What follows belongs to an exercise in optimizing a design on an open flow for small area, a short achievable clock period and few clock cycles per item; a production flow would make more cautious choices.
RTL that was checked went through simulation tests only; none was proved equivalent to the original.
Some runs may be left out. An edit can pass the tests and still lose a function that they never use.
The RTL of runs 1 and 3 to 8 was laid out without a check of its function.

`config.mk`:
```
export PLATFORM = sky130hd
export DESIGN_NAME = ysyx_mulunit
export DESIGN_NICKNAME = ysyx_mulunit
export VERILOG_FILES = /design/flow/design.v
export SDC_FILE = /design/flow/constraint.sdc
export NUM_CORES = 8
export LEC_CHECK = 0
export CAP_MARGIN = 20
export CORE_MARGIN = 2
export CORE_UTILIZATION = 50
export SETUP_SLACK_MARGIN = 4.5
export SLEW_MARGIN = 20
```
`constraint.sdc`:
```
create_clock -name core_clock -period 8.0 [get_ports {clk}]
set_input_delay 1.6000 -clock core_clock [delete_from_list [all_inputs] [get_ports {clk}]]
set_output_delay 1.6000 -clock core_clock [all_outputs]
set_load 0.01 [all_outputs]
```
`design.v`:
```
module mul (
    input              clk,
    input              rst_n,
    input              mul_valid,
    input      [63:0]  alu_src1,
    input      [63:0]  alu_src2,
    input      [3:0]   mul_expand_signed,
    output     [129:0] mul_res,
    output reg         sh_fnsh_flag
);
localparam K  = 8;
localparam NC = 9;
localparam W  = 76;
localparam QW = K + 1;
wire [3:0] md = mul_expand_signed;
wire e0  = (md == 4'd0);
wire e1  = (md == 4'd1);
wire e2  = (md == 4'd2);
wire e3  = (md == 4'd3);
wire e12 = e1 | e2;
wire [63:0] mask = {{32{e0}}, {16{e0 | e12}}, {16{e0 | e12 | e3}}};
wire [63:0] am = alu_src1 & mask;
wire [63:0] bm = alu_src2 & mask;
function [NC-1:0] therm;
    input [63:0] x;
    input [6:0]  w;
    reg   [NC-1:0] c;
    integer g, j;
    begin
        for (g = 0; g < NC; g = g + 1) begin
            c[g] = 1'b0;
            for (j = (g == 0 ? 0 : K*g - 1); j < K*g + K - 1; j = j + 1)
                if (j < w && j < 64) c[g] = c[g] | x[j];
        end
        for (g = 0; g < NC; g = g + 1) begin
            therm[g] = 1'b0;
            for (j = g; j < NC; j = j + 1)
                therm[g] = therm[g] | c[j];
        end
    end
endfunction
wire [NC-1:0] ta64 = therm(alu_src1, 7'd64), tb64 = therm(alu_src2, 7'd64);
wire [NC-1:0] ta32 = therm(alu_src1, 7'd32), tb32 = therm(alu_src2, 7'd32);
wire [NC-1:0] ta16 = therm(alu_src1, 7'd16), tb16 = therm(alu_src2, 7'd16);
wire sw64 = |(tb64 & ~ta64);
wire sw32 = |(tb32 & ~ta32);
wire sw16 = |(tb16 & ~ta16);
wire swap = e0 ? sw64 : e12 ? sw32 : e3 & sw16;
wire [NC-1:0] tn = e0 ? ta64 & tb64 : e12 ? ta32 & tb32 : e3 ? ta16 & tb16 : {NC{1'b0}};
function [K:0] chunk;
    input [63:0] x;
    input integer g;
    integer j;
    begin
        for (j = 0; j <= K; j = j + 1)
            chunk[j] = (K*g - 1 + j >= 0 && K*g - 1 + j < 64) ? x[K*g - 1 + j] : 1'b0;
    end
endfunction
reg              busy;      
reg              res;       
reg  [NC-1:0]    cnt;       
reg              swp;
reg  [127:0]     P;         
reg  [W-1:0]     C;         
reg              dlp, dlm;  
reg  [63:0]      M;
reg  [QW-1:0]    q;
reg              f0, f1, f3;
wire idle = ~busy & ~res & ~sh_fnsh_flag;
wire last = ~cnt[1];
function [K:0] topc;
    input [63:0]    x;
    input [NC-1:0]  h;
    integer g;
    begin
        topc = {(K+1){1'b0}};
        for (g = 0; g < NC; g = g + 1)
            topc = topc | (chunk(x, g) & {(K+1){h[g]}});
    end
endfunction
wire [63:0] a32 = {32'd0, alu_src1[31:0]}, b32 = {32'd0, alu_src2[31:0]};
wire [63:0] a16 = {48'd0, alu_src1[15:0]}, b16 = {48'd0, alu_src2[15:0]};
wire [K:0] q64 = sw64 ? topc(alu_src1, ta64 & ~(ta64 >> 1)) : topc(alu_src2, tb64 & ~(tb64 >> 1));
wire [K:0] q32 = sw32 ? topc(a32, ta32 & ~(ta32 >> 1)) : topc(b32, tb32 & ~(tb32 >> 1));
wire [K:0] q16 = sw16 ? topc(a16, ta16 & ~(ta16 >> 1)) : topc(b16, tb16 & ~(tb16 >> 1));
wire [K:0] qf  = e0 ? q64 : e12 ? q32 : q16;
wire [NC-1:0] nxt = (cnt >> 1) & ~(cnt >> 2);
reg  [K:0] qna, qnb;
integer i;
always @(*) begin
    qna = {(K+1){1'b0}};
    qnb = {(K+1){1'b0}};
    for (i = 0; i < NC; i = i + 1) begin
        qna = qna | (chunk(am, i) & {(K+1){nxt[i]}});
        qnb = qnb | (chunk(bm, i) & {(K+1){nxt[i]}});
    end
end
wire [K:0] qn = swp ? qna : qnb;
wire [W-K-1:0] A = P[W-K-1:0];
wire [W-K-1:0] B = C[W-K-1:0];
wire [64:0] M1 = {1'b0, M};
wire [64:0] M2 = {M, 1'b0};
wire neg0 = q[2] & ~(q[1] & q[0]);
wire one0 = q[1] ^ q[0];
wire two0 = q[2] ? ~q[1] & ~q[0] : q[1] & q[0];
wire [64:0] r0 = ((M1 & {65{one0}}) | (M2 & {65{two0}})) ^ {65{neg0}};
wire neg1 = q[4] & ~(q[3] & q[2]);
wire one1 = q[3] ^ q[2];
wire two1 = q[4] ? ~q[3] & ~q[2] : q[3] & q[2];
wire [64:0] r1 = ((M1 & {65{one1}}) | (M2 & {65{two1}})) ^ {65{neg1}};
wire neg2 = q[6] & ~(q[5] & q[4]);
wire one2 = q[5] ^ q[4];
wire two2 = q[6] ? ~q[5] & ~q[4] : q[5] & q[4];
wire [64:0] r2 = ((M1 & {65{one2}}) | (M2 & {65{two2}})) ^ {65{neg2}};
wire neg3 = q[8] & ~(q[7] & q[6]);
wire one3 = q[7] ^ q[6];
wire two3 = q[8] ? ~q[7] & ~q[6] : q[7] & q[6];
wire [64:0] r3 = ((M1 & {65{one3}}) | (M2 & {65{two3}})) ^ {65{neg3}};
wire t1 = A[57] ^ B[57];
wire t2 = A[57] & B[57];
wire t3 = A[58] ^ B[58];
wire t4 = A[58] & B[58];
wire t5 = r0[6] ^ r1[4];
wire t6 = r0[6] & r1[4];
wire t7 = r0[7] ^ r1[5];
wire t8 = r0[7] & r1[5];
wire t9 = A[0] ^ B[0] ^ r0[8];
wire t10 = (A[0] & B[0]) | (A[0] & r0[8]) | (B[0] & r0[8]);
wire t11 = r1[6] ^ r2[4];
wire t12 = r1[6] & r2[4];
wire t13 = A[1] ^ B[1] ^ r0[9];
wire t14 = (A[1] & B[1]) | (A[1] & r0[9]) | (B[1] & r0[9]);
wire t15 = r1[7] ^ r2[5] ^ r3[3];
wire t16 = (r1[7] & r2[5]) | (r1[7] & r3[3]) | (r2[5] & r3[3]);
wire t17 = A[2] ^ B[2] ^ r0[10];
wire t18 = (A[2] & B[2]) | (A[2] & r0[10]) | (B[2] & r0[10]);
wire t19 = r1[8] ^ r2[6] ^ r3[4];
wire t20 = (r1[8] & r2[6]) | (r1[8] & r3[4]) | (r2[6] & r3[4]);
wire t21 = A[3] ^ B[3] ^ r0[11];
wire t22 = (A[3] & B[3]) | (A[3] & r0[11]) | (B[3] & r0[11]);
wire t23 = r1[9] ^ r2[7] ^ r3[5];
wire t24 = (r1[9] & r2[7]) | (r1[9] & r3[5]) | (r2[7] & r3[5]);
wire t25 = A[4] ^ B[4] ^ r0[12];
wire t26 = (A[4] & B[4]) | (A[4] & r0[12]) | (B[4] & r0[12]);
wire t27 = r1[10] ^ r2[8] ^ r3[6];
wire t28 = (r1[10] & r2[8]) | (r1[10] & r3[6]) | (r2[8] & r3[6]);
wire t29 = A[5] ^ B[5] ^ r0[13];
wire t30 = (A[5] & B[5]) | (A[5] & r0[13]) | (B[5] & r0[13]);
wire t31 = r1[11] ^ r2[9] ^ r3[7];
wire t32 = (r1[11] & r2[9]) | (r1[11] & r3[7]) | (r2[9] & r3[7]);
wire t33 = A[6] ^ B[6] ^ r0[14];
wire t34 = (A[6] & B[6]) | (A[6] & r0[14]) | (B[6] & r0[14]);
wire t35 = r1[12] ^ r2[10] ^ r3[8];
wire t36 = (r1[12] & r2[10]) | (r1[12] & r3[8]) | (r2[10] & r3[8]);
wire t37 = A[7] ^ B[7] ^ r0[15];
wire t38 = (A[7] & B[7]) | (A[7] & r0[15]) | (B[7] & r0[15]);
wire t39 = r1[13] ^ r2[11] ^ r3[9];
wire t40 = (r1[13] & r2[11]) | (r1[13] & r3[9]) | (r2[11] & r3[9]);
wire t41 = A[8] ^ B[8] ^ r0[16];
wire t42 = (A[8] & B[8]) | (A[8] & r0[16]) | (B[8] & r0[16]);
wire t43 = r1[14] ^ r2[12] ^ r3[10];
wire t44 = (r1[14] & r2[12]) | (r1[14] & r3[10]) | (r2[12] & r3[10]);
wire t45 = A[9] ^ B[9] ^ r0[17];
wire t46 = (A[9] & B[9]) | (A[9] & r0[17]) | (B[9] & r0[17]);
wire t47 = r1[15] ^ r2[13] ^ r3[11];
wire t48 = (r1[15] & r2[13]) | (r1[15] & r3[11]) | (r2[13] & r3[11]);
wire t49 = A[10] ^ B[10] ^ r0[18];
wire t50 = (A[10] & B[10]) | (A[10] & r0[18]) | (B[10] & r0[18]);
wire t51 = r1[16] ^ r2[14] ^ r3[12];
wire t52 = (r1[16] & r2[14]) | (r1[16] & r3[12]) | (r2[14] & r3[12]);
wire t53 = A[11] ^ B[11] ^ r0[19];
wire t54 = (A[11] & B[11]) | (A[11] & r0[19]) | (B[11] & r0[19]);
wire t55 = r1[17] ^ r2[15] ^ r3[13];
wire t56 = (r1[17] & r2[15]) | (r1[17] & r3[13]) | (r2[15] & r3[13]);
wire t57 = A[12] ^ B[12] ^ r0[20];
wire t58 = (A[12] & B[12]) | (A[12] & r0[20]) | (B[12] & r0[20]);
wire t59 = r1[18] ^ r2[16] ^ r3[14];
wire t60 = (r1[18] & r2[16]) | (r1[18] & r3[14]) | (r2[16] & r3[14]);
wire t61 = A[13] ^ B[13] ^ r0[21];
wire t62 = (A[13] & B[13]) | (A[13] & r0[21]) | (B[13] & r0[21]);
wire t63 = r1[19] ^ r2[17] ^ r3[15];
wire t64 = (r1[19] & r2[17]) | (r1[19] & r3[15]) | (r2[17] & r3[15]);
wire t65 = A[14] ^ B[14] ^ r0[22];
wire t66 = (A[14] & B[14]) | (A[14] & r0[22]) | (B[14] & r0[22]);
wire t67 = r1[20] ^ r2[18] ^ r3[16];
wire t68 = (r1[20] & r2[18]) | (r1[20] & r3[16]) | (r2[18] & r3[16]);
wire t69 = A[15] ^ B[15] ^ r0[23];
wire t70 = (A[15] & B[15]) | (A[15] & r0[23]) | (B[15] & r0[23]);
wire t71 = r1[21] ^ r2[19] ^ r3[17];
wire t72 = (r1[21] & r2[19]) | (r1[21] & r3[17]) | (r2[19] & r3[17]);
wire t73 = A[16] ^ B[16] ^ r0[24];
wire t74 = (A[16] & B[16]) | (A[16] & r0[24]) | (B[16] & r0[24]);
wire t75 = r1[22] ^ r2[20] ^ r3[18];
wire t76 = (r1[22] & r2[20]) | (r1[22] & r3[18]) | (r2[20] & r3[18]);
wire t77 = A[17] ^ B[17] ^ r0[25];
wire t78 = (A[17] & B[17]) | (A[17] & r0[25]) | (B[17] & r0[25]);
wire t79 = r1[23] ^ r2[21] ^ r3[19];
wire t80 = (r1[23] & r2[21]) | (r1[23] & r3[19]) | (r2[21] & r3[19]);
wire t81 = A[18] ^ B[18] ^ r0[26];
wire t82 = (A[18] & B[18]) | (A[18] & r0[26]) | (B[18] & r0[26]);
wire t83 = r1[24] ^ r2[22] ^ r3[20];
wire t84 = (r1[24] & r2[22]) | (r1[24] & r3[20]) | (r2[22] & r3[20]);
wire t85 = A[19] ^ B[19] ^ r0[27];
wire t86 = (A[19] & B[19]) | (A[19] & r0[27]) | (B[19] & r0[27]);
wire t87 = r1[25] ^ r2[23] ^ r3[21];
wire t88 = (r1[25] & r2[23]) | (r1[25] & r3[21]) | (r2[23] & r3[21]);
wire t89 = A[20] ^ B[20] ^ r0[28];
wire t90 = (A[20] & B[20]) | (A[20] & r0[28]) | (B[20] & r0[28]);
wire t91 = r1[26] ^ r2[24] ^ r3[22];
wire t92 = (r1[26] & r2[24]) | (r1[26] & r3[22]) | (r2[24] & r3[22]);
wire t93 = A[21] ^ B[21] ^ r0[29];
wire t94 = (A[21] & B[21]) | (A[21] & r0[29]) | (B[21] & r0[29]);
wire t95 = r1[27] ^ r2[25] ^ r3[23];
wire t96 = (r1[27] & r2[25]) | (r1[27] & r3[23]) | (r2[25] & r3[23]);
wire t97 = A[22] ^ B[22] ^ r0[30];
wire t98 = (A[22] & B[22]) | (A[22] & r0[30]) | (B[22] & r0[30]);
wire t99 = r1[28] ^ r2[26] ^ r3[24];
wire t100 = (r1[28] & r2[26]) | (r1[28] & r3[24]) | (r2[26] & r3[24]);
wire t101 = A[23] ^ B[23] ^ r0[31];
wire t102 = (A[23] & B[23]) | (A[23] & r0[31]) | (B[23] & r0[31]);
wire t103 = r1[29] ^ r2[27] ^ r3[25];
wire t104 = (r1[29] & r2[27]) | (r1[29] & r3[25]) | (r2[27] & r3[25]);
wire t105 = A[24] ^ B[24] ^ r0[32];
wire t106 = (A[24] & B[24]) | (A[24] & r0[32]) | (B[24] & r0[32]);
wire t107 = r1[30] ^ r2[28] ^ r3[26];
wire t108 = (r1[30] & r2[28]) | (r1[30] & r3[26]) | (r2[28] & r3[26]);
wire t109 = A[25] ^ B[25] ^ r0[33];
wire t110 = (A[25] & B[25]) | (A[25] & r0[33]) | (B[25] & r0[33]);
wire t111 = r1[31] ^ r2[29] ^ r3[27];
wire t112 = (r1[31] & r2[29]) | (r1[31] & r3[27]) | (r2[29] & r3[27]);
wire t113 = A[26] ^ B[26] ^ r0[34];
wire t114 = (A[26] & B[26]) | (A[26] & r0[34]) | (B[26] & r0[34]);
wire t115 = r1[32] ^ r2[30] ^ r3[28];
wire t116 = (r1[32] & r2[30]) | (r1[32] & r3[28]) | (r2[30] & r3[28]);
wire t117 = A[27] ^ B[27] ^ r0[35];
wire t118 = (A[27] & B[27]) | (A[27] & r0[35]) | (B[27] & r0[35]);
wire t119 = r1[33] ^ r2[31] ^ r3[29];
wire t120 = (r1[33] & r2[31]) | (r1[33] & r3[29]) | (r2[31] & r3[29]);
wire t121 = A[28] ^ B[28] ^ r0[36];
wire t122 = (A[28] & B[28]) | (A[28] & r0[36]) | (B[28] & r0[36]);
wire t123 = r1[34] ^ r2[32] ^ r3[30];
wire t124 = (r1[34] & r2[32]) | (r1[34] & r3[30]) | (r2[32] & r3[30]);
wire t125 = A[29] ^ B[29] ^ r0[37];
wire t126 = (A[29] & B[29]) | (A[29] & r0[37]) | (B[29] & r0[37]);
wire t127 = r1[35] ^ r2[33] ^ r3[31];
wire t128 = (r1[35] & r2[33]) | (r1[35] & r3[31]) | (r2[33] & r3[31]);
wire t129 = A[30] ^ B[30] ^ r0[38];
wire t130 = (A[30] & B[30]) | (A[30] & r0[38]) | (B[30] & r0[38]);
wire t131 = r1[36] ^ r2[34] ^ r3[32];
wire t132 = (r1[36] & r2[34]) | (r1[36] & r3[32]) | (r2[34] & r3[32]);
wire t133 = A[31] ^ B[31] ^ r0[39];
wire t134 = (A[31] & B[31]) | (A[31] & r0[39]) | (B[31] & r0[39]);
wire t135 = r1[37] ^ r2[35] ^ r3[33];
wire t136 = (r1[37] & r2[35]) | (r1[37] & r3[33]) | (r2[35] & r3[33]);
wire t137 = A[32] ^ B[32] ^ r0[40];
wire t138 = (A[32] & B[32]) | (A[32] & r0[40]) | (B[32] & r0[40]);
wire t139 = r1[38] ^ r2[36] ^ r3[34];
wire t140 = (r1[38] & r2[36]) | (r1[38] & r3[34]) | (r2[36] & r3[34]);
wire t141 = A[33] ^ B[33] ^ r0[41];
wire t142 = (A[33] & B[33]) | (A[33] & r0[41]) | (B[33] & r0[41]);
wire t143 = r1[39] ^ r2[37] ^ r3[35];
wire t144 = (r1[39] & r2[37]) | (r1[39] & r3[35]) | (r2[37] & r3[35]);
wire t145 = A[34] ^ B[34] ^ r0[42];
wire t146 = (A[34] & B[34]) | (A[34] & r0[42]) | (B[34] & r0[42]);
wire t147 = r1[40] ^ r2[38] ^ r3[36];
wire t148 = (r1[40] & r2[38]) | (r1[40] & r3[36]) | (r2[38] & r3[36]);
wire t149 = A[35] ^ B[35] ^ r0[43];
wire t150 = (A[35] & B[35]) | (A[35] & r0[43]) | (B[35] & r0[43]);
wire t151 = r1[41] ^ r2[39] ^ r3[37];
wire t152 = (r1[41] & r2[39]) | (r1[41] & r3[37]) | (r2[39] & r3[37]);
wire t153 = A[36] ^ B[36] ^ r0[44];
wire t154 = (A[36] & B[36]) | (A[36] & r0[44]) | (B[36] & r0[44]);
wire t155 = r1[42] ^ r2[40] ^ r3[38];
wire t156 = (r1[42] & r2[40]) | (r1[42] & r3[38]) | (r2[40] & r3[38]);
wire t157 = A[37] ^ B[37] ^ r0[45];
wire t158 = (A[37] & B[37]) | (A[37] & r0[45]) | (B[37] & r0[45]);
wire t159 = r1[43] ^ r2[41] ^ r3[39];
wire t160 = (r1[43] & r2[41]) | (r1[43] & r3[39]) | (r2[41] & r3[39]);
wire t161 = A[38] ^ B[38] ^ r0[46];
wire t162 = (A[38] & B[38]) | (A[38] & r0[46]) | (B[38] & r0[46]);
wire t163 = r1[44] ^ r2[42] ^ r3[40];
wire t164 = (r1[44] & r2[42]) | (r1[44] & r3[40]) | (r2[42] & r3[40]);
wire t165 = A[39] ^ B[39] ^ r0[47];
wire t166 = (A[39] & B[39]) | (A[39] & r0[47]) | (B[39] & r0[47]);
wire t167 = r1[45] ^ r2[43] ^ r3[41];
wire t168 = (r1[45] & r2[43]) | (r1[45] & r3[41]) | (r2[43] & r3[41]);
wire t169 = A[40] ^ B[40] ^ r0[48];
wire t170 = (A[40] & B[40]) | (A[40] & r0[48]) | (B[40] & r0[48]);
wire t171 = r1[46] ^ r2[44] ^ r3[42];
wire t172 = (r1[46] & r2[44]) | (r1[46] & r3[42]) | (r2[44] & r3[42]);
wire t173 = A[41] ^ B[41] ^ r0[49];
wire t174 = (A[41] & B[41]) | (A[41] & r0[49]) | (B[41] & r0[49]);
wire t175 = r1[47] ^ r2[45] ^ r3[43];
wire t176 = (r1[47] & r2[45]) | (r1[47] & r3[43]) | (r2[45] & r3[43]);
wire t177 = A[42] ^ B[42] ^ r0[50];
wire t178 = (A[42] & B[42]) | (A[42] & r0[50]) | (B[42] & r0[50]);
wire t179 = r1[48] ^ r2[46] ^ r3[44];
wire t180 = (r1[48] & r2[46]) | (r1[48] & r3[44]) | (r2[46] & r3[44]);
wire t181 = A[43] ^ B[43] ^ r0[51];
wire t182 = (A[43] & B[43]) | (A[43] & r0[51]) | (B[43] & r0[51]);
wire t183 = r1[49] ^ r2[47] ^ r3[45];
wire t184 = (r1[49] & r2[47]) | (r1[49] & r3[45]) | (r2[47] & r3[45]);
wire t185 = A[44] ^ B[44] ^ r0[52];
wire t186 = (A[44] & B[44]) | (A[44] & r0[52]) | (B[44] & r0[52]);
wire t187 = r1[50] ^ r2[48] ^ r3[46];
wire t188 = (r1[50] & r2[48]) | (r1[50] & r3[46]) | (r2[48] & r3[46]);
wire t189 = A[45] ^ B[45] ^ r0[53];
wire t190 = (A[45] & B[45]) | (A[45] & r0[53]) | (B[45] & r0[53]);
wire t191 = r1[51] ^ r2[49] ^ r3[47];
wire t192 = (r1[51] & r2[49]) | (r1[51] & r3[47]) | (r2[49] & r3[47]);
wire t193 = A[46] ^ B[46] ^ r0[54];
wire t194 = (A[46] & B[46]) | (A[46] & r0[54]) | (B[46] & r0[54]);
wire t195 = r1[52] ^ r2[50] ^ r3[48];
wire t196 = (r1[52] & r2[50]) | (r1[52] & r3[48]) | (r2[50] & r3[48]);
wire t197 = A[47] ^ B[47] ^ r0[55];
wire t198 = (A[47] & B[47]) | (A[47] & r0[55]) | (B[47] & r0[55]);
wire t199 = r1[53] ^ r2[51] ^ r3[49];
wire t200 = (r1[53] & r2[51]) | (r1[53] & r3[49]) | (r2[51] & r3[49]);
wire t201 = A[48] ^ B[48] ^ r0[56];
wire t202 = (A[48] & B[48]) | (A[48] & r0[56]) | (B[48] & r0[56]);
wire t203 = r1[54] ^ r2[52] ^ r3[50];
wire t204 = (r1[54] & r2[52]) | (r1[54] & r3[50]) | (r2[52] & r3[50]);
wire t205 = A[49] ^ B[49] ^ r0[57];
wire t206 = (A[49] & B[49]) | (A[49] & r0[57]) | (B[49] & r0[57]);
wire t207 = r1[55] ^ r2[53] ^ r3[51];
wire t208 = (r1[55] & r2[53]) | (r1[55] & r3[51]) | (r2[53] & r3[51]);
wire t209 = A[50] ^ B[50] ^ r0[58];
wire t210 = (A[50] & B[50]) | (A[50] & r0[58]) | (B[50] & r0[58]);
wire t211 = r1[56] ^ r2[54] ^ r3[52];
wire t212 = (r1[56] & r2[54]) | (r1[56] & r3[52]) | (r2[54] & r3[52]);
wire t213 = A[51] ^ B[51] ^ r0[59];
wire t214 = (A[51] & B[51]) | (A[51] & r0[59]) | (B[51] & r0[59]);
wire t215 = r1[57] ^ r2[55] ^ r3[53];
wire t216 = (r1[57] & r2[55]) | (r1[57] & r3[53]) | (r2[55] & r3[53]);
wire t217 = A[52] ^ B[52] ^ r0[60];
wire t218 = (A[52] & B[52]) | (A[52] & r0[60]) | (B[52] & r0[60]);
wire t219 = r1[58] ^ r2[56] ^ r3[54];
wire t220 = (r1[58] & r2[56]) | (r1[58] & r3[54]) | (r2[56] & r3[54]);
wire t221 = A[53] ^ B[53] ^ r0[61];
wire t222 = (A[53] & B[53]) | (A[53] & r0[61]) | (B[53] & r0[61]);
wire t223 = r1[59] ^ r2[57] ^ r3[55];
wire t224 = (r1[59] & r2[57]) | (r1[59] & r3[55]) | (r2[57] & r3[55]);
wire t225 = A[54] ^ B[54] ^ r0[62];
wire t226 = (A[54] & B[54]) | (A[54] & r0[62]) | (B[54] & r0[62]);
wire t227 = r1[60] ^ r2[58] ^ r3[56];
wire t228 = (r1[60] & r2[58]) | (r1[60] & r3[56]) | (r2[58] & r3[56]);
wire t229 = A[55] ^ B[55] ^ r0[63];
wire t230 = (A[55] & B[55]) | (A[55] & r0[63]) | (B[55] & r0[63]);
wire t231 = r1[61] ^ r2[59] ^ r3[57];
wire t232 = (r1[61] & r2[59]) | (r1[61] & r3[57]) | (r2[59] & r3[57]);
wire t233 = A[56] ^ B[56] ^ r0[64];
wire t234 = (A[56] & B[56]) | (A[56] & r0[64]) | (B[56] & r0[64]);
wire t235 = r1[62] ^ r2[60] ^ r3[58];
wire t236 = (r1[62] & r2[60]) | (r1[62] & r3[58]) | (r2[60] & r3[58]);
wire t237 = ~neg0 ^ r1[63] ^ r2[61];
wire t238 = (~neg0 & r1[63]) | (~neg0 & r2[61]) | (r1[63] & r2[61]);
wire t239 = r3[59] ^ 1'b1 ^ t1;
wire t240 = (r3[59] & 1'b1) | (r3[59] & t1) | (1'b1 & t1);
wire t241 = r1[64] ^ r2[62] ^ r3[60];
wire t242 = (r1[64] & r2[62]) | (r1[64] & r3[60]) | (r2[62] & r3[60]);
wire t243 = 1'b1 ^ t3 ^ t2;
wire t244 = (1'b1 & t3) | (1'b1 & t2) | (t3 & t2);
wire t245 = A[59] ^ B[59] ^ ~neg1;
wire t246 = (A[59] & B[59]) | (A[59] & ~neg1) | (B[59] & ~neg1);
wire t247 = r2[63] ^ r3[61] ^ t4;
wire t248 = (r2[63] & r3[61]) | (r2[63] & t4) | (r3[61] & t4);
wire t249 = A[60] ^ B[60] ^ r2[64];
wire t250 = (A[60] & B[60]) | (A[60] & r2[64]) | (B[60] & r2[64]);
wire t251 = r3[62] ^ 1'b1;
wire t252 = r3[62] & 1'b1;
wire t253 = A[61] ^ B[61] ^ ~neg2;
wire t254 = (A[61] & B[61]) | (A[61] & ~neg2) | (B[61] & ~neg2);
wire t255 = A[62] ^ B[62];
wire t256 = A[62] & B[62];
wire t257 = r0[4] ^ r1[2];
wire t258 = r0[4] & r1[2];
wire t259 = r0[5] ^ r1[3];
wire t260 = r0[5] & r1[3];
wire t261 = r2[2] ^ r3[0] ^ neg3;
wire t262 = (r2[2] & r3[0]) | (r2[2] & neg3) | (r3[0] & neg3);
wire t263 = r2[3] ^ r3[1] ^ t7;
wire t264 = (r2[3] & r3[1]) | (r2[3] & t7) | (r3[1] & t7);
wire t265 = r3[2] ^ t9 ^ t11;
wire t266 = (r3[2] & t9) | (r3[2] & t11) | (t9 & t11);
wire t267 = t13 ^ t15 ^ t10;
wire t268 = (t13 & t15) | (t13 & t10) | (t15 & t10);
wire t269 = t17 ^ t19 ^ t14;
wire t270 = (t17 & t19) | (t17 & t14) | (t19 & t14);
wire t271 = t21 ^ t23 ^ t18;
wire t272 = (t21 & t23) | (t21 & t18) | (t23 & t18);
wire t273 = t25 ^ t27 ^ t22;
wire t274 = (t25 & t27) | (t25 & t22) | (t27 & t22);
wire t275 = t29 ^ t31 ^ t26;
wire t276 = (t29 & t31) | (t29 & t26) | (t31 & t26);
wire t277 = t33 ^ t35 ^ t30;
wire t278 = (t33 & t35) | (t33 & t30) | (t35 & t30);
wire t279 = t37 ^ t39 ^ t34;
wire t280 = (t37 & t39) | (t37 & t34) | (t39 & t34);
wire t281 = t41 ^ t43 ^ t38;
wire t282 = (t41 & t43) | (t41 & t38) | (t43 & t38);
wire t283 = t45 ^ t47 ^ t42;
wire t284 = (t45 & t47) | (t45 & t42) | (t47 & t42);
wire t285 = t49 ^ t51 ^ t46;
wire t286 = (t49 & t51) | (t49 & t46) | (t51 & t46);
wire t287 = t53 ^ t55 ^ t50;
wire t288 = (t53 & t55) | (t53 & t50) | (t55 & t50);
wire t289 = t57 ^ t59 ^ t54;
wire t290 = (t57 & t59) | (t57 & t54) | (t59 & t54);
wire t291 = t61 ^ t63 ^ t58;
wire t292 = (t61 & t63) | (t61 & t58) | (t63 & t58);
wire t293 = t65 ^ t67 ^ t62;
wire t294 = (t65 & t67) | (t65 & t62) | (t67 & t62);
wire t295 = t69 ^ t71 ^ t66;
wire t296 = (t69 & t71) | (t69 & t66) | (t71 & t66);
wire t297 = t73 ^ t75 ^ t70;
wire t298 = (t73 & t75) | (t73 & t70) | (t75 & t70);
wire t299 = t77 ^ t79 ^ t74;
wire t300 = (t77 & t79) | (t77 & t74) | (t79 & t74);
wire t301 = t81 ^ t83 ^ t78;
wire t302 = (t81 & t83) | (t81 & t78) | (t83 & t78);
wire t303 = t85 ^ t87 ^ t82;
wire t304 = (t85 & t87) | (t85 & t82) | (t87 & t82);
wire t305 = t89 ^ t91 ^ t86;
wire t306 = (t89 & t91) | (t89 & t86) | (t91 & t86);
wire t307 = t93 ^ t95 ^ t90;
wire t308 = (t93 & t95) | (t93 & t90) | (t95 & t90);
wire t309 = t97 ^ t99 ^ t94;
wire t310 = (t97 & t99) | (t97 & t94) | (t99 & t94);
wire t311 = t101 ^ t103 ^ t98;
wire t312 = (t101 & t103) | (t101 & t98) | (t103 & t98);
wire t313 = t105 ^ t107 ^ t102;
wire t314 = (t105 & t107) | (t105 & t102) | (t107 & t102);
wire t315 = t109 ^ t111 ^ t106;
wire t316 = (t109 & t111) | (t109 & t106) | (t111 & t106);
wire t317 = t113 ^ t115 ^ t110;
wire t318 = (t113 & t115) | (t113 & t110) | (t115 & t110);
wire t319 = t117 ^ t119 ^ t114;
wire t320 = (t117 & t119) | (t117 & t114) | (t119 & t114);
wire t321 = t121 ^ t123 ^ t118;
wire t322 = (t121 & t123) | (t121 & t118) | (t123 & t118);
wire t323 = t125 ^ t127 ^ t122;
wire t324 = (t125 & t127) | (t125 & t122) | (t127 & t122);
wire t325 = t129 ^ t131 ^ t126;
wire t326 = (t129 & t131) | (t129 & t126) | (t131 & t126);
wire t327 = t133 ^ t135 ^ t130;
wire t328 = (t133 & t135) | (t133 & t130) | (t135 & t130);
wire t329 = t137 ^ t139 ^ t134;
wire t330 = (t137 & t139) | (t137 & t134) | (t139 & t134);
wire t331 = t141 ^ t143 ^ t138;
wire t332 = (t141 & t143) | (t141 & t138) | (t143 & t138);
wire t333 = t145 ^ t147 ^ t142;
wire t334 = (t145 & t147) | (t145 & t142) | (t147 & t142);
wire t335 = t149 ^ t151 ^ t146;
wire t336 = (t149 & t151) | (t149 & t146) | (t151 & t146);
wire t337 = t153 ^ t155 ^ t150;
wire t338 = (t153 & t155) | (t153 & t150) | (t155 & t150);
wire t339 = t157 ^ t159 ^ t154;
wire t340 = (t157 & t159) | (t157 & t154) | (t159 & t154);
wire t341 = t161 ^ t163 ^ t158;
wire t342 = (t161 & t163) | (t161 & t158) | (t163 & t158);
wire t343 = t165 ^ t167 ^ t162;
wire t344 = (t165 & t167) | (t165 & t162) | (t167 & t162);
wire t345 = t169 ^ t171 ^ t166;
wire t346 = (t169 & t171) | (t169 & t166) | (t171 & t166);
wire t347 = t173 ^ t175 ^ t170;
wire t348 = (t173 & t175) | (t173 & t170) | (t175 & t170);
wire t349 = t177 ^ t179 ^ t174;
wire t350 = (t177 & t179) | (t177 & t174) | (t179 & t174);
wire t351 = t181 ^ t183 ^ t178;
wire t352 = (t181 & t183) | (t181 & t178) | (t183 & t178);
wire t353 = t185 ^ t187 ^ t182;
wire t354 = (t185 & t187) | (t185 & t182) | (t187 & t182);
wire t355 = t189 ^ t191 ^ t186;
wire t356 = (t189 & t191) | (t189 & t186) | (t191 & t186);
wire t357 = t193 ^ t195 ^ t190;
wire t358 = (t193 & t195) | (t193 & t190) | (t195 & t190);
wire t359 = t197 ^ t199 ^ t194;
wire t360 = (t197 & t199) | (t197 & t194) | (t199 & t194);
wire t361 = t201 ^ t203 ^ t198;
wire t362 = (t201 & t203) | (t201 & t198) | (t203 & t198);
wire t363 = t205 ^ t207 ^ t202;
wire t364 = (t205 & t207) | (t205 & t202) | (t207 & t202);
wire t365 = t209 ^ t211 ^ t206;
wire t366 = (t209 & t211) | (t209 & t206) | (t211 & t206);
wire t367 = t213 ^ t215 ^ t210;
wire t368 = (t213 & t215) | (t213 & t210) | (t215 & t210);
wire t369 = t217 ^ t219 ^ t214;
wire t370 = (t217 & t219) | (t217 & t214) | (t219 & t214);
wire t371 = t221 ^ t223 ^ t218;
wire t372 = (t221 & t223) | (t221 & t218) | (t223 & t218);
wire t373 = t225 ^ t227 ^ t222;
wire t374 = (t225 & t227) | (t225 & t222) | (t227 & t222);
wire t375 = t229 ^ t231 ^ t226;
wire t376 = (t229 & t231) | (t229 & t226) | (t231 & t226);
wire t377 = t233 ^ t235 ^ t230;
wire t378 = (t233 & t235) | (t233 & t230) | (t235 & t230);
wire t379 = t237 ^ t239 ^ t234;
wire t380 = (t237 & t239) | (t237 & t234) | (t239 & t234);
wire t381 = t241 ^ t243 ^ t238;
wire t382 = (t241 & t243) | (t241 & t238) | (t243 & t238);
wire t383 = t245 ^ t247 ^ t242;
wire t384 = (t245 & t247) | (t245 & t242) | (t247 & t242);
wire t385 = t249 ^ t251 ^ t246;
wire t386 = (t249 & t251) | (t249 & t246) | (t251 & t246);
wire t387 = r3[63] ^ t253 ^ t250;
wire t388 = (r3[63] & t253) | (r3[63] & t250) | (t253 & t250);
wire t389 = r3[64] ^ 1'b1 ^ t255;
wire t390 = (r3[64] & 1'b1) | (r3[64] & t255) | (1'b1 & t255);
wire t391 = A[63] ^ B[63] ^ ~neg3;
wire t392 = (A[63] & B[63]) | (A[63] & ~neg3) | (B[63] & ~neg3);
wire t393 = A[64] ^ B[64];
wire t394 = A[64] & B[64];
wire t395 = A[65] ^ B[65];
wire t396 = A[65] & B[65];
wire t397 = A[66] ^ B[66];
wire t398 = A[66] & B[66];
wire t399 = A[67] ^ B[67];
wire t400 = A[67] & B[67];
wire t401 = r0[2] ^ r1[0];
wire t402 = r0[2] & r1[0];
wire t403 = r0[3] ^ r1[1];
wire t404 = r0[3] & r1[1];
wire t405 = r2[0] ^ neg2 ^ t257;
wire t406 = (r2[0] & neg2) | (r2[0] & t257) | (neg2 & t257);
wire t407 = r2[1] ^ t259 ^ t258;
wire t408 = (r2[1] & t259) | (r2[1] & t258) | (t259 & t258);
wire t409 = t5 ^ t261 ^ t260;
wire t410 = (t5 & t261) | (t5 & t260) | (t261 & t260);
wire t411 = t6 ^ t263 ^ t262;
wire t412 = (t6 & t263) | (t6 & t262) | (t263 & t262);
wire t413 = t8 ^ t265 ^ t264;
wire t414 = (t8 & t265) | (t8 & t264) | (t265 & t264);
wire t415 = t12 ^ t267 ^ t266;
wire t416 = (t12 & t267) | (t12 & t266) | (t267 & t266);
wire t417 = t16 ^ t269 ^ t268;
wire t418 = (t16 & t269) | (t16 & t268) | (t269 & t268);
wire t419 = t20 ^ t271 ^ t270;
wire t420 = (t20 & t271) | (t20 & t270) | (t271 & t270);
wire t421 = t24 ^ t273 ^ t272;
wire t422 = (t24 & t273) | (t24 & t272) | (t273 & t272);
wire t423 = t28 ^ t275 ^ t274;
wire t424 = (t28 & t275) | (t28 & t274) | (t275 & t274);
wire t425 = t32 ^ t277 ^ t276;
wire t426 = (t32 & t277) | (t32 & t276) | (t277 & t276);
wire t427 = t36 ^ t279 ^ t278;
wire t428 = (t36 & t279) | (t36 & t278) | (t279 & t278);
wire t429 = t40 ^ t281 ^ t280;
wire t430 = (t40 & t281) | (t40 & t280) | (t281 & t280);
wire t431 = t44 ^ t283 ^ t282;
wire t432 = (t44 & t283) | (t44 & t282) | (t283 & t282);
wire t433 = t48 ^ t285 ^ t284;
wire t434 = (t48 & t285) | (t48 & t284) | (t285 & t284);
wire t435 = t52 ^ t287 ^ t286;
wire t436 = (t52 & t287) | (t52 & t286) | (t287 & t286);
wire t437 = t56 ^ t289 ^ t288;
wire t438 = (t56 & t289) | (t56 & t288) | (t289 & t288);
wire t439 = t60 ^ t291 ^ t290;
wire t440 = (t60 & t291) | (t60 & t290) | (t291 & t290);
wire t441 = t64 ^ t293 ^ t292;
wire t442 = (t64 & t293) | (t64 & t292) | (t293 & t292);
wire t443 = t68 ^ t295 ^ t294;
wire t444 = (t68 & t295) | (t68 & t294) | (t295 & t294);
wire t445 = t72 ^ t297 ^ t296;
wire t446 = (t72 & t297) | (t72 & t296) | (t297 & t296);
wire t447 = t76 ^ t299 ^ t298;
wire t448 = (t76 & t299) | (t76 & t298) | (t299 & t298);
wire t449 = t80 ^ t301 ^ t300;
wire t450 = (t80 & t301) | (t80 & t300) | (t301 & t300);
wire t451 = t84 ^ t303 ^ t302;
wire t452 = (t84 & t303) | (t84 & t302) | (t303 & t302);
wire t453 = t88 ^ t305 ^ t304;
wire t454 = (t88 & t305) | (t88 & t304) | (t305 & t304);
wire t455 = t92 ^ t307 ^ t306;
wire t456 = (t92 & t307) | (t92 & t306) | (t307 & t306);
wire t457 = t96 ^ t309 ^ t308;
wire t458 = (t96 & t309) | (t96 & t308) | (t309 & t308);
wire t459 = t100 ^ t311 ^ t310;
wire t460 = (t100 & t311) | (t100 & t310) | (t311 & t310);
wire t461 = t104 ^ t313 ^ t312;
wire t462 = (t104 & t313) | (t104 & t312) | (t313 & t312);
wire t463 = t108 ^ t315 ^ t314;
wire t464 = (t108 & t315) | (t108 & t314) | (t315 & t314);
wire t465 = t112 ^ t317 ^ t316;
wire t466 = (t112 & t317) | (t112 & t316) | (t317 & t316);
wire t467 = t116 ^ t319 ^ t318;
wire t468 = (t116 & t319) | (t116 & t318) | (t319 & t318);
wire t469 = t120 ^ t321 ^ t320;
wire t470 = (t120 & t321) | (t120 & t320) | (t321 & t320);
wire t471 = t124 ^ t323 ^ t322;
wire t472 = (t124 & t323) | (t124 & t322) | (t323 & t322);
wire t473 = t128 ^ t325 ^ t324;
wire t474 = (t128 & t325) | (t128 & t324) | (t325 & t324);
wire t475 = t132 ^ t327 ^ t326;
wire t476 = (t132 & t327) | (t132 & t326) | (t327 & t326);
wire t477 = t136 ^ t329 ^ t328;
wire t478 = (t136 & t329) | (t136 & t328) | (t329 & t328);
wire t479 = t140 ^ t331 ^ t330;
wire t480 = (t140 & t331) | (t140 & t330) | (t331 & t330);
wire t481 = t144 ^ t333 ^ t332;
wire t482 = (t144 & t333) | (t144 & t332) | (t333 & t332);
wire t483 = t148 ^ t335 ^ t334;
wire t484 = (t148 & t335) | (t148 & t334) | (t335 & t334);
wire t485 = t152 ^ t337 ^ t336;
wire t486 = (t152 & t337) | (t152 & t336) | (t337 & t336);
wire t487 = t156 ^ t339 ^ t338;
wire t488 = (t156 & t339) | (t156 & t338) | (t339 & t338);
wire t489 = t160 ^ t341 ^ t340;
wire t490 = (t160 & t341) | (t160 & t340) | (t341 & t340);
wire t491 = t164 ^ t343 ^ t342;
wire t492 = (t164 & t343) | (t164 & t342) | (t343 & t342);
wire t493 = t168 ^ t345 ^ t344;
wire t494 = (t168 & t345) | (t168 & t344) | (t345 & t344);
wire t495 = t172 ^ t347 ^ t346;
wire t496 = (t172 & t347) | (t172 & t346) | (t347 & t346);
wire t497 = t176 ^ t349 ^ t348;
wire t498 = (t176 & t349) | (t176 & t348) | (t349 & t348);
wire t499 = t180 ^ t351 ^ t350;
wire t500 = (t180 & t351) | (t180 & t350) | (t351 & t350);
wire t501 = t184 ^ t353 ^ t352;
wire t502 = (t184 & t353) | (t184 & t352) | (t353 & t352);
wire t503 = t188 ^ t355 ^ t354;
wire t504 = (t188 & t355) | (t188 & t354) | (t355 & t354);
wire t505 = t192 ^ t357 ^ t356;
wire t506 = (t192 & t357) | (t192 & t356) | (t357 & t356);
wire t507 = t196 ^ t359 ^ t358;
wire t508 = (t196 & t359) | (t196 & t358) | (t359 & t358);
wire t509 = t200 ^ t361 ^ t360;
wire t510 = (t200 & t361) | (t200 & t360) | (t361 & t360);
wire t511 = t204 ^ t363 ^ t362;
wire t512 = (t204 & t363) | (t204 & t362) | (t363 & t362);
wire t513 = t208 ^ t365 ^ t364;
wire t514 = (t208 & t365) | (t208 & t364) | (t365 & t364);
wire t515 = t212 ^ t367 ^ t366;
wire t516 = (t212 & t367) | (t212 & t366) | (t367 & t366);
wire t517 = t216 ^ t369 ^ t368;
wire t518 = (t216 & t369) | (t216 & t368) | (t369 & t368);
wire t519 = t220 ^ t371 ^ t370;
wire t520 = (t220 & t371) | (t220 & t370) | (t371 & t370);
wire t521 = t224 ^ t373 ^ t372;
wire t522 = (t224 & t373) | (t224 & t372) | (t373 & t372);
wire t523 = t228 ^ t375 ^ t374;
wire t524 = (t228 & t375) | (t228 & t374) | (t375 & t374);
wire t525 = t232 ^ t377 ^ t376;
wire t526 = (t232 & t377) | (t232 & t376) | (t377 & t376);
wire t527 = t236 ^ t379 ^ t378;
wire t528 = (t236 & t379) | (t236 & t378) | (t379 & t378);
wire t529 = t240 ^ t381 ^ t380;
wire t530 = (t240 & t381) | (t240 & t380) | (t381 & t380);
wire t531 = t244 ^ t383 ^ t382;
wire t532 = (t244 & t383) | (t244 & t382) | (t383 & t382);
wire t533 = t248 ^ t385 ^ t384;
wire t534 = (t248 & t385) | (t248 & t384) | (t385 & t384);
wire t535 = t252 ^ t387 ^ t386;
wire t536 = (t252 & t387) | (t252 & t386) | (t387 & t386);
wire t537 = t254 ^ t389 ^ t388;
wire t538 = (t254 & t389) | (t254 & t388) | (t389 & t388);
wire t539 = t256 ^ t391 ^ t390;
wire t540 = (t256 & t391) | (t256 & t390) | (t391 & t390);
wire t541 = 1'b1 ^ t393 ^ t392;
wire t542 = (1'b1 & t393) | (1'b1 & t392) | (t393 & t392);
wire t543 = 1'b1 ^ t395 ^ t394;
wire t544 = (1'b1 & t395) | (1'b1 & t394) | (t395 & t394);
wire t545 = 1'b1 ^ t397 ^ t396;
wire t546 = (1'b1 & t397) | (1'b1 & t396) | (t397 & t396);
wire t547 = 1'b1 ^ t399 ^ t398;
wire t548 = (1'b1 & t399) | (1'b1 & t398) | (t399 & t398);
wire [W-1:0] ns = {t547, t545, t543, t541, t539, t537, t535, t533, t531, t529, t527, t525, t523, t521, t519, t517, t515, t513, t511, t509, t507, t505, t503, t501, t499, t497, t495, t493, t491, t489, t487, t485, t483, t481, t479, t477, t475, t473, t471, t469, t467, t465, t463, t461, t459, t457, t455, t453, t451, t449, t447, t445, t443, t441, t439, t437, t435, t433, t431, t429, t427, t425, t423, t421, t419, t417, t415, t413, t411, t409, t407, t405, t403, neg1, r0[1], r0[0]};
wire [W-1:0] nc = {t546, t544, t542, t540, t538, t536, t534, t532, t530, t528, t526, t524, t522, t520, t518, t516, t514, t512, t510, t508, t506, t504, t502, t500, t498, t496, t494, t492, t490, t488, t486, t484, t482, t480, t478, t476, t474, t472, t470, t468, t466, t464, t462, t460, t458, t456, t454, t452, t450, t448, t446, t444, t442, t440, t438, t436, t434, t432, t430, t428, t426, t424, t422, t420, t418, t416, t414, t412, t410, t408, t406, t404, t402, t401, 1'b0, neg0};
wire [1:0] ncout = {t400, t548};
wire [K:0]   e    = P[W-1:W-K] + C[W-1:W-K];
wire [K+1:0] tz0  = {1'b0, e} - 1'b1;
wire [K+1:0] tz1  = {1'b0, e};
wire [K+1:0] tz2  = {1'b0, e} + 1'b1;
wire [1:0]   nco  = {ncout[1] & ncout[0], ncout[1] ^ ncout[0]};
wire [K+1:0] tz   = nco[1] ? tz2 : nco[0] ? tz1 : tz0;
wire tdp = ~tz[K+1] & tz[K];            
wire tdm = tz[K+1];
wire [127-W:0] ub = P[127:W];
wire [127-W:K] all1, all0;
assign all1[K] = 1'b1;
assign all0[K] = 1'b1;
genvar g;
generate for (g = K + 1; g <= 127 - W; g = g + 1) begin : pa
    assign all1[g] = all1[g-1] & ub[g-1];
    assign all0[g] = all0[g-1] & ~ub[g-1];
end endgenerate
wire [127-W:0] ud = {ub[127-W:K] ^ ((all1 & {(128-W-K){dlp}}) | (all0 & {(128-W-K){dlm}})),
                     ub[K-1:0]};
wire [127-W:0] ustep = {ud[127-W-K:0], tz[K-1:0]};
wire [128:0] rsum;
wire ra_g0_0 = P[0] & C[0];
wire ra_p0_0 = P[0] ^ C[0];
wire ra_g0_1 = P[1] & C[1];
wire ra_p0_1 = P[1] ^ C[1];
wire ra_g0_2 = P[2] & C[2];
wire ra_p0_2 = P[2] ^ C[2];
wire ra_g0_3 = P[3] & C[3];
wire ra_p0_3 = P[3] ^ C[3];
wire ra_g0_4 = P[4] & C[4];
wire ra_p0_4 = P[4] ^ C[4];
wire ra_g0_5 = P[5] & C[5];
wire ra_p0_5 = P[5] ^ C[5];
wire ra_g0_6 = P[6] & C[6];
wire ra_p0_6 = P[6] ^ C[6];
wire ra_g0_7 = P[7] & C[7];
wire ra_p0_7 = P[7] ^ C[7];
wire ra_g0_8 = P[8] & C[8];
wire ra_p0_8 = P[8] ^ C[8];
wire ra_g0_9 = P[9] & C[9];
wire ra_p0_9 = P[9] ^ C[9];
wire ra_g0_10 = P[10] & C[10];
wire ra_p0_10 = P[10] ^ C[10];
wire ra_g0_11 = P[11] & C[11];
wire ra_p0_11 = P[11] ^ C[11];
wire ra_g0_12 = P[12] & C[12];
wire ra_p0_12 = P[12] ^ C[12];
wire ra_g0_13 = P[13] & C[13];
wire ra_p0_13 = P[13] ^ C[13];
wire ra_g0_14 = P[14] & C[14];
wire ra_p0_14 = P[14] ^ C[14];
wire ra_g0_15 = P[15] & C[15];
wire ra_p0_15 = P[15] ^ C[15];
wire ra_g0_16 = P[16] & C[16];
wire ra_p0_16 = P[16] ^ C[16];
wire ra_g0_17 = P[17] & C[17];
wire ra_p0_17 = P[17] ^ C[17];
wire ra_g0_18 = P[18] & C[18];
wire ra_p0_18 = P[18] ^ C[18];
wire ra_g0_19 = P[19] & C[19];
wire ra_p0_19 = P[19] ^ C[19];
wire ra_g0_20 = P[20] & C[20];
wire ra_p0_20 = P[20] ^ C[20];
wire ra_g0_21 = P[21] & C[21];
wire ra_p0_21 = P[21] ^ C[21];
wire ra_g0_22 = P[22] & C[22];
wire ra_p0_22 = P[22] ^ C[22];
wire ra_g0_23 = P[23] & C[23];
wire ra_p0_23 = P[23] ^ C[23];
wire ra_g0_24 = P[24] & C[24];
wire ra_p0_24 = P[24] ^ C[24];
wire ra_g0_25 = P[25] & C[25];
wire ra_p0_25 = P[25] ^ C[25];
wire ra_g0_26 = P[26] & C[26];
wire ra_p0_26 = P[26] ^ C[26];
wire ra_g0_27 = P[27] & C[27];
wire ra_p0_27 = P[27] ^ C[27];
wire ra_g0_28 = P[28] & C[28];
wire ra_p0_28 = P[28] ^ C[28];
wire ra_g0_29 = P[29] & C[29];
wire ra_p0_29 = P[29] ^ C[29];
wire ra_g0_30 = P[30] & C[30];
wire ra_p0_30 = P[30] ^ C[30];
wire ra_g0_31 = P[31] & C[31];
wire ra_p0_31 = P[31] ^ C[31];
wire ra_g0_32 = P[32] & C[32];
wire ra_p0_32 = P[32] ^ C[32];
wire ra_g0_33 = P[33] & C[33];
wire ra_p0_33 = P[33] ^ C[33];
wire ra_g0_34 = P[34] & C[34];
wire ra_p0_34 = P[34] ^ C[34];
wire ra_g0_35 = P[35] & C[35];
wire ra_p0_35 = P[35] ^ C[35];
wire ra_g0_36 = P[36] & C[36];
wire ra_p0_36 = P[36] ^ C[36];
wire ra_g0_37 = P[37] & C[37];
wire ra_p0_37 = P[37] ^ C[37];
wire ra_g0_38 = P[38] & C[38];
wire ra_p0_38 = P[38] ^ C[38];
wire ra_g0_39 = P[39] & C[39];
wire ra_p0_39 = P[39] ^ C[39];
wire ra_g0_40 = P[40] & C[40];
wire ra_p0_40 = P[40] ^ C[40];
wire ra_g0_41 = P[41] & C[41];
wire ra_p0_41 = P[41] ^ C[41];
wire ra_g0_42 = P[42] & C[42];
wire ra_p0_42 = P[42] ^ C[42];
wire ra_g0_43 = P[43] & C[43];
wire ra_p0_43 = P[43] ^ C[43];
wire ra_g0_44 = P[44] & C[44];
wire ra_p0_44 = P[44] ^ C[44];
wire ra_g0_45 = P[45] & C[45];
wire ra_p0_45 = P[45] ^ C[45];
wire ra_g0_46 = P[46] & C[46];
wire ra_p0_46 = P[46] ^ C[46];
wire ra_g0_47 = P[47] & C[47];
wire ra_p0_47 = P[47] ^ C[47];
wire ra_g0_48 = P[48] & C[48];
wire ra_p0_48 = P[48] ^ C[48];
wire ra_g0_49 = P[49] & C[49];
wire ra_p0_49 = P[49] ^ C[49];
wire ra_g0_50 = P[50] & C[50];
wire ra_p0_50 = P[50] ^ C[50];
wire ra_g0_51 = P[51] & C[51];
wire ra_p0_51 = P[51] ^ C[51];
wire ra_g0_52 = P[52] & C[52];
wire ra_p0_52 = P[52] ^ C[52];
wire ra_g0_53 = P[53] & C[53];
wire ra_p0_53 = P[53] ^ C[53];
wire ra_g0_54 = P[54] & C[54];
wire ra_p0_54 = P[54] ^ C[54];
wire ra_g0_55 = P[55] & C[55];
wire ra_p0_55 = P[55] ^ C[55];
wire ra_g0_56 = P[56] & C[56];
wire ra_p0_56 = P[56] ^ C[56];
wire ra_g0_57 = P[57] & C[57];
wire ra_p0_57 = P[57] ^ C[57];
wire ra_g0_58 = P[58] & C[58];
wire ra_p0_58 = P[58] ^ C[58];
wire ra_g0_59 = P[59] & C[59];
wire ra_p0_59 = P[59] ^ C[59];
wire ra_g0_60 = P[60] & C[60];
wire ra_p0_60 = P[60] ^ C[60];
wire ra_g0_61 = P[61] & C[61];
wire ra_p0_61 = P[61] ^ C[61];
wire ra_g0_62 = P[62] & C[62];
wire ra_p0_62 = P[62] ^ C[62];
wire ra_g0_63 = P[63] & C[63];
wire ra_p0_63 = P[63] ^ C[63];
wire ra_g0_64 = P[64] & C[64];
wire ra_p0_64 = P[64] ^ C[64];
wire ra_g0_65 = P[65] & C[65];
wire ra_p0_65 = P[65] ^ C[65];
wire ra_g0_66 = P[66] & C[66];
wire ra_p0_66 = P[66] ^ C[66];
wire ra_g0_67 = P[67] & C[67];
wire ra_p0_67 = P[67] ^ C[67];
wire ra_g0_68 = P[68] & C[68];
wire ra_p0_68 = P[68] ^ C[68];
wire ra_g0_69 = P[69] & C[69];
wire ra_p0_69 = P[69] ^ C[69];
wire ra_g0_70 = P[70] & C[70];
wire ra_p0_70 = P[70] ^ C[70];
wire ra_g0_71 = P[71] & C[71];
wire ra_p0_71 = P[71] ^ C[71];
wire ra_g0_72 = P[72] & C[72];
wire ra_p0_72 = P[72] ^ C[72];
wire ra_g0_73 = P[73] & C[73];
wire ra_p0_73 = P[73] ^ C[73];
wire ra_g0_74 = P[74] & C[74];
wire ra_p0_74 = P[74] ^ C[74];
wire ra_g0_75 = P[75] & C[75];
wire ra_p0_75 = P[75] ^ C[75];
wire ra_g0_76 = ud[0] & 1'b0;
wire ra_p0_76 = ud[0] ^ 1'b0;
wire ra_g0_77 = ud[1] & 1'b0;
wire ra_p0_77 = ud[1] ^ 1'b0;
wire ra_g0_78 = ud[2] & 1'b0;
wire ra_p0_78 = ud[2] ^ 1'b0;
wire ra_g0_79 = ud[3] & 1'b0;
wire ra_p0_79 = ud[3] ^ 1'b0;
wire ra_g0_80 = ud[4] & 1'b0;
wire ra_p0_80 = ud[4] ^ 1'b0;
wire ra_g0_81 = ud[5] & 1'b0;
wire ra_p0_81 = ud[5] ^ 1'b0;
wire ra_g0_82 = ud[6] & 1'b0;
wire ra_p0_82 = ud[6] ^ 1'b0;
wire ra_g0_83 = ud[7] & 1'b0;
wire ra_p0_83 = ud[7] ^ 1'b0;
wire ra_g0_84 = ud[8] & 1'b0;
wire ra_p0_84 = ud[8] ^ 1'b0;
wire ra_g0_85 = ud[9] & 1'b0;
wire ra_p0_85 = ud[9] ^ 1'b0;
wire ra_g0_86 = ud[10] & 1'b0;
wire ra_p0_86 = ud[10] ^ 1'b0;
wire ra_g0_87 = ud[11] & 1'b0;
wire ra_p0_87 = ud[11] ^ 1'b0;
wire ra_g0_88 = ud[12] & 1'b0;
wire ra_p0_88 = ud[12] ^ 1'b0;
wire ra_g0_89 = ud[13] & 1'b0;
wire ra_p0_89 = ud[13] ^ 1'b0;
wire ra_g0_90 = ud[14] & 1'b0;
wire ra_p0_90 = ud[14] ^ 1'b0;
wire ra_g0_91 = ud[15] & 1'b0;
wire ra_p0_91 = ud[15] ^ 1'b0;
wire ra_g0_92 = ud[16] & 1'b0;
wire ra_p0_92 = ud[16] ^ 1'b0;
wire ra_g0_93 = ud[17] & 1'b0;
wire ra_p0_93 = ud[17] ^ 1'b0;
wire ra_g0_94 = ud[18] & 1'b0;
wire ra_p0_94 = ud[18] ^ 1'b0;
wire ra_g0_95 = ud[19] & 1'b0;
wire ra_p0_95 = ud[19] ^ 1'b0;
wire ra_g0_96 = ud[20] & 1'b0;
wire ra_p0_96 = ud[20] ^ 1'b0;
wire ra_g0_97 = ud[21] & 1'b0;
wire ra_p0_97 = ud[21] ^ 1'b0;
wire ra_g0_98 = ud[22] & 1'b0;
wire ra_p0_98 = ud[22] ^ 1'b0;
wire ra_g0_99 = ud[23] & 1'b0;
wire ra_p0_99 = ud[23] ^ 1'b0;
wire ra_g0_100 = ud[24] & 1'b0;
wire ra_p0_100 = ud[24] ^ 1'b0;
wire ra_g0_101 = ud[25] & 1'b0;
wire ra_p0_101 = ud[25] ^ 1'b0;
wire ra_g0_102 = ud[26] & 1'b0;
wire ra_p0_102 = ud[26] ^ 1'b0;
wire ra_g0_103 = ud[27] & 1'b0;
wire ra_p0_103 = ud[27] ^ 1'b0;
wire ra_g0_104 = ud[28] & 1'b0;
wire ra_p0_104 = ud[28] ^ 1'b0;
wire ra_g0_105 = ud[29] & 1'b0;
wire ra_p0_105 = ud[29] ^ 1'b0;
wire ra_g0_106 = ud[30] & 1'b0;
wire ra_p0_106 = ud[30] ^ 1'b0;
wire ra_g0_107 = ud[31] & 1'b0;
wire ra_p0_107 = ud[31] ^ 1'b0;
wire ra_g0_108 = ud[32] & 1'b0;
wire ra_p0_108 = ud[32] ^ 1'b0;
wire ra_g0_109 = ud[33] & 1'b0;
wire ra_p0_109 = ud[33] ^ 1'b0;
wire ra_g0_110 = ud[34] & 1'b0;
wire ra_p0_110 = ud[34] ^ 1'b0;
wire ra_g0_111 = ud[35] & 1'b0;
wire ra_p0_111 = ud[35] ^ 1'b0;
wire ra_g0_112 = ud[36] & 1'b0;
wire ra_p0_112 = ud[36] ^ 1'b0;
wire ra_g0_113 = ud[37] & 1'b0;
wire ra_p0_113 = ud[37] ^ 1'b0;
wire ra_g0_114 = ud[38] & 1'b0;
wire ra_p0_114 = ud[38] ^ 1'b0;
wire ra_g0_115 = ud[39] & 1'b0;
wire ra_p0_115 = ud[39] ^ 1'b0;
wire ra_g0_116 = ud[40] & 1'b0;
wire ra_p0_116 = ud[40] ^ 1'b0;
wire ra_g0_117 = ud[41] & 1'b0;
wire ra_p0_117 = ud[41] ^ 1'b0;
wire ra_g0_118 = ud[42] & 1'b0;
wire ra_p0_118 = ud[42] ^ 1'b0;
wire ra_g0_119 = ud[43] & 1'b0;
wire ra_p0_119 = ud[43] ^ 1'b0;
wire ra_g0_120 = ud[44] & 1'b0;
wire ra_p0_120 = ud[44] ^ 1'b0;
wire ra_g0_121 = ud[45] & 1'b0;
wire ra_p0_121 = ud[45] ^ 1'b0;
wire ra_g0_122 = ud[46] & 1'b0;
wire ra_p0_122 = ud[46] ^ 1'b0;
wire ra_g0_123 = ud[47] & 1'b0;
wire ra_p0_123 = ud[47] ^ 1'b0;
wire ra_g0_124 = ud[48] & 1'b0;
wire ra_p0_124 = ud[48] ^ 1'b0;
wire ra_g0_125 = ud[49] & 1'b0;
wire ra_p0_125 = ud[49] ^ 1'b0;
wire ra_g0_126 = ud[50] & 1'b0;
wire ra_p0_126 = ud[50] ^ 1'b0;
wire ra_g0_127 = ud[51] & 1'b0;
wire ra_p0_127 = ud[51] ^ 1'b0;
wire ra_G1_1 = ra_g0_1 | (ra_p0_1 & ra_g0_0);
wire ra_P1_1 = ra_p0_1 & ra_p0_0;
wire ra_G1_3 = ra_g0_3 | (ra_p0_3 & ra_g0_2);
wire ra_P1_3 = ra_p0_3 & ra_p0_2;
wire ra_G1_5 = ra_g0_5 | (ra_p0_5 & ra_g0_4);
wire ra_P1_5 = ra_p0_5 & ra_p0_4;
wire ra_G1_7 = ra_g0_7 | (ra_p0_7 & ra_g0_6);
wire ra_P1_7 = ra_p0_7 & ra_p0_6;
wire ra_G1_9 = ra_g0_9 | (ra_p0_9 & ra_g0_8);
wire ra_P1_9 = ra_p0_9 & ra_p0_8;
wire ra_G1_11 = ra_g0_11 | (ra_p0_11 & ra_g0_10);
wire ra_P1_11 = ra_p0_11 & ra_p0_10;
wire ra_G1_13 = ra_g0_13 | (ra_p0_13 & ra_g0_12);
wire ra_P1_13 = ra_p0_13 & ra_p0_12;
wire ra_G1_15 = ra_g0_15 | (ra_p0_15 & ra_g0_14);
wire ra_P1_15 = ra_p0_15 & ra_p0_14;
wire ra_G1_17 = ra_g0_17 | (ra_p0_17 & ra_g0_16);
wire ra_P1_17 = ra_p0_17 & ra_p0_16;
wire ra_G1_19 = ra_g0_19 | (ra_p0_19 & ra_g0_18);
wire ra_P1_19 = ra_p0_19 & ra_p0_18;
wire ra_G1_21 = ra_g0_21 | (ra_p0_21 & ra_g0_20);
wire ra_P1_21 = ra_p0_21 & ra_p0_20;
wire ra_G1_23 = ra_g0_23 | (ra_p0_23 & ra_g0_22);
wire ra_P1_23 = ra_p0_23 & ra_p0_22;
wire ra_G1_25 = ra_g0_25 | (ra_p0_25 & ra_g0_24);
wire ra_P1_25 = ra_p0_25 & ra_p0_24;
wire ra_G1_27 = ra_g0_27 | (ra_p0_27 & ra_g0_26);
wire ra_P1_27 = ra_p0_27 & ra_p0_26;
wire ra_G1_29 = ra_g0_29 | (ra_p0_29 & ra_g0_28);
wire ra_P1_29 = ra_p0_29 & ra_p0_28;
wire ra_G1_31 = ra_g0_31 | (ra_p0_31 & ra_g0_30);
wire ra_P1_31 = ra_p0_31 & ra_p0_30;
wire ra_G1_33 = ra_g0_33 | (ra_p0_33 & ra_g0_32);
wire ra_P1_33 = ra_p0_33 & ra_p0_32;
wire ra_G1_35 = ra_g0_35 | (ra_p0_35 & ra_g0_34);
wire ra_P1_35 = ra_p0_35 & ra_p0_34;
wire ra_G1_37 = ra_g0_37 | (ra_p0_37 & ra_g0_36);
wire ra_P1_37 = ra_p0_37 & ra_p0_36;
wire ra_G1_39 = ra_g0_39 | (ra_p0_39 & ra_g0_38);
wire ra_P1_39 = ra_p0_39 & ra_p0_38;
wire ra_G1_41 = ra_g0_41 | (ra_p0_41 & ra_g0_40);
wire ra_P1_41 = ra_p0_41 & ra_p0_40;
wire ra_G1_43 = ra_g0_43 | (ra_p0_43 & ra_g0_42);
wire ra_P1_43 = ra_p0_43 & ra_p0_42;
wire ra_G1_45 = ra_g0_45 | (ra_p0_45 & ra_g0_44);
wire ra_P1_45 = ra_p0_45 & ra_p0_44;
wire ra_G1_47 = ra_g0_47 | (ra_p0_47 & ra_g0_46);
wire ra_P1_47 = ra_p0_47 & ra_p0_46;
wire ra_G1_49 = ra_g0_49 | (ra_p0_49 & ra_g0_48);
wire ra_P1_49 = ra_p0_49 & ra_p0_48;
wire ra_G1_51 = ra_g0_51 | (ra_p0_51 & ra_g0_50);
wire ra_P1_51 = ra_p0_51 & ra_p0_50;
wire ra_G1_53 = ra_g0_53 | (ra_p0_53 & ra_g0_52);
wire ra_P1_53 = ra_p0_53 & ra_p0_52;
wire ra_G1_55 = ra_g0_55 | (ra_p0_55 & ra_g0_54);
wire ra_P1_55 = ra_p0_55 & ra_p0_54;
wire ra_G1_57 = ra_g0_57 | (ra_p0_57 & ra_g0_56);
wire ra_P1_57 = ra_p0_57 & ra_p0_56;
wire ra_G1_59 = ra_g0_59 | (ra_p0_59 & ra_g0_58);
wire ra_P1_59 = ra_p0_59 & ra_p0_58;
wire ra_G1_61 = ra_g0_61 | (ra_p0_61 & ra_g0_60);
wire ra_P1_61 = ra_p0_61 & ra_p0_60;
wire ra_G1_63 = ra_g0_63 | (ra_p0_63 & ra_g0_62);
wire ra_P1_63 = ra_p0_63 & ra_p0_62;
wire ra_G1_65 = ra_g0_65 | (ra_p0_65 & ra_g0_64);
wire ra_P1_65 = ra_p0_65 & ra_p0_64;
wire ra_G1_67 = ra_g0_67 | (ra_p0_67 & ra_g0_66);
wire ra_P1_67 = ra_p0_67 & ra_p0_66;
wire ra_G1_69 = ra_g0_69 | (ra_p0_69 & ra_g0_68);
wire ra_P1_69 = ra_p0_69 & ra_p0_68;
wire ra_G1_71 = ra_g0_71 | (ra_p0_71 & ra_g0_70);
wire ra_P1_71 = ra_p0_71 & ra_p0_70;
wire ra_G1_73 = ra_g0_73 | (ra_p0_73 & ra_g0_72);
wire ra_P1_73 = ra_p0_73 & ra_p0_72;
wire ra_G1_75 = ra_g0_75 | (ra_p0_75 & ra_g0_74);
wire ra_P1_75 = ra_p0_75 & ra_p0_74;
wire ra_G1_77 = ra_g0_77 | (ra_p0_77 & ra_g0_76);
wire ra_P1_77 = ra_p0_77 & ra_p0_76;
wire ra_G1_79 = ra_g0_79 | (ra_p0_79 & ra_g0_78);
wire ra_P1_79 = ra_p0_79 & ra_p0_78;
wire ra_G1_81 = ra_g0_81 | (ra_p0_81 & ra_g0_80);
wire ra_P1_81 = ra_p0_81 & ra_p0_80;
wire ra_G1_83 = ra_g0_83 | (ra_p0_83 & ra_g0_82);
wire ra_P1_83 = ra_p0_83 & ra_p0_82;
wire ra_G1_85 = ra_g0_85 | (ra_p0_85 & ra_g0_84);
wire ra_P1_85 = ra_p0_85 & ra_p0_84;
wire ra_G1_87 = ra_g0_87 | (ra_p0_87 & ra_g0_86);
wire ra_P1_87 = ra_p0_87 & ra_p0_86;
wire ra_G1_89 = ra_g0_89 | (ra_p0_89 & ra_g0_88);
wire ra_P1_89 = ra_p0_89 & ra_p0_88;
wire ra_G1_91 = ra_g0_91 | (ra_p0_91 & ra_g0_90);
wire ra_P1_91 = ra_p0_91 & ra_p0_90;
wire ra_G1_93 = ra_g0_93 | (ra_p0_93 & ra_g0_92);
wire ra_P1_93 = ra_p0_93 & ra_p0_92;
wire ra_G1_95 = ra_g0_95 | (ra_p0_95 & ra_g0_94);
wire ra_P1_95 = ra_p0_95 & ra_p0_94;
wire ra_G1_97 = ra_g0_97 | (ra_p0_97 & ra_g0_96);
wire ra_P1_97 = ra_p0_97 & ra_p0_96;
wire ra_G1_99 = ra_g0_99 | (ra_p0_99 & ra_g0_98);
wire ra_P1_99 = ra_p0_99 & ra_p0_98;
wire ra_G1_101 = ra_g0_101 | (ra_p0_101 & ra_g0_100);
wire ra_P1_101 = ra_p0_101 & ra_p0_100;
wire ra_G1_103 = ra_g0_103 | (ra_p0_103 & ra_g0_102);
wire ra_P1_103 = ra_p0_103 & ra_p0_102;
wire ra_G1_105 = ra_g0_105 | (ra_p0_105 & ra_g0_104);
wire ra_P1_105 = ra_p0_105 & ra_p0_104;
wire ra_G1_107 = ra_g0_107 | (ra_p0_107 & ra_g0_106);
wire ra_P1_107 = ra_p0_107 & ra_p0_106;
wire ra_G1_109 = ra_g0_109 | (ra_p0_109 & ra_g0_108);
wire ra_P1_109 = ra_p0_109 & ra_p0_108;
wire ra_G1_111 = ra_g0_111 | (ra_p0_111 & ra_g0_110);
wire ra_P1_111 = ra_p0_111 & ra_p0_110;
wire ra_G1_113 = ra_g0_113 | (ra_p0_113 & ra_g0_112);
wire ra_P1_113 = ra_p0_113 & ra_p0_112;
wire ra_G1_115 = ra_g0_115 | (ra_p0_115 & ra_g0_114);
wire ra_P1_115 = ra_p0_115 & ra_p0_114;
wire ra_G1_117 = ra_g0_117 | (ra_p0_117 & ra_g0_116);
wire ra_P1_117 = ra_p0_117 & ra_p0_116;
wire ra_G1_119 = ra_g0_119 | (ra_p0_119 & ra_g0_118);
wire ra_P1_119 = ra_p0_119 & ra_p0_118;
wire ra_G1_121 = ra_g0_121 | (ra_p0_121 & ra_g0_120);
wire ra_P1_121 = ra_p0_121 & ra_p0_120;
wire ra_G1_123 = ra_g0_123 | (ra_p0_123 & ra_g0_122);
wire ra_P1_123 = ra_p0_123 & ra_p0_122;
wire ra_G1_125 = ra_g0_125 | (ra_p0_125 & ra_g0_124);
wire ra_P1_125 = ra_p0_125 & ra_p0_124;
wire ra_G1_127 = ra_g0_127 | (ra_p0_127 & ra_g0_126);
wire ra_P1_127 = ra_p0_127 & ra_p0_126;
wire ra_G2_2 = ra_g0_2 | (ra_p0_2 & ra_G1_1);
wire ra_P2_2 = ra_p0_2 & ra_P1_1;
wire ra_G2_3 = ra_G1_3 | (ra_P1_3 & ra_G1_1);
wire ra_P2_3 = ra_P1_3 & ra_P1_1;
wire ra_G2_6 = ra_g0_6 | (ra_p0_6 & ra_G1_5);
wire ra_P2_6 = ra_p0_6 & ra_P1_5;
wire ra_G2_7 = ra_G1_7 | (ra_P1_7 & ra_G1_5);
wire ra_P2_7 = ra_P1_7 & ra_P1_5;
wire ra_G2_10 = ra_g0_10 | (ra_p0_10 & ra_G1_9);
wire ra_P2_10 = ra_p0_10 & ra_P1_9;
wire ra_G2_11 = ra_G1_11 | (ra_P1_11 & ra_G1_9);
wire ra_P2_11 = ra_P1_11 & ra_P1_9;
wire ra_G2_14 = ra_g0_14 | (ra_p0_14 & ra_G1_13);
wire ra_P2_14 = ra_p0_14 & ra_P1_13;
wire ra_G2_15 = ra_G1_15 | (ra_P1_15 & ra_G1_13);
wire ra_P2_15 = ra_P1_15 & ra_P1_13;
wire ra_G2_18 = ra_g0_18 | (ra_p0_18 & ra_G1_17);
wire ra_P2_18 = ra_p0_18 & ra_P1_17;
wire ra_G2_19 = ra_G1_19 | (ra_P1_19 & ra_G1_17);
wire ra_P2_19 = ra_P1_19 & ra_P1_17;
wire ra_G2_22 = ra_g0_22 | (ra_p0_22 & ra_G1_21);
wire ra_P2_22 = ra_p0_22 & ra_P1_21;
wire ra_G2_23 = ra_G1_23 | (ra_P1_23 & ra_G1_21);
wire ra_P2_23 = ra_P1_23 & ra_P1_21;
wire ra_G2_26 = ra_g0_26 | (ra_p0_26 & ra_G1_25);
wire ra_P2_26 = ra_p0_26 & ra_P1_25;
wire ra_G2_27 = ra_G1_27 | (ra_P1_27 & ra_G1_25);
wire ra_P2_27 = ra_P1_27 & ra_P1_25;
wire ra_G2_30 = ra_g0_30 | (ra_p0_30 & ra_G1_29);
wire ra_P2_30 = ra_p0_30 & ra_P1_29;
wire ra_G2_31 = ra_G1_31 | (ra_P1_31 & ra_G1_29);
wire ra_P2_31 = ra_P1_31 & ra_P1_29;
wire ra_G2_34 = ra_g0_34 | (ra_p0_34 & ra_G1_33);
wire ra_P2_34 = ra_p0_34 & ra_P1_33;
wire ra_G2_35 = ra_G1_35 | (ra_P1_35 & ra_G1_33);
wire ra_P2_35 = ra_P1_35 & ra_P1_33;
wire ra_G2_38 = ra_g0_38 | (ra_p0_38 & ra_G1_37);
wire ra_P2_38 = ra_p0_38 & ra_P1_37;
wire ra_G2_39 = ra_G1_39 | (ra_P1_39 & ra_G1_37);
wire ra_P2_39 = ra_P1_39 & ra_P1_37;
wire ra_G2_42 = ra_g0_42 | (ra_p0_42 & ra_G1_41);
wire ra_P2_42 = ra_p0_42 & ra_P1_41;
wire ra_G2_43 = ra_G1_43 | (ra_P1_43 & ra_G1_41);
wire ra_P2_43 = ra_P1_43 & ra_P1_41;
wire ra_G2_46 = ra_g0_46 | (ra_p0_46 & ra_G1_45);
wire ra_P2_46 = ra_p0_46 & ra_P1_45;
wire ra_G2_47 = ra_G1_47 | (ra_P1_47 & ra_G1_45);
wire ra_P2_47 = ra_P1_47 & ra_P1_45;
wire ra_G2_50 = ra_g0_50 | (ra_p0_50 & ra_G1_49);
wire ra_P2_50 = ra_p0_50 & ra_P1_49;
wire ra_G2_51 = ra_G1_51 | (ra_P1_51 & ra_G1_49);
wire ra_P2_51 = ra_P1_51 & ra_P1_49;
wire ra_G2_54 = ra_g0_54 | (ra_p0_54 & ra_G1_53);
wire ra_P2_54 = ra_p0_54 & ra_P1_53;
wire ra_G2_55 = ra_G1_55 | (ra_P1_55 & ra_G1_53);
wire ra_P2_55 = ra_P1_55 & ra_P1_53;
wire ra_G2_58 = ra_g0_58 | (ra_p0_58 & ra_G1_57);
wire ra_P2_58 = ra_p0_58 & ra_P1_57;
wire ra_G2_59 = ra_G1_59 | (ra_P1_59 & ra_G1_57);
wire ra_P2_59 = ra_P1_59 & ra_P1_57;
wire ra_G2_62 = ra_g0_62 | (ra_p0_62 & ra_G1_61);
wire ra_P2_62 = ra_p0_62 & ra_P1_61;
wire ra_G2_63 = ra_G1_63 | (ra_P1_63 & ra_G1_61);
wire ra_P2_63 = ra_P1_63 & ra_P1_61;
wire ra_G2_66 = ra_g0_66 | (ra_p0_66 & ra_G1_65);
wire ra_P2_66 = ra_p0_66 & ra_P1_65;
wire ra_G2_67 = ra_G1_67 | (ra_P1_67 & ra_G1_65);
wire ra_P2_67 = ra_P1_67 & ra_P1_65;
wire ra_G2_70 = ra_g0_70 | (ra_p0_70 & ra_G1_69);
wire ra_P2_70 = ra_p0_70 & ra_P1_69;
wire ra_G2_71 = ra_G1_71 | (ra_P1_71 & ra_G1_69);
wire ra_P2_71 = ra_P1_71 & ra_P1_69;
wire ra_G2_74 = ra_g0_74 | (ra_p0_74 & ra_G1_73);
wire ra_P2_74 = ra_p0_74 & ra_P1_73;
wire ra_G2_75 = ra_G1_75 | (ra_P1_75 & ra_G1_73);
wire ra_P2_75 = ra_P1_75 & ra_P1_73;
wire ra_G2_78 = ra_g0_78 | (ra_p0_78 & ra_G1_77);
wire ra_P2_78 = ra_p0_78 & ra_P1_77;
wire ra_G2_79 = ra_G1_79 | (ra_P1_79 & ra_G1_77);
wire ra_P2_79 = ra_P1_79 & ra_P1_77;
wire ra_G2_82 = ra_g0_82 | (ra_p0_82 & ra_G1_81);
wire ra_P2_82 = ra_p0_82 & ra_P1_81;
wire ra_G2_83 = ra_G1_83 | (ra_P1_83 & ra_G1_81);
wire ra_P2_83 = ra_P1_83 & ra_P1_81;
wire ra_G2_86 = ra_g0_86 | (ra_p0_86 & ra_G1_85);
wire ra_P2_86 = ra_p0_86 & ra_P1_85;
wire ra_G2_87 = ra_G1_87 | (ra_P1_87 & ra_G1_85);
wire ra_P2_87 = ra_P1_87 & ra_P1_85;
wire ra_G2_90 = ra_g0_90 | (ra_p0_90 & ra_G1_89);
wire ra_P2_90 = ra_p0_90 & ra_P1_89;
wire ra_G2_91 = ra_G1_91 | (ra_P1_91 & ra_G1_89);
wire ra_P2_91 = ra_P1_91 & ra_P1_89;
wire ra_G2_94 = ra_g0_94 | (ra_p0_94 & ra_G1_93);
wire ra_P2_94 = ra_p0_94 & ra_P1_93;
wire ra_G2_95 = ra_G1_95 | (ra_P1_95 & ra_G1_93);
wire ra_P2_95 = ra_P1_95 & ra_P1_93;
wire ra_G2_98 = ra_g0_98 | (ra_p0_98 & ra_G1_97);
wire ra_P2_98 = ra_p0_98 & ra_P1_97;
wire ra_G2_99 = ra_G1_99 | (ra_P1_99 & ra_G1_97);
wire ra_P2_99 = ra_P1_99 & ra_P1_97;
wire ra_G2_102 = ra_g0_102 | (ra_p0_102 & ra_G1_101);
wire ra_P2_102 = ra_p0_102 & ra_P1_101;
wire ra_G2_103 = ra_G1_103 | (ra_P1_103 & ra_G1_101);
wire ra_P2_103 = ra_P1_103 & ra_P1_101;
wire ra_G2_106 = ra_g0_106 | (ra_p0_106 & ra_G1_105);
wire ra_P2_106 = ra_p0_106 & ra_P1_105;
wire ra_G2_107 = ra_G1_107 | (ra_P1_107 & ra_G1_105);
wire ra_P2_107 = ra_P1_107 & ra_P1_105;
wire ra_G2_110 = ra_g0_110 | (ra_p0_110 & ra_G1_109);
wire ra_P2_110 = ra_p0_110 & ra_P1_109;
wire ra_G2_111 = ra_G1_111 | (ra_P1_111 & ra_G1_109);
wire ra_P2_111 = ra_P1_111 & ra_P1_109;
wire ra_G2_114 = ra_g0_114 | (ra_p0_114 & ra_G1_113);
wire ra_P2_114 = ra_p0_114 & ra_P1_113;
wire ra_G2_115 = ra_G1_115 | (ra_P1_115 & ra_G1_113);
wire ra_P2_115 = ra_P1_115 & ra_P1_113;
wire ra_G2_118 = ra_g0_118 | (ra_p0_118 & ra_G1_117);
wire ra_P2_118 = ra_p0_118 & ra_P1_117;
wire ra_G2_119 = ra_G1_119 | (ra_P1_119 & ra_G1_117);
wire ra_P2_119 = ra_P1_119 & ra_P1_117;
wire ra_G2_122 = ra_g0_122 | (ra_p0_122 & ra_G1_121);
wire ra_P2_122 = ra_p0_122 & ra_P1_121;
wire ra_G2_123 = ra_G1_123 | (ra_P1_123 & ra_G1_121);
wire ra_P2_123 = ra_P1_123 & ra_P1_121;
wire ra_G2_126 = ra_g0_126 | (ra_p0_126 & ra_G1_125);
wire ra_P2_126 = ra_p0_126 & ra_P1_125;
wire ra_G2_127 = ra_G1_127 | (ra_P1_127 & ra_G1_125);
wire ra_P2_127 = ra_P1_127 & ra_P1_125;
wire ra_G3_4 = ra_g0_4 | (ra_p0_4 & ra_G2_3);
wire ra_P3_4 = ra_p0_4 & ra_P2_3;
wire ra_G3_5 = ra_G1_5 | (ra_P1_5 & ra_G2_3);
wire ra_P3_5 = ra_P1_5 & ra_P2_3;
wire ra_G3_6 = ra_G2_6 | (ra_P2_6 & ra_G2_3);
wire ra_P3_6 = ra_P2_6 & ra_P2_3;
wire ra_G3_7 = ra_G2_7 | (ra_P2_7 & ra_G2_3);
wire ra_P3_7 = ra_P2_7 & ra_P2_3;
wire ra_G3_12 = ra_g0_12 | (ra_p0_12 & ra_G2_11);
wire ra_P3_12 = ra_p0_12 & ra_P2_11;
wire ra_G3_13 = ra_G1_13 | (ra_P1_13 & ra_G2_11);
wire ra_P3_13 = ra_P1_13 & ra_P2_11;
wire ra_G3_14 = ra_G2_14 | (ra_P2_14 & ra_G2_11);
wire ra_P3_14 = ra_P2_14 & ra_P2_11;
wire ra_G3_15 = ra_G2_15 | (ra_P2_15 & ra_G2_11);
wire ra_P3_15 = ra_P2_15 & ra_P2_11;
wire ra_G3_20 = ra_g0_20 | (ra_p0_20 & ra_G2_19);
wire ra_P3_20 = ra_p0_20 & ra_P2_19;
wire ra_G3_21 = ra_G1_21 | (ra_P1_21 & ra_G2_19);
wire ra_P3_21 = ra_P1_21 & ra_P2_19;
wire ra_G3_22 = ra_G2_22 | (ra_P2_22 & ra_G2_19);
wire ra_P3_22 = ra_P2_22 & ra_P2_19;
wire ra_G3_23 = ra_G2_23 | (ra_P2_23 & ra_G2_19);
wire ra_P3_23 = ra_P2_23 & ra_P2_19;
wire ra_G3_28 = ra_g0_28 | (ra_p0_28 & ra_G2_27);
wire ra_P3_28 = ra_p0_28 & ra_P2_27;
wire ra_G3_29 = ra_G1_29 | (ra_P1_29 & ra_G2_27);
wire ra_P3_29 = ra_P1_29 & ra_P2_27;
wire ra_G3_30 = ra_G2_30 | (ra_P2_30 & ra_G2_27);
wire ra_P3_30 = ra_P2_30 & ra_P2_27;
wire ra_G3_31 = ra_G2_31 | (ra_P2_31 & ra_G2_27);
wire ra_P3_31 = ra_P2_31 & ra_P2_27;
wire ra_G3_36 = ra_g0_36 | (ra_p0_36 & ra_G2_35);
wire ra_P3_36 = ra_p0_36 & ra_P2_35;
wire ra_G3_37 = ra_G1_37 | (ra_P1_37 & ra_G2_35);
wire ra_P3_37 = ra_P1_37 & ra_P2_35;
wire ra_G3_38 = ra_G2_38 | (ra_P2_38 & ra_G2_35);
wire ra_P3_38 = ra_P2_38 & ra_P2_35;
wire ra_G3_39 = ra_G2_39 | (ra_P2_39 & ra_G2_35);
wire ra_P3_39 = ra_P2_39 & ra_P2_35;
wire ra_G3_44 = ra_g0_44 | (ra_p0_44 & ra_G2_43);
wire ra_P3_44 = ra_p0_44 & ra_P2_43;
wire ra_G3_45 = ra_G1_45 | (ra_P1_45 & ra_G2_43);
wire ra_P3_45 = ra_P1_45 & ra_P2_43;
wire ra_G3_46 = ra_G2_46 | (ra_P2_46 & ra_G2_43);
wire ra_P3_46 = ra_P2_46 & ra_P2_43;
wire ra_G3_47 = ra_G2_47 | (ra_P2_47 & ra_G2_43);
wire ra_P3_47 = ra_P2_47 & ra_P2_43;
wire ra_G3_52 = ra_g0_52 | (ra_p0_52 & ra_G2_51);
wire ra_P3_52 = ra_p0_52 & ra_P2_51;
wire ra_G3_53 = ra_G1_53 | (ra_P1_53 & ra_G2_51);
wire ra_P3_53 = ra_P1_53 & ra_P2_51;
wire ra_G3_54 = ra_G2_54 | (ra_P2_54 & ra_G2_51);
wire ra_P3_54 = ra_P2_54 & ra_P2_51;
wire ra_G3_55 = ra_G2_55 | (ra_P2_55 & ra_G2_51);
wire ra_P3_55 = ra_P2_55 & ra_P2_51;
wire ra_G3_60 = ra_g0_60 | (ra_p0_60 & ra_G2_59);
wire ra_P3_60 = ra_p0_60 & ra_P2_59;
wire ra_G3_61 = ra_G1_61 | (ra_P1_61 & ra_G2_59);
wire ra_P3_61 = ra_P1_61 & ra_P2_59;
wire ra_G3_62 = ra_G2_62 | (ra_P2_62 & ra_G2_59);
wire ra_P3_62 = ra_P2_62 & ra_P2_59;
wire ra_G3_63 = ra_G2_63 | (ra_P2_63 & ra_G2_59);
wire ra_P3_63 = ra_P2_63 & ra_P2_59;
wire ra_G3_68 = ra_g0_68 | (ra_p0_68 & ra_G2_67);
wire ra_P3_68 = ra_p0_68 & ra_P2_67;
wire ra_G3_69 = ra_G1_69 | (ra_P1_69 & ra_G2_67);
wire ra_P3_69 = ra_P1_69 & ra_P2_67;
wire ra_G3_70 = ra_G2_70 | (ra_P2_70 & ra_G2_67);
wire ra_P3_70 = ra_P2_70 & ra_P2_67;
wire ra_G3_71 = ra_G2_71 | (ra_P2_71 & ra_G2_67);
wire ra_P3_71 = ra_P2_71 & ra_P2_67;
wire ra_G3_76 = ra_g0_76 | (ra_p0_76 & ra_G2_75);
wire ra_P3_76 = ra_p0_76 & ra_P2_75;
wire ra_G3_77 = ra_G1_77 | (ra_P1_77 & ra_G2_75);
wire ra_P3_77 = ra_P1_77 & ra_P2_75;
wire ra_G3_78 = ra_G2_78 | (ra_P2_78 & ra_G2_75);
wire ra_P3_78 = ra_P2_78 & ra_P2_75;
wire ra_G3_79 = ra_G2_79 | (ra_P2_79 & ra_G2_75);
wire ra_P3_79 = ra_P2_79 & ra_P2_75;
wire ra_G3_84 = ra_g0_84 | (ra_p0_84 & ra_G2_83);
wire ra_P3_84 = ra_p0_84 & ra_P2_83;
wire ra_G3_85 = ra_G1_85 | (ra_P1_85 & ra_G2_83);
wire ra_P3_85 = ra_P1_85 & ra_P2_83;
wire ra_G3_86 = ra_G2_86 | (ra_P2_86 & ra_G2_83);
wire ra_P3_86 = ra_P2_86 & ra_P2_83;
wire ra_G3_87 = ra_G2_87 | (ra_P2_87 & ra_G2_83);
wire ra_P3_87 = ra_P2_87 & ra_P2_83;
wire ra_G3_92 = ra_g0_92 | (ra_p0_92 & ra_G2_91);
wire ra_P3_92 = ra_p0_92 & ra_P2_91;
wire ra_G3_93 = ra_G1_93 | (ra_P1_93 & ra_G2_91);
wire ra_P3_93 = ra_P1_93 & ra_P2_91;
wire ra_G3_94 = ra_G2_94 | (ra_P2_94 & ra_G2_91);
wire ra_P3_94 = ra_P2_94 & ra_P2_91;
wire ra_G3_95 = ra_G2_95 | (ra_P2_95 & ra_G2_91);
wire ra_P3_95 = ra_P2_95 & ra_P2_91;
wire ra_G3_100 = ra_g0_100 | (ra_p0_100 & ra_G2_99);
wire ra_P3_100 = ra_p0_100 & ra_P2_99;
wire ra_G3_101 = ra_G1_101 | (ra_P1_101 & ra_G2_99);
wire ra_P3_101 = ra_P1_101 & ra_P2_99;
wire ra_G3_102 = ra_G2_102 | (ra_P2_102 & ra_G2_99);
wire ra_P3_102 = ra_P2_102 & ra_P2_99;
wire ra_G3_103 = ra_G2_103 | (ra_P2_103 & ra_G2_99);
wire ra_P3_103 = ra_P2_103 & ra_P2_99;
wire ra_G3_108 = ra_g0_108 | (ra_p0_108 & ra_G2_107);
wire ra_P3_108 = ra_p0_108 & ra_P2_107;
wire ra_G3_109 = ra_G1_109 | (ra_P1_109 & ra_G2_107);
wire ra_P3_109 = ra_P1_109 & ra_P2_107;
wire ra_G3_110 = ra_G2_110 | (ra_P2_110 & ra_G2_107);
wire ra_P3_110 = ra_P2_110 & ra_P2_107;
wire ra_G3_111 = ra_G2_111 | (ra_P2_111 & ra_G2_107);
wire ra_P3_111 = ra_P2_111 & ra_P2_107;
wire ra_G3_116 = ra_g0_116 | (ra_p0_116 & ra_G2_115);
wire ra_P3_116 = ra_p0_116 & ra_P2_115;
wire ra_G3_117 = ra_G1_117 | (ra_P1_117 & ra_G2_115);
wire ra_P3_117 = ra_P1_117 & ra_P2_115;
wire ra_G3_118 = ra_G2_118 | (ra_P2_118 & ra_G2_115);
wire ra_P3_118 = ra_P2_118 & ra_P2_115;
wire ra_G3_119 = ra_G2_119 | (ra_P2_119 & ra_G2_115);
wire ra_P3_119 = ra_P2_119 & ra_P2_115;
wire ra_G3_124 = ra_g0_124 | (ra_p0_124 & ra_G2_123);
wire ra_P3_124 = ra_p0_124 & ra_P2_123;
wire ra_G3_125 = ra_G1_125 | (ra_P1_125 & ra_G2_123);
wire ra_P3_125 = ra_P1_125 & ra_P2_123;
wire ra_G3_126 = ra_G2_126 | (ra_P2_126 & ra_G2_123);
wire ra_P3_126 = ra_P2_126 & ra_P2_123;
wire ra_G3_127 = ra_G2_127 | (ra_P2_127 & ra_G2_123);
wire ra_P3_127 = ra_P2_127 & ra_P2_123;
wire ra_G4_8 = ra_g0_8 | (ra_p0_8 & ra_G3_7);
wire ra_P4_8 = ra_p0_8 & ra_P3_7;
wire ra_G4_9 = ra_G1_9 | (ra_P1_9 & ra_G3_7);
wire ra_P4_9 = ra_P1_9 & ra_P3_7;
wire ra_G4_10 = ra_G2_10 | (ra_P2_10 & ra_G3_7);
wire ra_P4_10 = ra_P2_10 & ra_P3_7;
wire ra_G4_11 = ra_G2_11 | (ra_P2_11 & ra_G3_7);
wire ra_P4_11 = ra_P2_11 & ra_P3_7;
wire ra_G4_12 = ra_G3_12 | (ra_P3_12 & ra_G3_7);
wire ra_P4_12 = ra_P3_12 & ra_P3_7;
wire ra_G4_13 = ra_G3_13 | (ra_P3_13 & ra_G3_7);
wire ra_P4_13 = ra_P3_13 & ra_P3_7;
wire ra_G4_14 = ra_G3_14 | (ra_P3_14 & ra_G3_7);
wire ra_P4_14 = ra_P3_14 & ra_P3_7;
wire ra_G4_15 = ra_G3_15 | (ra_P3_15 & ra_G3_7);
wire ra_P4_15 = ra_P3_15 & ra_P3_7;
wire ra_G4_24 = ra_g0_24 | (ra_p0_24 & ra_G3_23);
wire ra_P4_24 = ra_p0_24 & ra_P3_23;
wire ra_G4_25 = ra_G1_25 | (ra_P1_25 & ra_G3_23);
wire ra_P4_25 = ra_P1_25 & ra_P3_23;
wire ra_G4_26 = ra_G2_26 | (ra_P2_26 & ra_G3_23);
wire ra_P4_26 = ra_P2_26 & ra_P3_23;
wire ra_G4_27 = ra_G2_27 | (ra_P2_27 & ra_G3_23);
wire ra_P4_27 = ra_P2_27 & ra_P3_23;
wire ra_G4_28 = ra_G3_28 | (ra_P3_28 & ra_G3_23);
wire ra_P4_28 = ra_P3_28 & ra_P3_23;
wire ra_G4_29 = ra_G3_29 | (ra_P3_29 & ra_G3_23);
wire ra_P4_29 = ra_P3_29 & ra_P3_23;
wire ra_G4_30 = ra_G3_30 | (ra_P3_30 & ra_G3_23);
wire ra_P4_30 = ra_P3_30 & ra_P3_23;
wire ra_G4_31 = ra_G3_31 | (ra_P3_31 & ra_G3_23);
wire ra_P4_31 = ra_P3_31 & ra_P3_23;
wire ra_G4_40 = ra_g0_40 | (ra_p0_40 & ra_G3_39);
wire ra_P4_40 = ra_p0_40 & ra_P3_39;
wire ra_G4_41 = ra_G1_41 | (ra_P1_41 & ra_G3_39);
wire ra_P4_41 = ra_P1_41 & ra_P3_39;
wire ra_G4_42 = ra_G2_42 | (ra_P2_42 & ra_G3_39);
wire ra_P4_42 = ra_P2_42 & ra_P3_39;
wire ra_G4_43 = ra_G2_43 | (ra_P2_43 & ra_G3_39);
wire ra_P4_43 = ra_P2_43 & ra_P3_39;
wire ra_G4_44 = ra_G3_44 | (ra_P3_44 & ra_G3_39);
wire ra_P4_44 = ra_P3_44 & ra_P3_39;
wire ra_G4_45 = ra_G3_45 | (ra_P3_45 & ra_G3_39);
wire ra_P4_45 = ra_P3_45 & ra_P3_39;
wire ra_G4_46 = ra_G3_46 | (ra_P3_46 & ra_G3_39);
wire ra_P4_46 = ra_P3_46 & ra_P3_39;
wire ra_G4_47 = ra_G3_47 | (ra_P3_47 & ra_G3_39);
wire ra_P4_47 = ra_P3_47 & ra_P3_39;
wire ra_G4_56 = ra_g0_56 | (ra_p0_56 & ra_G3_55);
wire ra_P4_56 = ra_p0_56 & ra_P3_55;
wire ra_G4_57 = ra_G1_57 | (ra_P1_57 & ra_G3_55);
wire ra_P4_57 = ra_P1_57 & ra_P3_55;
wire ra_G4_58 = ra_G2_58 | (ra_P2_58 & ra_G3_55);
wire ra_P4_58 = ra_P2_58 & ra_P3_55;
wire ra_G4_59 = ra_G2_59 | (ra_P2_59 & ra_G3_55);
wire ra_P4_59 = ra_P2_59 & ra_P3_55;
wire ra_G4_60 = ra_G3_60 | (ra_P3_60 & ra_G3_55);
wire ra_P4_60 = ra_P3_60 & ra_P3_55;
wire ra_G4_61 = ra_G3_61 | (ra_P3_61 & ra_G3_55);
wire ra_P4_61 = ra_P3_61 & ra_P3_55;
wire ra_G4_62 = ra_G3_62 | (ra_P3_62 & ra_G3_55);
wire ra_P4_62 = ra_P3_62 & ra_P3_55;
wire ra_G4_63 = ra_G3_63 | (ra_P3_63 & ra_G3_55);
wire ra_P4_63 = ra_P3_63 & ra_P3_55;
wire ra_G4_72 = ra_g0_72 | (ra_p0_72 & ra_G3_71);
wire ra_P4_72 = ra_p0_72 & ra_P3_71;
wire ra_G4_73 = ra_G1_73 | (ra_P1_73 & ra_G3_71);
wire ra_P4_73 = ra_P1_73 & ra_P3_71;
wire ra_G4_74 = ra_G2_74 | (ra_P2_74 & ra_G3_71);
wire ra_P4_74 = ra_P2_74 & ra_P3_71;
wire ra_G4_75 = ra_G2_75 | (ra_P2_75 & ra_G3_71);
wire ra_P4_75 = ra_P2_75 & ra_P3_71;
wire ra_G4_76 = ra_G3_76 | (ra_P3_76 & ra_G3_71);
wire ra_P4_76 = ra_P3_76 & ra_P3_71;
wire ra_G4_77 = ra_G3_77 | (ra_P3_77 & ra_G3_71);
wire ra_P4_77 = ra_P3_77 & ra_P3_71;
wire ra_G4_78 = ra_G3_78 | (ra_P3_78 & ra_G3_71);
wire ra_P4_78 = ra_P3_78 & ra_P3_71;
wire ra_G4_79 = ra_G3_79 | (ra_P3_79 & ra_G3_71);
wire ra_P4_79 = ra_P3_79 & ra_P3_71;
wire ra_G4_88 = ra_g0_88 | (ra_p0_88 & ra_G3_87);
wire ra_P4_88 = ra_p0_88 & ra_P3_87;
wire ra_G4_89 = ra_G1_89 | (ra_P1_89 & ra_G3_87);
wire ra_P4_89 = ra_P1_89 & ra_P3_87;
wire ra_G4_90 = ra_G2_90 | (ra_P2_90 & ra_G3_87);
wire ra_P4_90 = ra_P2_90 & ra_P3_87;
wire ra_G4_91 = ra_G2_91 | (ra_P2_91 & ra_G3_87);
wire ra_P4_91 = ra_P2_91 & ra_P3_87;
wire ra_G4_92 = ra_G3_92 | (ra_P3_92 & ra_G3_87);
wire ra_P4_92 = ra_P3_92 & ra_P3_87;
wire ra_G4_93 = ra_G3_93 | (ra_P3_93 & ra_G3_87);
wire ra_P4_93 = ra_P3_93 & ra_P3_87;
wire ra_G4_94 = ra_G3_94 | (ra_P3_94 & ra_G3_87);
wire ra_P4_94 = ra_P3_94 & ra_P3_87;
wire ra_G4_95 = ra_G3_95 | (ra_P3_95 & ra_G3_87);
wire ra_P4_95 = ra_P3_95 & ra_P3_87;
wire ra_G4_104 = ra_g0_104 | (ra_p0_104 & ra_G3_103);
wire ra_P4_104 = ra_p0_104 & ra_P3_103;
wire ra_G4_105 = ra_G1_105 | (ra_P1_105 & ra_G3_103);
wire ra_P4_105 = ra_P1_105 & ra_P3_103;
wire ra_G4_106 = ra_G2_106 | (ra_P2_106 & ra_G3_103);
wire ra_P4_106 = ra_P2_106 & ra_P3_103;
wire ra_G4_107 = ra_G2_107 | (ra_P2_107 & ra_G3_103);
wire ra_P4_107 = ra_P2_107 & ra_P3_103;
wire ra_G4_108 = ra_G3_108 | (ra_P3_108 & ra_G3_103);
wire ra_P4_108 = ra_P3_108 & ra_P3_103;
wire ra_G4_109 = ra_G3_109 | (ra_P3_109 & ra_G3_103);
wire ra_P4_109 = ra_P3_109 & ra_P3_103;
wire ra_G4_110 = ra_G3_110 | (ra_P3_110 & ra_G3_103);
wire ra_P4_110 = ra_P3_110 & ra_P3_103;
wire ra_G4_111 = ra_G3_111 | (ra_P3_111 & ra_G3_103);
wire ra_P4_111 = ra_P3_111 & ra_P3_103;
wire ra_G4_120 = ra_g0_120 | (ra_p0_120 & ra_G3_119);
wire ra_P4_120 = ra_p0_120 & ra_P3_119;
wire ra_G4_121 = ra_G1_121 | (ra_P1_121 & ra_G3_119);
wire ra_P4_121 = ra_P1_121 & ra_P3_119;
wire ra_G4_122 = ra_G2_122 | (ra_P2_122 & ra_G3_119);
wire ra_P4_122 = ra_P2_122 & ra_P3_119;
wire ra_G4_123 = ra_G2_123 | (ra_P2_123 & ra_G3_119);
wire ra_P4_123 = ra_P2_123 & ra_P3_119;
wire ra_G4_124 = ra_G3_124 | (ra_P3_124 & ra_G3_119);
wire ra_P4_124 = ra_P3_124 & ra_P3_119;
wire ra_G4_125 = ra_G3_125 | (ra_P3_125 & ra_G3_119);
wire ra_P4_125 = ra_P3_125 & ra_P3_119;
wire ra_G4_126 = ra_G3_126 | (ra_P3_126 & ra_G3_119);
wire ra_P4_126 = ra_P3_126 & ra_P3_119;
wire ra_G4_127 = ra_G3_127 | (ra_P3_127 & ra_G3_119);
wire ra_P4_127 = ra_P3_127 & ra_P3_119;
wire ra_G5_16 = ra_g0_16 | (ra_p0_16 & ra_G4_15);
wire ra_P5_16 = ra_p0_16 & ra_P4_15;
wire ra_G5_17 = ra_G1_17 | (ra_P1_17 & ra_G4_15);
wire ra_P5_17 = ra_P1_17 & ra_P4_15;
wire ra_G5_18 = ra_G2_18 | (ra_P2_18 & ra_G4_15);
wire ra_P5_18 = ra_P2_18 & ra_P4_15;
wire ra_G5_19 = ra_G2_19 | (ra_P2_19 & ra_G4_15);
wire ra_P5_19 = ra_P2_19 & ra_P4_15;
wire ra_G5_20 = ra_G3_20 | (ra_P3_20 & ra_G4_15);
wire ra_P5_20 = ra_P3_20 & ra_P4_15;
wire ra_G5_21 = ra_G3_21 | (ra_P3_21 & ra_G4_15);
wire ra_P5_21 = ra_P3_21 & ra_P4_15;
wire ra_G5_22 = ra_G3_22 | (ra_P3_22 & ra_G4_15);
wire ra_P5_22 = ra_P3_22 & ra_P4_15;
wire ra_G5_23 = ra_G3_23 | (ra_P3_23 & ra_G4_15);
wire ra_P5_23 = ra_P3_23 & ra_P4_15;
wire ra_G5_24 = ra_G4_24 | (ra_P4_24 & ra_G4_15);
wire ra_P5_24 = ra_P4_24 & ra_P4_15;
wire ra_G5_25 = ra_G4_25 | (ra_P4_25 & ra_G4_15);
wire ra_P5_25 = ra_P4_25 & ra_P4_15;
wire ra_G5_26 = ra_G4_26 | (ra_P4_26 & ra_G4_15);
wire ra_P5_26 = ra_P4_26 & ra_P4_15;
wire ra_G5_27 = ra_G4_27 | (ra_P4_27 & ra_G4_15);
wire ra_P5_27 = ra_P4_27 & ra_P4_15;
wire ra_G5_28 = ra_G4_28 | (ra_P4_28 & ra_G4_15);
wire ra_P5_28 = ra_P4_28 & ra_P4_15;
wire ra_G5_29 = ra_G4_29 | (ra_P4_29 & ra_G4_15);
wire ra_P5_29 = ra_P4_29 & ra_P4_15;
wire ra_G5_30 = ra_G4_30 | (ra_P4_30 & ra_G4_15);
wire ra_P5_30 = ra_P4_30 & ra_P4_15;
wire ra_G5_31 = ra_G4_31 | (ra_P4_31 & ra_G4_15);
wire ra_P5_31 = ra_P4_31 & ra_P4_15;
wire ra_G5_48 = ra_g0_48 | (ra_p0_48 & ra_G4_47);
wire ra_P5_48 = ra_p0_48 & ra_P4_47;
wire ra_G5_49 = ra_G1_49 | (ra_P1_49 & ra_G4_47);
wire ra_P5_49 = ra_P1_49 & ra_P4_47;
wire ra_G5_50 = ra_G2_50 | (ra_P2_50 & ra_G4_47);
wire ra_P5_50 = ra_P2_50 & ra_P4_47;
wire ra_G5_51 = ra_G2_51 | (ra_P2_51 & ra_G4_47);
wire ra_P5_51 = ra_P2_51 & ra_P4_47;
wire ra_G5_52 = ra_G3_52 | (ra_P3_52 & ra_G4_47);
wire ra_P5_52 = ra_P3_52 & ra_P4_47;
wire ra_G5_53 = ra_G3_53 | (ra_P3_53 & ra_G4_47);
wire ra_P5_53 = ra_P3_53 & ra_P4_47;
wire ra_G5_54 = ra_G3_54 | (ra_P3_54 & ra_G4_47);
wire ra_P5_54 = ra_P3_54 & ra_P4_47;
wire ra_G5_55 = ra_G3_55 | (ra_P3_55 & ra_G4_47);
wire ra_P5_55 = ra_P3_55 & ra_P4_47;
wire ra_G5_56 = ra_G4_56 | (ra_P4_56 & ra_G4_47);
wire ra_P5_56 = ra_P4_56 & ra_P4_47;
wire ra_G5_57 = ra_G4_57 | (ra_P4_57 & ra_G4_47);
wire ra_P5_57 = ra_P4_57 & ra_P4_47;
wire ra_G5_58 = ra_G4_58 | (ra_P4_58 & ra_G4_47);
wire ra_P5_58 = ra_P4_58 & ra_P4_47;
wire ra_G5_59 = ra_G4_59 | (ra_P4_59 & ra_G4_47);
wire ra_P5_59 = ra_P4_59 & ra_P4_47;
wire ra_G5_60 = ra_G4_60 | (ra_P4_60 & ra_G4_47);
wire ra_P5_60 = ra_P4_60 & ra_P4_47;
wire ra_G5_61 = ra_G4_61 | (ra_P4_61 & ra_G4_47);
wire ra_P5_61 = ra_P4_61 & ra_P4_47;
wire ra_G5_62 = ra_G4_62 | (ra_P4_62 & ra_G4_47);
wire ra_P5_62 = ra_P4_62 & ra_P4_47;
wire ra_G5_63 = ra_G4_63 | (ra_P4_63 & ra_G4_47);
wire ra_P5_63 = ra_P4_63 & ra_P4_47;
wire ra_G5_80 = ra_g0_80 | (ra_p0_80 & ra_G4_79);
wire ra_P5_80 = ra_p0_80 & ra_P4_79;
wire ra_G5_81 = ra_G1_81 | (ra_P1_81 & ra_G4_79);
wire ra_P5_81 = ra_P1_81 & ra_P4_79;
wire ra_G5_82 = ra_G2_82 | (ra_P2_82 & ra_G4_79);
wire ra_P5_82 = ra_P2_82 & ra_P4_79;
wire ra_G5_83 = ra_G2_83 | (ra_P2_83 & ra_G4_79);
wire ra_P5_83 = ra_P2_83 & ra_P4_79;
wire ra_G5_84 = ra_G3_84 | (ra_P3_84 & ra_G4_79);
wire ra_P5_84 = ra_P3_84 & ra_P4_79;
wire ra_G5_85 = ra_G3_85 | (ra_P3_85 & ra_G4_79);
wire ra_P5_85 = ra_P3_85 & ra_P4_79;
wire ra_G5_86 = ra_G3_86 | (ra_P3_86 & ra_G4_79);
wire ra_P5_86 = ra_P3_86 & ra_P4_79;
wire ra_G5_87 = ra_G3_87 | (ra_P3_87 & ra_G4_79);
wire ra_P5_87 = ra_P3_87 & ra_P4_79;
wire ra_G5_88 = ra_G4_88 | (ra_P4_88 & ra_G4_79);
wire ra_P5_88 = ra_P4_88 & ra_P4_79;
wire ra_G5_89 = ra_G4_89 | (ra_P4_89 & ra_G4_79);
wire ra_P5_89 = ra_P4_89 & ra_P4_79;
wire ra_G5_90 = ra_G4_90 | (ra_P4_90 & ra_G4_79);
wire ra_P5_90 = ra_P4_90 & ra_P4_79;
wire ra_G5_91 = ra_G4_91 | (ra_P4_91 & ra_G4_79);
wire ra_P5_91 = ra_P4_91 & ra_P4_79;
wire ra_G5_92 = ra_G4_92 | (ra_P4_92 & ra_G4_79);
wire ra_P5_92 = ra_P4_92 & ra_P4_79;
wire ra_G5_93 = ra_G4_93 | (ra_P4_93 & ra_G4_79);
wire ra_P5_93 = ra_P4_93 & ra_P4_79;
wire ra_G5_94 = ra_G4_94 | (ra_P4_94 & ra_G4_79);
wire ra_P5_94 = ra_P4_94 & ra_P4_79;
wire ra_G5_95 = ra_G4_95 | (ra_P4_95 & ra_G4_79);
wire ra_P5_95 = ra_P4_95 & ra_P4_79;
wire ra_G5_112 = ra_g0_112 | (ra_p0_112 & ra_G4_111);
wire ra_P5_112 = ra_p0_112 & ra_P4_111;
wire ra_G5_113 = ra_G1_113 | (ra_P1_113 & ra_G4_111);
wire ra_P5_113 = ra_P1_113 & ra_P4_111;
wire ra_G5_114 = ra_G2_114 | (ra_P2_114 & ra_G4_111);
wire ra_P5_114 = ra_P2_114 & ra_P4_111;
wire ra_G5_115 = ra_G2_115 | (ra_P2_115 & ra_G4_111);
wire ra_P5_115 = ra_P2_115 & ra_P4_111;
wire ra_G5_116 = ra_G3_116 | (ra_P3_116 & ra_G4_111);
wire ra_P5_116 = ra_P3_116 & ra_P4_111;
wire ra_G5_117 = ra_G3_117 | (ra_P3_117 & ra_G4_111);
wire ra_P5_117 = ra_P3_117 & ra_P4_111;
wire ra_G5_118 = ra_G3_118 | (ra_P3_118 & ra_G4_111);
wire ra_P5_118 = ra_P3_118 & ra_P4_111;
wire ra_G5_119 = ra_G3_119 | (ra_P3_119 & ra_G4_111);
wire ra_P5_119 = ra_P3_119 & ra_P4_111;
wire ra_G5_120 = ra_G4_120 | (ra_P4_120 & ra_G4_111);
wire ra_P5_120 = ra_P4_120 & ra_P4_111;
wire ra_G5_121 = ra_G4_121 | (ra_P4_121 & ra_G4_111);
wire ra_P5_121 = ra_P4_121 & ra_P4_111;
wire ra_G5_122 = ra_G4_122 | (ra_P4_122 & ra_G4_111);
wire ra_P5_122 = ra_P4_122 & ra_P4_111;
wire ra_G5_123 = ra_G4_123 | (ra_P4_123 & ra_G4_111);
wire ra_P5_123 = ra_P4_123 & ra_P4_111;
wire ra_G5_124 = ra_G4_124 | (ra_P4_124 & ra_G4_111);
wire ra_P5_124 = ra_P4_124 & ra_P4_111;
wire ra_G5_125 = ra_G4_125 | (ra_P4_125 & ra_G4_111);
wire ra_P5_125 = ra_P4_125 & ra_P4_111;
wire ra_G5_126 = ra_G4_126 | (ra_P4_126 & ra_G4_111);
wire ra_P5_126 = ra_P4_126 & ra_P4_111;
wire ra_G5_127 = ra_G4_127 | (ra_P4_127 & ra_G4_111);
wire ra_P5_127 = ra_P4_127 & ra_P4_111;
wire ra_G6_32 = ra_g0_32 | (ra_p0_32 & ra_G5_31);
wire ra_P6_32 = ra_p0_32 & ra_P5_31;
wire ra_G6_33 = ra_G1_33 | (ra_P1_33 & ra_G5_31);
wire ra_P6_33 = ra_P1_33 & ra_P5_31;
wire ra_G6_34 = ra_G2_34 | (ra_P2_34 & ra_G5_31);
wire ra_P6_34 = ra_P2_34 & ra_P5_31;
wire ra_G6_35 = ra_G2_35 | (ra_P2_35 & ra_G5_31);
wire ra_P6_35 = ra_P2_35 & ra_P5_31;
wire ra_G6_36 = ra_G3_36 | (ra_P3_36 & ra_G5_31);
wire ra_P6_36 = ra_P3_36 & ra_P5_31;
wire ra_G6_37 = ra_G3_37 | (ra_P3_37 & ra_G5_31);
wire ra_P6_37 = ra_P3_37 & ra_P5_31;
wire ra_G6_38 = ra_G3_38 | (ra_P3_38 & ra_G5_31);
wire ra_P6_38 = ra_P3_38 & ra_P5_31;
wire ra_G6_39 = ra_G3_39 | (ra_P3_39 & ra_G5_31);
wire ra_P6_39 = ra_P3_39 & ra_P5_31;
wire ra_G6_40 = ra_G4_40 | (ra_P4_40 & ra_G5_31);
wire ra_P6_40 = ra_P4_40 & ra_P5_31;
wire ra_G6_41 = ra_G4_41 | (ra_P4_41 & ra_G5_31);
wire ra_P6_41 = ra_P4_41 & ra_P5_31;
wire ra_G6_42 = ra_G4_42 | (ra_P4_42 & ra_G5_31);
wire ra_P6_42 = ra_P4_42 & ra_P5_31;
wire ra_G6_43 = ra_G4_43 | (ra_P4_43 & ra_G5_31);
wire ra_P6_43 = ra_P4_43 & ra_P5_31;
wire ra_G6_44 = ra_G4_44 | (ra_P4_44 & ra_G5_31);
wire ra_P6_44 = ra_P4_44 & ra_P5_31;
wire ra_G6_45 = ra_G4_45 | (ra_P4_45 & ra_G5_31);
wire ra_P6_45 = ra_P4_45 & ra_P5_31;
wire ra_G6_46 = ra_G4_46 | (ra_P4_46 & ra_G5_31);
wire ra_P6_46 = ra_P4_46 & ra_P5_31;
wire ra_G6_47 = ra_G4_47 | (ra_P4_47 & ra_G5_31);
wire ra_P6_47 = ra_P4_47 & ra_P5_31;
wire ra_G6_48 = ra_G5_48 | (ra_P5_48 & ra_G5_31);
wire ra_P6_48 = ra_P5_48 & ra_P5_31;
wire ra_G6_49 = ra_G5_49 | (ra_P5_49 & ra_G5_31);
wire ra_P6_49 = ra_P5_49 & ra_P5_31;
wire ra_G6_50 = ra_G5_50 | (ra_P5_50 & ra_G5_31);
wire ra_P6_50 = ra_P5_50 & ra_P5_31;
wire ra_G6_51 = ra_G5_51 | (ra_P5_51 & ra_G5_31);
wire ra_P6_51 = ra_P5_51 & ra_P5_31;
wire ra_G6_52 = ra_G5_52 | (ra_P5_52 & ra_G5_31);
wire ra_P6_52 = ra_P5_52 & ra_P5_31;
wire ra_G6_53 = ra_G5_53 | (ra_P5_53 & ra_G5_31);
wire ra_P6_53 = ra_P5_53 & ra_P5_31;
wire ra_G6_54 = ra_G5_54 | (ra_P5_54 & ra_G5_31);
wire ra_P6_54 = ra_P5_54 & ra_P5_31;
wire ra_G6_55 = ra_G5_55 | (ra_P5_55 & ra_G5_31);
wire ra_P6_55 = ra_P5_55 & ra_P5_31;
wire ra_G6_56 = ra_G5_56 | (ra_P5_56 & ra_G5_31);
wire ra_P6_56 = ra_P5_56 & ra_P5_31;
wire ra_G6_57 = ra_G5_57 | (ra_P5_57 & ra_G5_31);
wire ra_P6_57 = ra_P5_57 & ra_P5_31;
wire ra_G6_58 = ra_G5_58 | (ra_P5_58 & ra_G5_31);
wire ra_P6_58 = ra_P5_58 & ra_P5_31;
wire ra_G6_59 = ra_G5_59 | (ra_P5_59 & ra_G5_31);
wire ra_P6_59 = ra_P5_59 & ra_P5_31;
wire ra_G6_60 = ra_G5_60 | (ra_P5_60 & ra_G5_31);
wire ra_P6_60 = ra_P5_60 & ra_P5_31;
wire ra_G6_61 = ra_G5_61 | (ra_P5_61 & ra_G5_31);
wire ra_P6_61 = ra_P5_61 & ra_P5_31;
wire ra_G6_62 = ra_G5_62 | (ra_P5_62 & ra_G5_31);
wire ra_P6_62 = ra_P5_62 & ra_P5_31;
wire ra_G6_63 = ra_G5_63 | (ra_P5_63 & ra_G5_31);
wire ra_P6_63 = ra_P5_63 & ra_P5_31;
wire ra_G6_96 = ra_g0_96 | (ra_p0_96 & ra_G5_95);
wire ra_P6_96 = ra_p0_96 & ra_P5_95;
wire ra_G6_97 = ra_G1_97 | (ra_P1_97 & ra_G5_95);
wire ra_P6_97 = ra_P1_97 & ra_P5_95;
wire ra_G6_98 = ra_G2_98 | (ra_P2_98 & ra_G5_95);
wire ra_P6_98 = ra_P2_98 & ra_P5_95;
wire ra_G6_99 = ra_G2_99 | (ra_P2_99 & ra_G5_95);
wire ra_P6_99 = ra_P2_99 & ra_P5_95;
wire ra_G6_100 = ra_G3_100 | (ra_P3_100 & ra_G5_95);
wire ra_P6_100 = ra_P3_100 & ra_P5_95;
wire ra_G6_101 = ra_G3_101 | (ra_P3_101 & ra_G5_95);
wire ra_P6_101 = ra_P3_101 & ra_P5_95;
wire ra_G6_102 = ra_G3_102 | (ra_P3_102 & ra_G5_95);
wire ra_P6_102 = ra_P3_102 & ra_P5_95;
wire ra_G6_103 = ra_G3_103 | (ra_P3_103 & ra_G5_95);
wire ra_P6_103 = ra_P3_103 & ra_P5_95;
wire ra_G6_104 = ra_G4_104 | (ra_P4_104 & ra_G5_95);
wire ra_P6_104 = ra_P4_104 & ra_P5_95;
wire ra_G6_105 = ra_G4_105 | (ra_P4_105 & ra_G5_95);
wire ra_P6_105 = ra_P4_105 & ra_P5_95;
wire ra_G6_106 = ra_G4_106 | (ra_P4_106 & ra_G5_95);
wire ra_P6_106 = ra_P4_106 & ra_P5_95;
wire ra_G6_107 = ra_G4_107 | (ra_P4_107 & ra_G5_95);
wire ra_P6_107 = ra_P4_107 & ra_P5_95;
wire ra_G6_108 = ra_G4_108 | (ra_P4_108 & ra_G5_95);
wire ra_P6_108 = ra_P4_108 & ra_P5_95;
wire ra_G6_109 = ra_G4_109 | (ra_P4_109 & ra_G5_95);
wire ra_P6_109 = ra_P4_109 & ra_P5_95;
wire ra_G6_110 = ra_G4_110 | (ra_P4_110 & ra_G5_95);
wire ra_P6_110 = ra_P4_110 & ra_P5_95;
wire ra_G6_111 = ra_G4_111 | (ra_P4_111 & ra_G5_95);
wire ra_P6_111 = ra_P4_111 & ra_P5_95;
wire ra_G6_112 = ra_G5_112 | (ra_P5_112 & ra_G5_95);
wire ra_P6_112 = ra_P5_112 & ra_P5_95;
wire ra_G6_113 = ra_G5_113 | (ra_P5_113 & ra_G5_95);
wire ra_P6_113 = ra_P5_113 & ra_P5_95;
wire ra_G6_114 = ra_G5_114 | (ra_P5_114 & ra_G5_95);
wire ra_P6_114 = ra_P5_114 & ra_P5_95;
wire ra_G6_115 = ra_G5_115 | (ra_P5_115 & ra_G5_95);
wire ra_P6_115 = ra_P5_115 & ra_P5_95;
wire ra_G6_116 = ra_G5_116 | (ra_P5_116 & ra_G5_95);
wire ra_P6_116 = ra_P5_116 & ra_P5_95;
wire ra_G6_117 = ra_G5_117 | (ra_P5_117 & ra_G5_95);
wire ra_P6_117 = ra_P5_117 & ra_P5_95;
wire ra_G6_118 = ra_G5_118 | (ra_P5_118 & ra_G5_95);
wire ra_P6_118 = ra_P5_118 & ra_P5_95;
wire ra_G6_119 = ra_G5_119 | (ra_P5_119 & ra_G5_95);
wire ra_P6_119 = ra_P5_119 & ra_P5_95;
wire ra_G6_120 = ra_G5_120 | (ra_P5_120 & ra_G5_95);
wire ra_P6_120 = ra_P5_120 & ra_P5_95;
wire ra_G6_121 = ra_G5_121 | (ra_P5_121 & ra_G5_95);
wire ra_P6_121 = ra_P5_121 & ra_P5_95;
wire ra_G6_122 = ra_G5_122 | (ra_P5_122 & ra_G5_95);
wire ra_P6_122 = ra_P5_122 & ra_P5_95;
wire ra_G6_123 = ra_G5_123 | (ra_P5_123 & ra_G5_95);
wire ra_P6_123 = ra_P5_123 & ra_P5_95;
wire ra_G6_124 = ra_G5_124 | (ra_P5_124 & ra_G5_95);
wire ra_P6_124 = ra_P5_124 & ra_P5_95;
wire ra_G6_125 = ra_G5_125 | (ra_P5_125 & ra_G5_95);
wire ra_P6_125 = ra_P5_125 & ra_P5_95;
wire ra_G6_126 = ra_G5_126 | (ra_P5_126 & ra_G5_95);
wire ra_P6_126 = ra_P5_126 & ra_P5_95;
wire ra_G6_127 = ra_G5_127 | (ra_P5_127 & ra_G5_95);
wire ra_P6_127 = ra_P5_127 & ra_P5_95;
wire ra_G7_64 = ra_g0_64 | (ra_p0_64 & ra_G6_63);
wire ra_P7_64 = ra_p0_64 & ra_P6_63;
wire ra_G7_65 = ra_G1_65 | (ra_P1_65 & ra_G6_63);
wire ra_P7_65 = ra_P1_65 & ra_P6_63;
wire ra_G7_66 = ra_G2_66 | (ra_P2_66 & ra_G6_63);
wire ra_P7_66 = ra_P2_66 & ra_P6_63;
wire ra_G7_67 = ra_G2_67 | (ra_P2_67 & ra_G6_63);
wire ra_P7_67 = ra_P2_67 & ra_P6_63;
wire ra_G7_68 = ra_G3_68 | (ra_P3_68 & ra_G6_63);
wire ra_P7_68 = ra_P3_68 & ra_P6_63;
wire ra_G7_69 = ra_G3_69 | (ra_P3_69 & ra_G6_63);
wire ra_P7_69 = ra_P3_69 & ra_P6_63;
wire ra_G7_70 = ra_G3_70 | (ra_P3_70 & ra_G6_63);
wire ra_P7_70 = ra_P3_70 & ra_P6_63;
wire ra_G7_71 = ra_G3_71 | (ra_P3_71 & ra_G6_63);
wire ra_P7_71 = ra_P3_71 & ra_P6_63;
wire ra_G7_72 = ra_G4_72 | (ra_P4_72 & ra_G6_63);
wire ra_P7_72 = ra_P4_72 & ra_P6_63;
wire ra_G7_73 = ra_G4_73 | (ra_P4_73 & ra_G6_63);
wire ra_P7_73 = ra_P4_73 & ra_P6_63;
wire ra_G7_74 = ra_G4_74 | (ra_P4_74 & ra_G6_63);
wire ra_P7_74 = ra_P4_74 & ra_P6_63;
wire ra_G7_75 = ra_G4_75 | (ra_P4_75 & ra_G6_63);
wire ra_P7_75 = ra_P4_75 & ra_P6_63;
wire ra_G7_76 = ra_G4_76 | (ra_P4_76 & ra_G6_63);
wire ra_P7_76 = ra_P4_76 & ra_P6_63;
wire ra_G7_77 = ra_G4_77 | (ra_P4_77 & ra_G6_63);
wire ra_P7_77 = ra_P4_77 & ra_P6_63;
wire ra_G7_78 = ra_G4_78 | (ra_P4_78 & ra_G6_63);
wire ra_P7_78 = ra_P4_78 & ra_P6_63;
wire ra_G7_79 = ra_G4_79 | (ra_P4_79 & ra_G6_63);
wire ra_P7_79 = ra_P4_79 & ra_P6_63;
wire ra_G7_80 = ra_G5_80 | (ra_P5_80 & ra_G6_63);
wire ra_P7_80 = ra_P5_80 & ra_P6_63;
wire ra_G7_81 = ra_G5_81 | (ra_P5_81 & ra_G6_63);
wire ra_P7_81 = ra_P5_81 & ra_P6_63;
wire ra_G7_82 = ra_G5_82 | (ra_P5_82 & ra_G6_63);
wire ra_P7_82 = ra_P5_82 & ra_P6_63;
wire ra_G7_83 = ra_G5_83 | (ra_P5_83 & ra_G6_63);
wire ra_P7_83 = ra_P5_83 & ra_P6_63;
wire ra_G7_84 = ra_G5_84 | (ra_P5_84 & ra_G6_63);
wire ra_P7_84 = ra_P5_84 & ra_P6_63;
wire ra_G7_85 = ra_G5_85 | (ra_P5_85 & ra_G6_63);
wire ra_P7_85 = ra_P5_85 & ra_P6_63;
wire ra_G7_86 = ra_G5_86 | (ra_P5_86 & ra_G6_63);
wire ra_P7_86 = ra_P5_86 & ra_P6_63;
wire ra_G7_87 = ra_G5_87 | (ra_P5_87 & ra_G6_63);
wire ra_P7_87 = ra_P5_87 & ra_P6_63;
wire ra_G7_88 = ra_G5_88 | (ra_P5_88 & ra_G6_63);
wire ra_P7_88 = ra_P5_88 & ra_P6_63;
wire ra_G7_89 = ra_G5_89 | (ra_P5_89 & ra_G6_63);
wire ra_P7_89 = ra_P5_89 & ra_P6_63;
wire ra_G7_90 = ra_G5_90 | (ra_P5_90 & ra_G6_63);
wire ra_P7_90 = ra_P5_90 & ra_P6_63;
wire ra_G7_91 = ra_G5_91 | (ra_P5_91 & ra_G6_63);
wire ra_P7_91 = ra_P5_91 & ra_P6_63;
wire ra_G7_92 = ra_G5_92 | (ra_P5_92 & ra_G6_63);
wire ra_P7_92 = ra_P5_92 & ra_P6_63;
wire ra_G7_93 = ra_G5_93 | (ra_P5_93 & ra_G6_63);
wire ra_P7_93 = ra_P5_93 & ra_P6_63;
wire ra_G7_94 = ra_G5_94 | (ra_P5_94 & ra_G6_63);
wire ra_P7_94 = ra_P5_94 & ra_P6_63;
wire ra_G7_95 = ra_G5_95 | (ra_P5_95 & ra_G6_63);
wire ra_P7_95 = ra_P5_95 & ra_P6_63;
wire ra_G7_96 = ra_G6_96 | (ra_P6_96 & ra_G6_63);
wire ra_P7_96 = ra_P6_96 & ra_P6_63;
wire ra_G7_97 = ra_G6_97 | (ra_P6_97 & ra_G6_63);
wire ra_P7_97 = ra_P6_97 & ra_P6_63;
wire ra_G7_98 = ra_G6_98 | (ra_P6_98 & ra_G6_63);
wire ra_P7_98 = ra_P6_98 & ra_P6_63;
wire ra_G7_99 = ra_G6_99 | (ra_P6_99 & ra_G6_63);
wire ra_P7_99 = ra_P6_99 & ra_P6_63;
wire ra_G7_100 = ra_G6_100 | (ra_P6_100 & ra_G6_63);
wire ra_P7_100 = ra_P6_100 & ra_P6_63;
wire ra_G7_101 = ra_G6_101 | (ra_P6_101 & ra_G6_63);
wire ra_P7_101 = ra_P6_101 & ra_P6_63;
wire ra_G7_102 = ra_G6_102 | (ra_P6_102 & ra_G6_63);
wire ra_P7_102 = ra_P6_102 & ra_P6_63;
wire ra_G7_103 = ra_G6_103 | (ra_P6_103 & ra_G6_63);
wire ra_P7_103 = ra_P6_103 & ra_P6_63;
wire ra_G7_104 = ra_G6_104 | (ra_P6_104 & ra_G6_63);
wire ra_P7_104 = ra_P6_104 & ra_P6_63;
wire ra_G7_105 = ra_G6_105 | (ra_P6_105 & ra_G6_63);
wire ra_P7_105 = ra_P6_105 & ra_P6_63;
wire ra_G7_106 = ra_G6_106 | (ra_P6_106 & ra_G6_63);
wire ra_P7_106 = ra_P6_106 & ra_P6_63;
wire ra_G7_107 = ra_G6_107 | (ra_P6_107 & ra_G6_63);
wire ra_P7_107 = ra_P6_107 & ra_P6_63;
wire ra_G7_108 = ra_G6_108 | (ra_P6_108 & ra_G6_63);
wire ra_P7_108 = ra_P6_108 & ra_P6_63;
wire ra_G7_109 = ra_G6_109 | (ra_P6_109 & ra_G6_63);
wire ra_P7_109 = ra_P6_109 & ra_P6_63;
wire ra_G7_110 = ra_G6_110 | (ra_P6_110 & ra_G6_63);
wire ra_P7_110 = ra_P6_110 & ra_P6_63;
wire ra_G7_111 = ra_G6_111 | (ra_P6_111 & ra_G6_63);
wire ra_P7_111 = ra_P6_111 & ra_P6_63;
wire ra_G7_112 = ra_G6_112 | (ra_P6_112 & ra_G6_63);
wire ra_P7_112 = ra_P6_112 & ra_P6_63;
wire ra_G7_113 = ra_G6_113 | (ra_P6_113 & ra_G6_63);
wire ra_P7_113 = ra_P6_113 & ra_P6_63;
wire ra_G7_114 = ra_G6_114 | (ra_P6_114 & ra_G6_63);
wire ra_P7_114 = ra_P6_114 & ra_P6_63;
wire ra_G7_115 = ra_G6_115 | (ra_P6_115 & ra_G6_63);
wire ra_P7_115 = ra_P6_115 & ra_P6_63;
wire ra_G7_116 = ra_G6_116 | (ra_P6_116 & ra_G6_63);
wire ra_P7_116 = ra_P6_116 & ra_P6_63;
wire ra_G7_117 = ra_G6_117 | (ra_P6_117 & ra_G6_63);
wire ra_P7_117 = ra_P6_117 & ra_P6_63;
wire ra_G7_118 = ra_G6_118 | (ra_P6_118 & ra_G6_63);
wire ra_P7_118 = ra_P6_118 & ra_P6_63;
wire ra_G7_119 = ra_G6_119 | (ra_P6_119 & ra_G6_63);
wire ra_P7_119 = ra_P6_119 & ra_P6_63;
wire ra_G7_120 = ra_G6_120 | (ra_P6_120 & ra_G6_63);
wire ra_P7_120 = ra_P6_120 & ra_P6_63;
wire ra_G7_121 = ra_G6_121 | (ra_P6_121 & ra_G6_63);
wire ra_P7_121 = ra_P6_121 & ra_P6_63;
wire ra_G7_122 = ra_G6_122 | (ra_P6_122 & ra_G6_63);
wire ra_P7_122 = ra_P6_122 & ra_P6_63;
wire ra_G7_123 = ra_G6_123 | (ra_P6_123 & ra_G6_63);
wire ra_P7_123 = ra_P6_123 & ra_P6_63;
wire ra_G7_124 = ra_G6_124 | (ra_P6_124 & ra_G6_63);
wire ra_P7_124 = ra_P6_124 & ra_P6_63;
wire ra_G7_125 = ra_G6_125 | (ra_P6_125 & ra_G6_63);
wire ra_P7_125 = ra_P6_125 & ra_P6_63;
wire ra_G7_126 = ra_G6_126 | (ra_P6_126 & ra_G6_63);
wire ra_P7_126 = ra_P6_126 & ra_P6_63;
wire ra_G7_127 = ra_G6_127 | (ra_P6_127 & ra_G6_63);
wire ra_P7_127 = ra_P6_127 & ra_P6_63;
assign rsum[0] = ra_p0_0;
assign rsum[1] = ra_p0_1 ^ ra_g0_0;
assign rsum[2] = ra_p0_2 ^ ra_G1_1;
assign rsum[3] = ra_p0_3 ^ ra_G2_2;
assign rsum[4] = ra_p0_4 ^ ra_G2_3;
assign rsum[5] = ra_p0_5 ^ ra_G3_4;
assign rsum[6] = ra_p0_6 ^ ra_G3_5;
assign rsum[7] = ra_p0_7 ^ ra_G3_6;
assign rsum[8] = ra_p0_8 ^ ra_G3_7;
assign rsum[9] = ra_p0_9 ^ ra_G4_8;
assign rsum[10] = ra_p0_10 ^ ra_G4_9;
assign rsum[11] = ra_p0_11 ^ ra_G4_10;
assign rsum[12] = ra_p0_12 ^ ra_G4_11;
assign rsum[13] = ra_p0_13 ^ ra_G4_12;
assign rsum[14] = ra_p0_14 ^ ra_G4_13;
assign rsum[15] = ra_p0_15 ^ ra_G4_14;
assign rsum[16] = ra_p0_16 ^ ra_G4_15;
assign rsum[17] = ra_p0_17 ^ ra_G5_16;
assign rsum[18] = ra_p0_18 ^ ra_G5_17;
assign rsum[19] = ra_p0_19 ^ ra_G5_18;
assign rsum[20] = ra_p0_20 ^ ra_G5_19;
assign rsum[21] = ra_p0_21 ^ ra_G5_20;
assign rsum[22] = ra_p0_22 ^ ra_G5_21;
assign rsum[23] = ra_p0_23 ^ ra_G5_22;
assign rsum[24] = ra_p0_24 ^ ra_G5_23;
assign rsum[25] = ra_p0_25 ^ ra_G5_24;
assign rsum[26] = ra_p0_26 ^ ra_G5_25;
assign rsum[27] = ra_p0_27 ^ ra_G5_26;
assign rsum[28] = ra_p0_28 ^ ra_G5_27;
assign rsum[29] = ra_p0_29 ^ ra_G5_28;
assign rsum[30] = ra_p0_30 ^ ra_G5_29;
assign rsum[31] = ra_p0_31 ^ ra_G5_30;
assign rsum[32] = ra_p0_32 ^ ra_G5_31;
assign rsum[33] = ra_p0_33 ^ ra_G6_32;
assign rsum[34] = ra_p0_34 ^ ra_G6_33;
assign rsum[35] = ra_p0_35 ^ ra_G6_34;
assign rsum[36] = ra_p0_36 ^ ra_G6_35;
assign rsum[37] = ra_p0_37 ^ ra_G6_36;
assign rsum[38] = ra_p0_38 ^ ra_G6_37;
assign rsum[39] = ra_p0_39 ^ ra_G6_38;
assign rsum[40] = ra_p0_40 ^ ra_G6_39;
assign rsum[41] = ra_p0_41 ^ ra_G6_40;
assign rsum[42] = ra_p0_42 ^ ra_G6_41;
assign rsum[43] = ra_p0_43 ^ ra_G6_42;
assign rsum[44] = ra_p0_44 ^ ra_G6_43;
assign rsum[45] = ra_p0_45 ^ ra_G6_44;
assign rsum[46] = ra_p0_46 ^ ra_G6_45;
assign rsum[47] = ra_p0_47 ^ ra_G6_46;
assign rsum[48] = ra_p0_48 ^ ra_G6_47;
assign rsum[49] = ra_p0_49 ^ ra_G6_48;
assign rsum[50] = ra_p0_50 ^ ra_G6_49;
assign rsum[51] = ra_p0_51 ^ ra_G6_50;
assign rsum[52] = ra_p0_52 ^ ra_G6_51;
assign rsum[53] = ra_p0_53 ^ ra_G6_52;
assign rsum[54] = ra_p0_54 ^ ra_G6_53;
assign rsum[55] = ra_p0_55 ^ ra_G6_54;
assign rsum[56] = ra_p0_56 ^ ra_G6_55;
assign rsum[57] = ra_p0_57 ^ ra_G6_56;
assign rsum[58] = ra_p0_58 ^ ra_G6_57;
assign rsum[59] = ra_p0_59 ^ ra_G6_58;
assign rsum[60] = ra_p0_60 ^ ra_G6_59;
assign rsum[61] = ra_p0_61 ^ ra_G6_60;
assign rsum[62] = ra_p0_62 ^ ra_G6_61;
assign rsum[63] = ra_p0_63 ^ ra_G6_62;
assign rsum[64] = ra_p0_64 ^ ra_G6_63;
assign rsum[65] = ra_p0_65 ^ ra_G7_64;
assign rsum[66] = ra_p0_66 ^ ra_G7_65;
assign rsum[67] = ra_p0_67 ^ ra_G7_66;
assign rsum[68] = ra_p0_68 ^ ra_G7_67;
assign rsum[69] = ra_p0_69 ^ ra_G7_68;
assign rsum[70] = ra_p0_70 ^ ra_G7_69;
assign rsum[71] = ra_p0_71 ^ ra_G7_70;
assign rsum[72] = ra_p0_72 ^ ra_G7_71;
assign rsum[73] = ra_p0_73 ^ ra_G7_72;
assign rsum[74] = ra_p0_74 ^ ra_G7_73;
assign rsum[75] = ra_p0_75 ^ ra_G7_74;
assign rsum[76] = ra_p0_76 ^ ra_G7_75;
assign rsum[77] = ra_p0_77 ^ ra_G7_76;
assign rsum[78] = ra_p0_78 ^ ra_G7_77;
assign rsum[79] = ra_p0_79 ^ ra_G7_78;
assign rsum[80] = ra_p0_80 ^ ra_G7_79;
assign rsum[81] = ra_p0_81 ^ ra_G7_80;
assign rsum[82] = ra_p0_82 ^ ra_G7_81;
assign rsum[83] = ra_p0_83 ^ ra_G7_82;
assign rsum[84] = ra_p0_84 ^ ra_G7_83;
assign rsum[85] = ra_p0_85 ^ ra_G7_84;
assign rsum[86] = ra_p0_86 ^ ra_G7_85;
assign rsum[87] = ra_p0_87 ^ ra_G7_86;
assign rsum[88] = ra_p0_88 ^ ra_G7_87;
assign rsum[89] = ra_p0_89 ^ ra_G7_88;
assign rsum[90] = ra_p0_90 ^ ra_G7_89;
assign rsum[91] = ra_p0_91 ^ ra_G7_90;
assign rsum[92] = ra_p0_92 ^ ra_G7_91;
assign rsum[93] = ra_p0_93 ^ ra_G7_92;
assign rsum[94] = ra_p0_94 ^ ra_G7_93;
assign rsum[95] = ra_p0_95 ^ ra_G7_94;
assign rsum[96] = ra_p0_96 ^ ra_G7_95;
assign rsum[97] = ra_p0_97 ^ ra_G7_96;
assign rsum[98] = ra_p0_98 ^ ra_G7_97;
assign rsum[99] = ra_p0_99 ^ ra_G7_98;
assign rsum[100] = ra_p0_100 ^ ra_G7_99;
assign rsum[101] = ra_p0_101 ^ ra_G7_100;
assign rsum[102] = ra_p0_102 ^ ra_G7_101;
assign rsum[103] = ra_p0_103 ^ ra_G7_102;
assign rsum[104] = ra_p0_104 ^ ra_G7_103;
assign rsum[105] = ra_p0_105 ^ ra_G7_104;
assign rsum[106] = ra_p0_106 ^ ra_G7_105;
assign rsum[107] = ra_p0_107 ^ ra_G7_106;
assign rsum[108] = ra_p0_108 ^ ra_G7_107;
assign rsum[109] = ra_p0_109 ^ ra_G7_108;
assign rsum[110] = ra_p0_110 ^ ra_G7_109;
assign rsum[111] = ra_p0_111 ^ ra_G7_110;
assign rsum[112] = ra_p0_112 ^ ra_G7_111;
assign rsum[113] = ra_p0_113 ^ ra_G7_112;
assign rsum[114] = ra_p0_114 ^ ra_G7_113;
assign rsum[115] = ra_p0_115 ^ ra_G7_114;
assign rsum[116] = ra_p0_116 ^ ra_G7_115;
assign rsum[117] = ra_p0_117 ^ ra_G7_116;
assign rsum[118] = ra_p0_118 ^ ra_G7_117;
assign rsum[119] = ra_p0_119 ^ ra_G7_118;
assign rsum[120] = ra_p0_120 ^ ra_G7_119;
assign rsum[121] = ra_p0_121 ^ ra_G7_120;
assign rsum[122] = ra_p0_122 ^ ra_G7_121;
assign rsum[123] = ra_p0_123 ^ ra_G7_122;
assign rsum[124] = ra_p0_124 ^ ra_G7_123;
assign rsum[125] = ra_p0_125 ^ ra_G7_124;
assign rsum[126] = ra_p0_126 ^ ra_G7_125;
assign rsum[127] = ra_p0_127 ^ ra_G7_126;
assign rsum[128] = ra_G7_127;
wire sx = (f1 & rsum[31]) | (f3 & rsum[15]);
wire [127:0] rres = {rsum[127:64],
                     f0 ? rsum[63:32] : {32{sx}},
                     f3 ? {16{rsum[15]}} : rsum[31:16],
                     rsum[15:0]};
always @(posedge clk or negedge rst_n) begin
    if (!rst_n) begin
        busy         <= 1'b0;
        res          <= 1'b0;
        sh_fnsh_flag <= 1'b0;
    end else begin
        busy         <= busy ? ~last : (idle & mul_valid & tn[0]);
        res          <= busy & last;
        sh_fnsh_flag <= res | (idle & mul_valid & ~tn[0]);
    end
end
always @(posedge clk) begin
    swp <= swap;
    M   <= swap ? bm : am;
    f0  <= e0;
    f1  <= e1;
    f3  <= e3;
    q   <= busy ? qn : qf;
    if (busy) begin
        cnt <= cnt >> 1;
        P   <= {ustep, ns};
        C   <= nc;
        dlp <= tdp;
        dlm <= tdm;
    end else begin
        cnt <= tn;
        P   <= res ? rres : 128'd0;
        C   <= {W{1'b0}};
        dlp <= 1'b0;
        dlm <= 1'b0;
    end
end
assign mul_res = {2'b00, P};
endmodule
module ysyx_mulunit (
    input          clk,
    input          rst_n,
    input          mul_valid,
    input  [63:0]  alu_src1,
    input  [63:0]  alu_src2,
    input  [3:0]   mul_expand_signed,
    output [129:0] mul_res,
    output         sh_fnsh_flag
);
mul u_mul (
    .clk(clk),
    .rst_n(rst_n),
    .mul_valid(mul_valid),
    .alu_src1(alu_src1),
    .alu_src2(alu_src2),
    .mul_expand_signed(mul_expand_signed),
    .mul_res(mul_res),
    .sh_fnsh_flag(sh_fnsh_flag)
);
endmodule
```
`flow/run.sh`:
```
#!/bin/bash
# Layout flow: the standard layout (standard.sh, which also runs the
# standard synthesis) with these settings changed:
#  - the port buffers start as buf_2 instead of the buffer the resizer picks;
#  - sizing may swap a cell for one of another footprint;
#  - clock tree synthesis inserts no dummy loads.
# make's output goes to make.log; each step's tool output is in orfs/logs/.
set -euo pipefail
bash standard.sh MATCH_CELL_FOOTPRINT=0 \
    "BUFFER_PORTS_ARGS=-buffer_cell sky130_fd_sc_hd__buf_2" \
    "CTS_ARGS=-sink_clustering_enable -repair_clock_nets -dont_use_dummy_load" \
    finish > make.log 2>&1
```
`standard.sh`:
```
#!/bin/bash
# synth_recipe.tcl (not shown) runs the flow's synth.tcl, then flattens the netlist and writes it again
# the make line also repeats each setting of config.mk as NAME=value (left out here)
make -C /OpenROAD-flow-scripts/flow DESIGN_CONFIG=/design/flow/config.mk WORK_HOME=/design/flow/orfs CLKGATE_MAP_FILE= SYNTH_SCRIPT=/design/flow/synth_recipe.tcl "${@:-finish}"
```
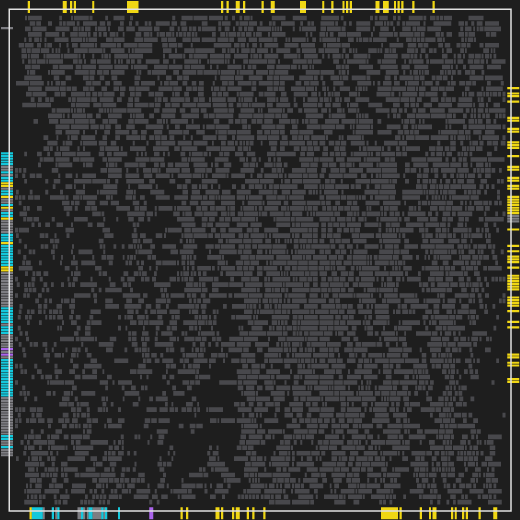
run_1/pins.png
Scale: 2 px per µm. Pins as bars across the die edge, other pins in grey.
| colour | port | pins | direction | edge |
|---|---|---|---|---|
| cyan | `alu_src1` | 64 | input | 50 left, 14 bottom |
| purple | `mul_expand_signed` | 4 | input | 2 left, 2 bottom |
| yellow | `mul_res` | 130 | output | 51 right, 38 top, 33 bottom, 8 left |
all pins by edge: 113 left, 61 bottom, 54 right, 38 top
Chip Height: 250 µm
Port Buffers: 263
width of the die: 250 µm

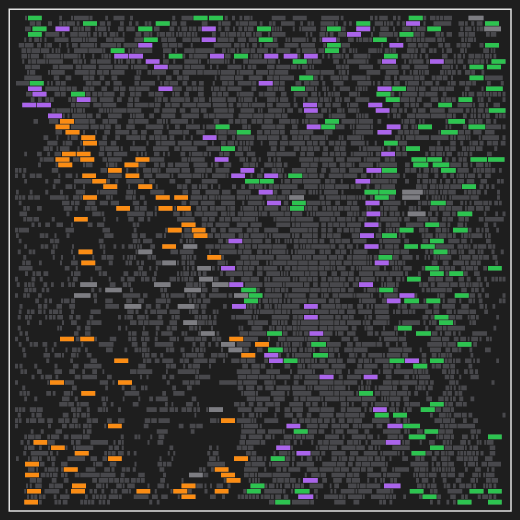
run_1/registers.png
Scale: 2 px per µm. Other sequential cells in the stronger grey, the rest of the logic in the fainter grey.
| colour | name in the netlist | flops |
|---|---|---|
| purple | `u_mul.C` | 75 |
| orange | `u_mul.M` | 64 |
| green | `u_mul.P` | 128 |
sequential standard cell area: 0.00600 mm²
Seq area share: 0.159
utilization after layout: 0.625

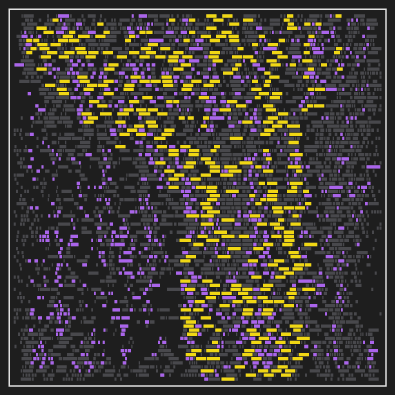
run_1/gate_families.png
Scale: 1.5 px per µm.
| colour | family | cells | most used |
|---|---|---|---|
| yellow | adder and majority cells | 362 | fa_1 |
| purple | inverting AOI/OAI gates | 777 | a22oi_1 |
most common cell after layout, fill and taps aside: inv_1
multi-input combinational area share: 0.654
Finished Layout Cells: 4652

==> reports/summary.txt, run 1 <==
Setup TNS: 0 ps
CP arrival: 4410 ps
max capacitance violation total: 0
largest net degree at the start of global routing: 77
max-slew violation count: 0
worst stage delay on the critical path: 540 ps
area delta synth->final: 24.1%
metal2 WL: 60200 µm
grt met3 use: 0.0941
GRT met2 Usage: 0.646
Worst-path clk slew: 60 ps
post-route ant nets: 0
area of the die: 0.0626 mm²
htree depth: 2
first-pass GRT wire length: 191000 µm
Total Routing Usage GR: 0.400
crit path cell chain: buf_8 -> or4_4 -> or3_4 -> nor4_4 -> and3_4 -> o22a_1 -> o22ai_4 -> o311ai_4 -> o21ai_4 -> buf_12 -> clkbuf_16 -> mux2i_1 -> nor2_1
vias per cell: 6.63
CP Max Fanout: 4
dpl ws: 2330 ps
Avg WL per Cell: 28.8 µm
min cycle time layout: 3980 ps
Root Buffer Master: clkbuf_16
final setup fails: 0
FMAX: 251 MHz
Layout Skew: 39.1 ps
Placement Cell Area: 0.0318 mm²
final wirelength: 134000 µm
fin crit share: 0.497
CTS tree: built
IO Pins: 266
kind of critical path: primary input to flip-flop
CTS max path bufs: 3
most frequent cell after synthesis: inv_1
startpoint types: primary input
Ys Warns: 1
CP delay by family, top: simple AND/OR/NAND/NOR gates
register area share after synthesis: 0.194
CTS sink cnt: 293
grt peak-use layer: met2
Synth cell types: 87
CP bufs+invs: 3
Worst Max-Slew Pin Slew: 1030 ps
syn_area_per_cell: 8.32 µm²
post-DP HPWL: 91100 µm
worst hold path type: flip-flop to flip-flop
cells after synthesis: 3642
starting density of the core: 0.504
total core area: 0.0601 mm²
final hold viol count: 0
gr ovfl total: 0
Final Wtd Congestion: 1.08
Layout Nets: 4368
Worst Slack Setup Final: 4020 ps
Post-CTS Hold Buffers: 0
total clock buffers created by CTS: 39
FILL cells: 5051
share of cells above drive strength 1: 0.259
final hold slack: 551 ps
post-route cell area: 0.0376 mm²
routed length on met1: 49000 µm
CP max-delay cell: or4_4
DR vias: 30.8k
max layer used: met5
routed wire length on met3: 13900 µm
number of synthesized flops with an enable pin: 0
Yosys top cell area share: 0.192
# DRC: 0
Synth Cell Area: 0.0303 mm²
commonest non-fill, non-tap cells in the layout: inv_1 (360), xnor2_1 (302), buf_2 (257), fa_1 (252), dfxtp_1 (241)
commonest cells in the netlist: inv_1 (372), xnor2_1 (334), dfxtp_1 (290)
Worst-Skew Late Latency: 590 ps
initial antenna violation count: 4
run status: complete, no violations
top post-synthesis cells by area: dfxtp_1 (19%), fa_1 (17%), xnor2_1 (9.7%)
unrepaired setup endpoints after global routing: true
relative max-transition margin: 0.314
synthesized flop and latch total: 293
vias in the first global route: 30.7k
largest area contributor in the netlist: dfxtp_1
ys flop type: dfxtp_1
GR Util met1: 0.481
drt first pass iters: 7
row count: 90
Async SR Flop Fraction: 0.0102
WP data required: 8440 ps
placed cell count: 4427
Worst setup EP type: flip-flop
initial DRC count: 3085
[run 1: layout make-up]
type | count | area, µm² | area share
inverter | 377 | 1420 | 0.0379
clock buffer | 39 | 976 | 0.0259
sequential | 293 | 6000 | 0.159
multi-input combinational | 2693 | 24600 | 0.654
tap | 782 | 978 | 0.0260
antenna | 1 | 2.50 | 0.0000665
timing repair buffer | 467 | 3620 | 0.0963
[run 1: repair_timing]
action	in CTS	in global routing
buffers inserted	69	79
cloned	26	11
pin swaps	54	301
hold endpoints to repair	0	0
setup endpoints to repair	261	202
resized for setup	264	426
[run 1: worst paths after layout]
| path | slack (ps) | start | cells past startpoint | end |
|---|---|---|---|---|
| max | 4020 | alu_src2[51] | 13 | u_mul.M[0] |
| min | 550 | u_mul.P[77] | 2 | u_mul.P[85] |
| max reg2reg | 4270 | u_mul.P[2] | 14 | u_mul.P[120] |
| min reg2reg | 550 | u_mul.P[77] | 2 | u_mul.P[85] |
| max in group asynchronous | 7070 | rst_n | 1 | u_mul.busy |
| min in group asynchronous | 800 | rst_n | 1 | u_mul.sh_fnsh_flag |
[run 1: flip-flops by register name, summed over array words and instances, names as in the netlist]
signal / count
u_mul.C: 75
u_mul.M: 64
u_mul.P: 128
u_mul.busy: 1
u_mul.cnt: 8
u_mul.dlm: 1
u_mul.dlp: 1
u_mul.f0: 1
u_mul.f1: 1
u_mul.f3: 1
u_mul.q: 9
u_mul.res: 1
u_mul.sh_fnsh_flag: 1
u_mul.swp: 1
[run 1: cells by family (layout without fill, tap and decap cells)]
logic type      after synthesis  in the layout  share of synthesized area
compound gates              906            908                      0.209
xor+xnor                    403            403                      0.116
fa+ha+maj                   362            362                      0.214
buf+inv                     674            883                     0.0865
flops                       293            293                      0.194
mux                          85             95                     0.0284
other cells                   1              3                   0.000124
simple gates                918            923                      0.152
[run 1: worst register-to-register path: cells and delay by family (launching register included)]
family,cells,cell delay [ps]
AO/OA/AOI/OAI,7,2200
buffers and inverters,3,360
AND/OR/NAND/NOR,2,240
adder cells (fa/ha/maj),1,250
multiplexers,1,180
flip-flops,1,370
run_1/final_congestion.png
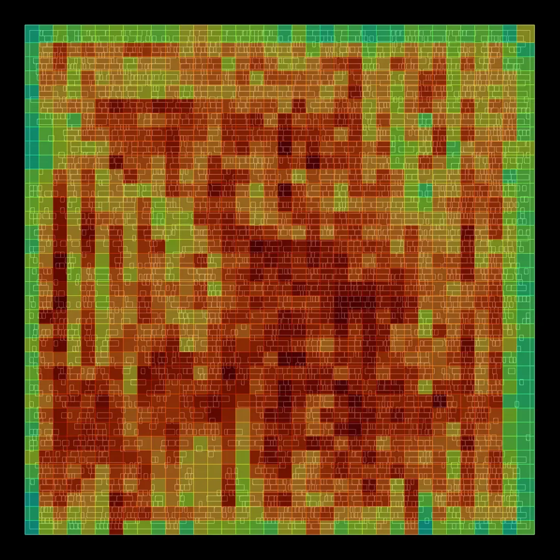

==> inputs of run 2 (changes only) <==
--- a/design.v
+++ b/design.v
@@ -12,5 +12,5 @@
 localparam NC = 9;
 localparam W  = 76;
-localparam QW = K + 1;
+localparam QW = 12;
 wire [3:0] md = mul_expand_signed;
 wire e0  = (md == 4'd0);
@@ -19,28 +19,142 @@
 wire e3  = (md == 4'd3);
 wire e12 = e1 | e2;
-wire [63:0] mask = {{32{e0}}, {16{e0 | e12}}, {16{e0 | e12 | e3}}};
-wire [63:0] am = alu_src1 & mask;
-wire [63:0] bm = alu_src2 & mask;
-function [NC-1:0] therm;
-    input [63:0] x;
-    input [6:0]  w;
-    reg   [NC-1:0] c;
-    integer g, j;
-    begin
-        for (g = 0; g < NC; g = g + 1) begin
-            c[g] = 1'b0;
-            for (j = (g == 0 ? 0 : K*g - 1); j < K*g + K - 1; j = j + 1)
-                if (j < w && j < 64) c[g] = c[g] | x[j];
-        end
-        for (g = 0; g < NC; g = g + 1) begin
-            therm[g] = 1'b0;
-            for (j = g; j < NC; j = j + 1)
-                therm[g] = therm[g] | c[j];
-        end
-    end
-endfunction
-wire [NC-1:0] ta64 = therm(alu_src1, 7'd64), tb64 = therm(alu_src2, 7'd64);
-wire [NC-1:0] ta32 = therm(alu_src1, 7'd32), tb32 = therm(alu_src2, 7'd32);
-wire [NC-1:0] ta16 = therm(alu_src1, 7'd16), tb16 = therm(alu_src2, 7'd16);
+wire ca64_0 = alu_src1[0] | alu_src1[1] | alu_src1[2] | alu_src1[3] | alu_src1[4] | alu_src1[5] | alu_src1[6];
+wire ca64_1 = alu_src1[7] | alu_src1[8] | alu_src1[9] | alu_src1[10] | alu_src1[11] | alu_src1[12] | alu_src1[13] | alu_src1[14];
+wire ca64_2 = alu_src1[15] | alu_src1[16] | alu_src1[17] | alu_src1[18] | alu_src1[19] | alu_src1[20] | alu_src1[21] | alu_src1[22];
+wire ca64_3 = alu_src1[23] | alu_src1[24] | alu_src1[25] | alu_src1[26] | alu_src1[27] | alu_src1[28] | alu_src1[29] | alu_src1[30];
+wire ca64_4 = alu_src1[31] | alu_src1[32] | alu_src1[33] | alu_src1[34] | alu_src1[35] | alu_src1[36] | alu_src1[37] | alu_src1[38];
+wire ca64_5 = alu_src1[39] | alu_src1[40] | alu_src1[41] | alu_src1[42] | alu_src1[43] | alu_src1[44] | alu_src1[45] | alu_src1[46];
+wire ca64_6 = alu_src1[47] | alu_src1[48] | alu_src1[49] | alu_src1[50] | alu_src1[51] | alu_src1[52] | alu_src1[53] | alu_src1[54];
+wire ca64_7 = alu_src1[55] | alu_src1[56] | alu_src1[57] | alu_src1[58] | alu_src1[59] | alu_src1[60] | alu_src1[61] | alu_src1[62];
+wire ca64_8 = alu_src1[63];
+wire sa64_1_1 = ca64_7 | ca64_8;
+wire sa64_1_3 = ca64_5 | ca64_6;
+wire sa64_1_5 = ca64_3 | ca64_4;
+wire sa64_1_7 = ca64_1 | ca64_2;
+wire sa64_2_2 = ca64_6 | sa64_1_1;
+wire sa64_2_3 = sa64_1_3 | sa64_1_1;
+wire sa64_2_6 = ca64_2 | sa64_1_5;
+wire sa64_2_7 = sa64_1_7 | sa64_1_5;
+wire sa64_3_4 = ca64_4 | sa64_2_3;
+wire sa64_3_5 = sa64_1_5 | sa64_2_3;
+wire sa64_3_6 = sa64_2_6 | sa64_2_3;
+wire sa64_3_7 = sa64_2_7 | sa64_2_3;
+wire sa64_4_8 = ca64_0 | sa64_3_7;
+wire [NC-1:0] ta64 = {ca64_8, sa64_1_1, sa64_2_2, sa64_2_3, sa64_3_4, sa64_3_5, sa64_3_6, sa64_3_7, sa64_4_8};
+wire ca32_0 = alu_src1[0] | alu_src1[1] | alu_src1[2] | alu_src1[3] | alu_src1[4] | alu_src1[5] | alu_src1[6];
+wire ca32_1 = alu_src1[7] | alu_src1[8] | alu_src1[9] | alu_src1[10] | alu_src1[11] | alu_src1[12] | alu_src1[13] | alu_src1[14];
+wire ca32_2 = alu_src1[15] | alu_src1[16] | alu_src1[17] | alu_src1[18] | alu_src1[19] | alu_src1[20] | alu_src1[21] | alu_src1[22];
+wire ca32_3 = alu_src1[23] | alu_src1[24] | alu_src1[25] | alu_src1[26] | alu_src1[27] | alu_src1[28] | alu_src1[29] | alu_src1[30];
+wire ca32_4 = alu_src1[31];
+wire ca32_5 = 1'b0;
+wire ca32_6 = 1'b0;
+wire ca32_7 = 1'b0;
+wire ca32_8 = 1'b0;
+wire sa32_1_1 = ca32_7 | ca32_8;
+wire sa32_1_3 = ca32_5 | ca32_6;
+wire sa32_1_5 = ca32_3 | ca32_4;
+wire sa32_1_7 = ca32_1 | ca32_2;
+wire sa32_2_2 = ca32_6 | sa32_1_1;
+wire sa32_2_3 = sa32_1_3 | sa32_1_1;
+wire sa32_2_6 = ca32_2 | sa32_1_5;
+wire sa32_2_7 = sa32_1_7 | sa32_1_5;
+wire sa32_3_4 = ca32_4 | sa32_2_3;
+wire sa32_3_5 = sa32_1_5 | sa32_2_3;
+wire sa32_3_6 = sa32_2_6 | sa32_2_3;
+wire sa32_3_7 = sa32_2_7 | sa32_2_3;
+wire sa32_4_8 = ca32_0 | sa32_3_7;
+wire [NC-1:0] ta32 = {ca32_8, sa32_1_1, sa32_2_2, sa32_2_3, sa32_3_4, sa32_3_5, sa32_3_6, sa32_3_7, sa32_4_8};
+wire ca16_0 = alu_src1[0] | alu_src1[1] | alu_src1[2] | alu_src1[3] | alu_src1[4] | alu_src1[5] | alu_src1[6];
+wire ca16_1 = alu_src1[7] | alu_src1[8] | alu_src1[9] | alu_src1[10] | alu_src1[11] | alu_src1[12] | alu_src1[13] | alu_src1[14];
+wire ca16_2 = alu_src1[15];
+wire ca16_3 = 1'b0;
+wire ca16_4 = 1'b0;
+wire ca16_5 = 1'b0;
+wire ca16_6 = 1'b0;
+wire ca16_7 = 1'b0;
+wire ca16_8 = 1'b0;
+wire sa16_1_1 = ca16_7 | ca16_8;
+wire sa16_1_3 = ca16_5 | ca16_6;
+wire sa16_1_5 = ca16_3 | ca16_4;
+wire sa16_1_7 = ca16_1 | ca16_2;
+wire sa16_2_2 = ca16_6 | sa16_1_1;
+wire sa16_2_3 = sa16_1_3 | sa16_1_1;
+wire sa16_2_6 = ca16_2 | sa16_1_5;
+wire sa16_2_7 = sa16_1_7 | sa16_1_5;
+wire sa16_3_4 = ca16_4 | sa16_2_3;
+wire sa16_3_5 = sa16_1_5 | sa16_2_3;
+wire sa16_3_6 = sa16_2_6 | sa16_2_3;
+wire sa16_3_7 = sa16_2_7 | sa16_2_3;
+wire sa16_4_8 = ca16_0 | sa16_3_7;
+wire [NC-1:0] ta16 = {ca16_8, sa16_1_1, sa16_2_2, sa16_2_3, sa16_3_4, sa16_3_5, sa16_3_6, sa16_3_7, sa16_4_8};
+wire cb64_0 = alu_src2[0] | alu_src2[1] | alu_src2[2] | alu_src2[3] | alu_src2[4] | alu_src2[5] | alu_src2[6];
+wire cb64_1 = alu_src2[7] | alu_src2[8] | alu_src2[9] | alu_src2[10] | alu_src2[11] | alu_src2[12] | alu_src2[13] | alu_src2[14];
+wire cb64_2 = alu_src2[15] | alu_src2[16] | alu_src2[17] | alu_src2[18] | alu_src2[19] | alu_src2[20] | alu_src2[21] | alu_src2[22];
+wire cb64_3 = alu_src2[23] | alu_src2[24] | alu_src2[25] | alu_src2[26] | alu_src2[27] | alu_src2[28] | alu_src2[29] | alu_src2[30];
+wire cb64_4 = alu_src2[31] | alu_src2[32] | alu_src2[33] | alu_src2[34] | alu_src2[35] | alu_src2[36] | alu_src2[37] | alu_src2[38];
+wire cb64_5 = alu_src2[39] | alu_src2[40] | alu_src2[41] | alu_src2[42] | alu_src2[43] | alu_src2[44] | alu_src2[45] | alu_src2[46];
+wire cb64_6 = alu_src2[47] | alu_src2[48] | alu_src2[49] | alu_src2[50] | alu_src2[51] | alu_src2[52] | alu_src2[53] | alu_src2[54];
+wire cb64_7 = alu_src2[55] | alu_src2[56] | alu_src2[57] | alu_src2[58] | alu_src2[59] | alu_src2[60] | alu_src2[61] | alu_src2[62];
+wire cb64_8 = alu_src2[63];
+wire sb64_1_1 = cb64_7 | cb64_8;
+wire sb64_1_3 = cb64_5 | cb64_6;
+wire sb64_1_5 = cb64_3 | cb64_4;
+wire sb64_1_7 = cb64_1 | cb64_2;
+wire sb64_2_2 = cb64_6 | sb64_1_1;
+wire sb64_2_3 = sb64_1_3 | sb64_1_1;
+wire sb64_2_6 = cb64_2 | sb64_1_5;
+wire sb64_2_7 = sb64_1_7 | sb64_1_5;
+wire sb64_3_4 = cb64_4 | sb64_2_3;
+wire sb64_3_5 = sb64_1_5 | sb64_2_3;
+wire sb64_3_6 = sb64_2_6 | sb64_2_3;
+wire sb64_3_7 = sb64_2_7 | sb64_2_3;
+wire sb64_4_8 = cb64_0 | sb64_3_7;
+wire [NC-1:0] tb64 = {cb64_8, sb64_1_1, sb64_2_2, sb64_2_3, sb64_3_4, sb64_3_5, sb64_3_6, sb64_3_7, sb64_4_8};
+wire cb32_0 = alu_src2[0] | alu_src2[1] | alu_src2[2] | alu_src2[3] | alu_src2[4] | alu_src2[5] | alu_src2[6];
+wire cb32_1 = alu_src2[7] | alu_src2[8] | alu_src2[9] | alu_src2[10] | alu_src2[11] | alu_src2[12] | alu_src2[13] | alu_src2[14];
+wire cb32_2 = alu_src2[15] | alu_src2[16] | alu_src2[17] | alu_src2[18] | alu_src2[19] | alu_src2[20] | alu_src2[21] | alu_src2[22];
+wire cb32_3 = alu_src2[23] | alu_src2[24] | alu_src2[25] | alu_src2[26] | alu_src2[27] | alu_src2[28] | alu_src2[29] | alu_src2[30];
+wire cb32_4 = alu_src2[31];
+wire cb32_5 = 1'b0;
+wire cb32_6 = 1'b0;
+wire cb32_7 = 1'b0;
+wire cb32_8 = 1'b0;
+wire sb32_1_1 = cb32_7 | cb32_8;
+wire sb32_1_3 = cb32_5 | cb32_6;
+wire sb32_1_5 = cb32_3 | cb32_4;
+wire sb32_1_7 = cb32_1 | cb32_2;
+wire sb32_2_2 = cb32_6 | sb32_1_1;
+wire sb32_2_3 = sb32_1_3 | sb32_1_1;
+wire sb32_2_6 = cb32_2 | sb32_1_5;
+wire sb32_2_7 = sb32_1_7 | sb32_1_5;
+wire sb32_3_4 = cb32_4 | sb32_2_3;
+wire sb32_3_5 = sb32_1_5 | sb32_2_3;
+wire sb32_3_6 = sb32_2_6 | sb32_2_3;
+wire sb32_3_7 = sb32_2_7 | sb32_2_3;
+wire sb32_4_8 = cb32_0 | sb32_3_7;
+wire [NC-1:0] tb32 = {cb32_8, sb32_1_1, sb32_2_2, sb32_2_3, sb32_3_4, sb32_3_5, sb32_3_6, sb32_3_7, sb32_4_8};
+wire cb16_0 = alu_src2[0] | alu_src2[1] | alu_src2[2] | alu_src2[3] | alu_src2[4] | alu_src2[5] | alu_src2[6];
+wire cb16_1 = alu_src2[7] | alu_src2[8] | alu_src2[9] | alu_src2[10] | alu_src2[11] | alu_src2[12] | alu_src2[13] | alu_src2[14];
+wire cb16_2 = alu_src2[15];
+wire cb16_3 = 1'b0;
+wire cb16_4 = 1'b0;
+wire cb16_5 = 1'b0;
+wire cb16_6 = 1'b0;
+wire cb16_7 = 1'b0;
+wire cb16_8 = 1'b0;
+wire sb16_1_1 = cb16_7 | cb16_8;
+wire sb16_1_3 = cb16_5 | cb16_6;
+wire sb16_1_5 = cb16_3 | cb16_4;
+wire sb16_1_7 = cb16_1 | cb16_2;
+wire sb16_2_2 = cb16_6 | sb16_1_1;
+wire sb16_2_3 = sb16_1_3 | sb16_1_1;
+wire sb16_2_6 = cb16_2 | sb16_1_5;
+wire sb16_2_7 = sb16_1_7 | sb16_1_5;
+wire sb16_3_4 = cb16_4 | sb16_2_3;
+wire sb16_3_5 = sb16_1_5 | sb16_2_3;
+wire sb16_3_6 = sb16_2_6 | sb16_2_3;
+wire sb16_3_7 = sb16_2_7 | sb16_2_3;
+wire sb16_4_8 = cb16_0 | sb16_3_7;
+wire [NC-1:0] tb16 = {cb16_8, sb16_1_1, sb16_2_2, sb16_2_3, sb16_3_4, sb16_3_5, sb16_3_6, sb16_3_7, sb16_4_8};
 wire sw64 = |(tb64 & ~ta64);
 wire sw32 = |(tb32 & ~ta32);
@@ -48,4 +162,8 @@
 wire swap = e0 ? sw64 : e12 ? sw32 : e3 & sw16;
 wire [NC-1:0] tn = e0 ? ta64 & tb64 : e12 ? ta32 & tb32 : e3 ? ta16 & tb16 : {NC{1'b0}};
+wire [NC-1:0] ha = e0 ? ta64 & ~(ta64 >> 1) : e12 ? ta32 & ~(ta32 >> 1) :
+                   e3 ? ta16 & ~(ta16 >> 1) : {NC{1'b0}};
+wire [NC-1:0] hb = e0 ? tb64 & ~(tb64 >> 1) : e12 ? tb32 & ~(tb32 >> 1) :
+                   e3 ? tb16 & ~(tb16 >> 1) : {NC{1'b0}};
 function [K:0] chunk;
     input [63:0] x;
@@ -57,7 +175,20 @@
     end
 endfunction
+function [QW-1:0] booth;
+    input [K:0] c;
+    integer i;
+    begin
+        for (i = 0; i < K/2; i = i + 1) begin
+            booth[3*i]     = c[2*i+2] & ~(c[2*i+1] & c[2*i]);
+            booth[3*i + 1] = c[2*i+1] ^ c[2*i];
+            booth[3*i + 2] = c[2*i+2] ? ~c[2*i+1] & ~c[2*i] : c[2*i+1] & c[2*i];
+        end
+    end
+endfunction
+reg              prep;      
 reg              busy;      
 reg              res;       
 reg  [NC-1:0]    cnt;       
+reg  [NC-1:0]    hra, hrb;  
 reg              swp;
 reg  [127:0]     P;         
@@ -66,24 +197,11 @@
 reg  [63:0]      M;
 reg  [QW-1:0]    q;
-reg              f0, f1, f3;
-wire idle = ~busy & ~res & ~sh_fnsh_flag;
+reg              f0, f1, f3, f12, fa;
+wire [63:0] mask = {{32{f0}}, {16{f12}}, {16{fa}}};
+wire [63:0] am = alu_src1 & mask;
+wire [63:0] bm = alu_src2 & mask;
+wire idle = ~prep & ~busy & ~res & ~sh_fnsh_flag;
 wire last = ~cnt[1];
-function [K:0] topc;
-    input [63:0]    x;
-    input [NC-1:0]  h;
-    integer g;
-    begin
-        topc = {(K+1){1'b0}};
-        for (g = 0; g < NC; g = g + 1)
-            topc = topc | (chunk(x, g) & {(K+1){h[g]}});
-    end
-endfunction
-wire [63:0] a32 = {32'd0, alu_src1[31:0]}, b32 = {32'd0, alu_src2[31:0]};
-wire [63:0] a16 = {48'd0, alu_src1[15:0]}, b16 = {48'd0, alu_src2[15:0]};
-wire [K:0] q64 = sw64 ? topc(alu_src1, ta64 & ~(ta64 >> 1)) : topc(alu_src2, tb64 & ~(tb64 >> 1));
-wire [K:0] q32 = sw32 ? topc(a32, ta32 & ~(ta32 >> 1)) : topc(b32, tb32 & ~(tb32 >> 1));
-wire [K:0] q16 = sw16 ? topc(a16, ta16 & ~(ta16 >> 1)) : topc(b16, tb16 & ~(tb16 >> 1));
-wire [K:0] qf  = e0 ? q64 : e12 ? q32 : q16;
-wire [NC-1:0] nxt = (cnt >> 1) & ~(cnt >> 2);
+wire [NC-1:0] nxt = prep ? (swp ? hra : hrb) : (cnt >> 1) & ~(cnt >> 2);
 reg  [K:0] qna, qnb;
 integer i;
@@ -96,24 +214,24 @@
     end
 end
-wire [K:0] qn = swp ? qna : qnb;
+wire [QW-1:0] qn = booth(swp ? qna : qnb);
 wire [W-K-1:0] A = P[W-K-1:0];
 wire [W-K-1:0] B = C[W-K-1:0];
 wire [64:0] M1 = {1'b0, M};
 wire [64:0] M2 = {M, 1'b0};
-wire neg0 = q[2] & ~(q[1] & q[0]);
-wire one0 = q[1] ^ q[0];
-wire two0 = q[2] ? ~q[1] & ~q[0] : q[1] & q[0];
+wire neg0 = q[0];
+wire one0 = q[1];
+wire two0 = q[2];
 wire [64:0] r0 = ((M1 & {65{one0}}) | (M2 & {65{two0}})) ^ {65{neg0}};
-wire neg1 = q[4] & ~(q[3] & q[2]);
-wire one1 = q[3] ^ q[2];
-wire two1 = q[4] ? ~q[3] & ~q[2] : q[3] & q[2];
+wire neg1 = q[3];
+wire one1 = q[4];
+wire two1 = q[5];
 wire [64:0] r1 = ((M1 & {65{one1}}) | (M2 & {65{two1}})) ^ {65{neg1}};
-wire neg2 = q[6] & ~(q[5] & q[4]);
-wire one2 = q[5] ^ q[4];
-wire two2 = q[6] ? ~q[5] & ~q[4] : q[5] & q[4];
+wire neg2 = q[6];
+wire one2 = q[7];
+wire two2 = q[8];
 wire [64:0] r2 = ((M1 & {65{one2}}) | (M2 & {65{two2}})) ^ {65{neg2}};
-wire neg3 = q[8] & ~(q[7] & q[6]);
-wire one3 = q[7] ^ q[6];
-wire two3 = q[8] ? ~q[7] & ~q[6] : q[7] & q[6];
+wire neg3 = q[9];
+wire one3 = q[10];
+wire two3 = q[11];
 wire [64:0] r3 = ((M1 & {65{one3}}) | (M2 & {65{two3}})) ^ {65{neg3}};
 wire t1 = A[57] ^ B[57];
@@ -678,11 +796,308 @@
 wire [127-W:0] ub = P[127:W];
 wire [127-W:K] all1, all0;
+wire u1_1_1 = ub[9] & ub[8];
+wire u1_1_3 = ub[11] & ub[10];
+wire u1_1_5 = ub[13] & ub[12];
+wire u1_1_7 = ub[15] & ub[14];
+wire u1_1_9 = ub[17] & ub[16];
+wire u1_1_11 = ub[19] & ub[18];
+wire u1_1_13 = ub[21] & ub[20];
+wire u1_1_15 = ub[23] & ub[22];
+wire u1_1_17 = ub[25] & ub[24];
+wire u1_1_19 = ub[27] & ub[26];
+wire u1_1_21 = ub[29] & ub[28];
+wire u1_1_23 = ub[31] & ub[30];
+wire u1_1_25 = ub[33] & ub[32];
+wire u1_1_27 = ub[35] & ub[34];
+wire u1_1_29 = ub[37] & ub[36];
+wire u1_1_31 = ub[39] & ub[38];
+wire u1_1_33 = ub[41] & ub[40];
+wire u1_1_35 = ub[43] & ub[42];
+wire u1_1_37 = ub[45] & ub[44];
+wire u1_1_39 = ub[47] & ub[46];
+wire u1_1_41 = ub[49] & ub[48];
+wire u1_2_2 = ub[10] & u1_1_1;
+wire u1_2_3 = u1_1_3 & u1_1_1;
+wire u1_2_6 = ub[14] & u1_1_5;
+wire u1_2_7 = u1_1_7 & u1_1_5;
+wire u1_2_10 = ub[18] & u1_1_9;
+wire u1_2_11 = u1_1_11 & u1_1_9;
+wire u1_2_14 = ub[22] & u1_1_13;
+wire u1_2_15 = u1_1_15 & u1_1_13;
+wire u1_2_18 = ub[26] & u1_1_17;
+wire u1_2_19 = u1_1_19 & u1_1_17;
+wire u1_2_22 = ub[30] & u1_1_21;
+wire u1_2_23 = u1_1_23 & u1_1_21;
+wire u1_2_26 = ub[34] & u1_1_25;
+wire u1_2_27 = u1_1_27 & u1_1_25;
+wire u1_2_30 = ub[38] & u1_1_29;
+wire u1_2_31 = u1_1_31 & u1_1_29;
+wire u1_2_34 = ub[42] & u1_1_33;
+wire u1_2_35 = u1_1_35 & u1_1_33;
+wire u1_2_38 = ub[46] & u1_1_37;
+wire u1_2_39 = u1_1_39 & u1_1_37;
+wire u1_2_42 = ub[50] & u1_1_41;
+wire u1_3_4 = ub[12] & u1_2_3;
+wire u1_3_5 = u1_1_5 & u1_2_3;
+wire u1_3_6 = u1_2_6 & u1_2_3;
+wire u1_3_7 = u1_2_7 & u1_2_3;
+wire u1_3_12 = ub[20] & u1_2_11;
+wire u1_3_13 = u1_1_13 & u1_2_11;
+wire u1_3_14 = u1_2_14 & u1_2_11;
+wire u1_3_15 = u1_2_15 & u1_2_11;
+wire u1_3_20 = ub[28] & u1_2_19;
+wire u1_3_21 = u1_1_21 & u1_2_19;
+wire u1_3_22 = u1_2_22 & u1_2_19;
+wire u1_3_23 = u1_2_23 & u1_2_19;
+wire u1_3_28 = ub[36] & u1_2_27;
+wire u1_3_29 = u1_1_29 & u1_2_27;
+wire u1_3_30 = u1_2_30 & u1_2_27;
+wire u1_3_31 = u1_2_31 & u1_2_27;
+wire u1_3_36 = ub[44] & u1_2_35;
+wire u1_3_37 = u1_1_37 & u1_2_35;
+wire u1_3_38 = u1_2_38 & u1_2_35;
+wire u1_3_39 = u1_2_39 & u1_2_35;
+wire u1_4_8 = ub[16] & u1_3_7;
+wire u1_4_9 = u1_1_9 & u1_3_7;
+wire u1_4_10 = u1_2_10 & u1_3_7;
+wire u1_4_11 = u1_2_11 & u1_3_7;
+wire u1_4_12 = u1_3_12 & u1_3_7;
+wire u1_4_13 = u1_3_13 & u1_3_7;
+wire u1_4_14 = u1_3_14 & u1_3_7;
+wire u1_4_15 = u1_3_15 & u1_3_7;
+wire u1_4_24 = ub[32] & u1_3_23;
+wire u1_4_25 = u1_1_25 & u1_3_23;
+wire u1_4_26 = u1_2_26 & u1_3_23;
+wire u1_4_27 = u1_2_27 & u1_3_23;
+wire u1_4_28 = u1_3_28 & u1_3_23;
+wire u1_4_29 = u1_3_29 & u1_3_23;
+wire u1_4_30 = u1_3_30 & u1_3_23;
+wire u1_4_31 = u1_3_31 & u1_3_23;
+wire u1_4_40 = ub[48] & u1_3_39;
+wire u1_4_41 = u1_1_41 & u1_3_39;
+wire u1_4_42 = u1_2_42 & u1_3_39;
+wire u1_5_16 = ub[24] & u1_4_15;
+wire u1_5_17 = u1_1_17 & u1_4_15;
+wire u1_5_18 = u1_2_18 & u1_4_15;
+wire u1_5_19 = u1_2_19 & u1_4_15;
+wire u1_5_20 = u1_3_20 & u1_4_15;
+wire u1_5_21 = u1_3_21 & u1_4_15;
+wire u1_5_22 = u1_3_22 & u1_4_15;
+wire u1_5_23 = u1_3_23 & u1_4_15;
+wire u1_5_24 = u1_4_24 & u1_4_15;
+wire u1_5_25 = u1_4_25 & u1_4_15;
+wire u1_5_26 = u1_4_26 & u1_4_15;
+wire u1_5_27 = u1_4_27 & u1_4_15;
+wire u1_5_28 = u1_4_28 & u1_4_15;
+wire u1_5_29 = u1_4_29 & u1_4_15;
+wire u1_5_30 = u1_4_30 & u1_4_15;
+wire u1_5_31 = u1_4_31 & u1_4_15;
+wire u1_6_32 = ub[40] & u1_5_31;
+wire u1_6_33 = u1_1_33 & u1_5_31;
+wire u1_6_34 = u1_2_34 & u1_5_31;
+wire u1_6_35 = u1_2_35 & u1_5_31;
+wire u1_6_36 = u1_3_36 & u1_5_31;
+wire u1_6_37 = u1_3_37 & u1_5_31;
+wire u1_6_38 = u1_3_38 & u1_5_31;
+wire u1_6_39 = u1_3_39 & u1_5_31;
+wire u1_6_40 = u1_4_40 & u1_5_31;
+wire u1_6_41 = u1_4_41 & u1_5_31;
+wire u1_6_42 = u1_4_42 & u1_5_31;
+wire u0_1_1 = ~ub[9] & ~ub[8];
+wire u0_1_3 = ~ub[11] & ~ub[10];
+wire u0_1_5 = ~ub[13] & ~ub[12];
+wire u0_1_7 = ~ub[15] & ~ub[14];
+wire u0_1_9 = ~ub[17] & ~ub[16];
+wire u0_1_11 = ~ub[19] & ~ub[18];
+wire u0_1_13 = ~ub[21] & ~ub[20];
+wire u0_1_15 = ~ub[23] & ~ub[22];
+wire u0_1_17 = ~ub[25] & ~ub[24];
+wire u0_1_19 = ~ub[27] & ~ub[26];
+wire u0_1_21 = ~ub[29] & ~ub[28];
+wire u0_1_23 = ~ub[31] & ~ub[30];
+wire u0_1_25 = ~ub[33] & ~ub[32];
+wire u0_1_27 = ~ub[35] & ~ub[34];
+wire u0_1_29 = ~ub[37] & ~ub[36];
+wire u0_1_31 = ~ub[39] & ~ub[38];
+wire u0_1_33 = ~ub[41] & ~ub[40];
+wire u0_1_35 = ~ub[43] & ~ub[42];
+wire u0_1_37 = ~ub[45] & ~ub[44];
+wire u0_1_39 = ~ub[47] & ~ub[46];
+wire u0_1_41 = ~ub[49] & ~ub[48];
+wire u0_2_2 = ~ub[10] & u0_1_1;
+wire u0_2_3 = u0_1_3 & u0_1_1;
+wire u0_2_6 = ~ub[14] & u0_1_5;
+wire u0_2_7 = u0_1_7 & u0_1_5;
+wire u0_2_10 = ~ub[18] & u0_1_9;
+wire u0_2_11 = u0_1_11 & u0_1_9;
+wire u0_2_14 = ~ub[22] & u0_1_13;
+wire u0_2_15 = u0_1_15 & u0_1_13;
+wire u0_2_18 = ~ub[26] & u0_1_17;
+wire u0_2_19 = u0_1_19 & u0_1_17;
+wire u0_2_22 = ~ub[30] & u0_1_21;
+wire u0_2_23 = u0_1_23 & u0_1_21;
+wire u0_2_26 = ~ub[34] & u0_1_25;
+wire u0_2_27 = u0_1_27 & u0_1_25;
+wire u0_2_30 = ~ub[38] & u0_1_29;
+wire u0_2_31 = u0_1_31 & u0_1_29;
+wire u0_2_34 = ~ub[42] & u0_1_33;
+wire u0_2_35 = u0_1_35 & u0_1_33;
+wire u0_2_38 = ~ub[46] & u0_1_37;
+wire u0_2_39 = u0_1_39 & u0_1_37;
+wire u0_2_42 = ~ub[50] & u0_1_41;
+wire u0_3_4 = ~ub[12] & u0_2_3;
+wire u0_3_5 = u0_1_5 & u0_2_3;
+wire u0_3_6 = u0_2_6 & u0_2_3;
+wire u0_3_7 = u0_2_7 & u0_2_3;
+wire u0_3_12 = ~ub[20] & u0_2_11;
+wire u0_3_13 = u0_1_13 & u0_2_11;
+wire u0_3_14 = u0_2_14 & u0_2_11;
+wire u0_3_15 = u0_2_15 & u0_2_11;
+wire u0_3_20 = ~ub[28] & u0_2_19;
+wire u0_3_21 = u0_1_21 & u0_2_19;
+wire u0_3_22 = u0_2_22 & u0_2_19;
+wire u0_3_23 = u0_2_23 & u0_2_19;
+wire u0_3_28 = ~ub[36] & u0_2_27;
+wire u0_3_29 = u0_1_29 & u0_2_27;
+wire u0_3_30 = u0_2_30 & u0_2_27;
+wire u0_3_31 = u0_2_31 & u0_2_27;
+wire u0_3_36 = ~ub[44] & u0_2_35;
+wire u0_3_37 = u0_1_37 & u0_2_35;
+wire u0_3_38 = u0_2_38 & u0_2_35;
+wire u0_3_39 = u0_2_39 & u0_2_35;
+wire u0_4_8 = ~ub[16] & u0_3_7;
+wire u0_4_9 = u0_1_9 & u0_3_7;
+wire u0_4_10 = u0_2_10 & u0_3_7;
+wire u0_4_11 = u0_2_11 & u0_3_7;
+wire u0_4_12 = u0_3_12 & u0_3_7;
+wire u0_4_13 = u0_3_13 & u0_3_7;
+wire u0_4_14 = u0_3_14 & u0_3_7;
+wire u0_4_15 = u0_3_15 & u0_3_7;
+wire u0_4_24 = ~ub[32] & u0_3_23;
+wire u0_4_25 = u0_1_25 & u0_3_23;
+wire u0_4_26 = u0_2_26 & u0_3_23;
+wire u0_4_27 = u0_2_27 & u0_3_23;
+wire u0_4_28 = u0_3_28 & u0_3_23;
+wire u0_4_29 = u0_3_29 & u0_3_23;
+wire u0_4_30 = u0_3_30 & u0_3_23;
+wire u0_4_31 = u0_3_31 & u0_3_23;
+wire u0_4_40 = ~ub[48] & u0_3_39;
+wire u0_4_41 = u0_1_41 & u0_3_39;
+wire u0_4_42 = u0_2_42 & u0_3_39;
+wire u0_5_16 = ~ub[24] & u0_4_15;
+wire u0_5_17 = u0_1_17 & u0_4_15;
+wire u0_5_18 = u0_2_18 & u0_4_15;
+wire u0_5_19 = u0_2_19 & u0_4_15;
+wire u0_5_20 = u0_3_20 & u0_4_15;
+wire u0_5_21 = u0_3_21 & u0_4_15;
+wire u0_5_22 = u0_3_22 & u0_4_15;
+wire u0_5_23 = u0_3_23 & u0_4_15;
+wire u0_5_24 = u0_4_24 & u0_4_15;
+wire u0_5_25 = u0_4_25 & u0_4_15;
+wire u0_5_26 = u0_4_26 & u0_4_15;
+wire u0_5_27 = u0_4_27 & u0_4_15;
+wire u0_5_28 = u0_4_28 & u0_4_15;
+wire u0_5_29 = u0_4_29 & u0_4_15;
+wire u0_5_30 = u0_4_30 & u0_4_15;
+wire u0_5_31 = u0_4_31 & u0_4_15;
+wire u0_6_32 = ~ub[40] & u0_5_31;
+wire u0_6_33 = u0_1_33 & u0_5_31;
+wire u0_6_34 = u0_2_34 & u0_5_31;
+wire u0_6_35 = u0_2_35 & u0_5_31;
+wire u0_6_36 = u0_3_36 & u0_5_31;
+wire u0_6_37 = u0_3_37 & u0_5_31;
+wire u0_6_38 = u0_3_38 & u0_5_31;
+wire u0_6_39 = u0_3_39 & u0_5_31;
+wire u0_6_40 = u0_4_40 & u0_5_31;
+wire u0_6_41 = u0_4_41 & u0_5_31;
+wire u0_6_42 = u0_4_42 & u0_5_31;
 assign all1[K] = 1'b1;
 assign all0[K] = 1'b1;
-genvar g;
-generate for (g = K + 1; g <= 127 - W; g = g + 1) begin : pa
-    assign all1[g] = all1[g-1] & ub[g-1];
-    assign all0[g] = all0[g-1] & ~ub[g-1];
-end endgenerate
+assign all1[9] = ub[8];
+assign all0[9] = ~ub[8];
+assign all1[10] = u1_1_1;
+assign all0[10] = u0_1_1;
+assign all1[11] = u1_2_2;
+assign all0[11] = u0_2_2;
+assign all1[12] = u1_2_3;
+assign all0[12] = u0_2_3;
+assign all1[13] = u1_3_4;
+assign all0[13] = u0_3_4;
+assign all1[14] = u1_3_5;
+assign all0[14] = u0_3_5;
+assign all1[15] = u1_3_6;
+assign all0[15] = u0_3_6;
+assign all1[16] = u1_3_7;
+assign all0[16] = u0_3_7;
+assign all1[17] = u1_4_8;
+assign all0[17] = u0_4_8;
+assign all1[18] = u1_4_9;
+assign all0[18] = u0_4_9;
+assign all1[19] = u1_4_10;
+assign all0[19] = u0_4_10;
+assign all1[20] = u1_4_11;
+assign all0[20] = u0_4_11;
+assign all1[21] = u1_4_12;
+assign all0[21] = u0_4_12;
+assign all1[22] = u1_4_13;
+assign all0[22] = u0_4_13;
+assign all1[23] = u1_4_14;
+assign all0[23] = u0_4_14;
+assign all1[24] = u1_4_15;
+assign all0[24] = u0_4_15;
+assign all1[25] = u1_5_16;
+assign all0[25] = u0_5_16;
+assign all1[26] = u1_5_17;
+assign all0[26] = u0_5_17;
+assign all1[27] = u1_5_18;
+assign all0[27] = u0_5_18;
+assign all1[28] = u1_5_19;
+assign all0[28] = u0_5_19;
+assign all1[29] = u1_5_20;
+assign all0[29] = u0_5_20;
+assign all1[30] = u1_5_21;
+assign all0[30] = u0_5_21;
+assign all1[31] = u1_5_22;
+assign all0[31] = u0_5_22;
+assign all1[32] = u1_5_23;
+assign all0[32] = u0_5_23;
+assign all1[33] = u1_5_24;
+assign all0[33] = u0_5_24;
+assign all1[34] = u1_5_25;
+assign all0[34] = u0_5_25;
+assign all1[35] = u1_5_26;
+assign all0[35] = u0_5_26;
+assign all1[36] = u1_5_27;
+assign all0[36] = u0_5_27;
+assign all1[37] = u1_5_28;
+assign all0[37] = u0_5_28;
+assign all1[38] = u1_5_29;
+assign all0[38] = u0_5_29;
+assign all1[39] = u1_5_30;
+assign all0[39] = u0_5_30;
+assign all1[40] = u1_5_31;
+assign all0[40] = u0_5_31;
+assign all1[41] = u1_6_32;
+assign all0[41] = u0_6_32;
+assign all1[42] = u1_6_33;
+assign all0[42] = u0_6_33;
+assign all1[43] = u1_6_34;
+assign all0[43] = u0_6_34;
+assign all1[44] = u1_6_35;
+assign all0[44] = u0_6_35;
+assign all1[45] = u1_6_36;
+assign all0[45] = u0_6_36;
+assign all1[46] = u1_6_37;
+assign all0[46] = u0_6_37;
+assign all1[47] = u1_6_38;
+assign all0[47] = u0_6_38;
+assign all1[48] = u1_6_39;
+assign all0[48] = u0_6_39;
+assign all1[49] = u1_6_40;
+assign all0[49] = u0_6_40;
+assign all1[50] = u1_6_41;
+assign all0[50] = u0_6_41;
+assign all1[51] = u1_6_42;
+assign all0[51] = u0_6_42;
 wire [127-W:0] ud = {ub[127-W:K] ^ ((all1 & {(128-W-K){dlp}}) | (all0 & {(128-W-K){dlm}})),
                      ub[K-1:0]};
@@ -1977,9 +2392,11 @@
 always @(posedge clk or negedge rst_n) begin
     if (!rst_n) begin
+        prep         <= 1'b0;
         busy         <= 1'b0;
         res          <= 1'b0;
         sh_fnsh_flag <= 1'b0;
     end else begin
-        busy         <= busy ? ~last : (idle & mul_valid & tn[0]);
+        prep         <= idle & mul_valid & tn[0];
+        busy         <= prep | (busy & ~last);
         res          <= busy & last;
         sh_fnsh_flag <= res | (idle & mul_valid & ~tn[0]);
@@ -1988,9 +2405,13 @@
 always @(posedge clk) begin
     swp <= swap;
-    M   <= swap ? bm : am;
+    hra <= ha;
+    hrb <= hb;
+    M   <= swp ? bm : am;
     f0  <= e0;
     f1  <= e1;
     f3  <= e3;
-    q   <= busy ? qn : qf;
+    f12 <= e0 | e12;
+    fa  <= e0 | e12 | e3;
+    q   <= qn;
     if (busy) begin
         cnt <= cnt >> 1;
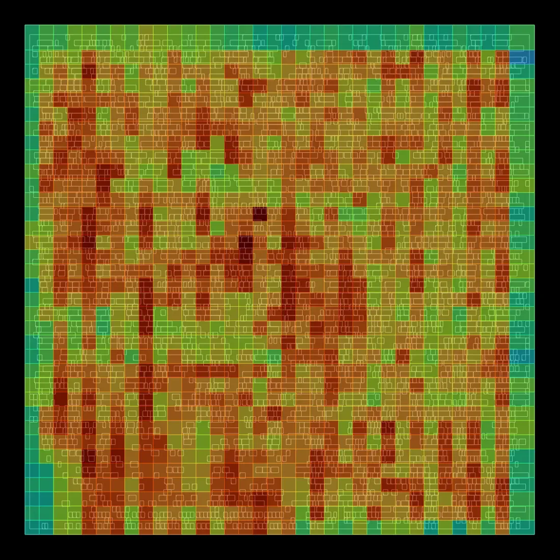
run_2/final_congestion.png
Avg WL per Cell: 25.0 µm
GRT met2 Usage: 0.564

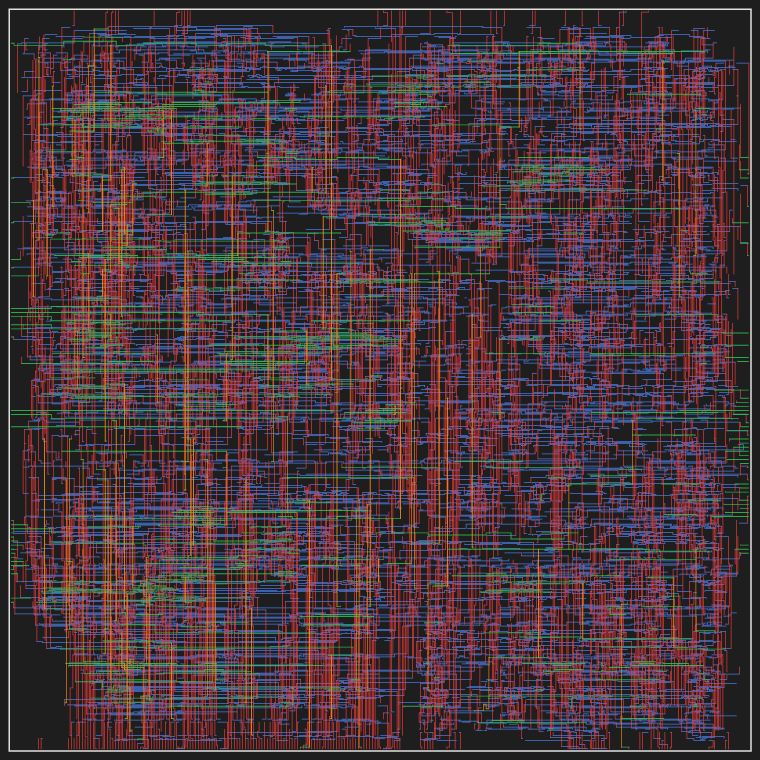
run_2/metal_stack.png
Scale: 3 px per µm.
| colour | layer | wire length |
|---|---|---|
| red | met2 | 50.4 mm |
| green | met3 | 8280 µm |
| blue | met1 | 43.8 mm |
| orange | met4 | 4380 µm |
final wirelength: 107000 µm
Total Routing Usage GR: 0.343
DR vias: 26.3k

==> run 2 against run 1 <==
Compared with the run above: via count down 15%; clock-buffer cell count up 1; largest cell class unchanged; sequential cell count up 24; global-route usage down 5.7 points; still clean; critical endpoint is now u_mul.P[127]; hold slack worse by 98 ps; critical path depth down 2; highest routed layer is now met4.
==> reports/summary.txt, run 2 <==
CTS max path bufs: 3
run status: complete, no violations
worst hold path type: flip-flop to flip-flop
commonest cells in the netlist: inv_1 (379), dfxtp_1 (313), a22oi_1 (276)
commonest non-fill, non-tap cells in the layout: inv_1 (379), dfxtp_1 (280), a22oi_1 (276), buf_2 (264), fa_1 (259)
largest registers: u_mul.P (128), u_mul.C (75), u_mul.M (64)
Worst-path clk slew: 60 ps
Layout Nets: 4005
# DRC: 0
most frequent cell after synthesis: inv_1
largest area contributor in the netlist: dfxtp_1
Layout Skew: 49.1 ps
number of synthesized flops with an enable pin: 0
Worst Max-Slew Pin Slew: 859 ps
WP data required: 8450 ps
ys flop type: dfxtp_1
vias per cell: 6.16
CP arrival: 3910 ps
top post-synthesis cells by area: dfxtp_1 (21%), fa_1 (18%), a22oi_1 (7.0%)
Largest Register: u_mul.P
Worst setup EP type: flip-flop
most common cell after layout, fill and taps aside: inv_1
initial DRC count: 2670
drt first pass iters: 9
CTS sink cnt: 317
Root Buffer Master: clkbuf_16
Ys Warns: 1
share of cells above drive strength 1: 0.163
syn_area_per_cell: 8.73 µm²
Async SR Flop Fraction: 0.0126
register area share after synthesis: 0.216
total core area: 0.0579 mm²
max capacitance violation total: 0
area of the die: 0.0609 mm²
gr ovfl total: 0
final setup fails: 0
relative max-transition margin: 0.427
initial antenna violation count: 0
kind of critical path: flip-flop to flip-flop
min cycle time layout: 3460 ps
Worst-Skew Late Latency: 580 ps
startpoint types: flip-flop
Yosys top cell area share: 0.213
final hold viol count: 0
Final Wtd Congestion: 1.03
largest net degree at the start of global routing: 76
Synth cell types: 91
Synth Cell Area: 0.0295 mm²
Testbench counts for the RTL of run 2, summed over its fixed seeds: cycles 34,522, muls 4,800.
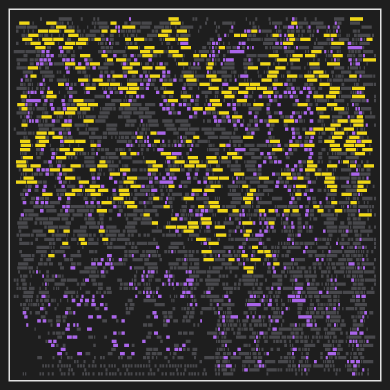
run_2/gate_families.png
Scale: 1.5 px per µm.
| colour | family | cells | most used |
|---|---|---|---|
| yellow | adder and majority cells | 362 | fa_1 |
| purple | inverting AOI/OAI gates | 665 | a22oi_1 |
multi-input combinational area share: 0.637
Finished Layout Cells: 4271

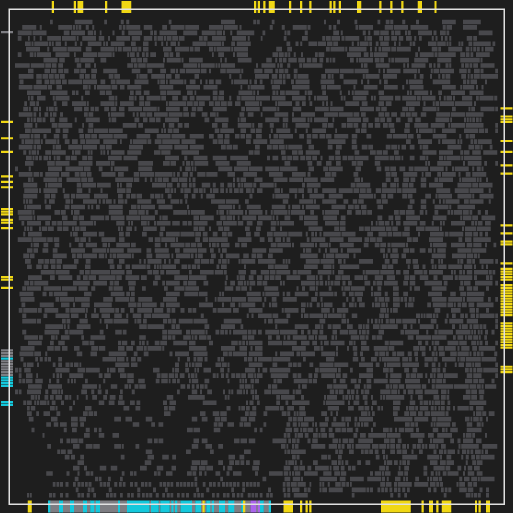
run_2/pins.png
Scale: 2 px per µm. Pins as bars across the die edge, other pins in grey.
| colour | port | pins | direction | edge |
|---|---|---|---|---|
| purple | `mul_expand_signed` | 4 | input | bottom |
| yellow | `mul_res` | 130 | output | 43 right, 41 bottom, 31 top, 15 left |
| cyan | `alu_src1` | 64 | input | 57 bottom, 7 left |
all pins by edge: 160 bottom, 43 right, 32 left, 31 top
Chip Height: 247 µm
width of the die: 247 µm

## run 2: cell type report
class	instances	area (µm²)
repair buffers	361	2290
fillers	5319	24500
multi-input cells	2408	21300
flip-flops and latches	317	6430
clock buffers	40	1000
well taps	765	957
inverters	380	1430
## run 2: worst paths after layout
check,slack (ps),depth (start not counted),startpoint,to
min in group asynchronous,840,1,rst_n,u_mul.prep
setup reg to reg,4540,11,u_mul.P[87],u_mul.P[127]
hold reg to reg,450,1,u_mul.cnt[1],u_mul.res
max in group asynchronous,6990,1,rst_n,u_mul.res
setup / recovery,4540,11,u_mul.P[87],u_mul.P[127]
hold / removal,450,1,u_mul.cnt[1],u_mul.res
## run 2: cell families after synthesis
| kind of cell | after synthesis | synth area share |
|---|---|---|
| other | 1 | 0.000127 |
| AOI/OAI and AO/OA | 768 | 0.184 |
| adders and majority gates | 362 | 0.220 |
| buffers and inverters | 653 | 0.0877 |
| xor gates and xnor gates | 413 | 0.123 |
| DFF | 317 | 0.216 |
| and+or+nand+nor | 775 | 0.139 |
| muxes | 86 | 0.0297 |
## run 2: what timing repair did
action | in CTS | in global routing
hold buffers | 0 | 0
gates resized for setup | 89 | 104
setup endpoints to repair | 138 | 82
buffers inserted | 32 | 38
gates cloned | 0 | 4
pin swaps | 23 | 34
## run 2: critical path, stage by stage, from the launching register on
cell       delay [ps]
dfxtp_4           440
nand4_1           210
or4_4             530
or4_4             530
a21oi_4           170
a2bb2o_4          240
nor4_4            220
buf_6             170
o2111ai_4         180
or4_4             470
nand3b_2           90
o211ai_2           80
## run 2: metal layers
| layer | up-vias | track usage | part of all wire |
|---|---|---|---|
| met2 | 1236 | 0.564 | 0.47 |
| li1 | 11700 | - | - |
| met4 | 0 | 0.116 | 0.041 |
| met5 | - | 0 | 0 |
| met3 | 242 | 0.0520 | 0.077 |
| met1 | 13100 | 0.461 | 0.41 |
## run 2: through the flow
stage | area [µm²] | worst slack (ps) | util | std cells
after floorplan | 29500 | 4540 | - | 3376
after global placement | 30800 | 3580 | 0.532 | 4157
after detailed placement | 30800 | 3520 | 0.532 | 4157
after CTS | 32400 | 4490 | 0.560 | 4229
after global routing | 33400 | 4390 | 0.576 | 4271
final | 33400 | 4540 | 0.576 | 4271
run_2/registers.png
Scale: 2 px per µm. Other sequential cells in the stronger grey, the rest of the logic in the fainter grey.
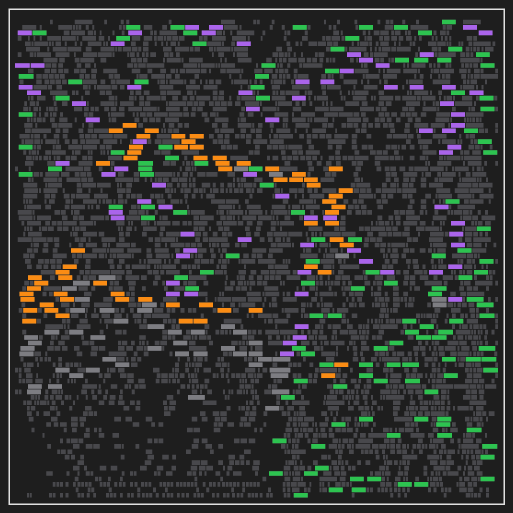

--- run 3: outline of the changes from run 2 ---
design.v: 2452 -> 2460 lines; modules unchanged: 1
  mul: edited, 2431 -> 2431 lines
  csa_fa: new, 4 lines
  csa_ha: new, 4 lines
==> module csa_ha as of run 3 <==
module csa_ha (input a, input b, output s, output co);
assign s  = a ^ b;
assign co = a & b;
endmodule
==> module csa_fa as of run 3 <==
module csa_fa (input a, input b, input c, output s, output co);
assign s  = a ^ b ^ c;
assign co = (a & b) | (a & c) | (b & c);
endmodule
--- a/config.mk
+++ b/config.mk
@@ -11,2 +11,3 @@
 export SETUP_SLACK_MARGIN = 4.5
 export SLEW_MARGIN = 20
+export SYNTH_HIERARCHICAL = 1
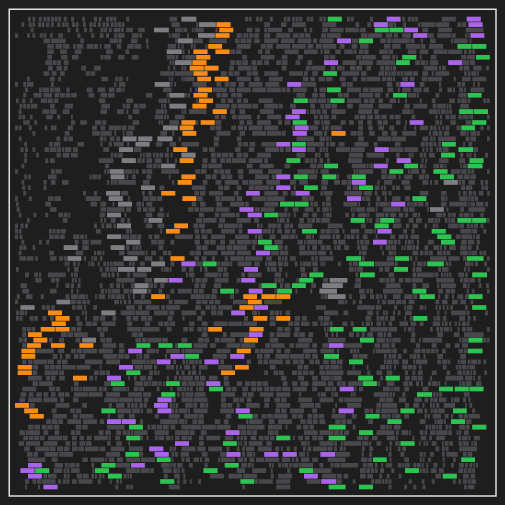
run_3/registers.png
Scale: 2 px per µm. Other sequential cells in the stronger grey, the rest of the logic in the fainter grey.
| colour | name in the netlist | flops |
|---|---|---|
| green | `u_mul.P` | 128 |
| orange | `u_mul.M` | 64 |
| purple | `u_mul.C` | 75 |
not coloured: 50
Seq area share: 0.199
utilization after layout: 0.576
sequential standard cell area: 0.00644 mm²

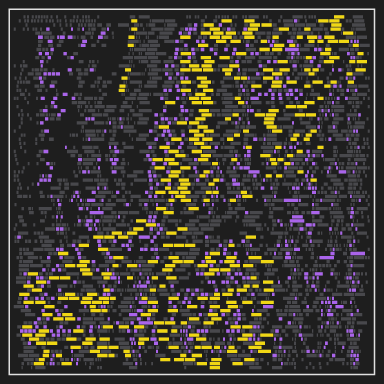
run_3/gate_families.png
Scale: 1.5 px per µm.
| colour | family | cells | most used | where |
|---|---|---|---|---|
| purple | inverting AOI/OAI gates | 674 | a22oi_1 | all over the die |
| yellow | adder and majority cells | 369 | fa_1 | all over the die |
Finished Layout Cells: 4024
multi-input combinational area share: 0.661
most common cell after layout, fill and taps aside: xnor2_1

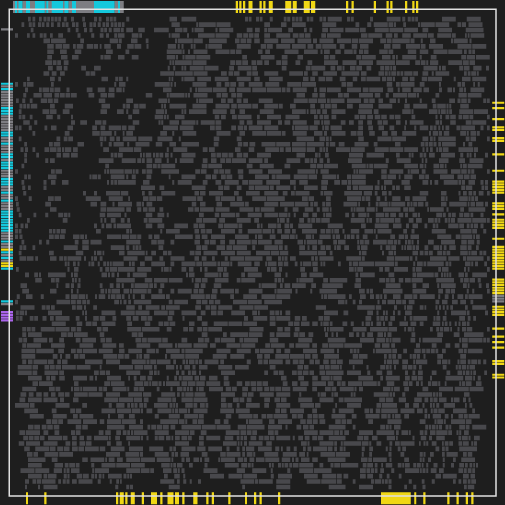
run_3/pins.png
Scale: 2 px per µm. Pins as bars across the die edge, other pins in grey.
| colour | port | pins | direction | edge |
|---|---|---|---|---|
| cyan | `alu_src1` | 64 | input | 33 top, 31 left |
| yellow | `mul_res` | 130 | output | 50 right, 50 bottom, 27 top, 3 left |
| purple | `mul_expand_signed` | 4 | input | left |
Chip Height: 243 µm
width of the die: 243 µm

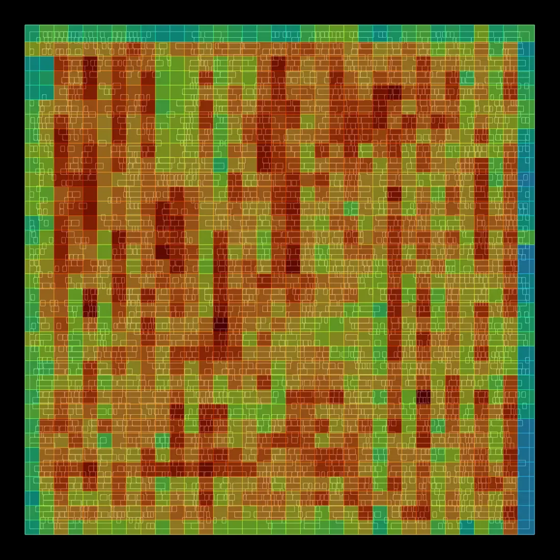
run_3/final_congestion.png
Total Routing Usage GR: 0.348
GR Util met1: 0.471
grt peak-use layer: met2
Avg WL per Cell: 26.2 µm

==> run 3 against run 2 <==
Compared with the run above: still clean; register-to-register slack lost 100 ps; non-clock buffer count shrank 4; clock skew grew 5.0 ps; first-iteration DRC count shrank 5.1%; worst setup slack lost 100 ps; core utilization is essentially flat; critical path type unchanged.
==> reports/summary.txt, run 3 <==
post-route ant nets: 0
Layout Nets: 3772
share of cells above drive strength 1: 0.177
Worst Max-Slew Pin Slew: 1020 ps
Final Wtd Congestion: 0.956
startpoint types: flip-flop
commonest cells in the netlist: xnor2_1 (347), dfxtp_1 (313), a22oi_1 (278)
number of synthesized flops with an enable pin: 0
GRT met2 Usage: 0.574
initial antenna violation count: 3
Port Buffers: 263
Layout Skew: 54.1 ps
vias per cell: 6.35
CP Max Fanout: 7
syn_area_per_cell: 9.05 µm²
Synth cell types: 81
min cycle time layout: 3560 ps
Yosys top cell area share: 0.220
WP data required: 8390 ps
most frequent cell after synthesis: xnor2_1
vias in the first global route: 25.2k
Root Buffer Master: clkbuf_16
relative max-transition margin: 0.312
CTS max path bufs: 3
largest net degree at the start of global routing: 97
max reg flops: 128
final wirelength: 106000 µm
row count: 87
largest area contributor in the netlist: dfxtp_1
Worst Slack Setup Final: 4440 ps
initial DRC count: 2534
run status: complete, no violations
DR vias: 25.6k
dpl ws: 3510 ps
synthesized flop and latch total: 317
final hold viol count: 0
grt met3 use: 0.0589
first-pass GRT wire length: 159000 µm
final setup fails: 0
Async SR Flop Fraction: 0.0126
Largest Register: u_mul.P
starting density of the core: 0.506
FILL cells: 5100
Placement Cell Area: 0.0298 mm²
cells after synthesis: 3145
CTS tree: built
area of the die: 0.0588 mm²
Setup TNS: 0 ps
commonest non-fill, non-tap cells in the layout: xnor2_1 (341), dfxtp_1 (277), a22oi_1 (276), buf_2 (263), fa_1 (260)
IO Pins: 266
max-slew violation count: 0
CTS sink cnt: 317
FMAX: 281 MHz
ys flop type: dfxtp_1
post-route cell area: 0.0324 mm²
Ys Warns: 7
gr ovfl total: 0
placed cell count: 3910
fin crit share: 0.445
Worst setup EP type: flip-flop
post-DP HPWL: 78700 µm
worst hold path type: flip-flop to flip-flop
Synth Cell Area: 0.0285 mm²
max capacitance violation total: 0
total core area: 0.0563 mm²
-- run 3: per-layer routing --
metal	up-vias	wire, µm
met1	12700	43600
met4	4	3360
met2	1303	49900
met5	-	41
li1	11300	-
met3	212	8560
-- run 3: repair_timing --
| item | in CTS | in global routing |
|---|---|---|
| pin swaps | 34 | 36 |
| hold buffers | 0 | 0 |
| resized for setup | 127 | 95 |
| setup buffers | 40 | 28 |
| gates cloned | 2 | 1 |
| endpoints found under the setup margin | 142 | 78 |
-- run 3: final timing paths --
kind | from | to | slack [ps] | cells past startpoint
max | u_mul.C[0] | u_mul.P[117] | 4440 | 18
min reg2reg | u_mul.cnt[3] | u_mul.cnt[2] | 490 | 1
max reg2reg | u_mul.C[0] | u_mul.P[117] | 4440 | 18
min in group asynchronous | rst_n | u_mul.busy | 840 | 1
min | u_mul.cnt[3] | u_mul.cnt[2] | 490 | 1
max in group asynchronous | rst_n | u_mul.busy | 7030 | 1
-- run 3: cells by family after synthesis --
group / Yosys count / share of synthesized area
other cells: 1 / 0.000132
xor+xnor: 410 / 0.126
buf+inv: 365 / 0.0529
fa+ha+maj: 369 / 0.231
mux: 81 / 0.0288
flops: 317 / 0.224
compound gates: 777 / 0.190
simple gates: 825 / 0.147
-- run 3: modules after synthesis (local to each module, per instance), a selection --
module / flip-flops and latches / cells inside / copies in the design
csa_fa: 0 / 1 / 252
csa_ha: 0 / 1 / 14
mul: 317 / 2879 / 1
-- run 3: cell type report --
cell class	instances	area, µm²	share of cell area
clock buffers	41	1030	0.0317
multi-input cells	2467	21400	0.661
diodes	2	5.00	0.000154
repair buffers	357	2240	0.0690
well taps	756	946	0.0292
inverters	84	315	0.00973
flip-flops and latches	317	6440	0.199
-- run 3: worst max-delay path, stage by stage, from the launching register on --
cell and delay [ps]:
dfxtp_2 330, ha_4 160, ha_4 170, a211oi_4 270, o211ai_1 260, a211oi_2 230
buf_4 150, o41ai_4 80, buf_6 150, o211ai_1 250, nand3_2 230, buf_6 190
a41oi_4 260, nor4_4 50, buf_6 170, buf_6 140, nand2_2 50, xor2_1 150
o22ai_1 100
run_3/metal_stack.png
Scale: 3 px per µm.
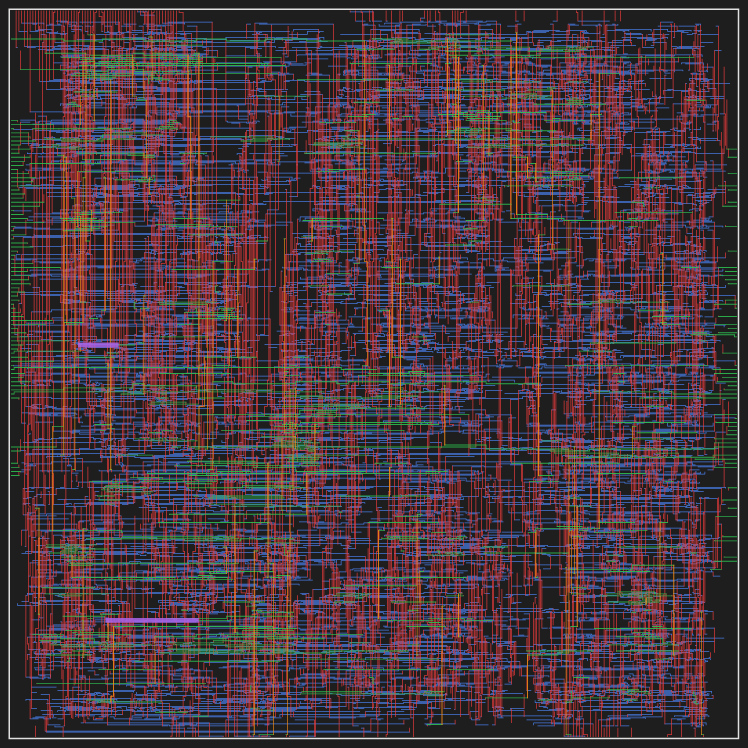

==> inputs of run 4 (changes only) <==
--- a/design.v
+++ b/design.v
@@ -12,5 +12,5 @@
 localparam NC = 9;
 localparam W  = 76;
-localparam QW = 12;
+localparam QW = K + 1;
 wire [3:0] md = mul_expand_signed;
 wire e0  = (md == 4'd0);
@@ -19,4 +19,7 @@
 wire e3  = (md == 4'd3);
 wire e12 = e1 | e2;
+wire [63:0] mask = {{32{e0}}, {16{e0 | e12}}, {16{e0 | e12 | e3}}};
+wire [63:0] am = alu_src1 & mask;
+wire [63:0] bm = alu_src2 & mask;
 wire ca64_0 = alu_src1[0] | alu_src1[1] | alu_src1[2] | alu_src1[3] | alu_src1[4] | alu_src1[5] | alu_src1[6];
 wire ca64_1 = alu_src1[7] | alu_src1[8] | alu_src1[9] | alu_src1[10] | alu_src1[11] | alu_src1[12] | alu_src1[13] | alu_src1[14];
@@ -162,8 +165,4 @@
 wire swap = e0 ? sw64 : e12 ? sw32 : e3 & sw16;
 wire [NC-1:0] tn = e0 ? ta64 & tb64 : e12 ? ta32 & tb32 : e3 ? ta16 & tb16 : {NC{1'b0}};
-wire [NC-1:0] ha = e0 ? ta64 & ~(ta64 >> 1) : e12 ? ta32 & ~(ta32 >> 1) :
-                   e3 ? ta16 & ~(ta16 >> 1) : {NC{1'b0}};
-wire [NC-1:0] hb = e0 ? tb64 & ~(tb64 >> 1) : e12 ? tb32 & ~(tb32 >> 1) :
-                   e3 ? tb16 & ~(tb16 >> 1) : {NC{1'b0}};
 function [K:0] chunk;
     input [63:0] x;
@@ -175,20 +174,7 @@
     end
 endfunction
-function [QW-1:0] booth;
-    input [K:0] c;
-    integer i;
-    begin
-        for (i = 0; i < K/2; i = i + 1) begin
-            booth[3*i]     = c[2*i+2] & ~(c[2*i+1] & c[2*i]);
-            booth[3*i + 1] = c[2*i+1] ^ c[2*i];
-            booth[3*i + 2] = c[2*i+2] ? ~c[2*i+1] & ~c[2*i] : c[2*i+1] & c[2*i];
-        end
-    end
-endfunction
-reg              prep;      
 reg              busy;      
 reg              res;       
 reg  [NC-1:0]    cnt;       
-reg  [NC-1:0]    hra, hrb;  
 reg              swp;
 reg  [127:0]     P;         
@@ -196,12 +182,25 @@
 reg              dlp, dlm;  
 reg  [63:0]      M;
-reg  [QW-1:0]    q;
-reg              f0, f1, f3, f12, fa;
-wire [63:0] mask = {{32{f0}}, {16{f12}}, {16{fa}}};
-wire [63:0] am = alu_src1 & mask;
-wire [63:0] bm = alu_src2 & mask;
-wire idle = ~prep & ~busy & ~res & ~sh_fnsh_flag;
+reg  [K:0]       qa, qb;    
+reg              f0, f1, f3;
+wire idle = ~busy & ~res & ~sh_fnsh_flag;
 wire last = ~cnt[1];
-wire [NC-1:0] nxt = prep ? (swp ? hra : hrb) : (cnt >> 1) & ~(cnt >> 2);
+function [K:0] topc;
+    input [63:0]    x;
+    input [NC-1:0]  h;
+    integer g;
+    begin
+        topc = {(K+1){1'b0}};
+        for (g = 0; g < NC; g = g + 1)
+            topc = topc | (chunk(x, g) & {(K+1){h[g]}});
+    end
+endfunction
+wire [63:0] a32 = {32'd0, alu_src1[31:0]}, b32 = {32'd0, alu_src2[31:0]};
+wire [63:0] a16 = {48'd0, alu_src1[15:0]}, b16 = {48'd0, alu_src2[15:0]};
+wire [K:0] qfa = e0 ? topc(alu_src1, ta64 & ~(ta64 >> 1)) :
+                 e12 ? topc(a32, ta32 & ~(ta32 >> 1)) : topc(a16, ta16 & ~(ta16 >> 1));
+wire [K:0] qfb = e0 ? topc(alu_src2, tb64 & ~(tb64 >> 1)) :
+                 e12 ? topc(b32, tb32 & ~(tb32 >> 1)) : topc(b16, tb16 & ~(tb16 >> 1));
+wire [NC-1:0] nxt = (cnt >> 1) & ~(cnt >> 2);
 reg  [K:0] qna, qnb;
 integer i;
@@ -214,24 +213,24 @@
     end
 end
-wire [QW-1:0] qn = booth(swp ? qna : qnb);
+wire [K:0] q = swp ? qa : qb;
 wire [W-K-1:0] A = P[W-K-1:0];
 wire [W-K-1:0] B = C[W-K-1:0];
 wire [64:0] M1 = {1'b0, M};
 wire [64:0] M2 = {M, 1'b0};
-wire neg0 = q[0];
-wire one0 = q[1];
-wire two0 = q[2];
+wire neg0 = q[2] & ~(q[1] & q[0]);
+wire one0 = q[1] ^ q[0];
+wire two0 = q[2] ? ~q[1] & ~q[0] : q[1] & q[0];
 wire [64:0] r0 = ((M1 & {65{one0}}) | (M2 & {65{two0}})) ^ {65{neg0}};
-wire neg1 = q[3];
-wire one1 = q[4];
-wire two1 = q[5];
+wire neg1 = q[4] & ~(q[3] & q[2]);
+wire one1 = q[3] ^ q[2];
+wire two1 = q[4] ? ~q[3] & ~q[2] : q[3] & q[2];
 wire [64:0] r1 = ((M1 & {65{one1}}) | (M2 & {65{two1}})) ^ {65{neg1}};
-wire neg2 = q[6];
-wire one2 = q[7];
-wire two2 = q[8];
+wire neg2 = q[6] & ~(q[5] & q[4]);
+wire one2 = q[5] ^ q[4];
+wire two2 = q[6] ? ~q[5] & ~q[4] : q[5] & q[4];
 wire [64:0] r2 = ((M1 & {65{one2}}) | (M2 & {65{two2}})) ^ {65{neg2}};
-wire neg3 = q[9];
-wire one3 = q[10];
-wire two3 = q[11];
+wire neg3 = q[8] & ~(q[7] & q[6]);
+wire one3 = q[7] ^ q[6];
+wire two3 = q[8] ? ~q[7] & ~q[6] : q[7] & q[6];
 wire [64:0] r3 = ((M1 & {65{one3}}) | (M2 & {65{two3}})) ^ {65{neg3}};
 wire t1, t2;
@@ -2392,11 +2391,9 @@
 always @(posedge clk or negedge rst_n) begin
     if (!rst_n) begin
-        prep         <= 1'b0;
         busy         <= 1'b0;
         res          <= 1'b0;
         sh_fnsh_flag <= 1'b0;
     end else begin
-        prep         <= idle & mul_valid & tn[0];
-        busy         <= prep | (busy & ~last);
+        busy         <= busy ? ~last : (idle & mul_valid & tn[0]);
         res          <= busy & last;
         sh_fnsh_flag <= res | (idle & mul_valid & ~tn[0]);
@@ -2405,13 +2402,10 @@
 always @(posedge clk) begin
     swp <= swap;
-    hra <= ha;
-    hrb <= hb;
-    M   <= swp ? bm : am;
+    M   <= swap ? bm : am;
     f0  <= e0;
     f1  <= e1;
     f3  <= e3;
-    f12 <= e0 | e12;
-    fa  <= e0 | e12 | e3;
-    q   <= qn;
+    qa  <= busy ? qna : qfa;
+    qb  <= busy ? qnb : qfb;
     if (busy) begin
         cnt <= cnt >> 1;
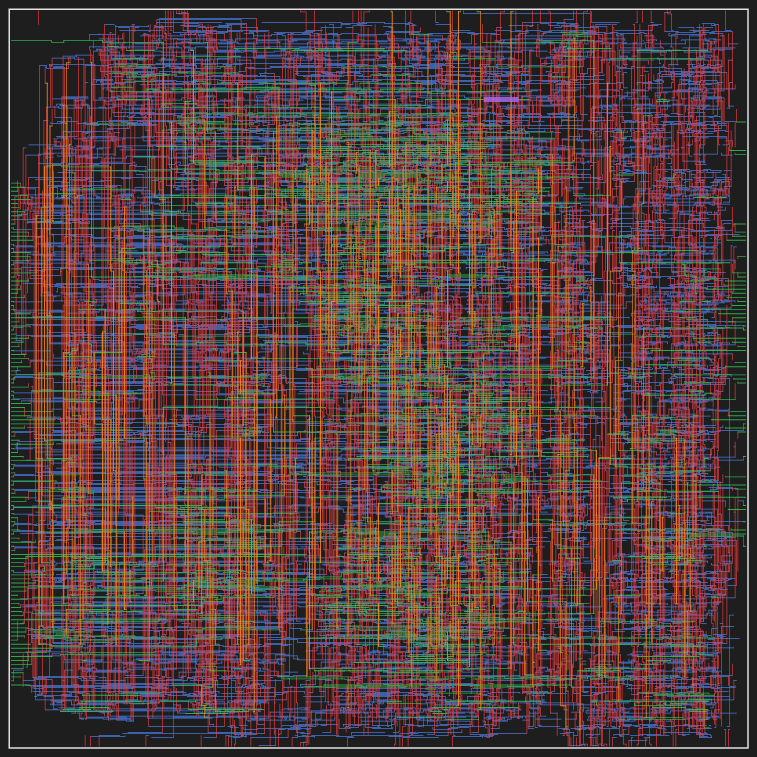
run_4/metal_stack.png
Scale: 3 px per µm.
| colour | layer | wire length |
|---|---|---|
| blue | met1 | 51.1 mm |
| red | met2 | 63.7 mm |
| purple | met5 | 10.1 µm |
| orange | met4 | 13500 µm |
| green | met3 | 16900 µm |
Total Routing Usage GR: 0.452
final wirelength: 145000 µm
Avg WL per Cell: 33.1 µm
DR vias: 31.2k

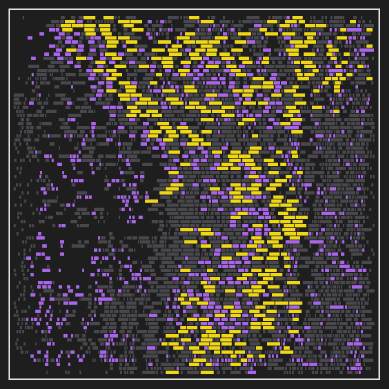
run_4/gate_families.png
Scale: 1.5 px per µm.
| colour | family | cells | most used |
|---|---|---|---|
| yellow | adder and majority cells | 369 | fa_1 |
| purple | inverting AOI/OAI gates | 823 | a22oi_2 |
Finished Layout Cells: 4391
multi-input combinational area share: 0.663

==> run 4 against run 3 <==
Compared with the run above: routed wire length up 38%; highest routed layer unchanged; final cell count up 9.1%.
==> reports/summary.txt, run 4 <==
largest net degree at the start of global routing: 114
post-DP HPWL: 91800 µm
Worst R2R Setup Slack: 3480 ps
Synth Cell Area: 0.0292 mm²
max capacitance violation total: 0
vias per cell: 7.10
most common cell after layout, fill and taps aside: xnor2_1
# DRC: 0
Setup TNS: 0 ps
final hold viol count: 0
most frequent cell after synthesis: xnor2_1
Worst-path clk slew: 60 ps
FILL cells: 4280
commonest non-fill, non-tap cells in the layout: xnor2_1 (263), buf_2 (251), dfxtp_1 (244), a22oi_2 (219), nor2_1 (197)
Async SR Flop Fraction: 0.00993
register area share after synthesis: 0.207
max reg flops: 128
Final Wtd Congestion: 1.03
ys flop type: dfxtp_1
post-route ant nets: 0
worst r2r src: u_mul.swp
commonest cells in the netlist: xnor2_1 (329), dfxtp_1 (299), a22oi_1 (279)
run status: complete, no violations
CP arrival: 5010 ps
WHS Endpoint: u_mul.res
unrepaired setup endpoints after global routing: true
area delta synth->final: 33.1%
Hold Path Depth: 1
top post-synthesis cells by area: dfxtp_1 (20%), fa_1 (18%), xnor2_1 (9.9%)
WP data required: 8490 ps
Worst setup EP type: flip-flop
initial DRC count: 3854
Worst Max-Slew Pin Slew: 1180 ps
drt first pass iters: 9
Ys Warns: 7
CP Max Fanout: 6
first-pass GRT wire length: 202000 µm
R2R Path End: u_mul.P[22]
Worst Setup SP: u_mul.swp
gr ovfl total: 0
IO Pins: 266
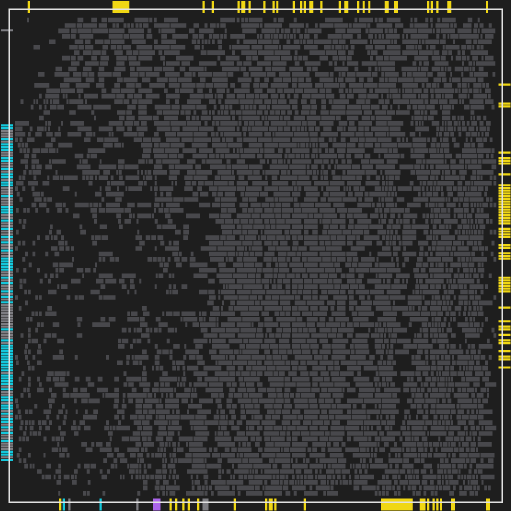
run_4/pins.png
Scale: 2 px per µm. Pins as bars across the die edge, other pins in grey.
| colour | port | pins | direction | edge |
|---|---|---|---|---|
| purple | `mul_expand_signed` | 4 | input | bottom |
| cyan | `alu_src1` | 64 | input | 62 left, 2 bottom |
| yellow | `mul_res` | 130 | output | 49 right, 41 top, 40 bottom |
all pins by edge: 125 left, 51 bottom, 49 right, 41 top
Chip Height: 246 µm
width of the die: 246 µm

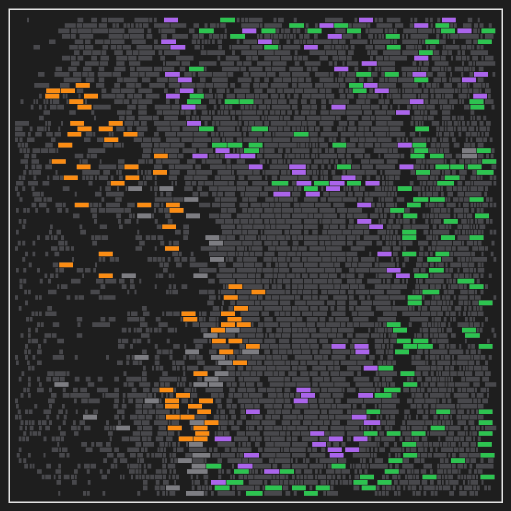
run_4/registers.png
Scale: 2 px per µm. Other sequential cells in the stronger grey, the rest of the logic in the fainter grey.
| colour | name in the netlist | flops |
|---|---|---|
| orange | `u_mul.M` | 64 |
| green | `u_mul.P` | 128 |
| purple | `u_mul.C` | 75 |
Seq area share: 0.159
sequential standard cell area: 0.00617 mm²
utilization after layout: 0.674

==> run 4: changes by cell type in the layout (fill, tap and decap cells not counted), moves of 37 or more <==
cell,before,now
fa_1,260,159
ha_4,6,45
xnor2_1,341,263
buf_6,10,55
fa_2,0,101
ha_1,103,61
a21oi_1,98,154
nor2b_1,46,9
buf_4,67,190
xnor2_2,6,66
a22oi_2,2,219
a22oi_1,276,60
==> run 4: area by class of cell <==
type | count | area (µm²) | area share
inverter | 86 | 327 | 0.00840
antenna | 1 | 2.50 | 0.0000643
multi-input combinational | 2634 | 25800 | 0.663
tap | 765 | 957 | 0.0246
timing repair buffer | 565 | 4690 | 0.121
sequential | 302 | 6170 | 0.159
clock buffer | 38 | 951 | 0.0244
==> run 4: kinds of logic (layout without fill, tap and decap cells) <==
kind of cell | Yosys count | count (layout) | share of synthesized area
fa+ha+maj | 369 | 369 | 0.225
other cells | 1 | 4 | 0.000128
mux | 100 | 112 | 0.0346
compound gates | 908 | 911 | 0.215
simple gates | 840 | 843 | 0.147
flops | 302 | 302 | 0.207
buf+inv | 368 | 689 | 0.0522
xor+xnor | 396 | 396 | 0.119
==> run 4: modules after synthesis, one instance, submodules excluded, excerpt <==
module,copies in the design,cell area (µm²),cells inside
csa_ha,14,12.5,1
mul,1,24000,3018
csa_fa,252,20.0,1
==> run 4: per-layer routing <==
metal / vias up / track usage / routed length (µm)
met4: 2 / 0.311 / 13500
met1: 15200 / 0.544 / 51100
met3: 837 / 0.113 / 16900
met2: 2625 / 0.712 / 63700
li1: 12500 / - / -
met5: - / 0 / 10
==> run 4: critical path, stage by stage, from the launching register on <==
cell and delay [ps]:
dfxtp_4 390, buf_12 150, mux2i_4 390, inv_2 120, ha_4 200, mux2_4 330
buf_6 140, buf_6 100, buf_6 120, clkbuf_16 160, a22oi_2 180, xnor2_1 120
fa_1 710, fa_2 550, fa_2 560, nand2_1 60, o211ai_1 140
==> run 4: repair_timing <==
item	in CTS	in global routing
gates cloned	35	4
setup endpoints to repair	279	259
resized for setup	493	266
pin swaps	239	203
buffers inserted	144	100
==> run 4: per-stage QoR <==
stage	utilization	cell area, µm²	std cells	hold slack [ps]
global placement	0.554	31900	4069	458
CTS	0.640	36900	4286	491
finish	0.674	38900	4391	494
global route	0.674	38900	4390	524
floorplan	-	30900	3286	427
detailed placement	0.554	31900	4069	478
run_4/final_congestion.png
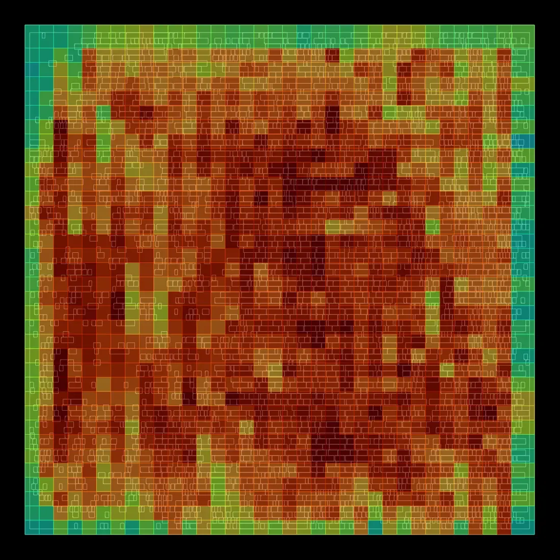

==> run 5: too many edits to list; what changed since run 4 <==
design.v: 2454 -> 2464 lines; modules unchanged: 3
  mul: edited, 2425 -> 2432 lines
  pmux: new, 3 lines
==> module pmux as of run 5 <==
module pmux (input s, input r, input a, input b, output y);
assign y = s ? a : (r & b);
endmodule
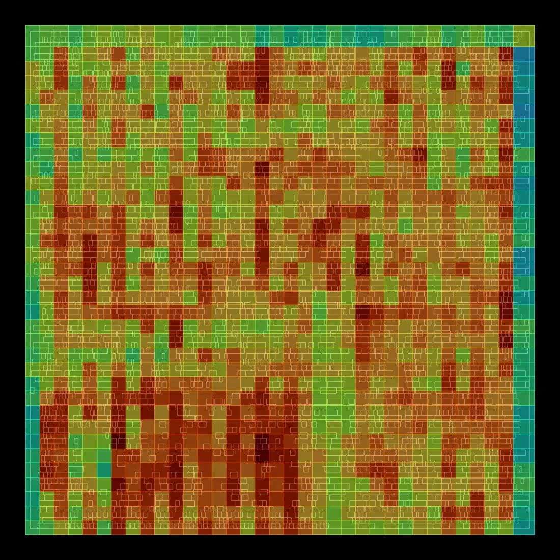
run_5/final_congestion.png
GR Util met1: 0.474
utilization after layout: 0.582
Avg WL per Cell: 24.9 µm
Total Routing Usage GR: 0.344

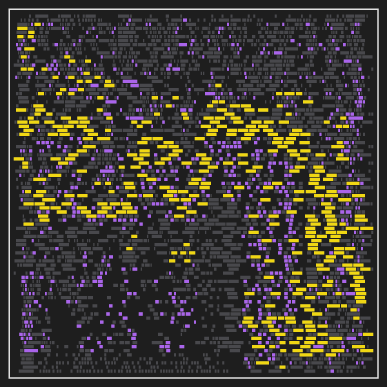
run_5/gate_families.png
Scale: 1.5 px per µm.
| colour | family | cells | most used |
|---|---|---|---|
| yellow | adder and majority cells | 367 | fa_1 |
| purple | inverting AOI/OAI gates | 679 | a22oi_1 |
multi-input combinational area share: 0.666
most common cell after layout, fill and taps aside: nand2_1

==> run 5 against run 4 <==
Compared with the run above: still clean; worst setup slack improved by 710 ps; final cell count fell by 3.8%; clock-buffer cell count rose by 3; synthesized cell count rose by 0.46%; area after synthesis fell by 0.75%; non-clock buffer count fell by 190; cell area fell by 14%; critical endpoint is now u_mul.P[119]; highest routed layer unchanged.
==> reports/summary.txt, run 5 <==
area of the die: 0.0599 mm²
commonest non-fill, non-tap cells in the layout: nand2_1 (391), xnor2_1 (341), a22oi_1 (278), dfxtp_1 (266)
most frequent cell after synthesis: nand2_1
row count: 88
number of synthesized flops with an enable pin: 0
Worst setup EP type: flip-flop
Setup TNS: 0 ps
largest area contributor in the netlist: dfxtp_1
vias in the first global route: 26.2k
synthesized flop and latch total: 317
FMAX: 263 MHz
Worst R2R Setup Slack: 4190 ps
register area share after synthesis: 0.220
initial antenna violation count: 4
area delta synth->final: 15.4%
cells after synthesis: 3299
Worst-path clk slew: 50 ps
Ys Warns: 7
startpoint types: flip-flop
share of cells above drive strength 1: 0.188
run status: complete, no violations
vias per cell: 6.21
Worst Slack Setup Final: 4190 ps
gr ovfl total: 0
final setup fails: 0
Layout Skew: 48.2 ps
IO Pins: 266
# DRC: 0
WP data required: 8460 ps
DR vias: 26.2k
max-slew violation count: 0
htree depth: 2
worst hold path type: flip-flop to flip-flop
FILL cells: 5250
ys flop type: dfxtp_1
crit path cell chain: buf_4 -> buf_4 -> nor3b_1 -> a31oi_1 -> xnor2_1 -> nand4_1 -> or4_4 -> buf_4 -> o2bb2ai_4 -> buf_4 -> buf_6 -> nand3_4 -> nor2_2 -> xor2_1 -> nand2_1 -> o21ai_1
syn_area_per_cell: 8.79 µm²
Synth cell types: 85
post-DP HPWL: 76900 µm
CP bufs+invs: 5
max reg flops: 128
CP delay by family, top: simple AND/OR/NAND/NOR gates
CP most frequent cell: buf_4
Layout Nets: 3961
CP max-delay cell: or4_4
Synth Cell Area: 0.0290 mm²
Post-CTS Resized: 117
Worst-Skew Late Latency: 580 ps
post-route cell area: 0.0335 mm²
Yosys top cell area share: 0.216
final wirelength: 105000 µm
final hold slack: 460 ps
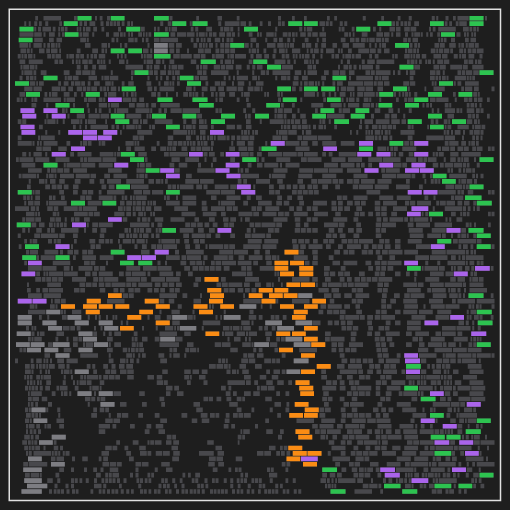
run_5/registers.png
Scale: 2 px per µm. Other sequential cells in the stronger grey, the rest of the logic in the fainter grey.
| colour | name in the netlist | flops |
|---|---|---|
| orange | `u_mul.M` | 64 |
| green | `u_mul.P` | 128 |
| purple | `u_mul.C` | 75 |
not coloured: 50
sequential standard cell area: 0.00648 mm²

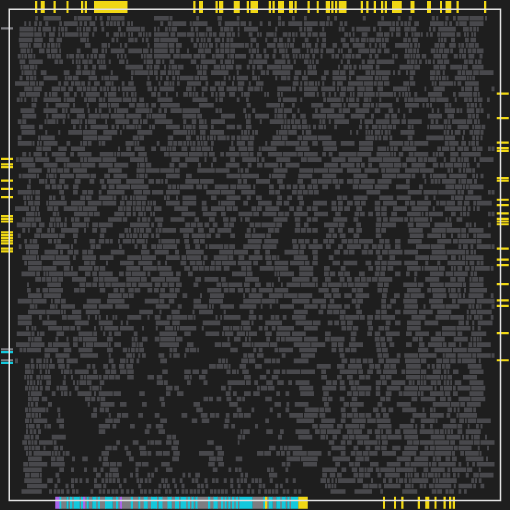
run_5/pins.png
Scale: 2 px per µm. Pins as bars across the die edge, other pins in grey.
| colour | port | pins | direction | edge |
|---|---|---|---|---|
| cyan | `alu_src1` | 64 | input | 62 bottom, 2 left |
| purple | `mul_expand_signed` | 4 | input | bottom |
| yellow | `mul_res` | 130 | output | 77 top, 21 right, 16 bottom, 16 left |
width of the die: 245 µm
Chip Height: 245 µm

## run 5: cell types whose count changed after synthesis, sizes merged, moves of 20 or more
cell / change
a21o: +25
a21oi: -88
buf: +20
clkbuf: -42
nand2: +188
nor2: -77
nor2b: +31
o21ai: +53
o221ai: -22
o22ai: -27
## run 5: layer usage
| metal | global-route usage | vias to the layer above | wire (µm) |
|---|---|---|---|
| met5 | 0 | - | 23 |
| met4 | 0.118 | 4 | 3830 |
| met3 | 0.0529 | 237 | 7730 |
| met2 | 0.549 | 1196 | 48700 |
| met1 | 0.474 | 13000 | 44900 |
| li1 | - | 11800 | - |
## run 5: layout make-up
class / count / area, µm² / share of cell area
well taps: 765 / 957 / 0.0286
diodes: 2 / 5.00 / 0.000149
flip-flops and latches: 317 / 6480 / 0.193
inverters: 97 / 364 / 0.0109
multi-input cells: 2627 / 22300 / 0.666
repair buffers: 375 / 2340 / 0.0699
clock buffers: 41 / 1030 / 0.0306
## run 5: cell families (layout without fill, tap and decap cells)
family	Yosys count	in the layout	synth area share
AND/OR/NAND/NOR	982	982	0.167
AO/OA/AOI/OAI	772	772	0.181
XOR/XNOR	414	414	0.125
adder cells (fa/ha/maj)	367	367	0.226
buffers and inverters	357	513	0.0506
flip-flops	317	317	0.220
multiplexers	89	89	0.0314
other	1	5	0.000129
## run 5: per-stage QoR
| stage | instances |
|---|---|
| 2_1_floorplan | 3301 |
| 3_3_place_gp | 4093 |
| 3_5_place_dp | 4093 |
| 4_1_cts | 4185 |
| 5_1_grt | 4222 |
| 6_report | 4224 |
## run 5: path summary, 6_finish.rpt
kind                       cells after the start            to         start
setup / recovery                              16  u_mul.P[119]   u_mul.P[84]
hold / removal                                 1     u_mul.res  u_mul.cnt[1]
setup reg to reg                              16  u_mul.P[119]   u_mul.P[84]
hold reg to reg                                1     u_mul.res  u_mul.cnt[1]
max in group asynchronous                      1     u_mul.res         rst_n
min in group asynchronous                      1    u_mul.busy         rst_n
run_5/metal_stack.png
Scale: 3 px per µm.
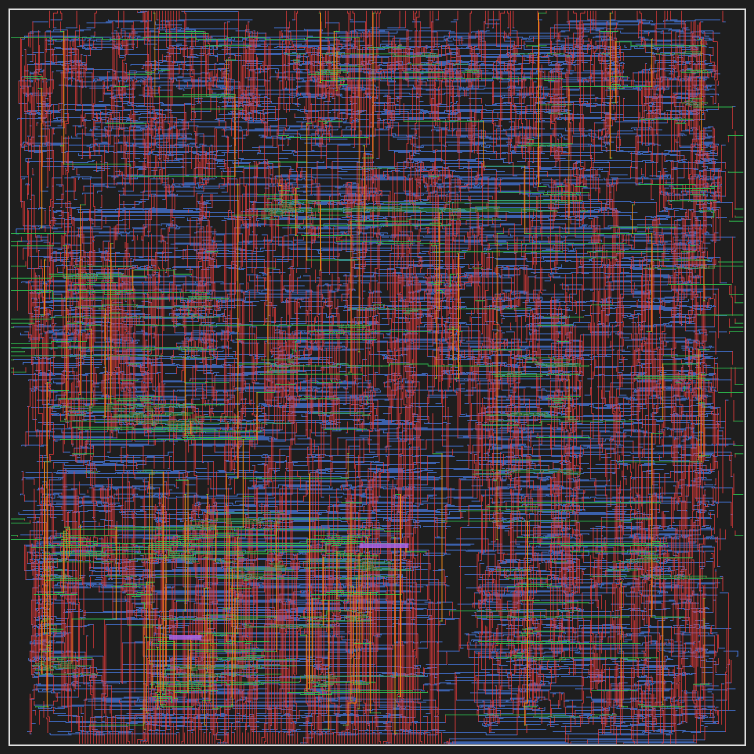

==> inputs of run 6 (changes only) <==
--- a/design.v
+++ b/design.v
@@ -2386,10 +2386,4 @@
                      f3 ? {16{rsum[15]}} : rsum[31:16],
                      rsum[15:0]};
-wire [127:0] pstep = {ustep, ns};
-wire [127:0] pnext;
-genvar gp;
-generate for (gp = 0; gp < 128; gp = gp + 1) begin : pm
-    pmux pmux_i (.s(busy), .r(res), .a(pstep[gp]), .b(rres[gp]), .y(pnext[gp]));
-end endgenerate
 always @(posedge clk or negedge rst_n) begin
     if (!rst_n) begin
@@ -2416,7 +2410,7 @@
     fa  <= e0 | e12 | e3;
     q   <= qn;
-    P   <= pnext;
     if (busy) begin
         cnt <= cnt >> 1;
+        P   <= {ustep, ns};
         C   <= nc;
         dlp <= tdp;
@@ -2424,4 +2418,5 @@
     end else begin
         cnt <= tn;
+        P   <= res ? rres : 128'd0;
         C   <= {W{1'b0}};
         dlp <= 1'b0;
@@ -2439,7 +2434,4 @@
 assign co = a & b;
 endmodule
-module pmux (input s, input r, input a, input b, output y);
-assign y = s ? a : (r & b);
-endmodule
 module ysyx_mulunit (
     input          clk,
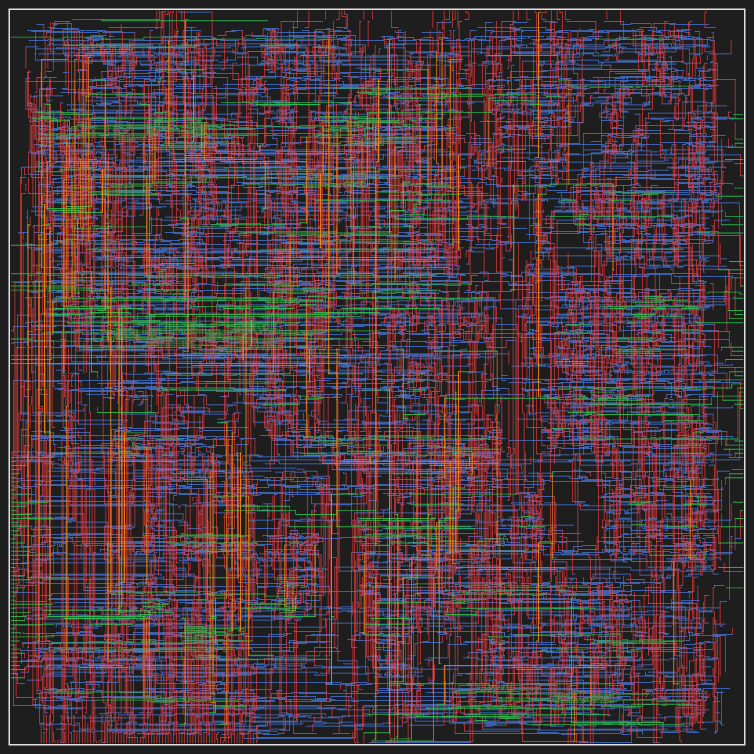
run_6/metal_stack.png
Scale: 3 px per µm.
| colour | layer | wire length |
|---|---|---|
| blue | met1 | 45.8 mm |
| red | met2 | 51.2 mm |
| green | met3 | 11000 µm |
| orange | met4 | 5390 µm |
DR vias: 26.7k
Avg WL per Cell: 27.6 µm

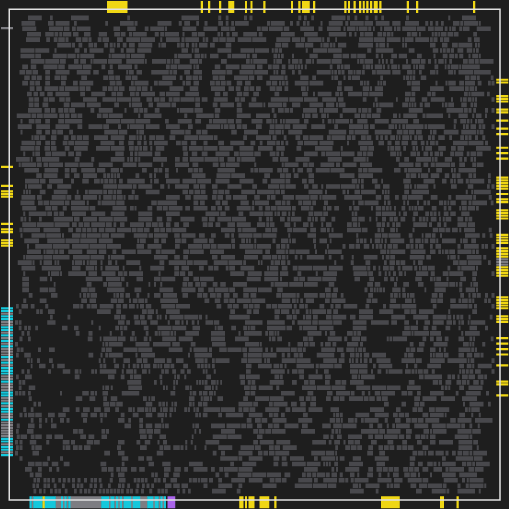
run_6/pins.png
Scale: 2 px per µm. Pins as bars across the die edge, other pins in grey.
| colour | port | pins | direction | edge |
|---|---|---|---|---|
| yellow | `mul_res` | 130 | output | 53 right, 40 top, 26 bottom, 11 left |
| cyan | `alu_src1` | 64 | input | 38 bottom, 26 left |
| purple | `mul_expand_signed` | 4 | input | bottom |
width of the die: 245 µm
Chip Height: 245 µm

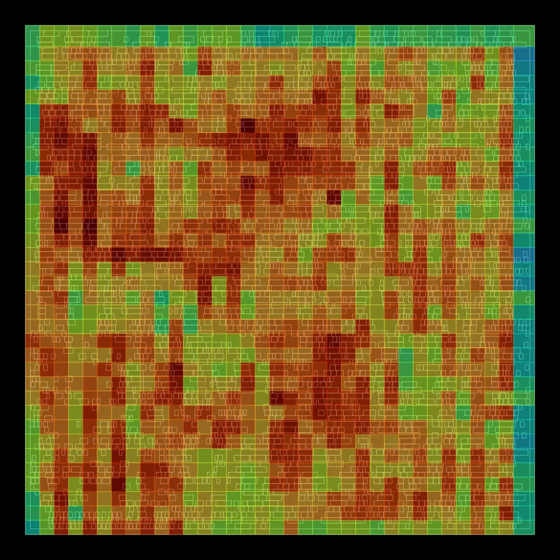
run_6/final_congestion.png
GR Util met1: 0.474
utilization after layout: 0.574
Total Routing Usage GR: 0.361
grt met3 use: 0.0762

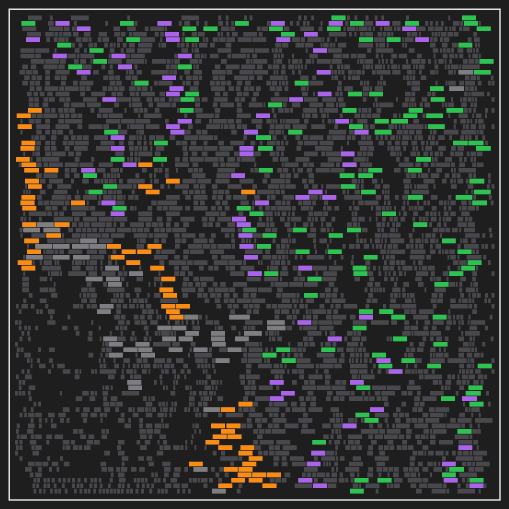
run_6/registers.png
Scale: 2 px per µm. Other sequential cells in the stronger grey, the rest of the logic in the fainter grey.
| colour | name in the netlist | flops |
|---|---|---|
| purple | `u_mul.C` | 75 |
| orange | `u_mul.M` | 64 |
| green | `u_mul.P` | 128 |
not coloured: 50
sequential standard cell area: 0.00648 mm²

==> run 6 against run 5 <==
Compared with the run above: cell area down 1.5%; worst setup slack better by 290 ps; critical path type unchanged; largest cell class unchanged.
==> reports/summary.txt, run 6 <==
largest registers: u_mul.P (128), u_mul.C (75), u_mul.M (64)
Final Wtd Congestion: 0.986
Hold Path Depth: 1
Yosys top cell area share: 0.216
# DRC: 0
Finished Layout Cells: 4103
FMAX: 284 MHz
buffering overhead: 0.0741
Worst-Skew Late Latency: 580 ps
synthesized flop and latch total: 317
final hold viol count: 0
unrepaired setup endpoints after global routing: true
r2r worst-path depth: 12
WP data required: 8440 ps
crit path cell chain: ha_4 -> o211ai_1 -> o211ai_1 -> and3_4 -> o21ai_4 -> a211oi_4 -> buf_4 -> o31a_4 -> nand3_4 -> o31ai_4 -> xor2_1 -> a311o_1
max layer used: met4
multi-input combinational area share: 0.659
gr ovfl total: 0
first-pass GRT wire length: 165000 µm
min cycle time layout: 3520 ps
vias in the first global route: 26.4k
non-clock buffer count in the final layout: 369
largest area contributor in the netlist: dfxtp_1
max capacitance violation total: 0
area delta synth->final: 13.9%
FILL cells: 5240
most common cell after layout, fill and taps aside: xnor2_1
Layout Nets: 3841
CTS max path bufs: 3
count of flip-flops and latches: 317
share of cells above drive strength 1: 0.179
Final clock-cell share: 0.0319
CP most frequent cell: o211ai_1
CP max-delay cell: o211ai_1
Root Buffer Master: clkbuf_16
Port Buffers: 263
Biggest Area Class: multi-input gates
worst hold path type: flip-flop to flip-flop
ys flop type: dfxtp_1
R2R Path End: u_mul.P[122]
Clock Buffer Count: 42
vias per cell: 6.50
Async SR Flop Fraction: 0.0126
worst r2r src: u_mul.C[3]
Hold Startpoint: u_mul.cnt[1]
run status: complete, no violations
row count: 88
routed wire length on met3: 11000 µm
GRT met2 Usage: 0.578
worst stage delay on the critical path: 520 ps
## run 6: cell types whose count changed in the layout (fill, tap and decap cells not counted), moves of 14 or more
cell / delta
nand2_1: -158
o21ai_1: -121
o21ai_0: +50
nor2_1: +49
a21oi_1: +27
a21o_1: -22
ha_1: +21
ha_4: -21
nand3_1: +18
o22ai_1: +15
a31oi_1: +14
or4_1: -14
## run 6: stage by stage
| step | utilization | area (µm²) | hold slack [ps] | worst slack [ps] |
|---|---|---|---|---|
| detailed placement | 0.527 | 30300 | 428 | 3380 |
| floorplan | - | 29000 | 402 | 4510 |
| global placement | 0.526 | 30300 | 422 | 3460 |
| global route | 0.574 | 33000 | 469 | 4380 |
| finish | 0.574 | 33000 | 435 | 4480 |
| CTS | 0.558 | 32000 | 436 | 4450 |
## run 6: timing repair
action	in CTS	in global routing
resized for setup	117	87
cloned	0	3
setup buffers	28	53
hold buffers	0	0
pin swaps	16	30
setup endpoints to repair	146	85
## run 6: critical path, delay by kind of cell, from the launching register on
kind                     cells  cell delay (ps)
AO/OA/AOI/OAI                7             1910
flip-flops                   1              360
AND/OR/NAND/NOR              2              530
XOR/XNOR                     1              100
adder cells (fa/ha/maj)      1              300
buffers and inverters        1              190
## run 6: cells by family (layout without fill, tap and decap cells)
kind of cell	Yosys count	after routing	synth area share
multiplexers	88	88	0.0310
flip-flops	317	317	0.220
XOR/XNOR	407	407	0.123
other	1	4	0.000129
AO/OA/AOI/OAI	789	790	0.192
buffers and inverters	380	497	0.0541
adder cells (fa/ha/maj)	367	367	0.226
AND/OR/NAND/NOR	868	868	0.153
## run 6: how the worst max path moves through the flow
stage / startpoint / end / slack, ps / depth (start not counted)
2_1_floorplan: u_mul.P[85] / u_mul.P[122] / 4510 / 13
3_3_place_gp: u_mul.P[0] / u_mul.P[122] / 3460 / 12
3_5_place_dp: u_mul.P[0] / u_mul.P[122] / 3380 / 12
4_1_cts: u_mul.P[41] / u_mul.P[122] / 4450 / 11
5_1_grt: u_mul.P[102] / u_mul.P[125] / 4380 / 10
6_report: u_mul.C[3] / u_mul.P[122] / 4480 / 12
run_6/gate_families.png
Scale: 1.5 px per µm.
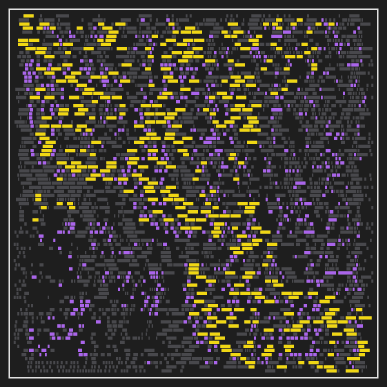

==> run 7: too many edits to list; what changed since run 6 <==
design.v: 2456 -> 2024 lines; modules unchanged: 3
  mul: edited, 2427 -> 1995 lines
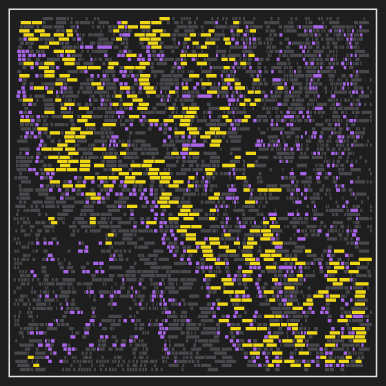
run_7/gate_families.png
Scale: 1.5 px per µm.
| colour | family | cells | most used | where |
|---|---|---|---|---|
| purple | inverting AOI/OAI gates | 692 | a22oi_1 | all over the die |
| yellow | adder and majority cells | 368 | fa_1 | all over the die |
Finished Layout Cells: 4063
multi-input combinational area share: 0.661
most common cell after layout, fill and taps aside: xnor2_1

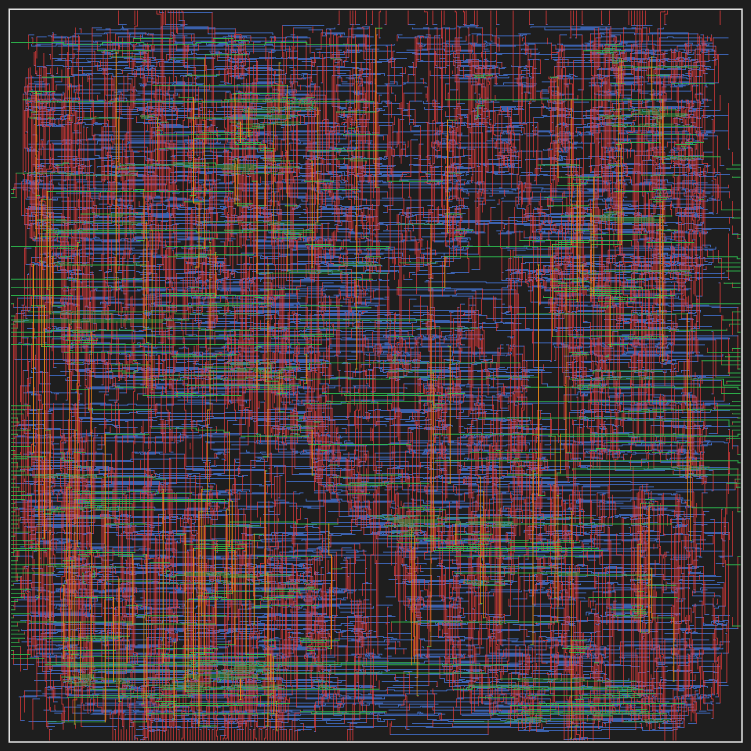
run_7/metal_stack.png
Scale: 3 px per µm.
| colour | layer | wire length |
|---|---|---|
| green | met3 | 10000 µm |
| blue | met1 | 45.2 mm |
| orange | met4 | 4820 µm |
| red | met2 | 50.2 mm |
DR vias: 26.2k
Total Routing Usage GR: 0.357
Avg WL per Cell: 27.1 µm

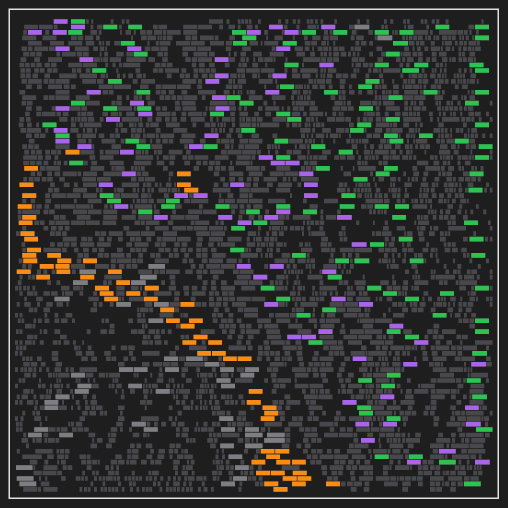
run_7/registers.png
Scale: 2 px per µm. Other sequential cells in the stronger grey, the rest of the logic in the fainter grey.
| colour | name in the netlist | flops |
|---|---|---|
| orange | `u_mul.M` | 64 |
| green | `u_mul.P` | 128 |
| purple | `u_mul.C` | 75 |
utilization after layout: 0.582
Seq area share: 0.196
sequential standard cell area: 0.00644 mm²

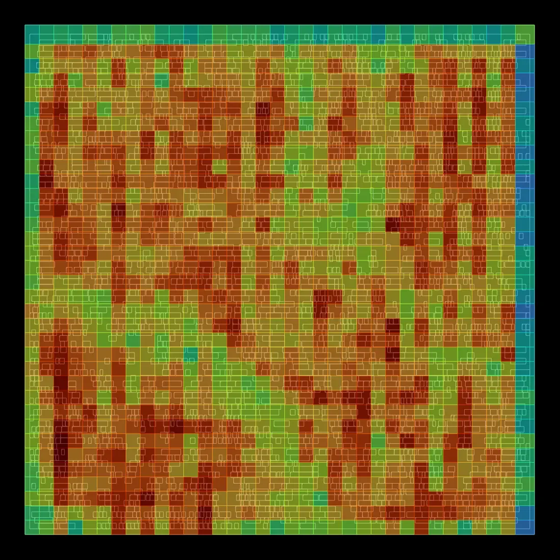
run_7/final_congestion.png
grt met3 use: 0.0750
GRT met2 Usage: 0.573
GR Util met1: 0.473

==> run 7 against run 6 <==
Compared with the run above: still clean on timing, DRC and antenna; core utilization up 0.80 points; fmax decreased by 1.8%; final cell count decreased by 0.97%; critical path type unchanged; area after synthesis fell by 0.75%.
==> reports/summary.txt, run 7 <==
max-slew violation count: 0
total core area: 0.0566 mm²
Post-CTS Resized: 81
gr ovfl total: 0
final setup fails: 0
routed length on met1: 45200 µm
final hold slack: 453 ps
Worst-path clk slew: 50 ps
routed wire length on met3: 10000 µm
commonest non-fill, non-tap cells in the layout: xnor2_1 (355), dfxtp_1 (282), a22oi_1 (281), buf_2 (263), fa_1 (262)
CP arrival: 3990 ps
WP data required: 8410 ps
crit path cell chain: ha_4 -> o211ai_1 -> o211ai_1 -> buf_4 -> nand3_4 -> a21oi_4 -> o2111ai_4 -> a2111oi_4 -> buf_4 -> o21ai_4 -> buf_12 -> buf_4 -> a211oi_4 -> xnor2_1 -> o21ai_1
largest family of logic cells by synthesized area: adder cells
unrepaired setup endpoints after global routing: true
Synth Area in XOR/XNOR: 0.124
# DRC: 0
Setup TNS: 0 ps
Chip Height: 244 µm
Worst Max-Slew Pin Slew: 893 ps
min cycle time layout: 3580 ps
max layer used: met4
share of cells above drive strength 1: 0.176
max capacitance violation total: 0
syn_area_per_cell: 9.03 µm²
final hold viol count: 0
largest registers: u_mul.P (128), u_mul.C (75), u_mul.M (64)
worst stage delay on the critical path: 480 ps
Worst-Skew Late Latency: 570 ps
vias in the first global route: 25.9k
Post-CTS Hold Buffers: 0
FMAX: 279 MHz
run status: complete, no violations
Layout Skew: 21.4 ps
Port Buffers: 263
Synth cell types: 81
startpoint types: flip-flop
kind of critical path: flip-flop to flip-flop
mux share of post-synthesis cell area: 0.0316
Worst R2R Setup Slack: 4420 ps
width of the die: 244 µm
ys flop type: dfxtp_1
Yosys top cell area share: 0.218
Synth Cell Area: 0.0287 mm²
total clock buffers created by CTS: 42
CTS tree: built
Worst setup EP type: flip-flop
number of synthesized flops with an enable pin: 0
Compound-Gate Fraction of Synth Area: 0.194
CP max-delay cell: a2111oi_4
post-route ant nets: 0
Post-Synth Adder-Cell Area: 0.229
run 7: changes by cell type after synthesis, moves of 9 or more:
| cell | before | now |
|---|---|---|
| a21o_1 | 22 | 31 |
| a221oi_1 | 19 | 7 |
| and4_1 | 18 | 7 |
| buf_4 | 13 | 4 |
| nand4_1 | 31 | 41 |
| nor2_1 | 191 | 124 |
| nor2b_1 | 27 | 83 |
| nor3_1 | 57 | 40 |
| nor4_1 | 52 | 39 |
| o21a_1 | 16 | 6 |
| o21bai_1 | 4 | 18 |
| or3_1 | 9 | 25 |
| xnor2_1 | 333 | 356 |
| xor2_1 | 73 | 50 |
run 7: critical path: cells and delay by family (launching register included):
kind,cells,cell delay (ps)
AOI/OAI and AO/OA,8,1820
xor gates and xnor gates,1,150
adders and majority gates,1,270
buffers and inverters,4,730
DFF,1,350
and+or+nand+nor,1,110
run 7: cell families (layout without fill, tap and decap cells):
kind of cell | after synthesis | count (layout)
AO/OA/AOI/OAI | 798 | 798
flip-flops | 317 | 317
buffers and inverters | 367 | 489
adder cells (fa/ha/maj) | 368 | 368
multiplexers | 89 | 89
other | 1 | 4
XOR/XNOR | 406 | 406
AND/OR/NAND/NOR | 836 | 836
run 7: stage by stage:
step | setup slack [ps] | area (µm²) | utilization
after floorplan | 4510 | 28800 | -
after global placement | 3160 | 30100 | 0.532
after detailed placement | 3010 | 30100 | 0.532
after CTS | 4500 | 31800 | 0.562
after global routing | 4310 | 32900 | 0.582
final | 4420 | 32900 | 0.582
run 7: final timing paths:
kind,startpoint,to,cells after the start
max,u_mul.P[5],u_mul.P[86],15
min,u_mul.cnt[1],u_mul.res,1
max reg2reg,u_mul.P[5],u_mul.P[86],15
min reg2reg,u_mul.cnt[1],u_mul.res,1
max in group asynchronous,rst_n,u_mul.busy,1
min in group asynchronous,rst_n,u_mul.prep,1
run 7: final cells by class:
| cell class | instances | area (µm²) | share of cell area |
|---|---|---|---|
| multi-input cells | 2500 | 21800 | 0.661 |
| flip-flops and latches | 317 | 6440 | 0.196 |
| repair buffers | 364 | 2410 | 0.0733 |
| clock buffers | 42 | 1050 | 0.0319 |
| well taps | 756 | 946 | 0.0287 |
| inverters | 82 | 313 | 0.00950 |
| repair inverters | 1 | 6.26 | 0.000190 |
| diodes | 1 | 2.50 | 0.0000760 |
run_7/pins.png
Scale: 2 px per µm. Pins as bars across the die edge, other pins in grey.
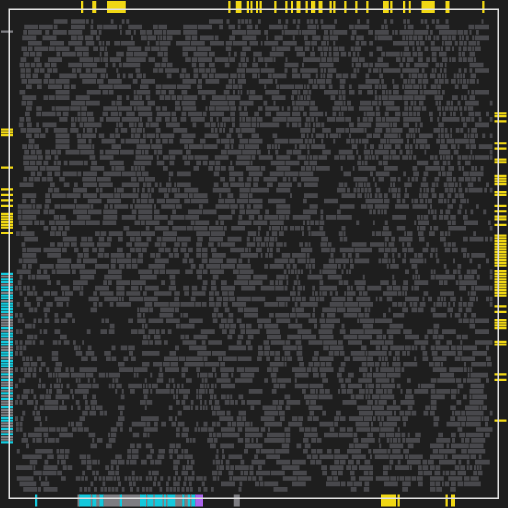

==> inputs of run 8 (changes only) <==
--- a/config.mk
+++ b/config.mk
@@ -9,5 +9,5 @@
 export CORE_MARGIN = 2
 export CORE_UTILIZATION = 50
-export SETUP_SLACK_MARGIN = 4.5
+export SETUP_SLACK_MARGIN = 4.2
 export SLEW_MARGIN = 20
 export SYNTH_HIERARCHICAL = 1
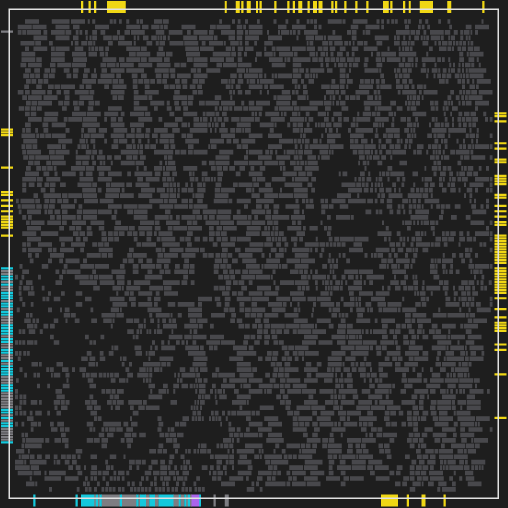
run_8/pins.png
Scale: 2 px per µm. Pins as bars across the die edge, other pins in grey.
| colour | port | pins | direction | edge |
|---|---|---|---|---|
| cyan | `alu_src1` | 64 | input | 33 left, 31 bottom |
| yellow | `mul_res` | 130 | output | 52 top, 50 right, 15 left, 13 bottom |
| purple | `mul_expand_signed` | 4 | input | bottom |
all pins by edge: 83 bottom, 81 left, 52 top, 50 right
width of the die: 244 µm
Chip Height: 244 µm

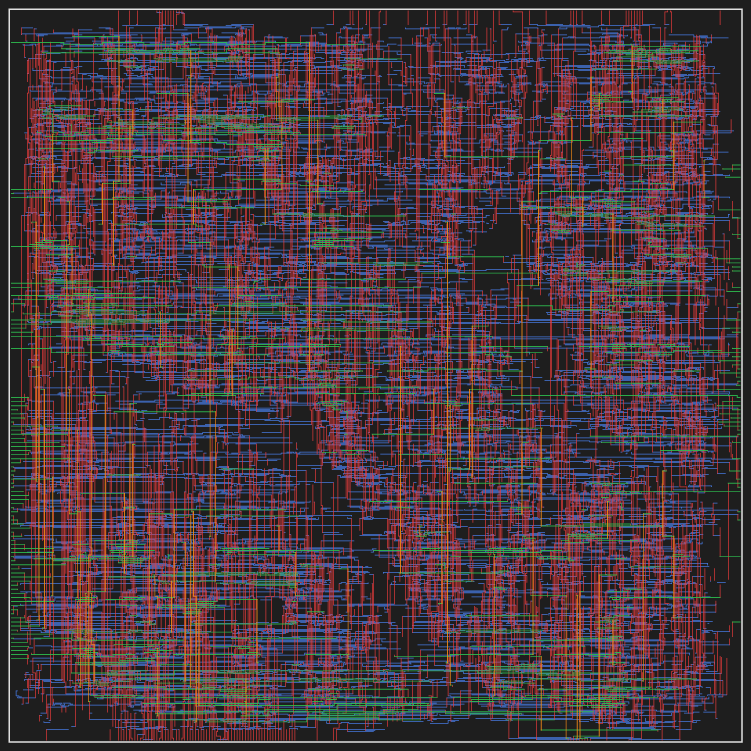
run_8/metal_stack.png
Scale: 3 px per µm.
| colour | layer | wire length |
|---|---|---|
| green | met3 | 9520 µm |
| orange | met4 | 3290 µm |
| red | met2 | 49.2 mm |
| blue | met1 | 44.2 mm |
DR vias: 25.9k
Avg WL per Cell: 26.5 µm
Total Routing Usage GR: 0.350

==> run 8 against run 7 <==
Compared with the run above: sequential share of layout area up 0.72 points; sequential cell count is the same; synthesized cell count unchanged; die area is the same; critical path depth is 3 lower; register-to-register slack lost 280 ps; routed wire length fell by 3.6%; cell area down 4.0%; global-route usage is 0.68 points lower.
==> reports/summary.txt, run 8 <==
# DRC: 0
Synth cell types: 81
ys flop type: dfxtp_1
Yosys top cell area share: 0.218
Ys Warns: 7
total core area: 0.0566 mm²
CP max-delay cell: a221o_1
run status: complete, no violations
cells after synthesis: 3182
multi-input logic area: 0.0211 mm²
invs w/o clock: 82
CP most frequent cell: a21o_1
Port Buffers: 263
CP bufs+invs: 1
drt first pass iters: 8
Largest Register: u_mul.P
total clock buffers created by CTS: 41
post-DP HPWL: 78700 µm
CP delay by family, top: compound AO/OA/AOI/OAI gates
initial antenna violation count: 1
worst stage delay on the critical path: 490 ps
max-slew violation count: 0
sequential standard cell area: 0.00641 mm²
commonest non-fill, non-tap cells in the layout: xnor2_1 (356), dfxtp_1 (297), a22oi_1 (281), buf_2 (263), fa_1 (262)
FMAX: 259 MHz
post-route ant nets: 0
Worst Max-Slew Pin Slew: 975 ps
vias per cell: 6.46
Worst-Skew Late Latency: 580 ps
IO Pins: 266
CP arrival: 4270 ps
crit path cell chain: ha_1 -> a21o_1 -> a21o_1 -> a21o_1 -> a221o_1 -> a21oi_1 -> o211ai_1 -> o21ai_4 -> buf_6 -> mux2_2 -> a31oi_1 -> o21ai_0
synthesized flop and latch total: 317
largest net degree at the start of global routing: 77
CTS max path bufs: 3
min cycle time layout: 3860 ps
CTS tree: built
CTS sink cnt: 317
Setup TNS: 0 ps
row count: 87
unrepaired setup endpoints after global routing: true
count of flip-flops and latches: 317
CP Max Fanout: 18
fin crit share: 0.483
non-clock buffer count in the final layout: 314
relative max-transition margin: 0.347
largest registers: u_mul.P (128), u_mul.C (75), u_mul.M (64)
commonest cells in the netlist: xnor2_1 (356), dfxtp_1 (313), a22oi_1 (281)
diode count: 2
worst hold path type: flip-flop to flip-flop
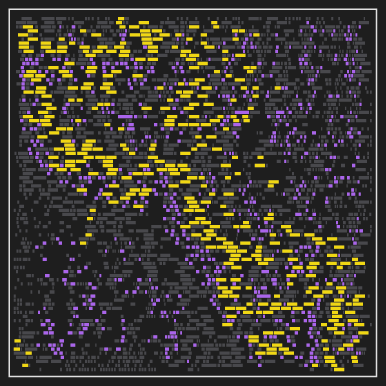
run_8/gate_families.png
Scale: 1.5 px per µm.
| colour | family | cells | most used | where |
|---|---|---|---|---|
| yellow | adder and majority cells | 368 | fa_1 | all over the die |
| purple | inverting AOI/OAI gates | 692 | a22oi_1 | all over the die |
multi-input combinational area share: 0.668
Finished Layout Cells: 4012

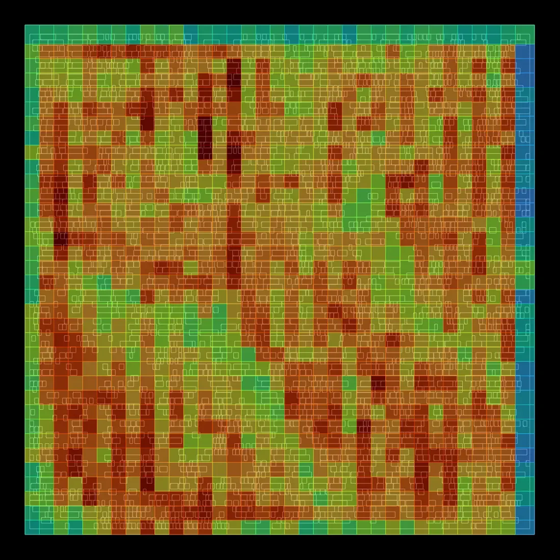
run_8/final_congestion.png
GR Util met1: 0.480
grt met3 use: 0.0620
GRT met2 Usage: 0.564
utilization after layout: 0.559

## run 8: cell counts after synthesis
No cell type changed its count.
## run 8: cell families after synthesis
group	after synthesis	synth area share
AOI/OAI and AO/OA	798	0.194
xor gates and xnor gates	406	0.124
adders and majority gates	368	0.229
buffers and inverters	367	0.0514
DFF	317	0.221
muxes	89	0.0316
other	1	0.000130
and+or+nand+nor	836	0.149
## run 8: modules after synthesis, one instance, submodules excluded, excerpt
module | cells inside | times used
csa_ha | 1 | 12
mul | 2916 | 1
csa_fa | 1 | 254
## run 8: path summary, 6_finish.rpt
path / start / endpoint / slack (ps) / cells after the start
worst max-delay path: u_mul.P[49] / u_mul.P[85] / 4140 / 12
worst min register to register: u_mul.cnt[1] / u_mul.res / 450 / 1
worst max register to register: u_mul.P[49] / u_mul.P[85] / 4140 / 12
worst min-delay path: u_mul.cnt[1] / u_mul.res / 450 / 1
min in group asynchronous: rst_n / u_mul.sh_fnsh_flag / 820 / 1
max in group asynchronous: rst_n / u_mul.busy / 7040 / 1
## run 8: metal layers
layer,up-vias,share of wire,GRT usage
li1,11400,-,-
met1,12900,0.42,0.480
met2,1398,0.46,0.564
met3,207,0.090,0.0620
met4,0,0.031,0.104
met5,-,0,0
## run 8: metrics by stage
| step | area, µm² | cells | hold WS [ps] | setup WS (ps) |
|---|---|---|---|---|
| floorplan | 28700 | 3184 | 402 | 4260 |
| global placement | 30100 | 3945 | 429 | 3430 |
| detailed placement | 30100 | 3945 | 440 | 3190 |
| CTS | 31400 | 3995 | 447 | 4180 |
| global route | 31600 | 4010 | 493 | 4030 |
| finish | 31600 | 4012 | 450 | 4140 |
## run 8: what timing repair did
| action | in CTS | in global routing |
|---|---|---|
| cloned | 1 | 1 |
| pin swaps | 6 | 9 |
| hold buffers | 0 | 0 |
| buffers inserted | 8 | 14 |
| setup endpoints to repair | 108 | 77 |
| resized for setup | 33 | 25 |
run_8/registers.png
Scale: 2 px per µm. Other sequential cells in the stronger grey, the rest of the logic in the fainter grey.
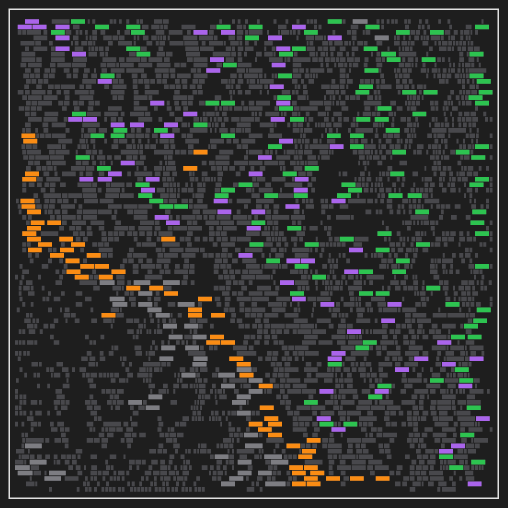

==> inputs of run 9 (changes only) <==
--- a/design.v
+++ b/design.v
@@ -19,4 +19,5 @@
 wire e3  = (md == 4'd3);
 wire e12 = e1 | e2;
+wire e123 = e12 | e3;                   
 wire ca64_0 = alu_src1[0] | alu_src1[1] | alu_src1[2] | alu_src1[3] | alu_src1[4] | alu_src1[5] | alu_src1[6];
 wire ca64_1 = alu_src1[7] | alu_src1[8] | alu_src1[9] | alu_src1[10] | alu_src1[11] | alu_src1[12] | alu_src1[13] | alu_src1[14];
@@ -65,27 +66,4 @@
 wire sa32_4_8 = ca32_0 | sa32_3_7;
 wire [NC-1:0] ta32 = {ca32_8, sa32_1_1, sa32_2_2, sa32_2_3, sa32_3_4, sa32_3_5, sa32_3_6, sa32_3_7, sa32_4_8};
-wire ca16_0 = alu_src1[0] | alu_src1[1] | alu_src1[2] | alu_src1[3] | alu_src1[4] | alu_src1[5] | alu_src1[6];
-wire ca16_1 = alu_src1[7] | alu_src1[8] | alu_src1[9] | alu_src1[10] | alu_src1[11] | alu_src1[12] | alu_src1[13] | alu_src1[14];
-wire ca16_2 = alu_src1[15];
-wire ca16_3 = 1'b0;
-wire ca16_4 = 1'b0;
-wire ca16_5 = 1'b0;
-wire ca16_6 = 1'b0;
-wire ca16_7 = 1'b0;
-wire ca16_8 = 1'b0;
-wire sa16_1_1 = ca16_7 | ca16_8;
-wire sa16_1_3 = ca16_5 | ca16_6;
-wire sa16_1_5 = ca16_3 | ca16_4;
-wire sa16_1_7 = ca16_1 | ca16_2;
-wire sa16_2_2 = ca16_6 | sa16_1_1;
-wire sa16_2_3 = sa16_1_3 | sa16_1_1;
-wire sa16_2_6 = ca16_2 | sa16_1_5;
-wire sa16_2_7 = sa16_1_7 | sa16_1_5;
-wire sa16_3_4 = ca16_4 | sa16_2_3;
-wire sa16_3_5 = sa16_1_5 | sa16_2_3;
-wire sa16_3_6 = sa16_2_6 | sa16_2_3;
-wire sa16_3_7 = sa16_2_7 | sa16_2_3;
-wire sa16_4_8 = ca16_0 | sa16_3_7;
-wire [NC-1:0] ta16 = {ca16_8, sa16_1_1, sa16_2_2, sa16_2_3, sa16_3_4, sa16_3_5, sa16_3_6, sa16_3_7, sa16_4_8};
 wire cb64_0 = alu_src2[0] | alu_src2[1] | alu_src2[2] | alu_src2[3] | alu_src2[4] | alu_src2[5] | alu_src2[6];
 wire cb64_1 = alu_src2[7] | alu_src2[8] | alu_src2[9] | alu_src2[10] | alu_src2[11] | alu_src2[12] | alu_src2[13] | alu_src2[14];
@@ -134,36 +112,10 @@
 wire sb32_4_8 = cb32_0 | sb32_3_7;
 wire [NC-1:0] tb32 = {cb32_8, sb32_1_1, sb32_2_2, sb32_2_3, sb32_3_4, sb32_3_5, sb32_3_6, sb32_3_7, sb32_4_8};
-wire cb16_0 = alu_src2[0] | alu_src2[1] | alu_src2[2] | alu_src2[3] | alu_src2[4] | alu_src2[5] | alu_src2[6];
-wire cb16_1 = alu_src2[7] | alu_src2[8] | alu_src2[9] | alu_src2[10] | alu_src2[11] | alu_src2[12] | alu_src2[13] | alu_src2[14];
-wire cb16_2 = alu_src2[15];
-wire cb16_3 = 1'b0;
-wire cb16_4 = 1'b0;
-wire cb16_5 = 1'b0;
-wire cb16_6 = 1'b0;
-wire cb16_7 = 1'b0;
-wire cb16_8 = 1'b0;
-wire sb16_1_1 = cb16_7 | cb16_8;
-wire sb16_1_3 = cb16_5 | cb16_6;
-wire sb16_1_5 = cb16_3 | cb16_4;
-wire sb16_1_7 = cb16_1 | cb16_2;
-wire sb16_2_2 = cb16_6 | sb16_1_1;
-wire sb16_2_3 = sb16_1_3 | sb16_1_1;
-wire sb16_2_6 = cb16_2 | sb16_1_5;
-wire sb16_2_7 = sb16_1_7 | sb16_1_5;
-wire sb16_3_4 = cb16_4 | sb16_2_3;
-wire sb16_3_5 = sb16_1_5 | sb16_2_3;
-wire sb16_3_6 = sb16_2_6 | sb16_2_3;
-wire sb16_3_7 = sb16_2_7 | sb16_2_3;
-wire sb16_4_8 = cb16_0 | sb16_3_7;
-wire [NC-1:0] tb16 = {cb16_8, sb16_1_1, sb16_2_2, sb16_2_3, sb16_3_4, sb16_3_5, sb16_3_6, sb16_3_7, sb16_4_8};
 wire sw64 = |(tb64 & ~ta64);
 wire sw32 = |(tb32 & ~ta32);
-wire sw16 = |(tb16 & ~ta16);
-wire swap = e0 ? sw64 : e12 ? sw32 : e3 & sw16;
-wire [NC-1:0] tn = e0 ? ta64 & tb64 : e12 ? ta32 & tb32 : e3 ? ta16 & tb16 : {NC{1'b0}};
-wire [NC-1:0] ha = e0 ? ta64 & ~(ta64 >> 1) : e12 ? ta32 & ~(ta32 >> 1) :
-                   e3 ? ta16 & ~(ta16 >> 1) : {NC{1'b0}};
-wire [NC-1:0] hb = e0 ? tb64 & ~(tb64 >> 1) : e12 ? tb32 & ~(tb32 >> 1) :
-                   e3 ? tb16 & ~(tb16 >> 1) : {NC{1'b0}};
+wire swap = e0 ? sw64 : e123 & sw32;
+wire nz = e0 ? ta64[0] & tb64[0] : e123 & ta32[0] & tb32[0];
+wire [NC-1:0] ha = e0 ? ta64 & ~(ta64 >> 1) : e123 ? ta32 & ~(ta32 >> 1) : {NC{1'b0}};
+wire [NC-1:0] hb = e0 ? tb64 & ~(tb64 >> 1) : e123 ? tb32 & ~(tb32 >> 1) : {NC{1'b0}};
 function [K:0] chunk;
     input [63:0] x;
@@ -197,13 +149,20 @@
 reg  [63:0]      M;
 reg  [QW-1:0]    q;
-reg              f0, f1, f3, f12, fa;
-wire [63:0] mask = {{32{f0}}, {16{f12}}, {16{fa}}};
+reg              f0, f1, f3, fa;
+wire [63:0] mask = {{32{f0}}, {32{fa}}};
 wire [63:0] am = alu_src1 & mask;
 wire [63:0] bm = alu_src2 & mask;
 wire idle = ~prep & ~busy & ~res & ~sh_fnsh_flag;
 wire last = ~cnt[1];
-wire [NC-1:0] nxt = prep ? (swp ? hra : hrb) : (cnt >> 1) & ~(cnt >> 2);
-reg  [K:0] qna, qnb;
 integer i;
+wire [NC-1:0] hm  = swp ? hra : hrb;    
+wire [NC-1:0] nxt = prep ? hm : (cnt >> 1) & ~(cnt >> 2);
+reg  [NC-1:0] tn;
+always @(*) begin
+    tn[NC-1] = hm[NC-1];
+    for (i = NC - 2; i >= 0; i = i - 1)
+        tn[i] = tn[i+1] | hm[i];
+end
+reg  [K:0] qna, qnb;
 always @(*) begin
     qna = {(K+1){1'b0}};
@@ -1961,8 +1920,8 @@
         sh_fnsh_flag <= 1'b0;
     end else begin
-        prep         <= idle & mul_valid & tn[0];
+        prep         <= idle & mul_valid & nz;
         busy         <= prep | (busy & ~last);
         res          <= busy & last;
-        sh_fnsh_flag <= res | (idle & mul_valid & ~tn[0]);
+        sh_fnsh_flag <= res | (idle & mul_valid & ~nz);
     end
 end
@@ -1975,6 +1934,5 @@
     f1  <= e1;
     f3  <= e3;
-    f12 <= e0 | e12;
-    fa  <= e0 | e12 | e3;
+    fa  <= e0 | e123;
     q   <= qn;
     if (busy) begin
--- a/config.mk
+++ b/config.mk
@@ -9,5 +9,5 @@
 export CORE_MARGIN = 2
 export CORE_UTILIZATION = 50
-export SETUP_SLACK_MARGIN = 4.2
+export SETUP_SLACK_MARGIN = 4.7
 export SLEW_MARGIN = 20
 export SYNTH_HIERARCHICAL = 1
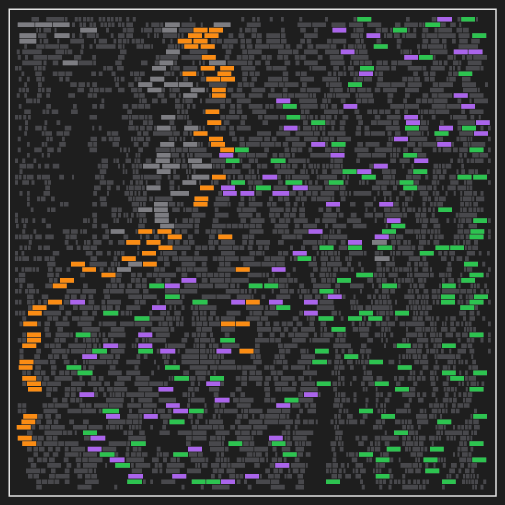
run_9/registers.png
Scale: 2 px per µm. Other sequential cells in the stronger grey, the rest of the logic in the fainter grey.
| colour | name in the netlist | flops |
|---|---|---|
| orange | `u_mul.M` | 64 |
| purple | `u_mul.C` | 75 |
| green | `u_mul.P` | 128 |
Seq area share: 0.198
utilization after layout: 0.579
sequential standard cell area: 0.00646 mm²

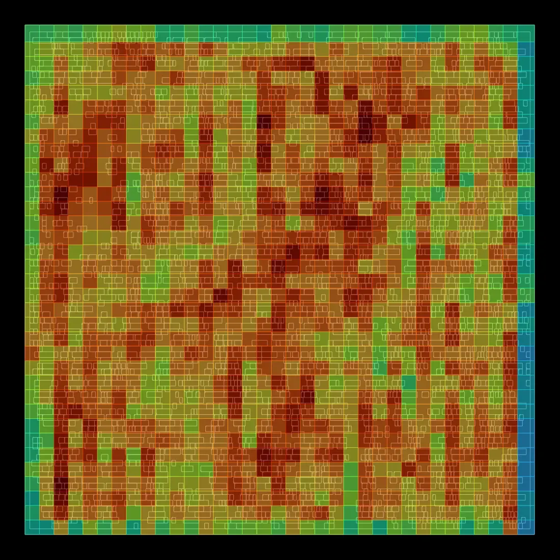
run_9/final_congestion.png
Avg WL per Cell: 27.9 µm
GRT met2 Usage: 0.574
GR Util met1: 0.481
Total Routing Usage GR: 0.360

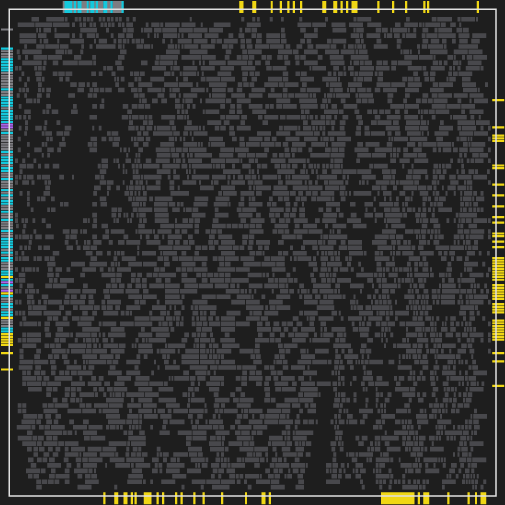
run_9/pins.png
Scale: 2 px per µm. Pins as bars across the die edge, other pins in grey.
| colour | port | pins | direction | edge |
|---|---|---|---|---|
| yellow | `mul_res` | 130 | output | 50 bottom, 46 right, 24 top, 10 left |
| purple | `mul_expand_signed` | 4 | input | left |
| cyan | `alu_src1` | 64 | input | 49 left, 15 top |
all pins by edge: 113 left, 57 top, 50 bottom, 46 right
Chip Height: 243 µm
width of the die: 243 µm

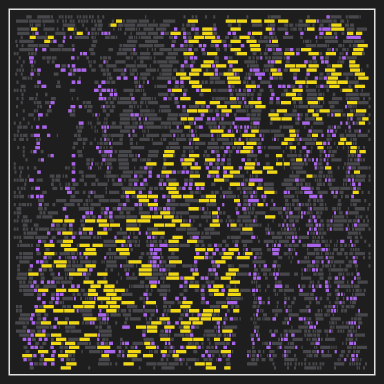
run_9/gate_families.png
Scale: 1.5 px per µm.
| colour | family | cells | most used | where |
|---|---|---|---|---|
| yellow | adder and majority cells | 368 | fa_1 | all over the die |
| purple | inverting AOI/OAI gates | 717 | a22oi_1 | all over the die |
Finished Layout Cells: 4022
multi-input combinational area share: 0.666

==> run 9 against run 8 <==
Compared with the run above: cell area rose by 3.2%; register-to-register slack improved by 540 ps; worst setup slack improved by 540 ps; non-clock buffer count rose by 17; clock-buffer cell count fell by 1.
==> reports/summary.txt, run 9 <==
run status: complete, no violations
Layout Skew: 53.0 ps
Synth Cell Area: 0.0285 mm²
area of the die: 0.0589 mm²
gr ovfl total: 0
Root Buffer Master: clkbuf_16
max capacitance violation total: 0
share of cells above drive strength 1: 0.185
total core area: 0.0564 mm²
htree depth: 2
FMAX: 301 MHz
Ys Warns: 7
CP arrival: 3750 ps
worst r2r src: u_mul.P[41]
vias per cell: 6.48
row count: 87
post-route cell area: 0.0326 mm²
WP data required: 8430 ps
mux share of post-synthesis cell area: 0.0319
cells after synthesis: 3160
fin crit share: 0.415
syn_area_per_cell: 9.01 µm²
top post-synthesis cells by area: dfxtp_1 (22%), fa_1 (18%), xnor2_1 (11%)
Synth Area in XOR/XNOR: 0.126
dpl ws: 3890 ps
R2R Path End: u_mul.P[85]
# DRC: 0
post-route ant nets: 0
Largest Register: u_mul.P
r2r worst-path depth: 11
Worst-path clk slew: 60 ps
CTS sink cnt: 316
initial DRC count: 2430
WHS Endpoint: u_mul.res
final hold slack: 435 ps
Worst Max-Slew Pin Slew: 989 ps
commonest non-fill, non-tap cells in the layout: xnor2_1 (351), a22oi_1 (289), buf_2 (263), fa_1 (262), dfxtp_1 (248)
Worst setup EP type: flip-flop
Yosys top cell area share: 0.219
register area share after synthesis: 0.223
largest area contributor in the netlist: dfxtp_1
IO Pins: 266
vias in the first global route: 25.8k
area delta synth->final: 14.6%
Final Wtd Congestion: 1.08
Testbench counts for the RTL of run 9, summed over its fixed seeds: cycles 34,590, muls 4,800.
==> run 9: changes by cell type after synthesis, moves of 13 or more <==
| cell | change |
|---|---|
| nor2_1 | +50 |
| nor2b_1 | -40 |
| a21oi_1 | +32 |
| clkbuf_1 | -27 |
| nand4_1 | -20 |
| o21a_1 | +13 |
==> run 9: worst max path at each step <==
stage,startpoint,end,slack [ps],cells past startpoint
after floorplan,alu_src1[22],u_mul.prep,4590,10
after global placement,u_mul.P[56],u_mul.P[85],3950,11
after detailed placement,u_mul.C[56],u_mul.P[85],3890,11
after CTS,u_mul.P[15],u_mul.P[85],4640,11
after global routing,u_mul.P[41],u_mul.P[85],4550,11
final,u_mul.P[41],u_mul.P[85],4680,11
==> run 9: per-layer routing <==
metal,track usage,vias up,part of all wire
met5,0,-,0.00024
met4,0.135,4,0.046
met3,0.0759,279,0.094
met2,0.574,1482,0.45
met1,0.481,13000,0.41
li1,-,11300,-
==> run 9: logic make-up (layout without fill, tap and decap cells) <==
group	after synthesis	in the layout
simple gates	832	832
compound gates	808	808
xor+xnor	407	407
fa+ha+maj	368	368
buf+inv	340	443
flops	316	316
mux	88	88
other cells	1	4
==> run 9: cell type report <==
type                       count  area (µm²)
fill                        5073       23800
multi-input combinational   2506       21700
sequential                   316        6460
timing repair buffer         331        2230
clock buffer                  40        1000
tap                          756         946
inverter                      72         270
antenna                        1        2.50
==> run 9: timing repair <==
item	CTS	global route
resized for setup	87	180
hold buffers	0	0
setup endpoints to repair	179	106
cloned	0	4
pin swaps	11	31
buffers inserted	14	26
==> run 9: modules after synthesis, one instance, submodules excluded, excerpt <==
module,flip-flops and latches,cells,cell area [µm²]
mul,316,2894,23200
csa_ha,0,1,12.5
csa_fa,0,1,20.0

## static timing again, ports no longer ideal
No port has a modelled driver above. Below, the same layouts with a new extraction and two added sets of constraints. Step 1: set_driving_cell puts a clkbuf_16 on clk and a buf_2 on each other input, an assumption about the parent block. Step 2 times the ports against the registers' clock, not the clock port: input delays grow and output delays shrink by t, the midpoint of the rising clock arrivals with the driver on. a / b / c = ideal ports / drivers / drivers and shift; a / b = the first two.
run	t (ns)	setup WS [ns]	worst data-port slew with drivers (ns)
run 1	0.633	4.023 / 4.043 / 3.411	0.09
run 2	0.621	4.538 / 4.538 / 4.017	0.06
run 3	0.619	4.438 / 4.438 / 3.882	0.09
run 4	0.633	3.480 / 3.480 / 3.480	0.07
run 5	0.619	4.191 / 4.191 / 3.939	0.06
run 6	0.625	4.482 / 4.482 / 4.005	0.13
run 7	0.625	4.417 / 4.417 / 4.015	0.04
run 8	0.619	4.140 / 4.140 / 3.707	0.05
run 9	0.611	4.677 / 4.677 / 4.180	0.07
After both steps setup and hold are still met in every run listed. The setup slack of run 1, which loses most, moves by +0.020 ns with the drivers and by -0.612 ns with both steps.
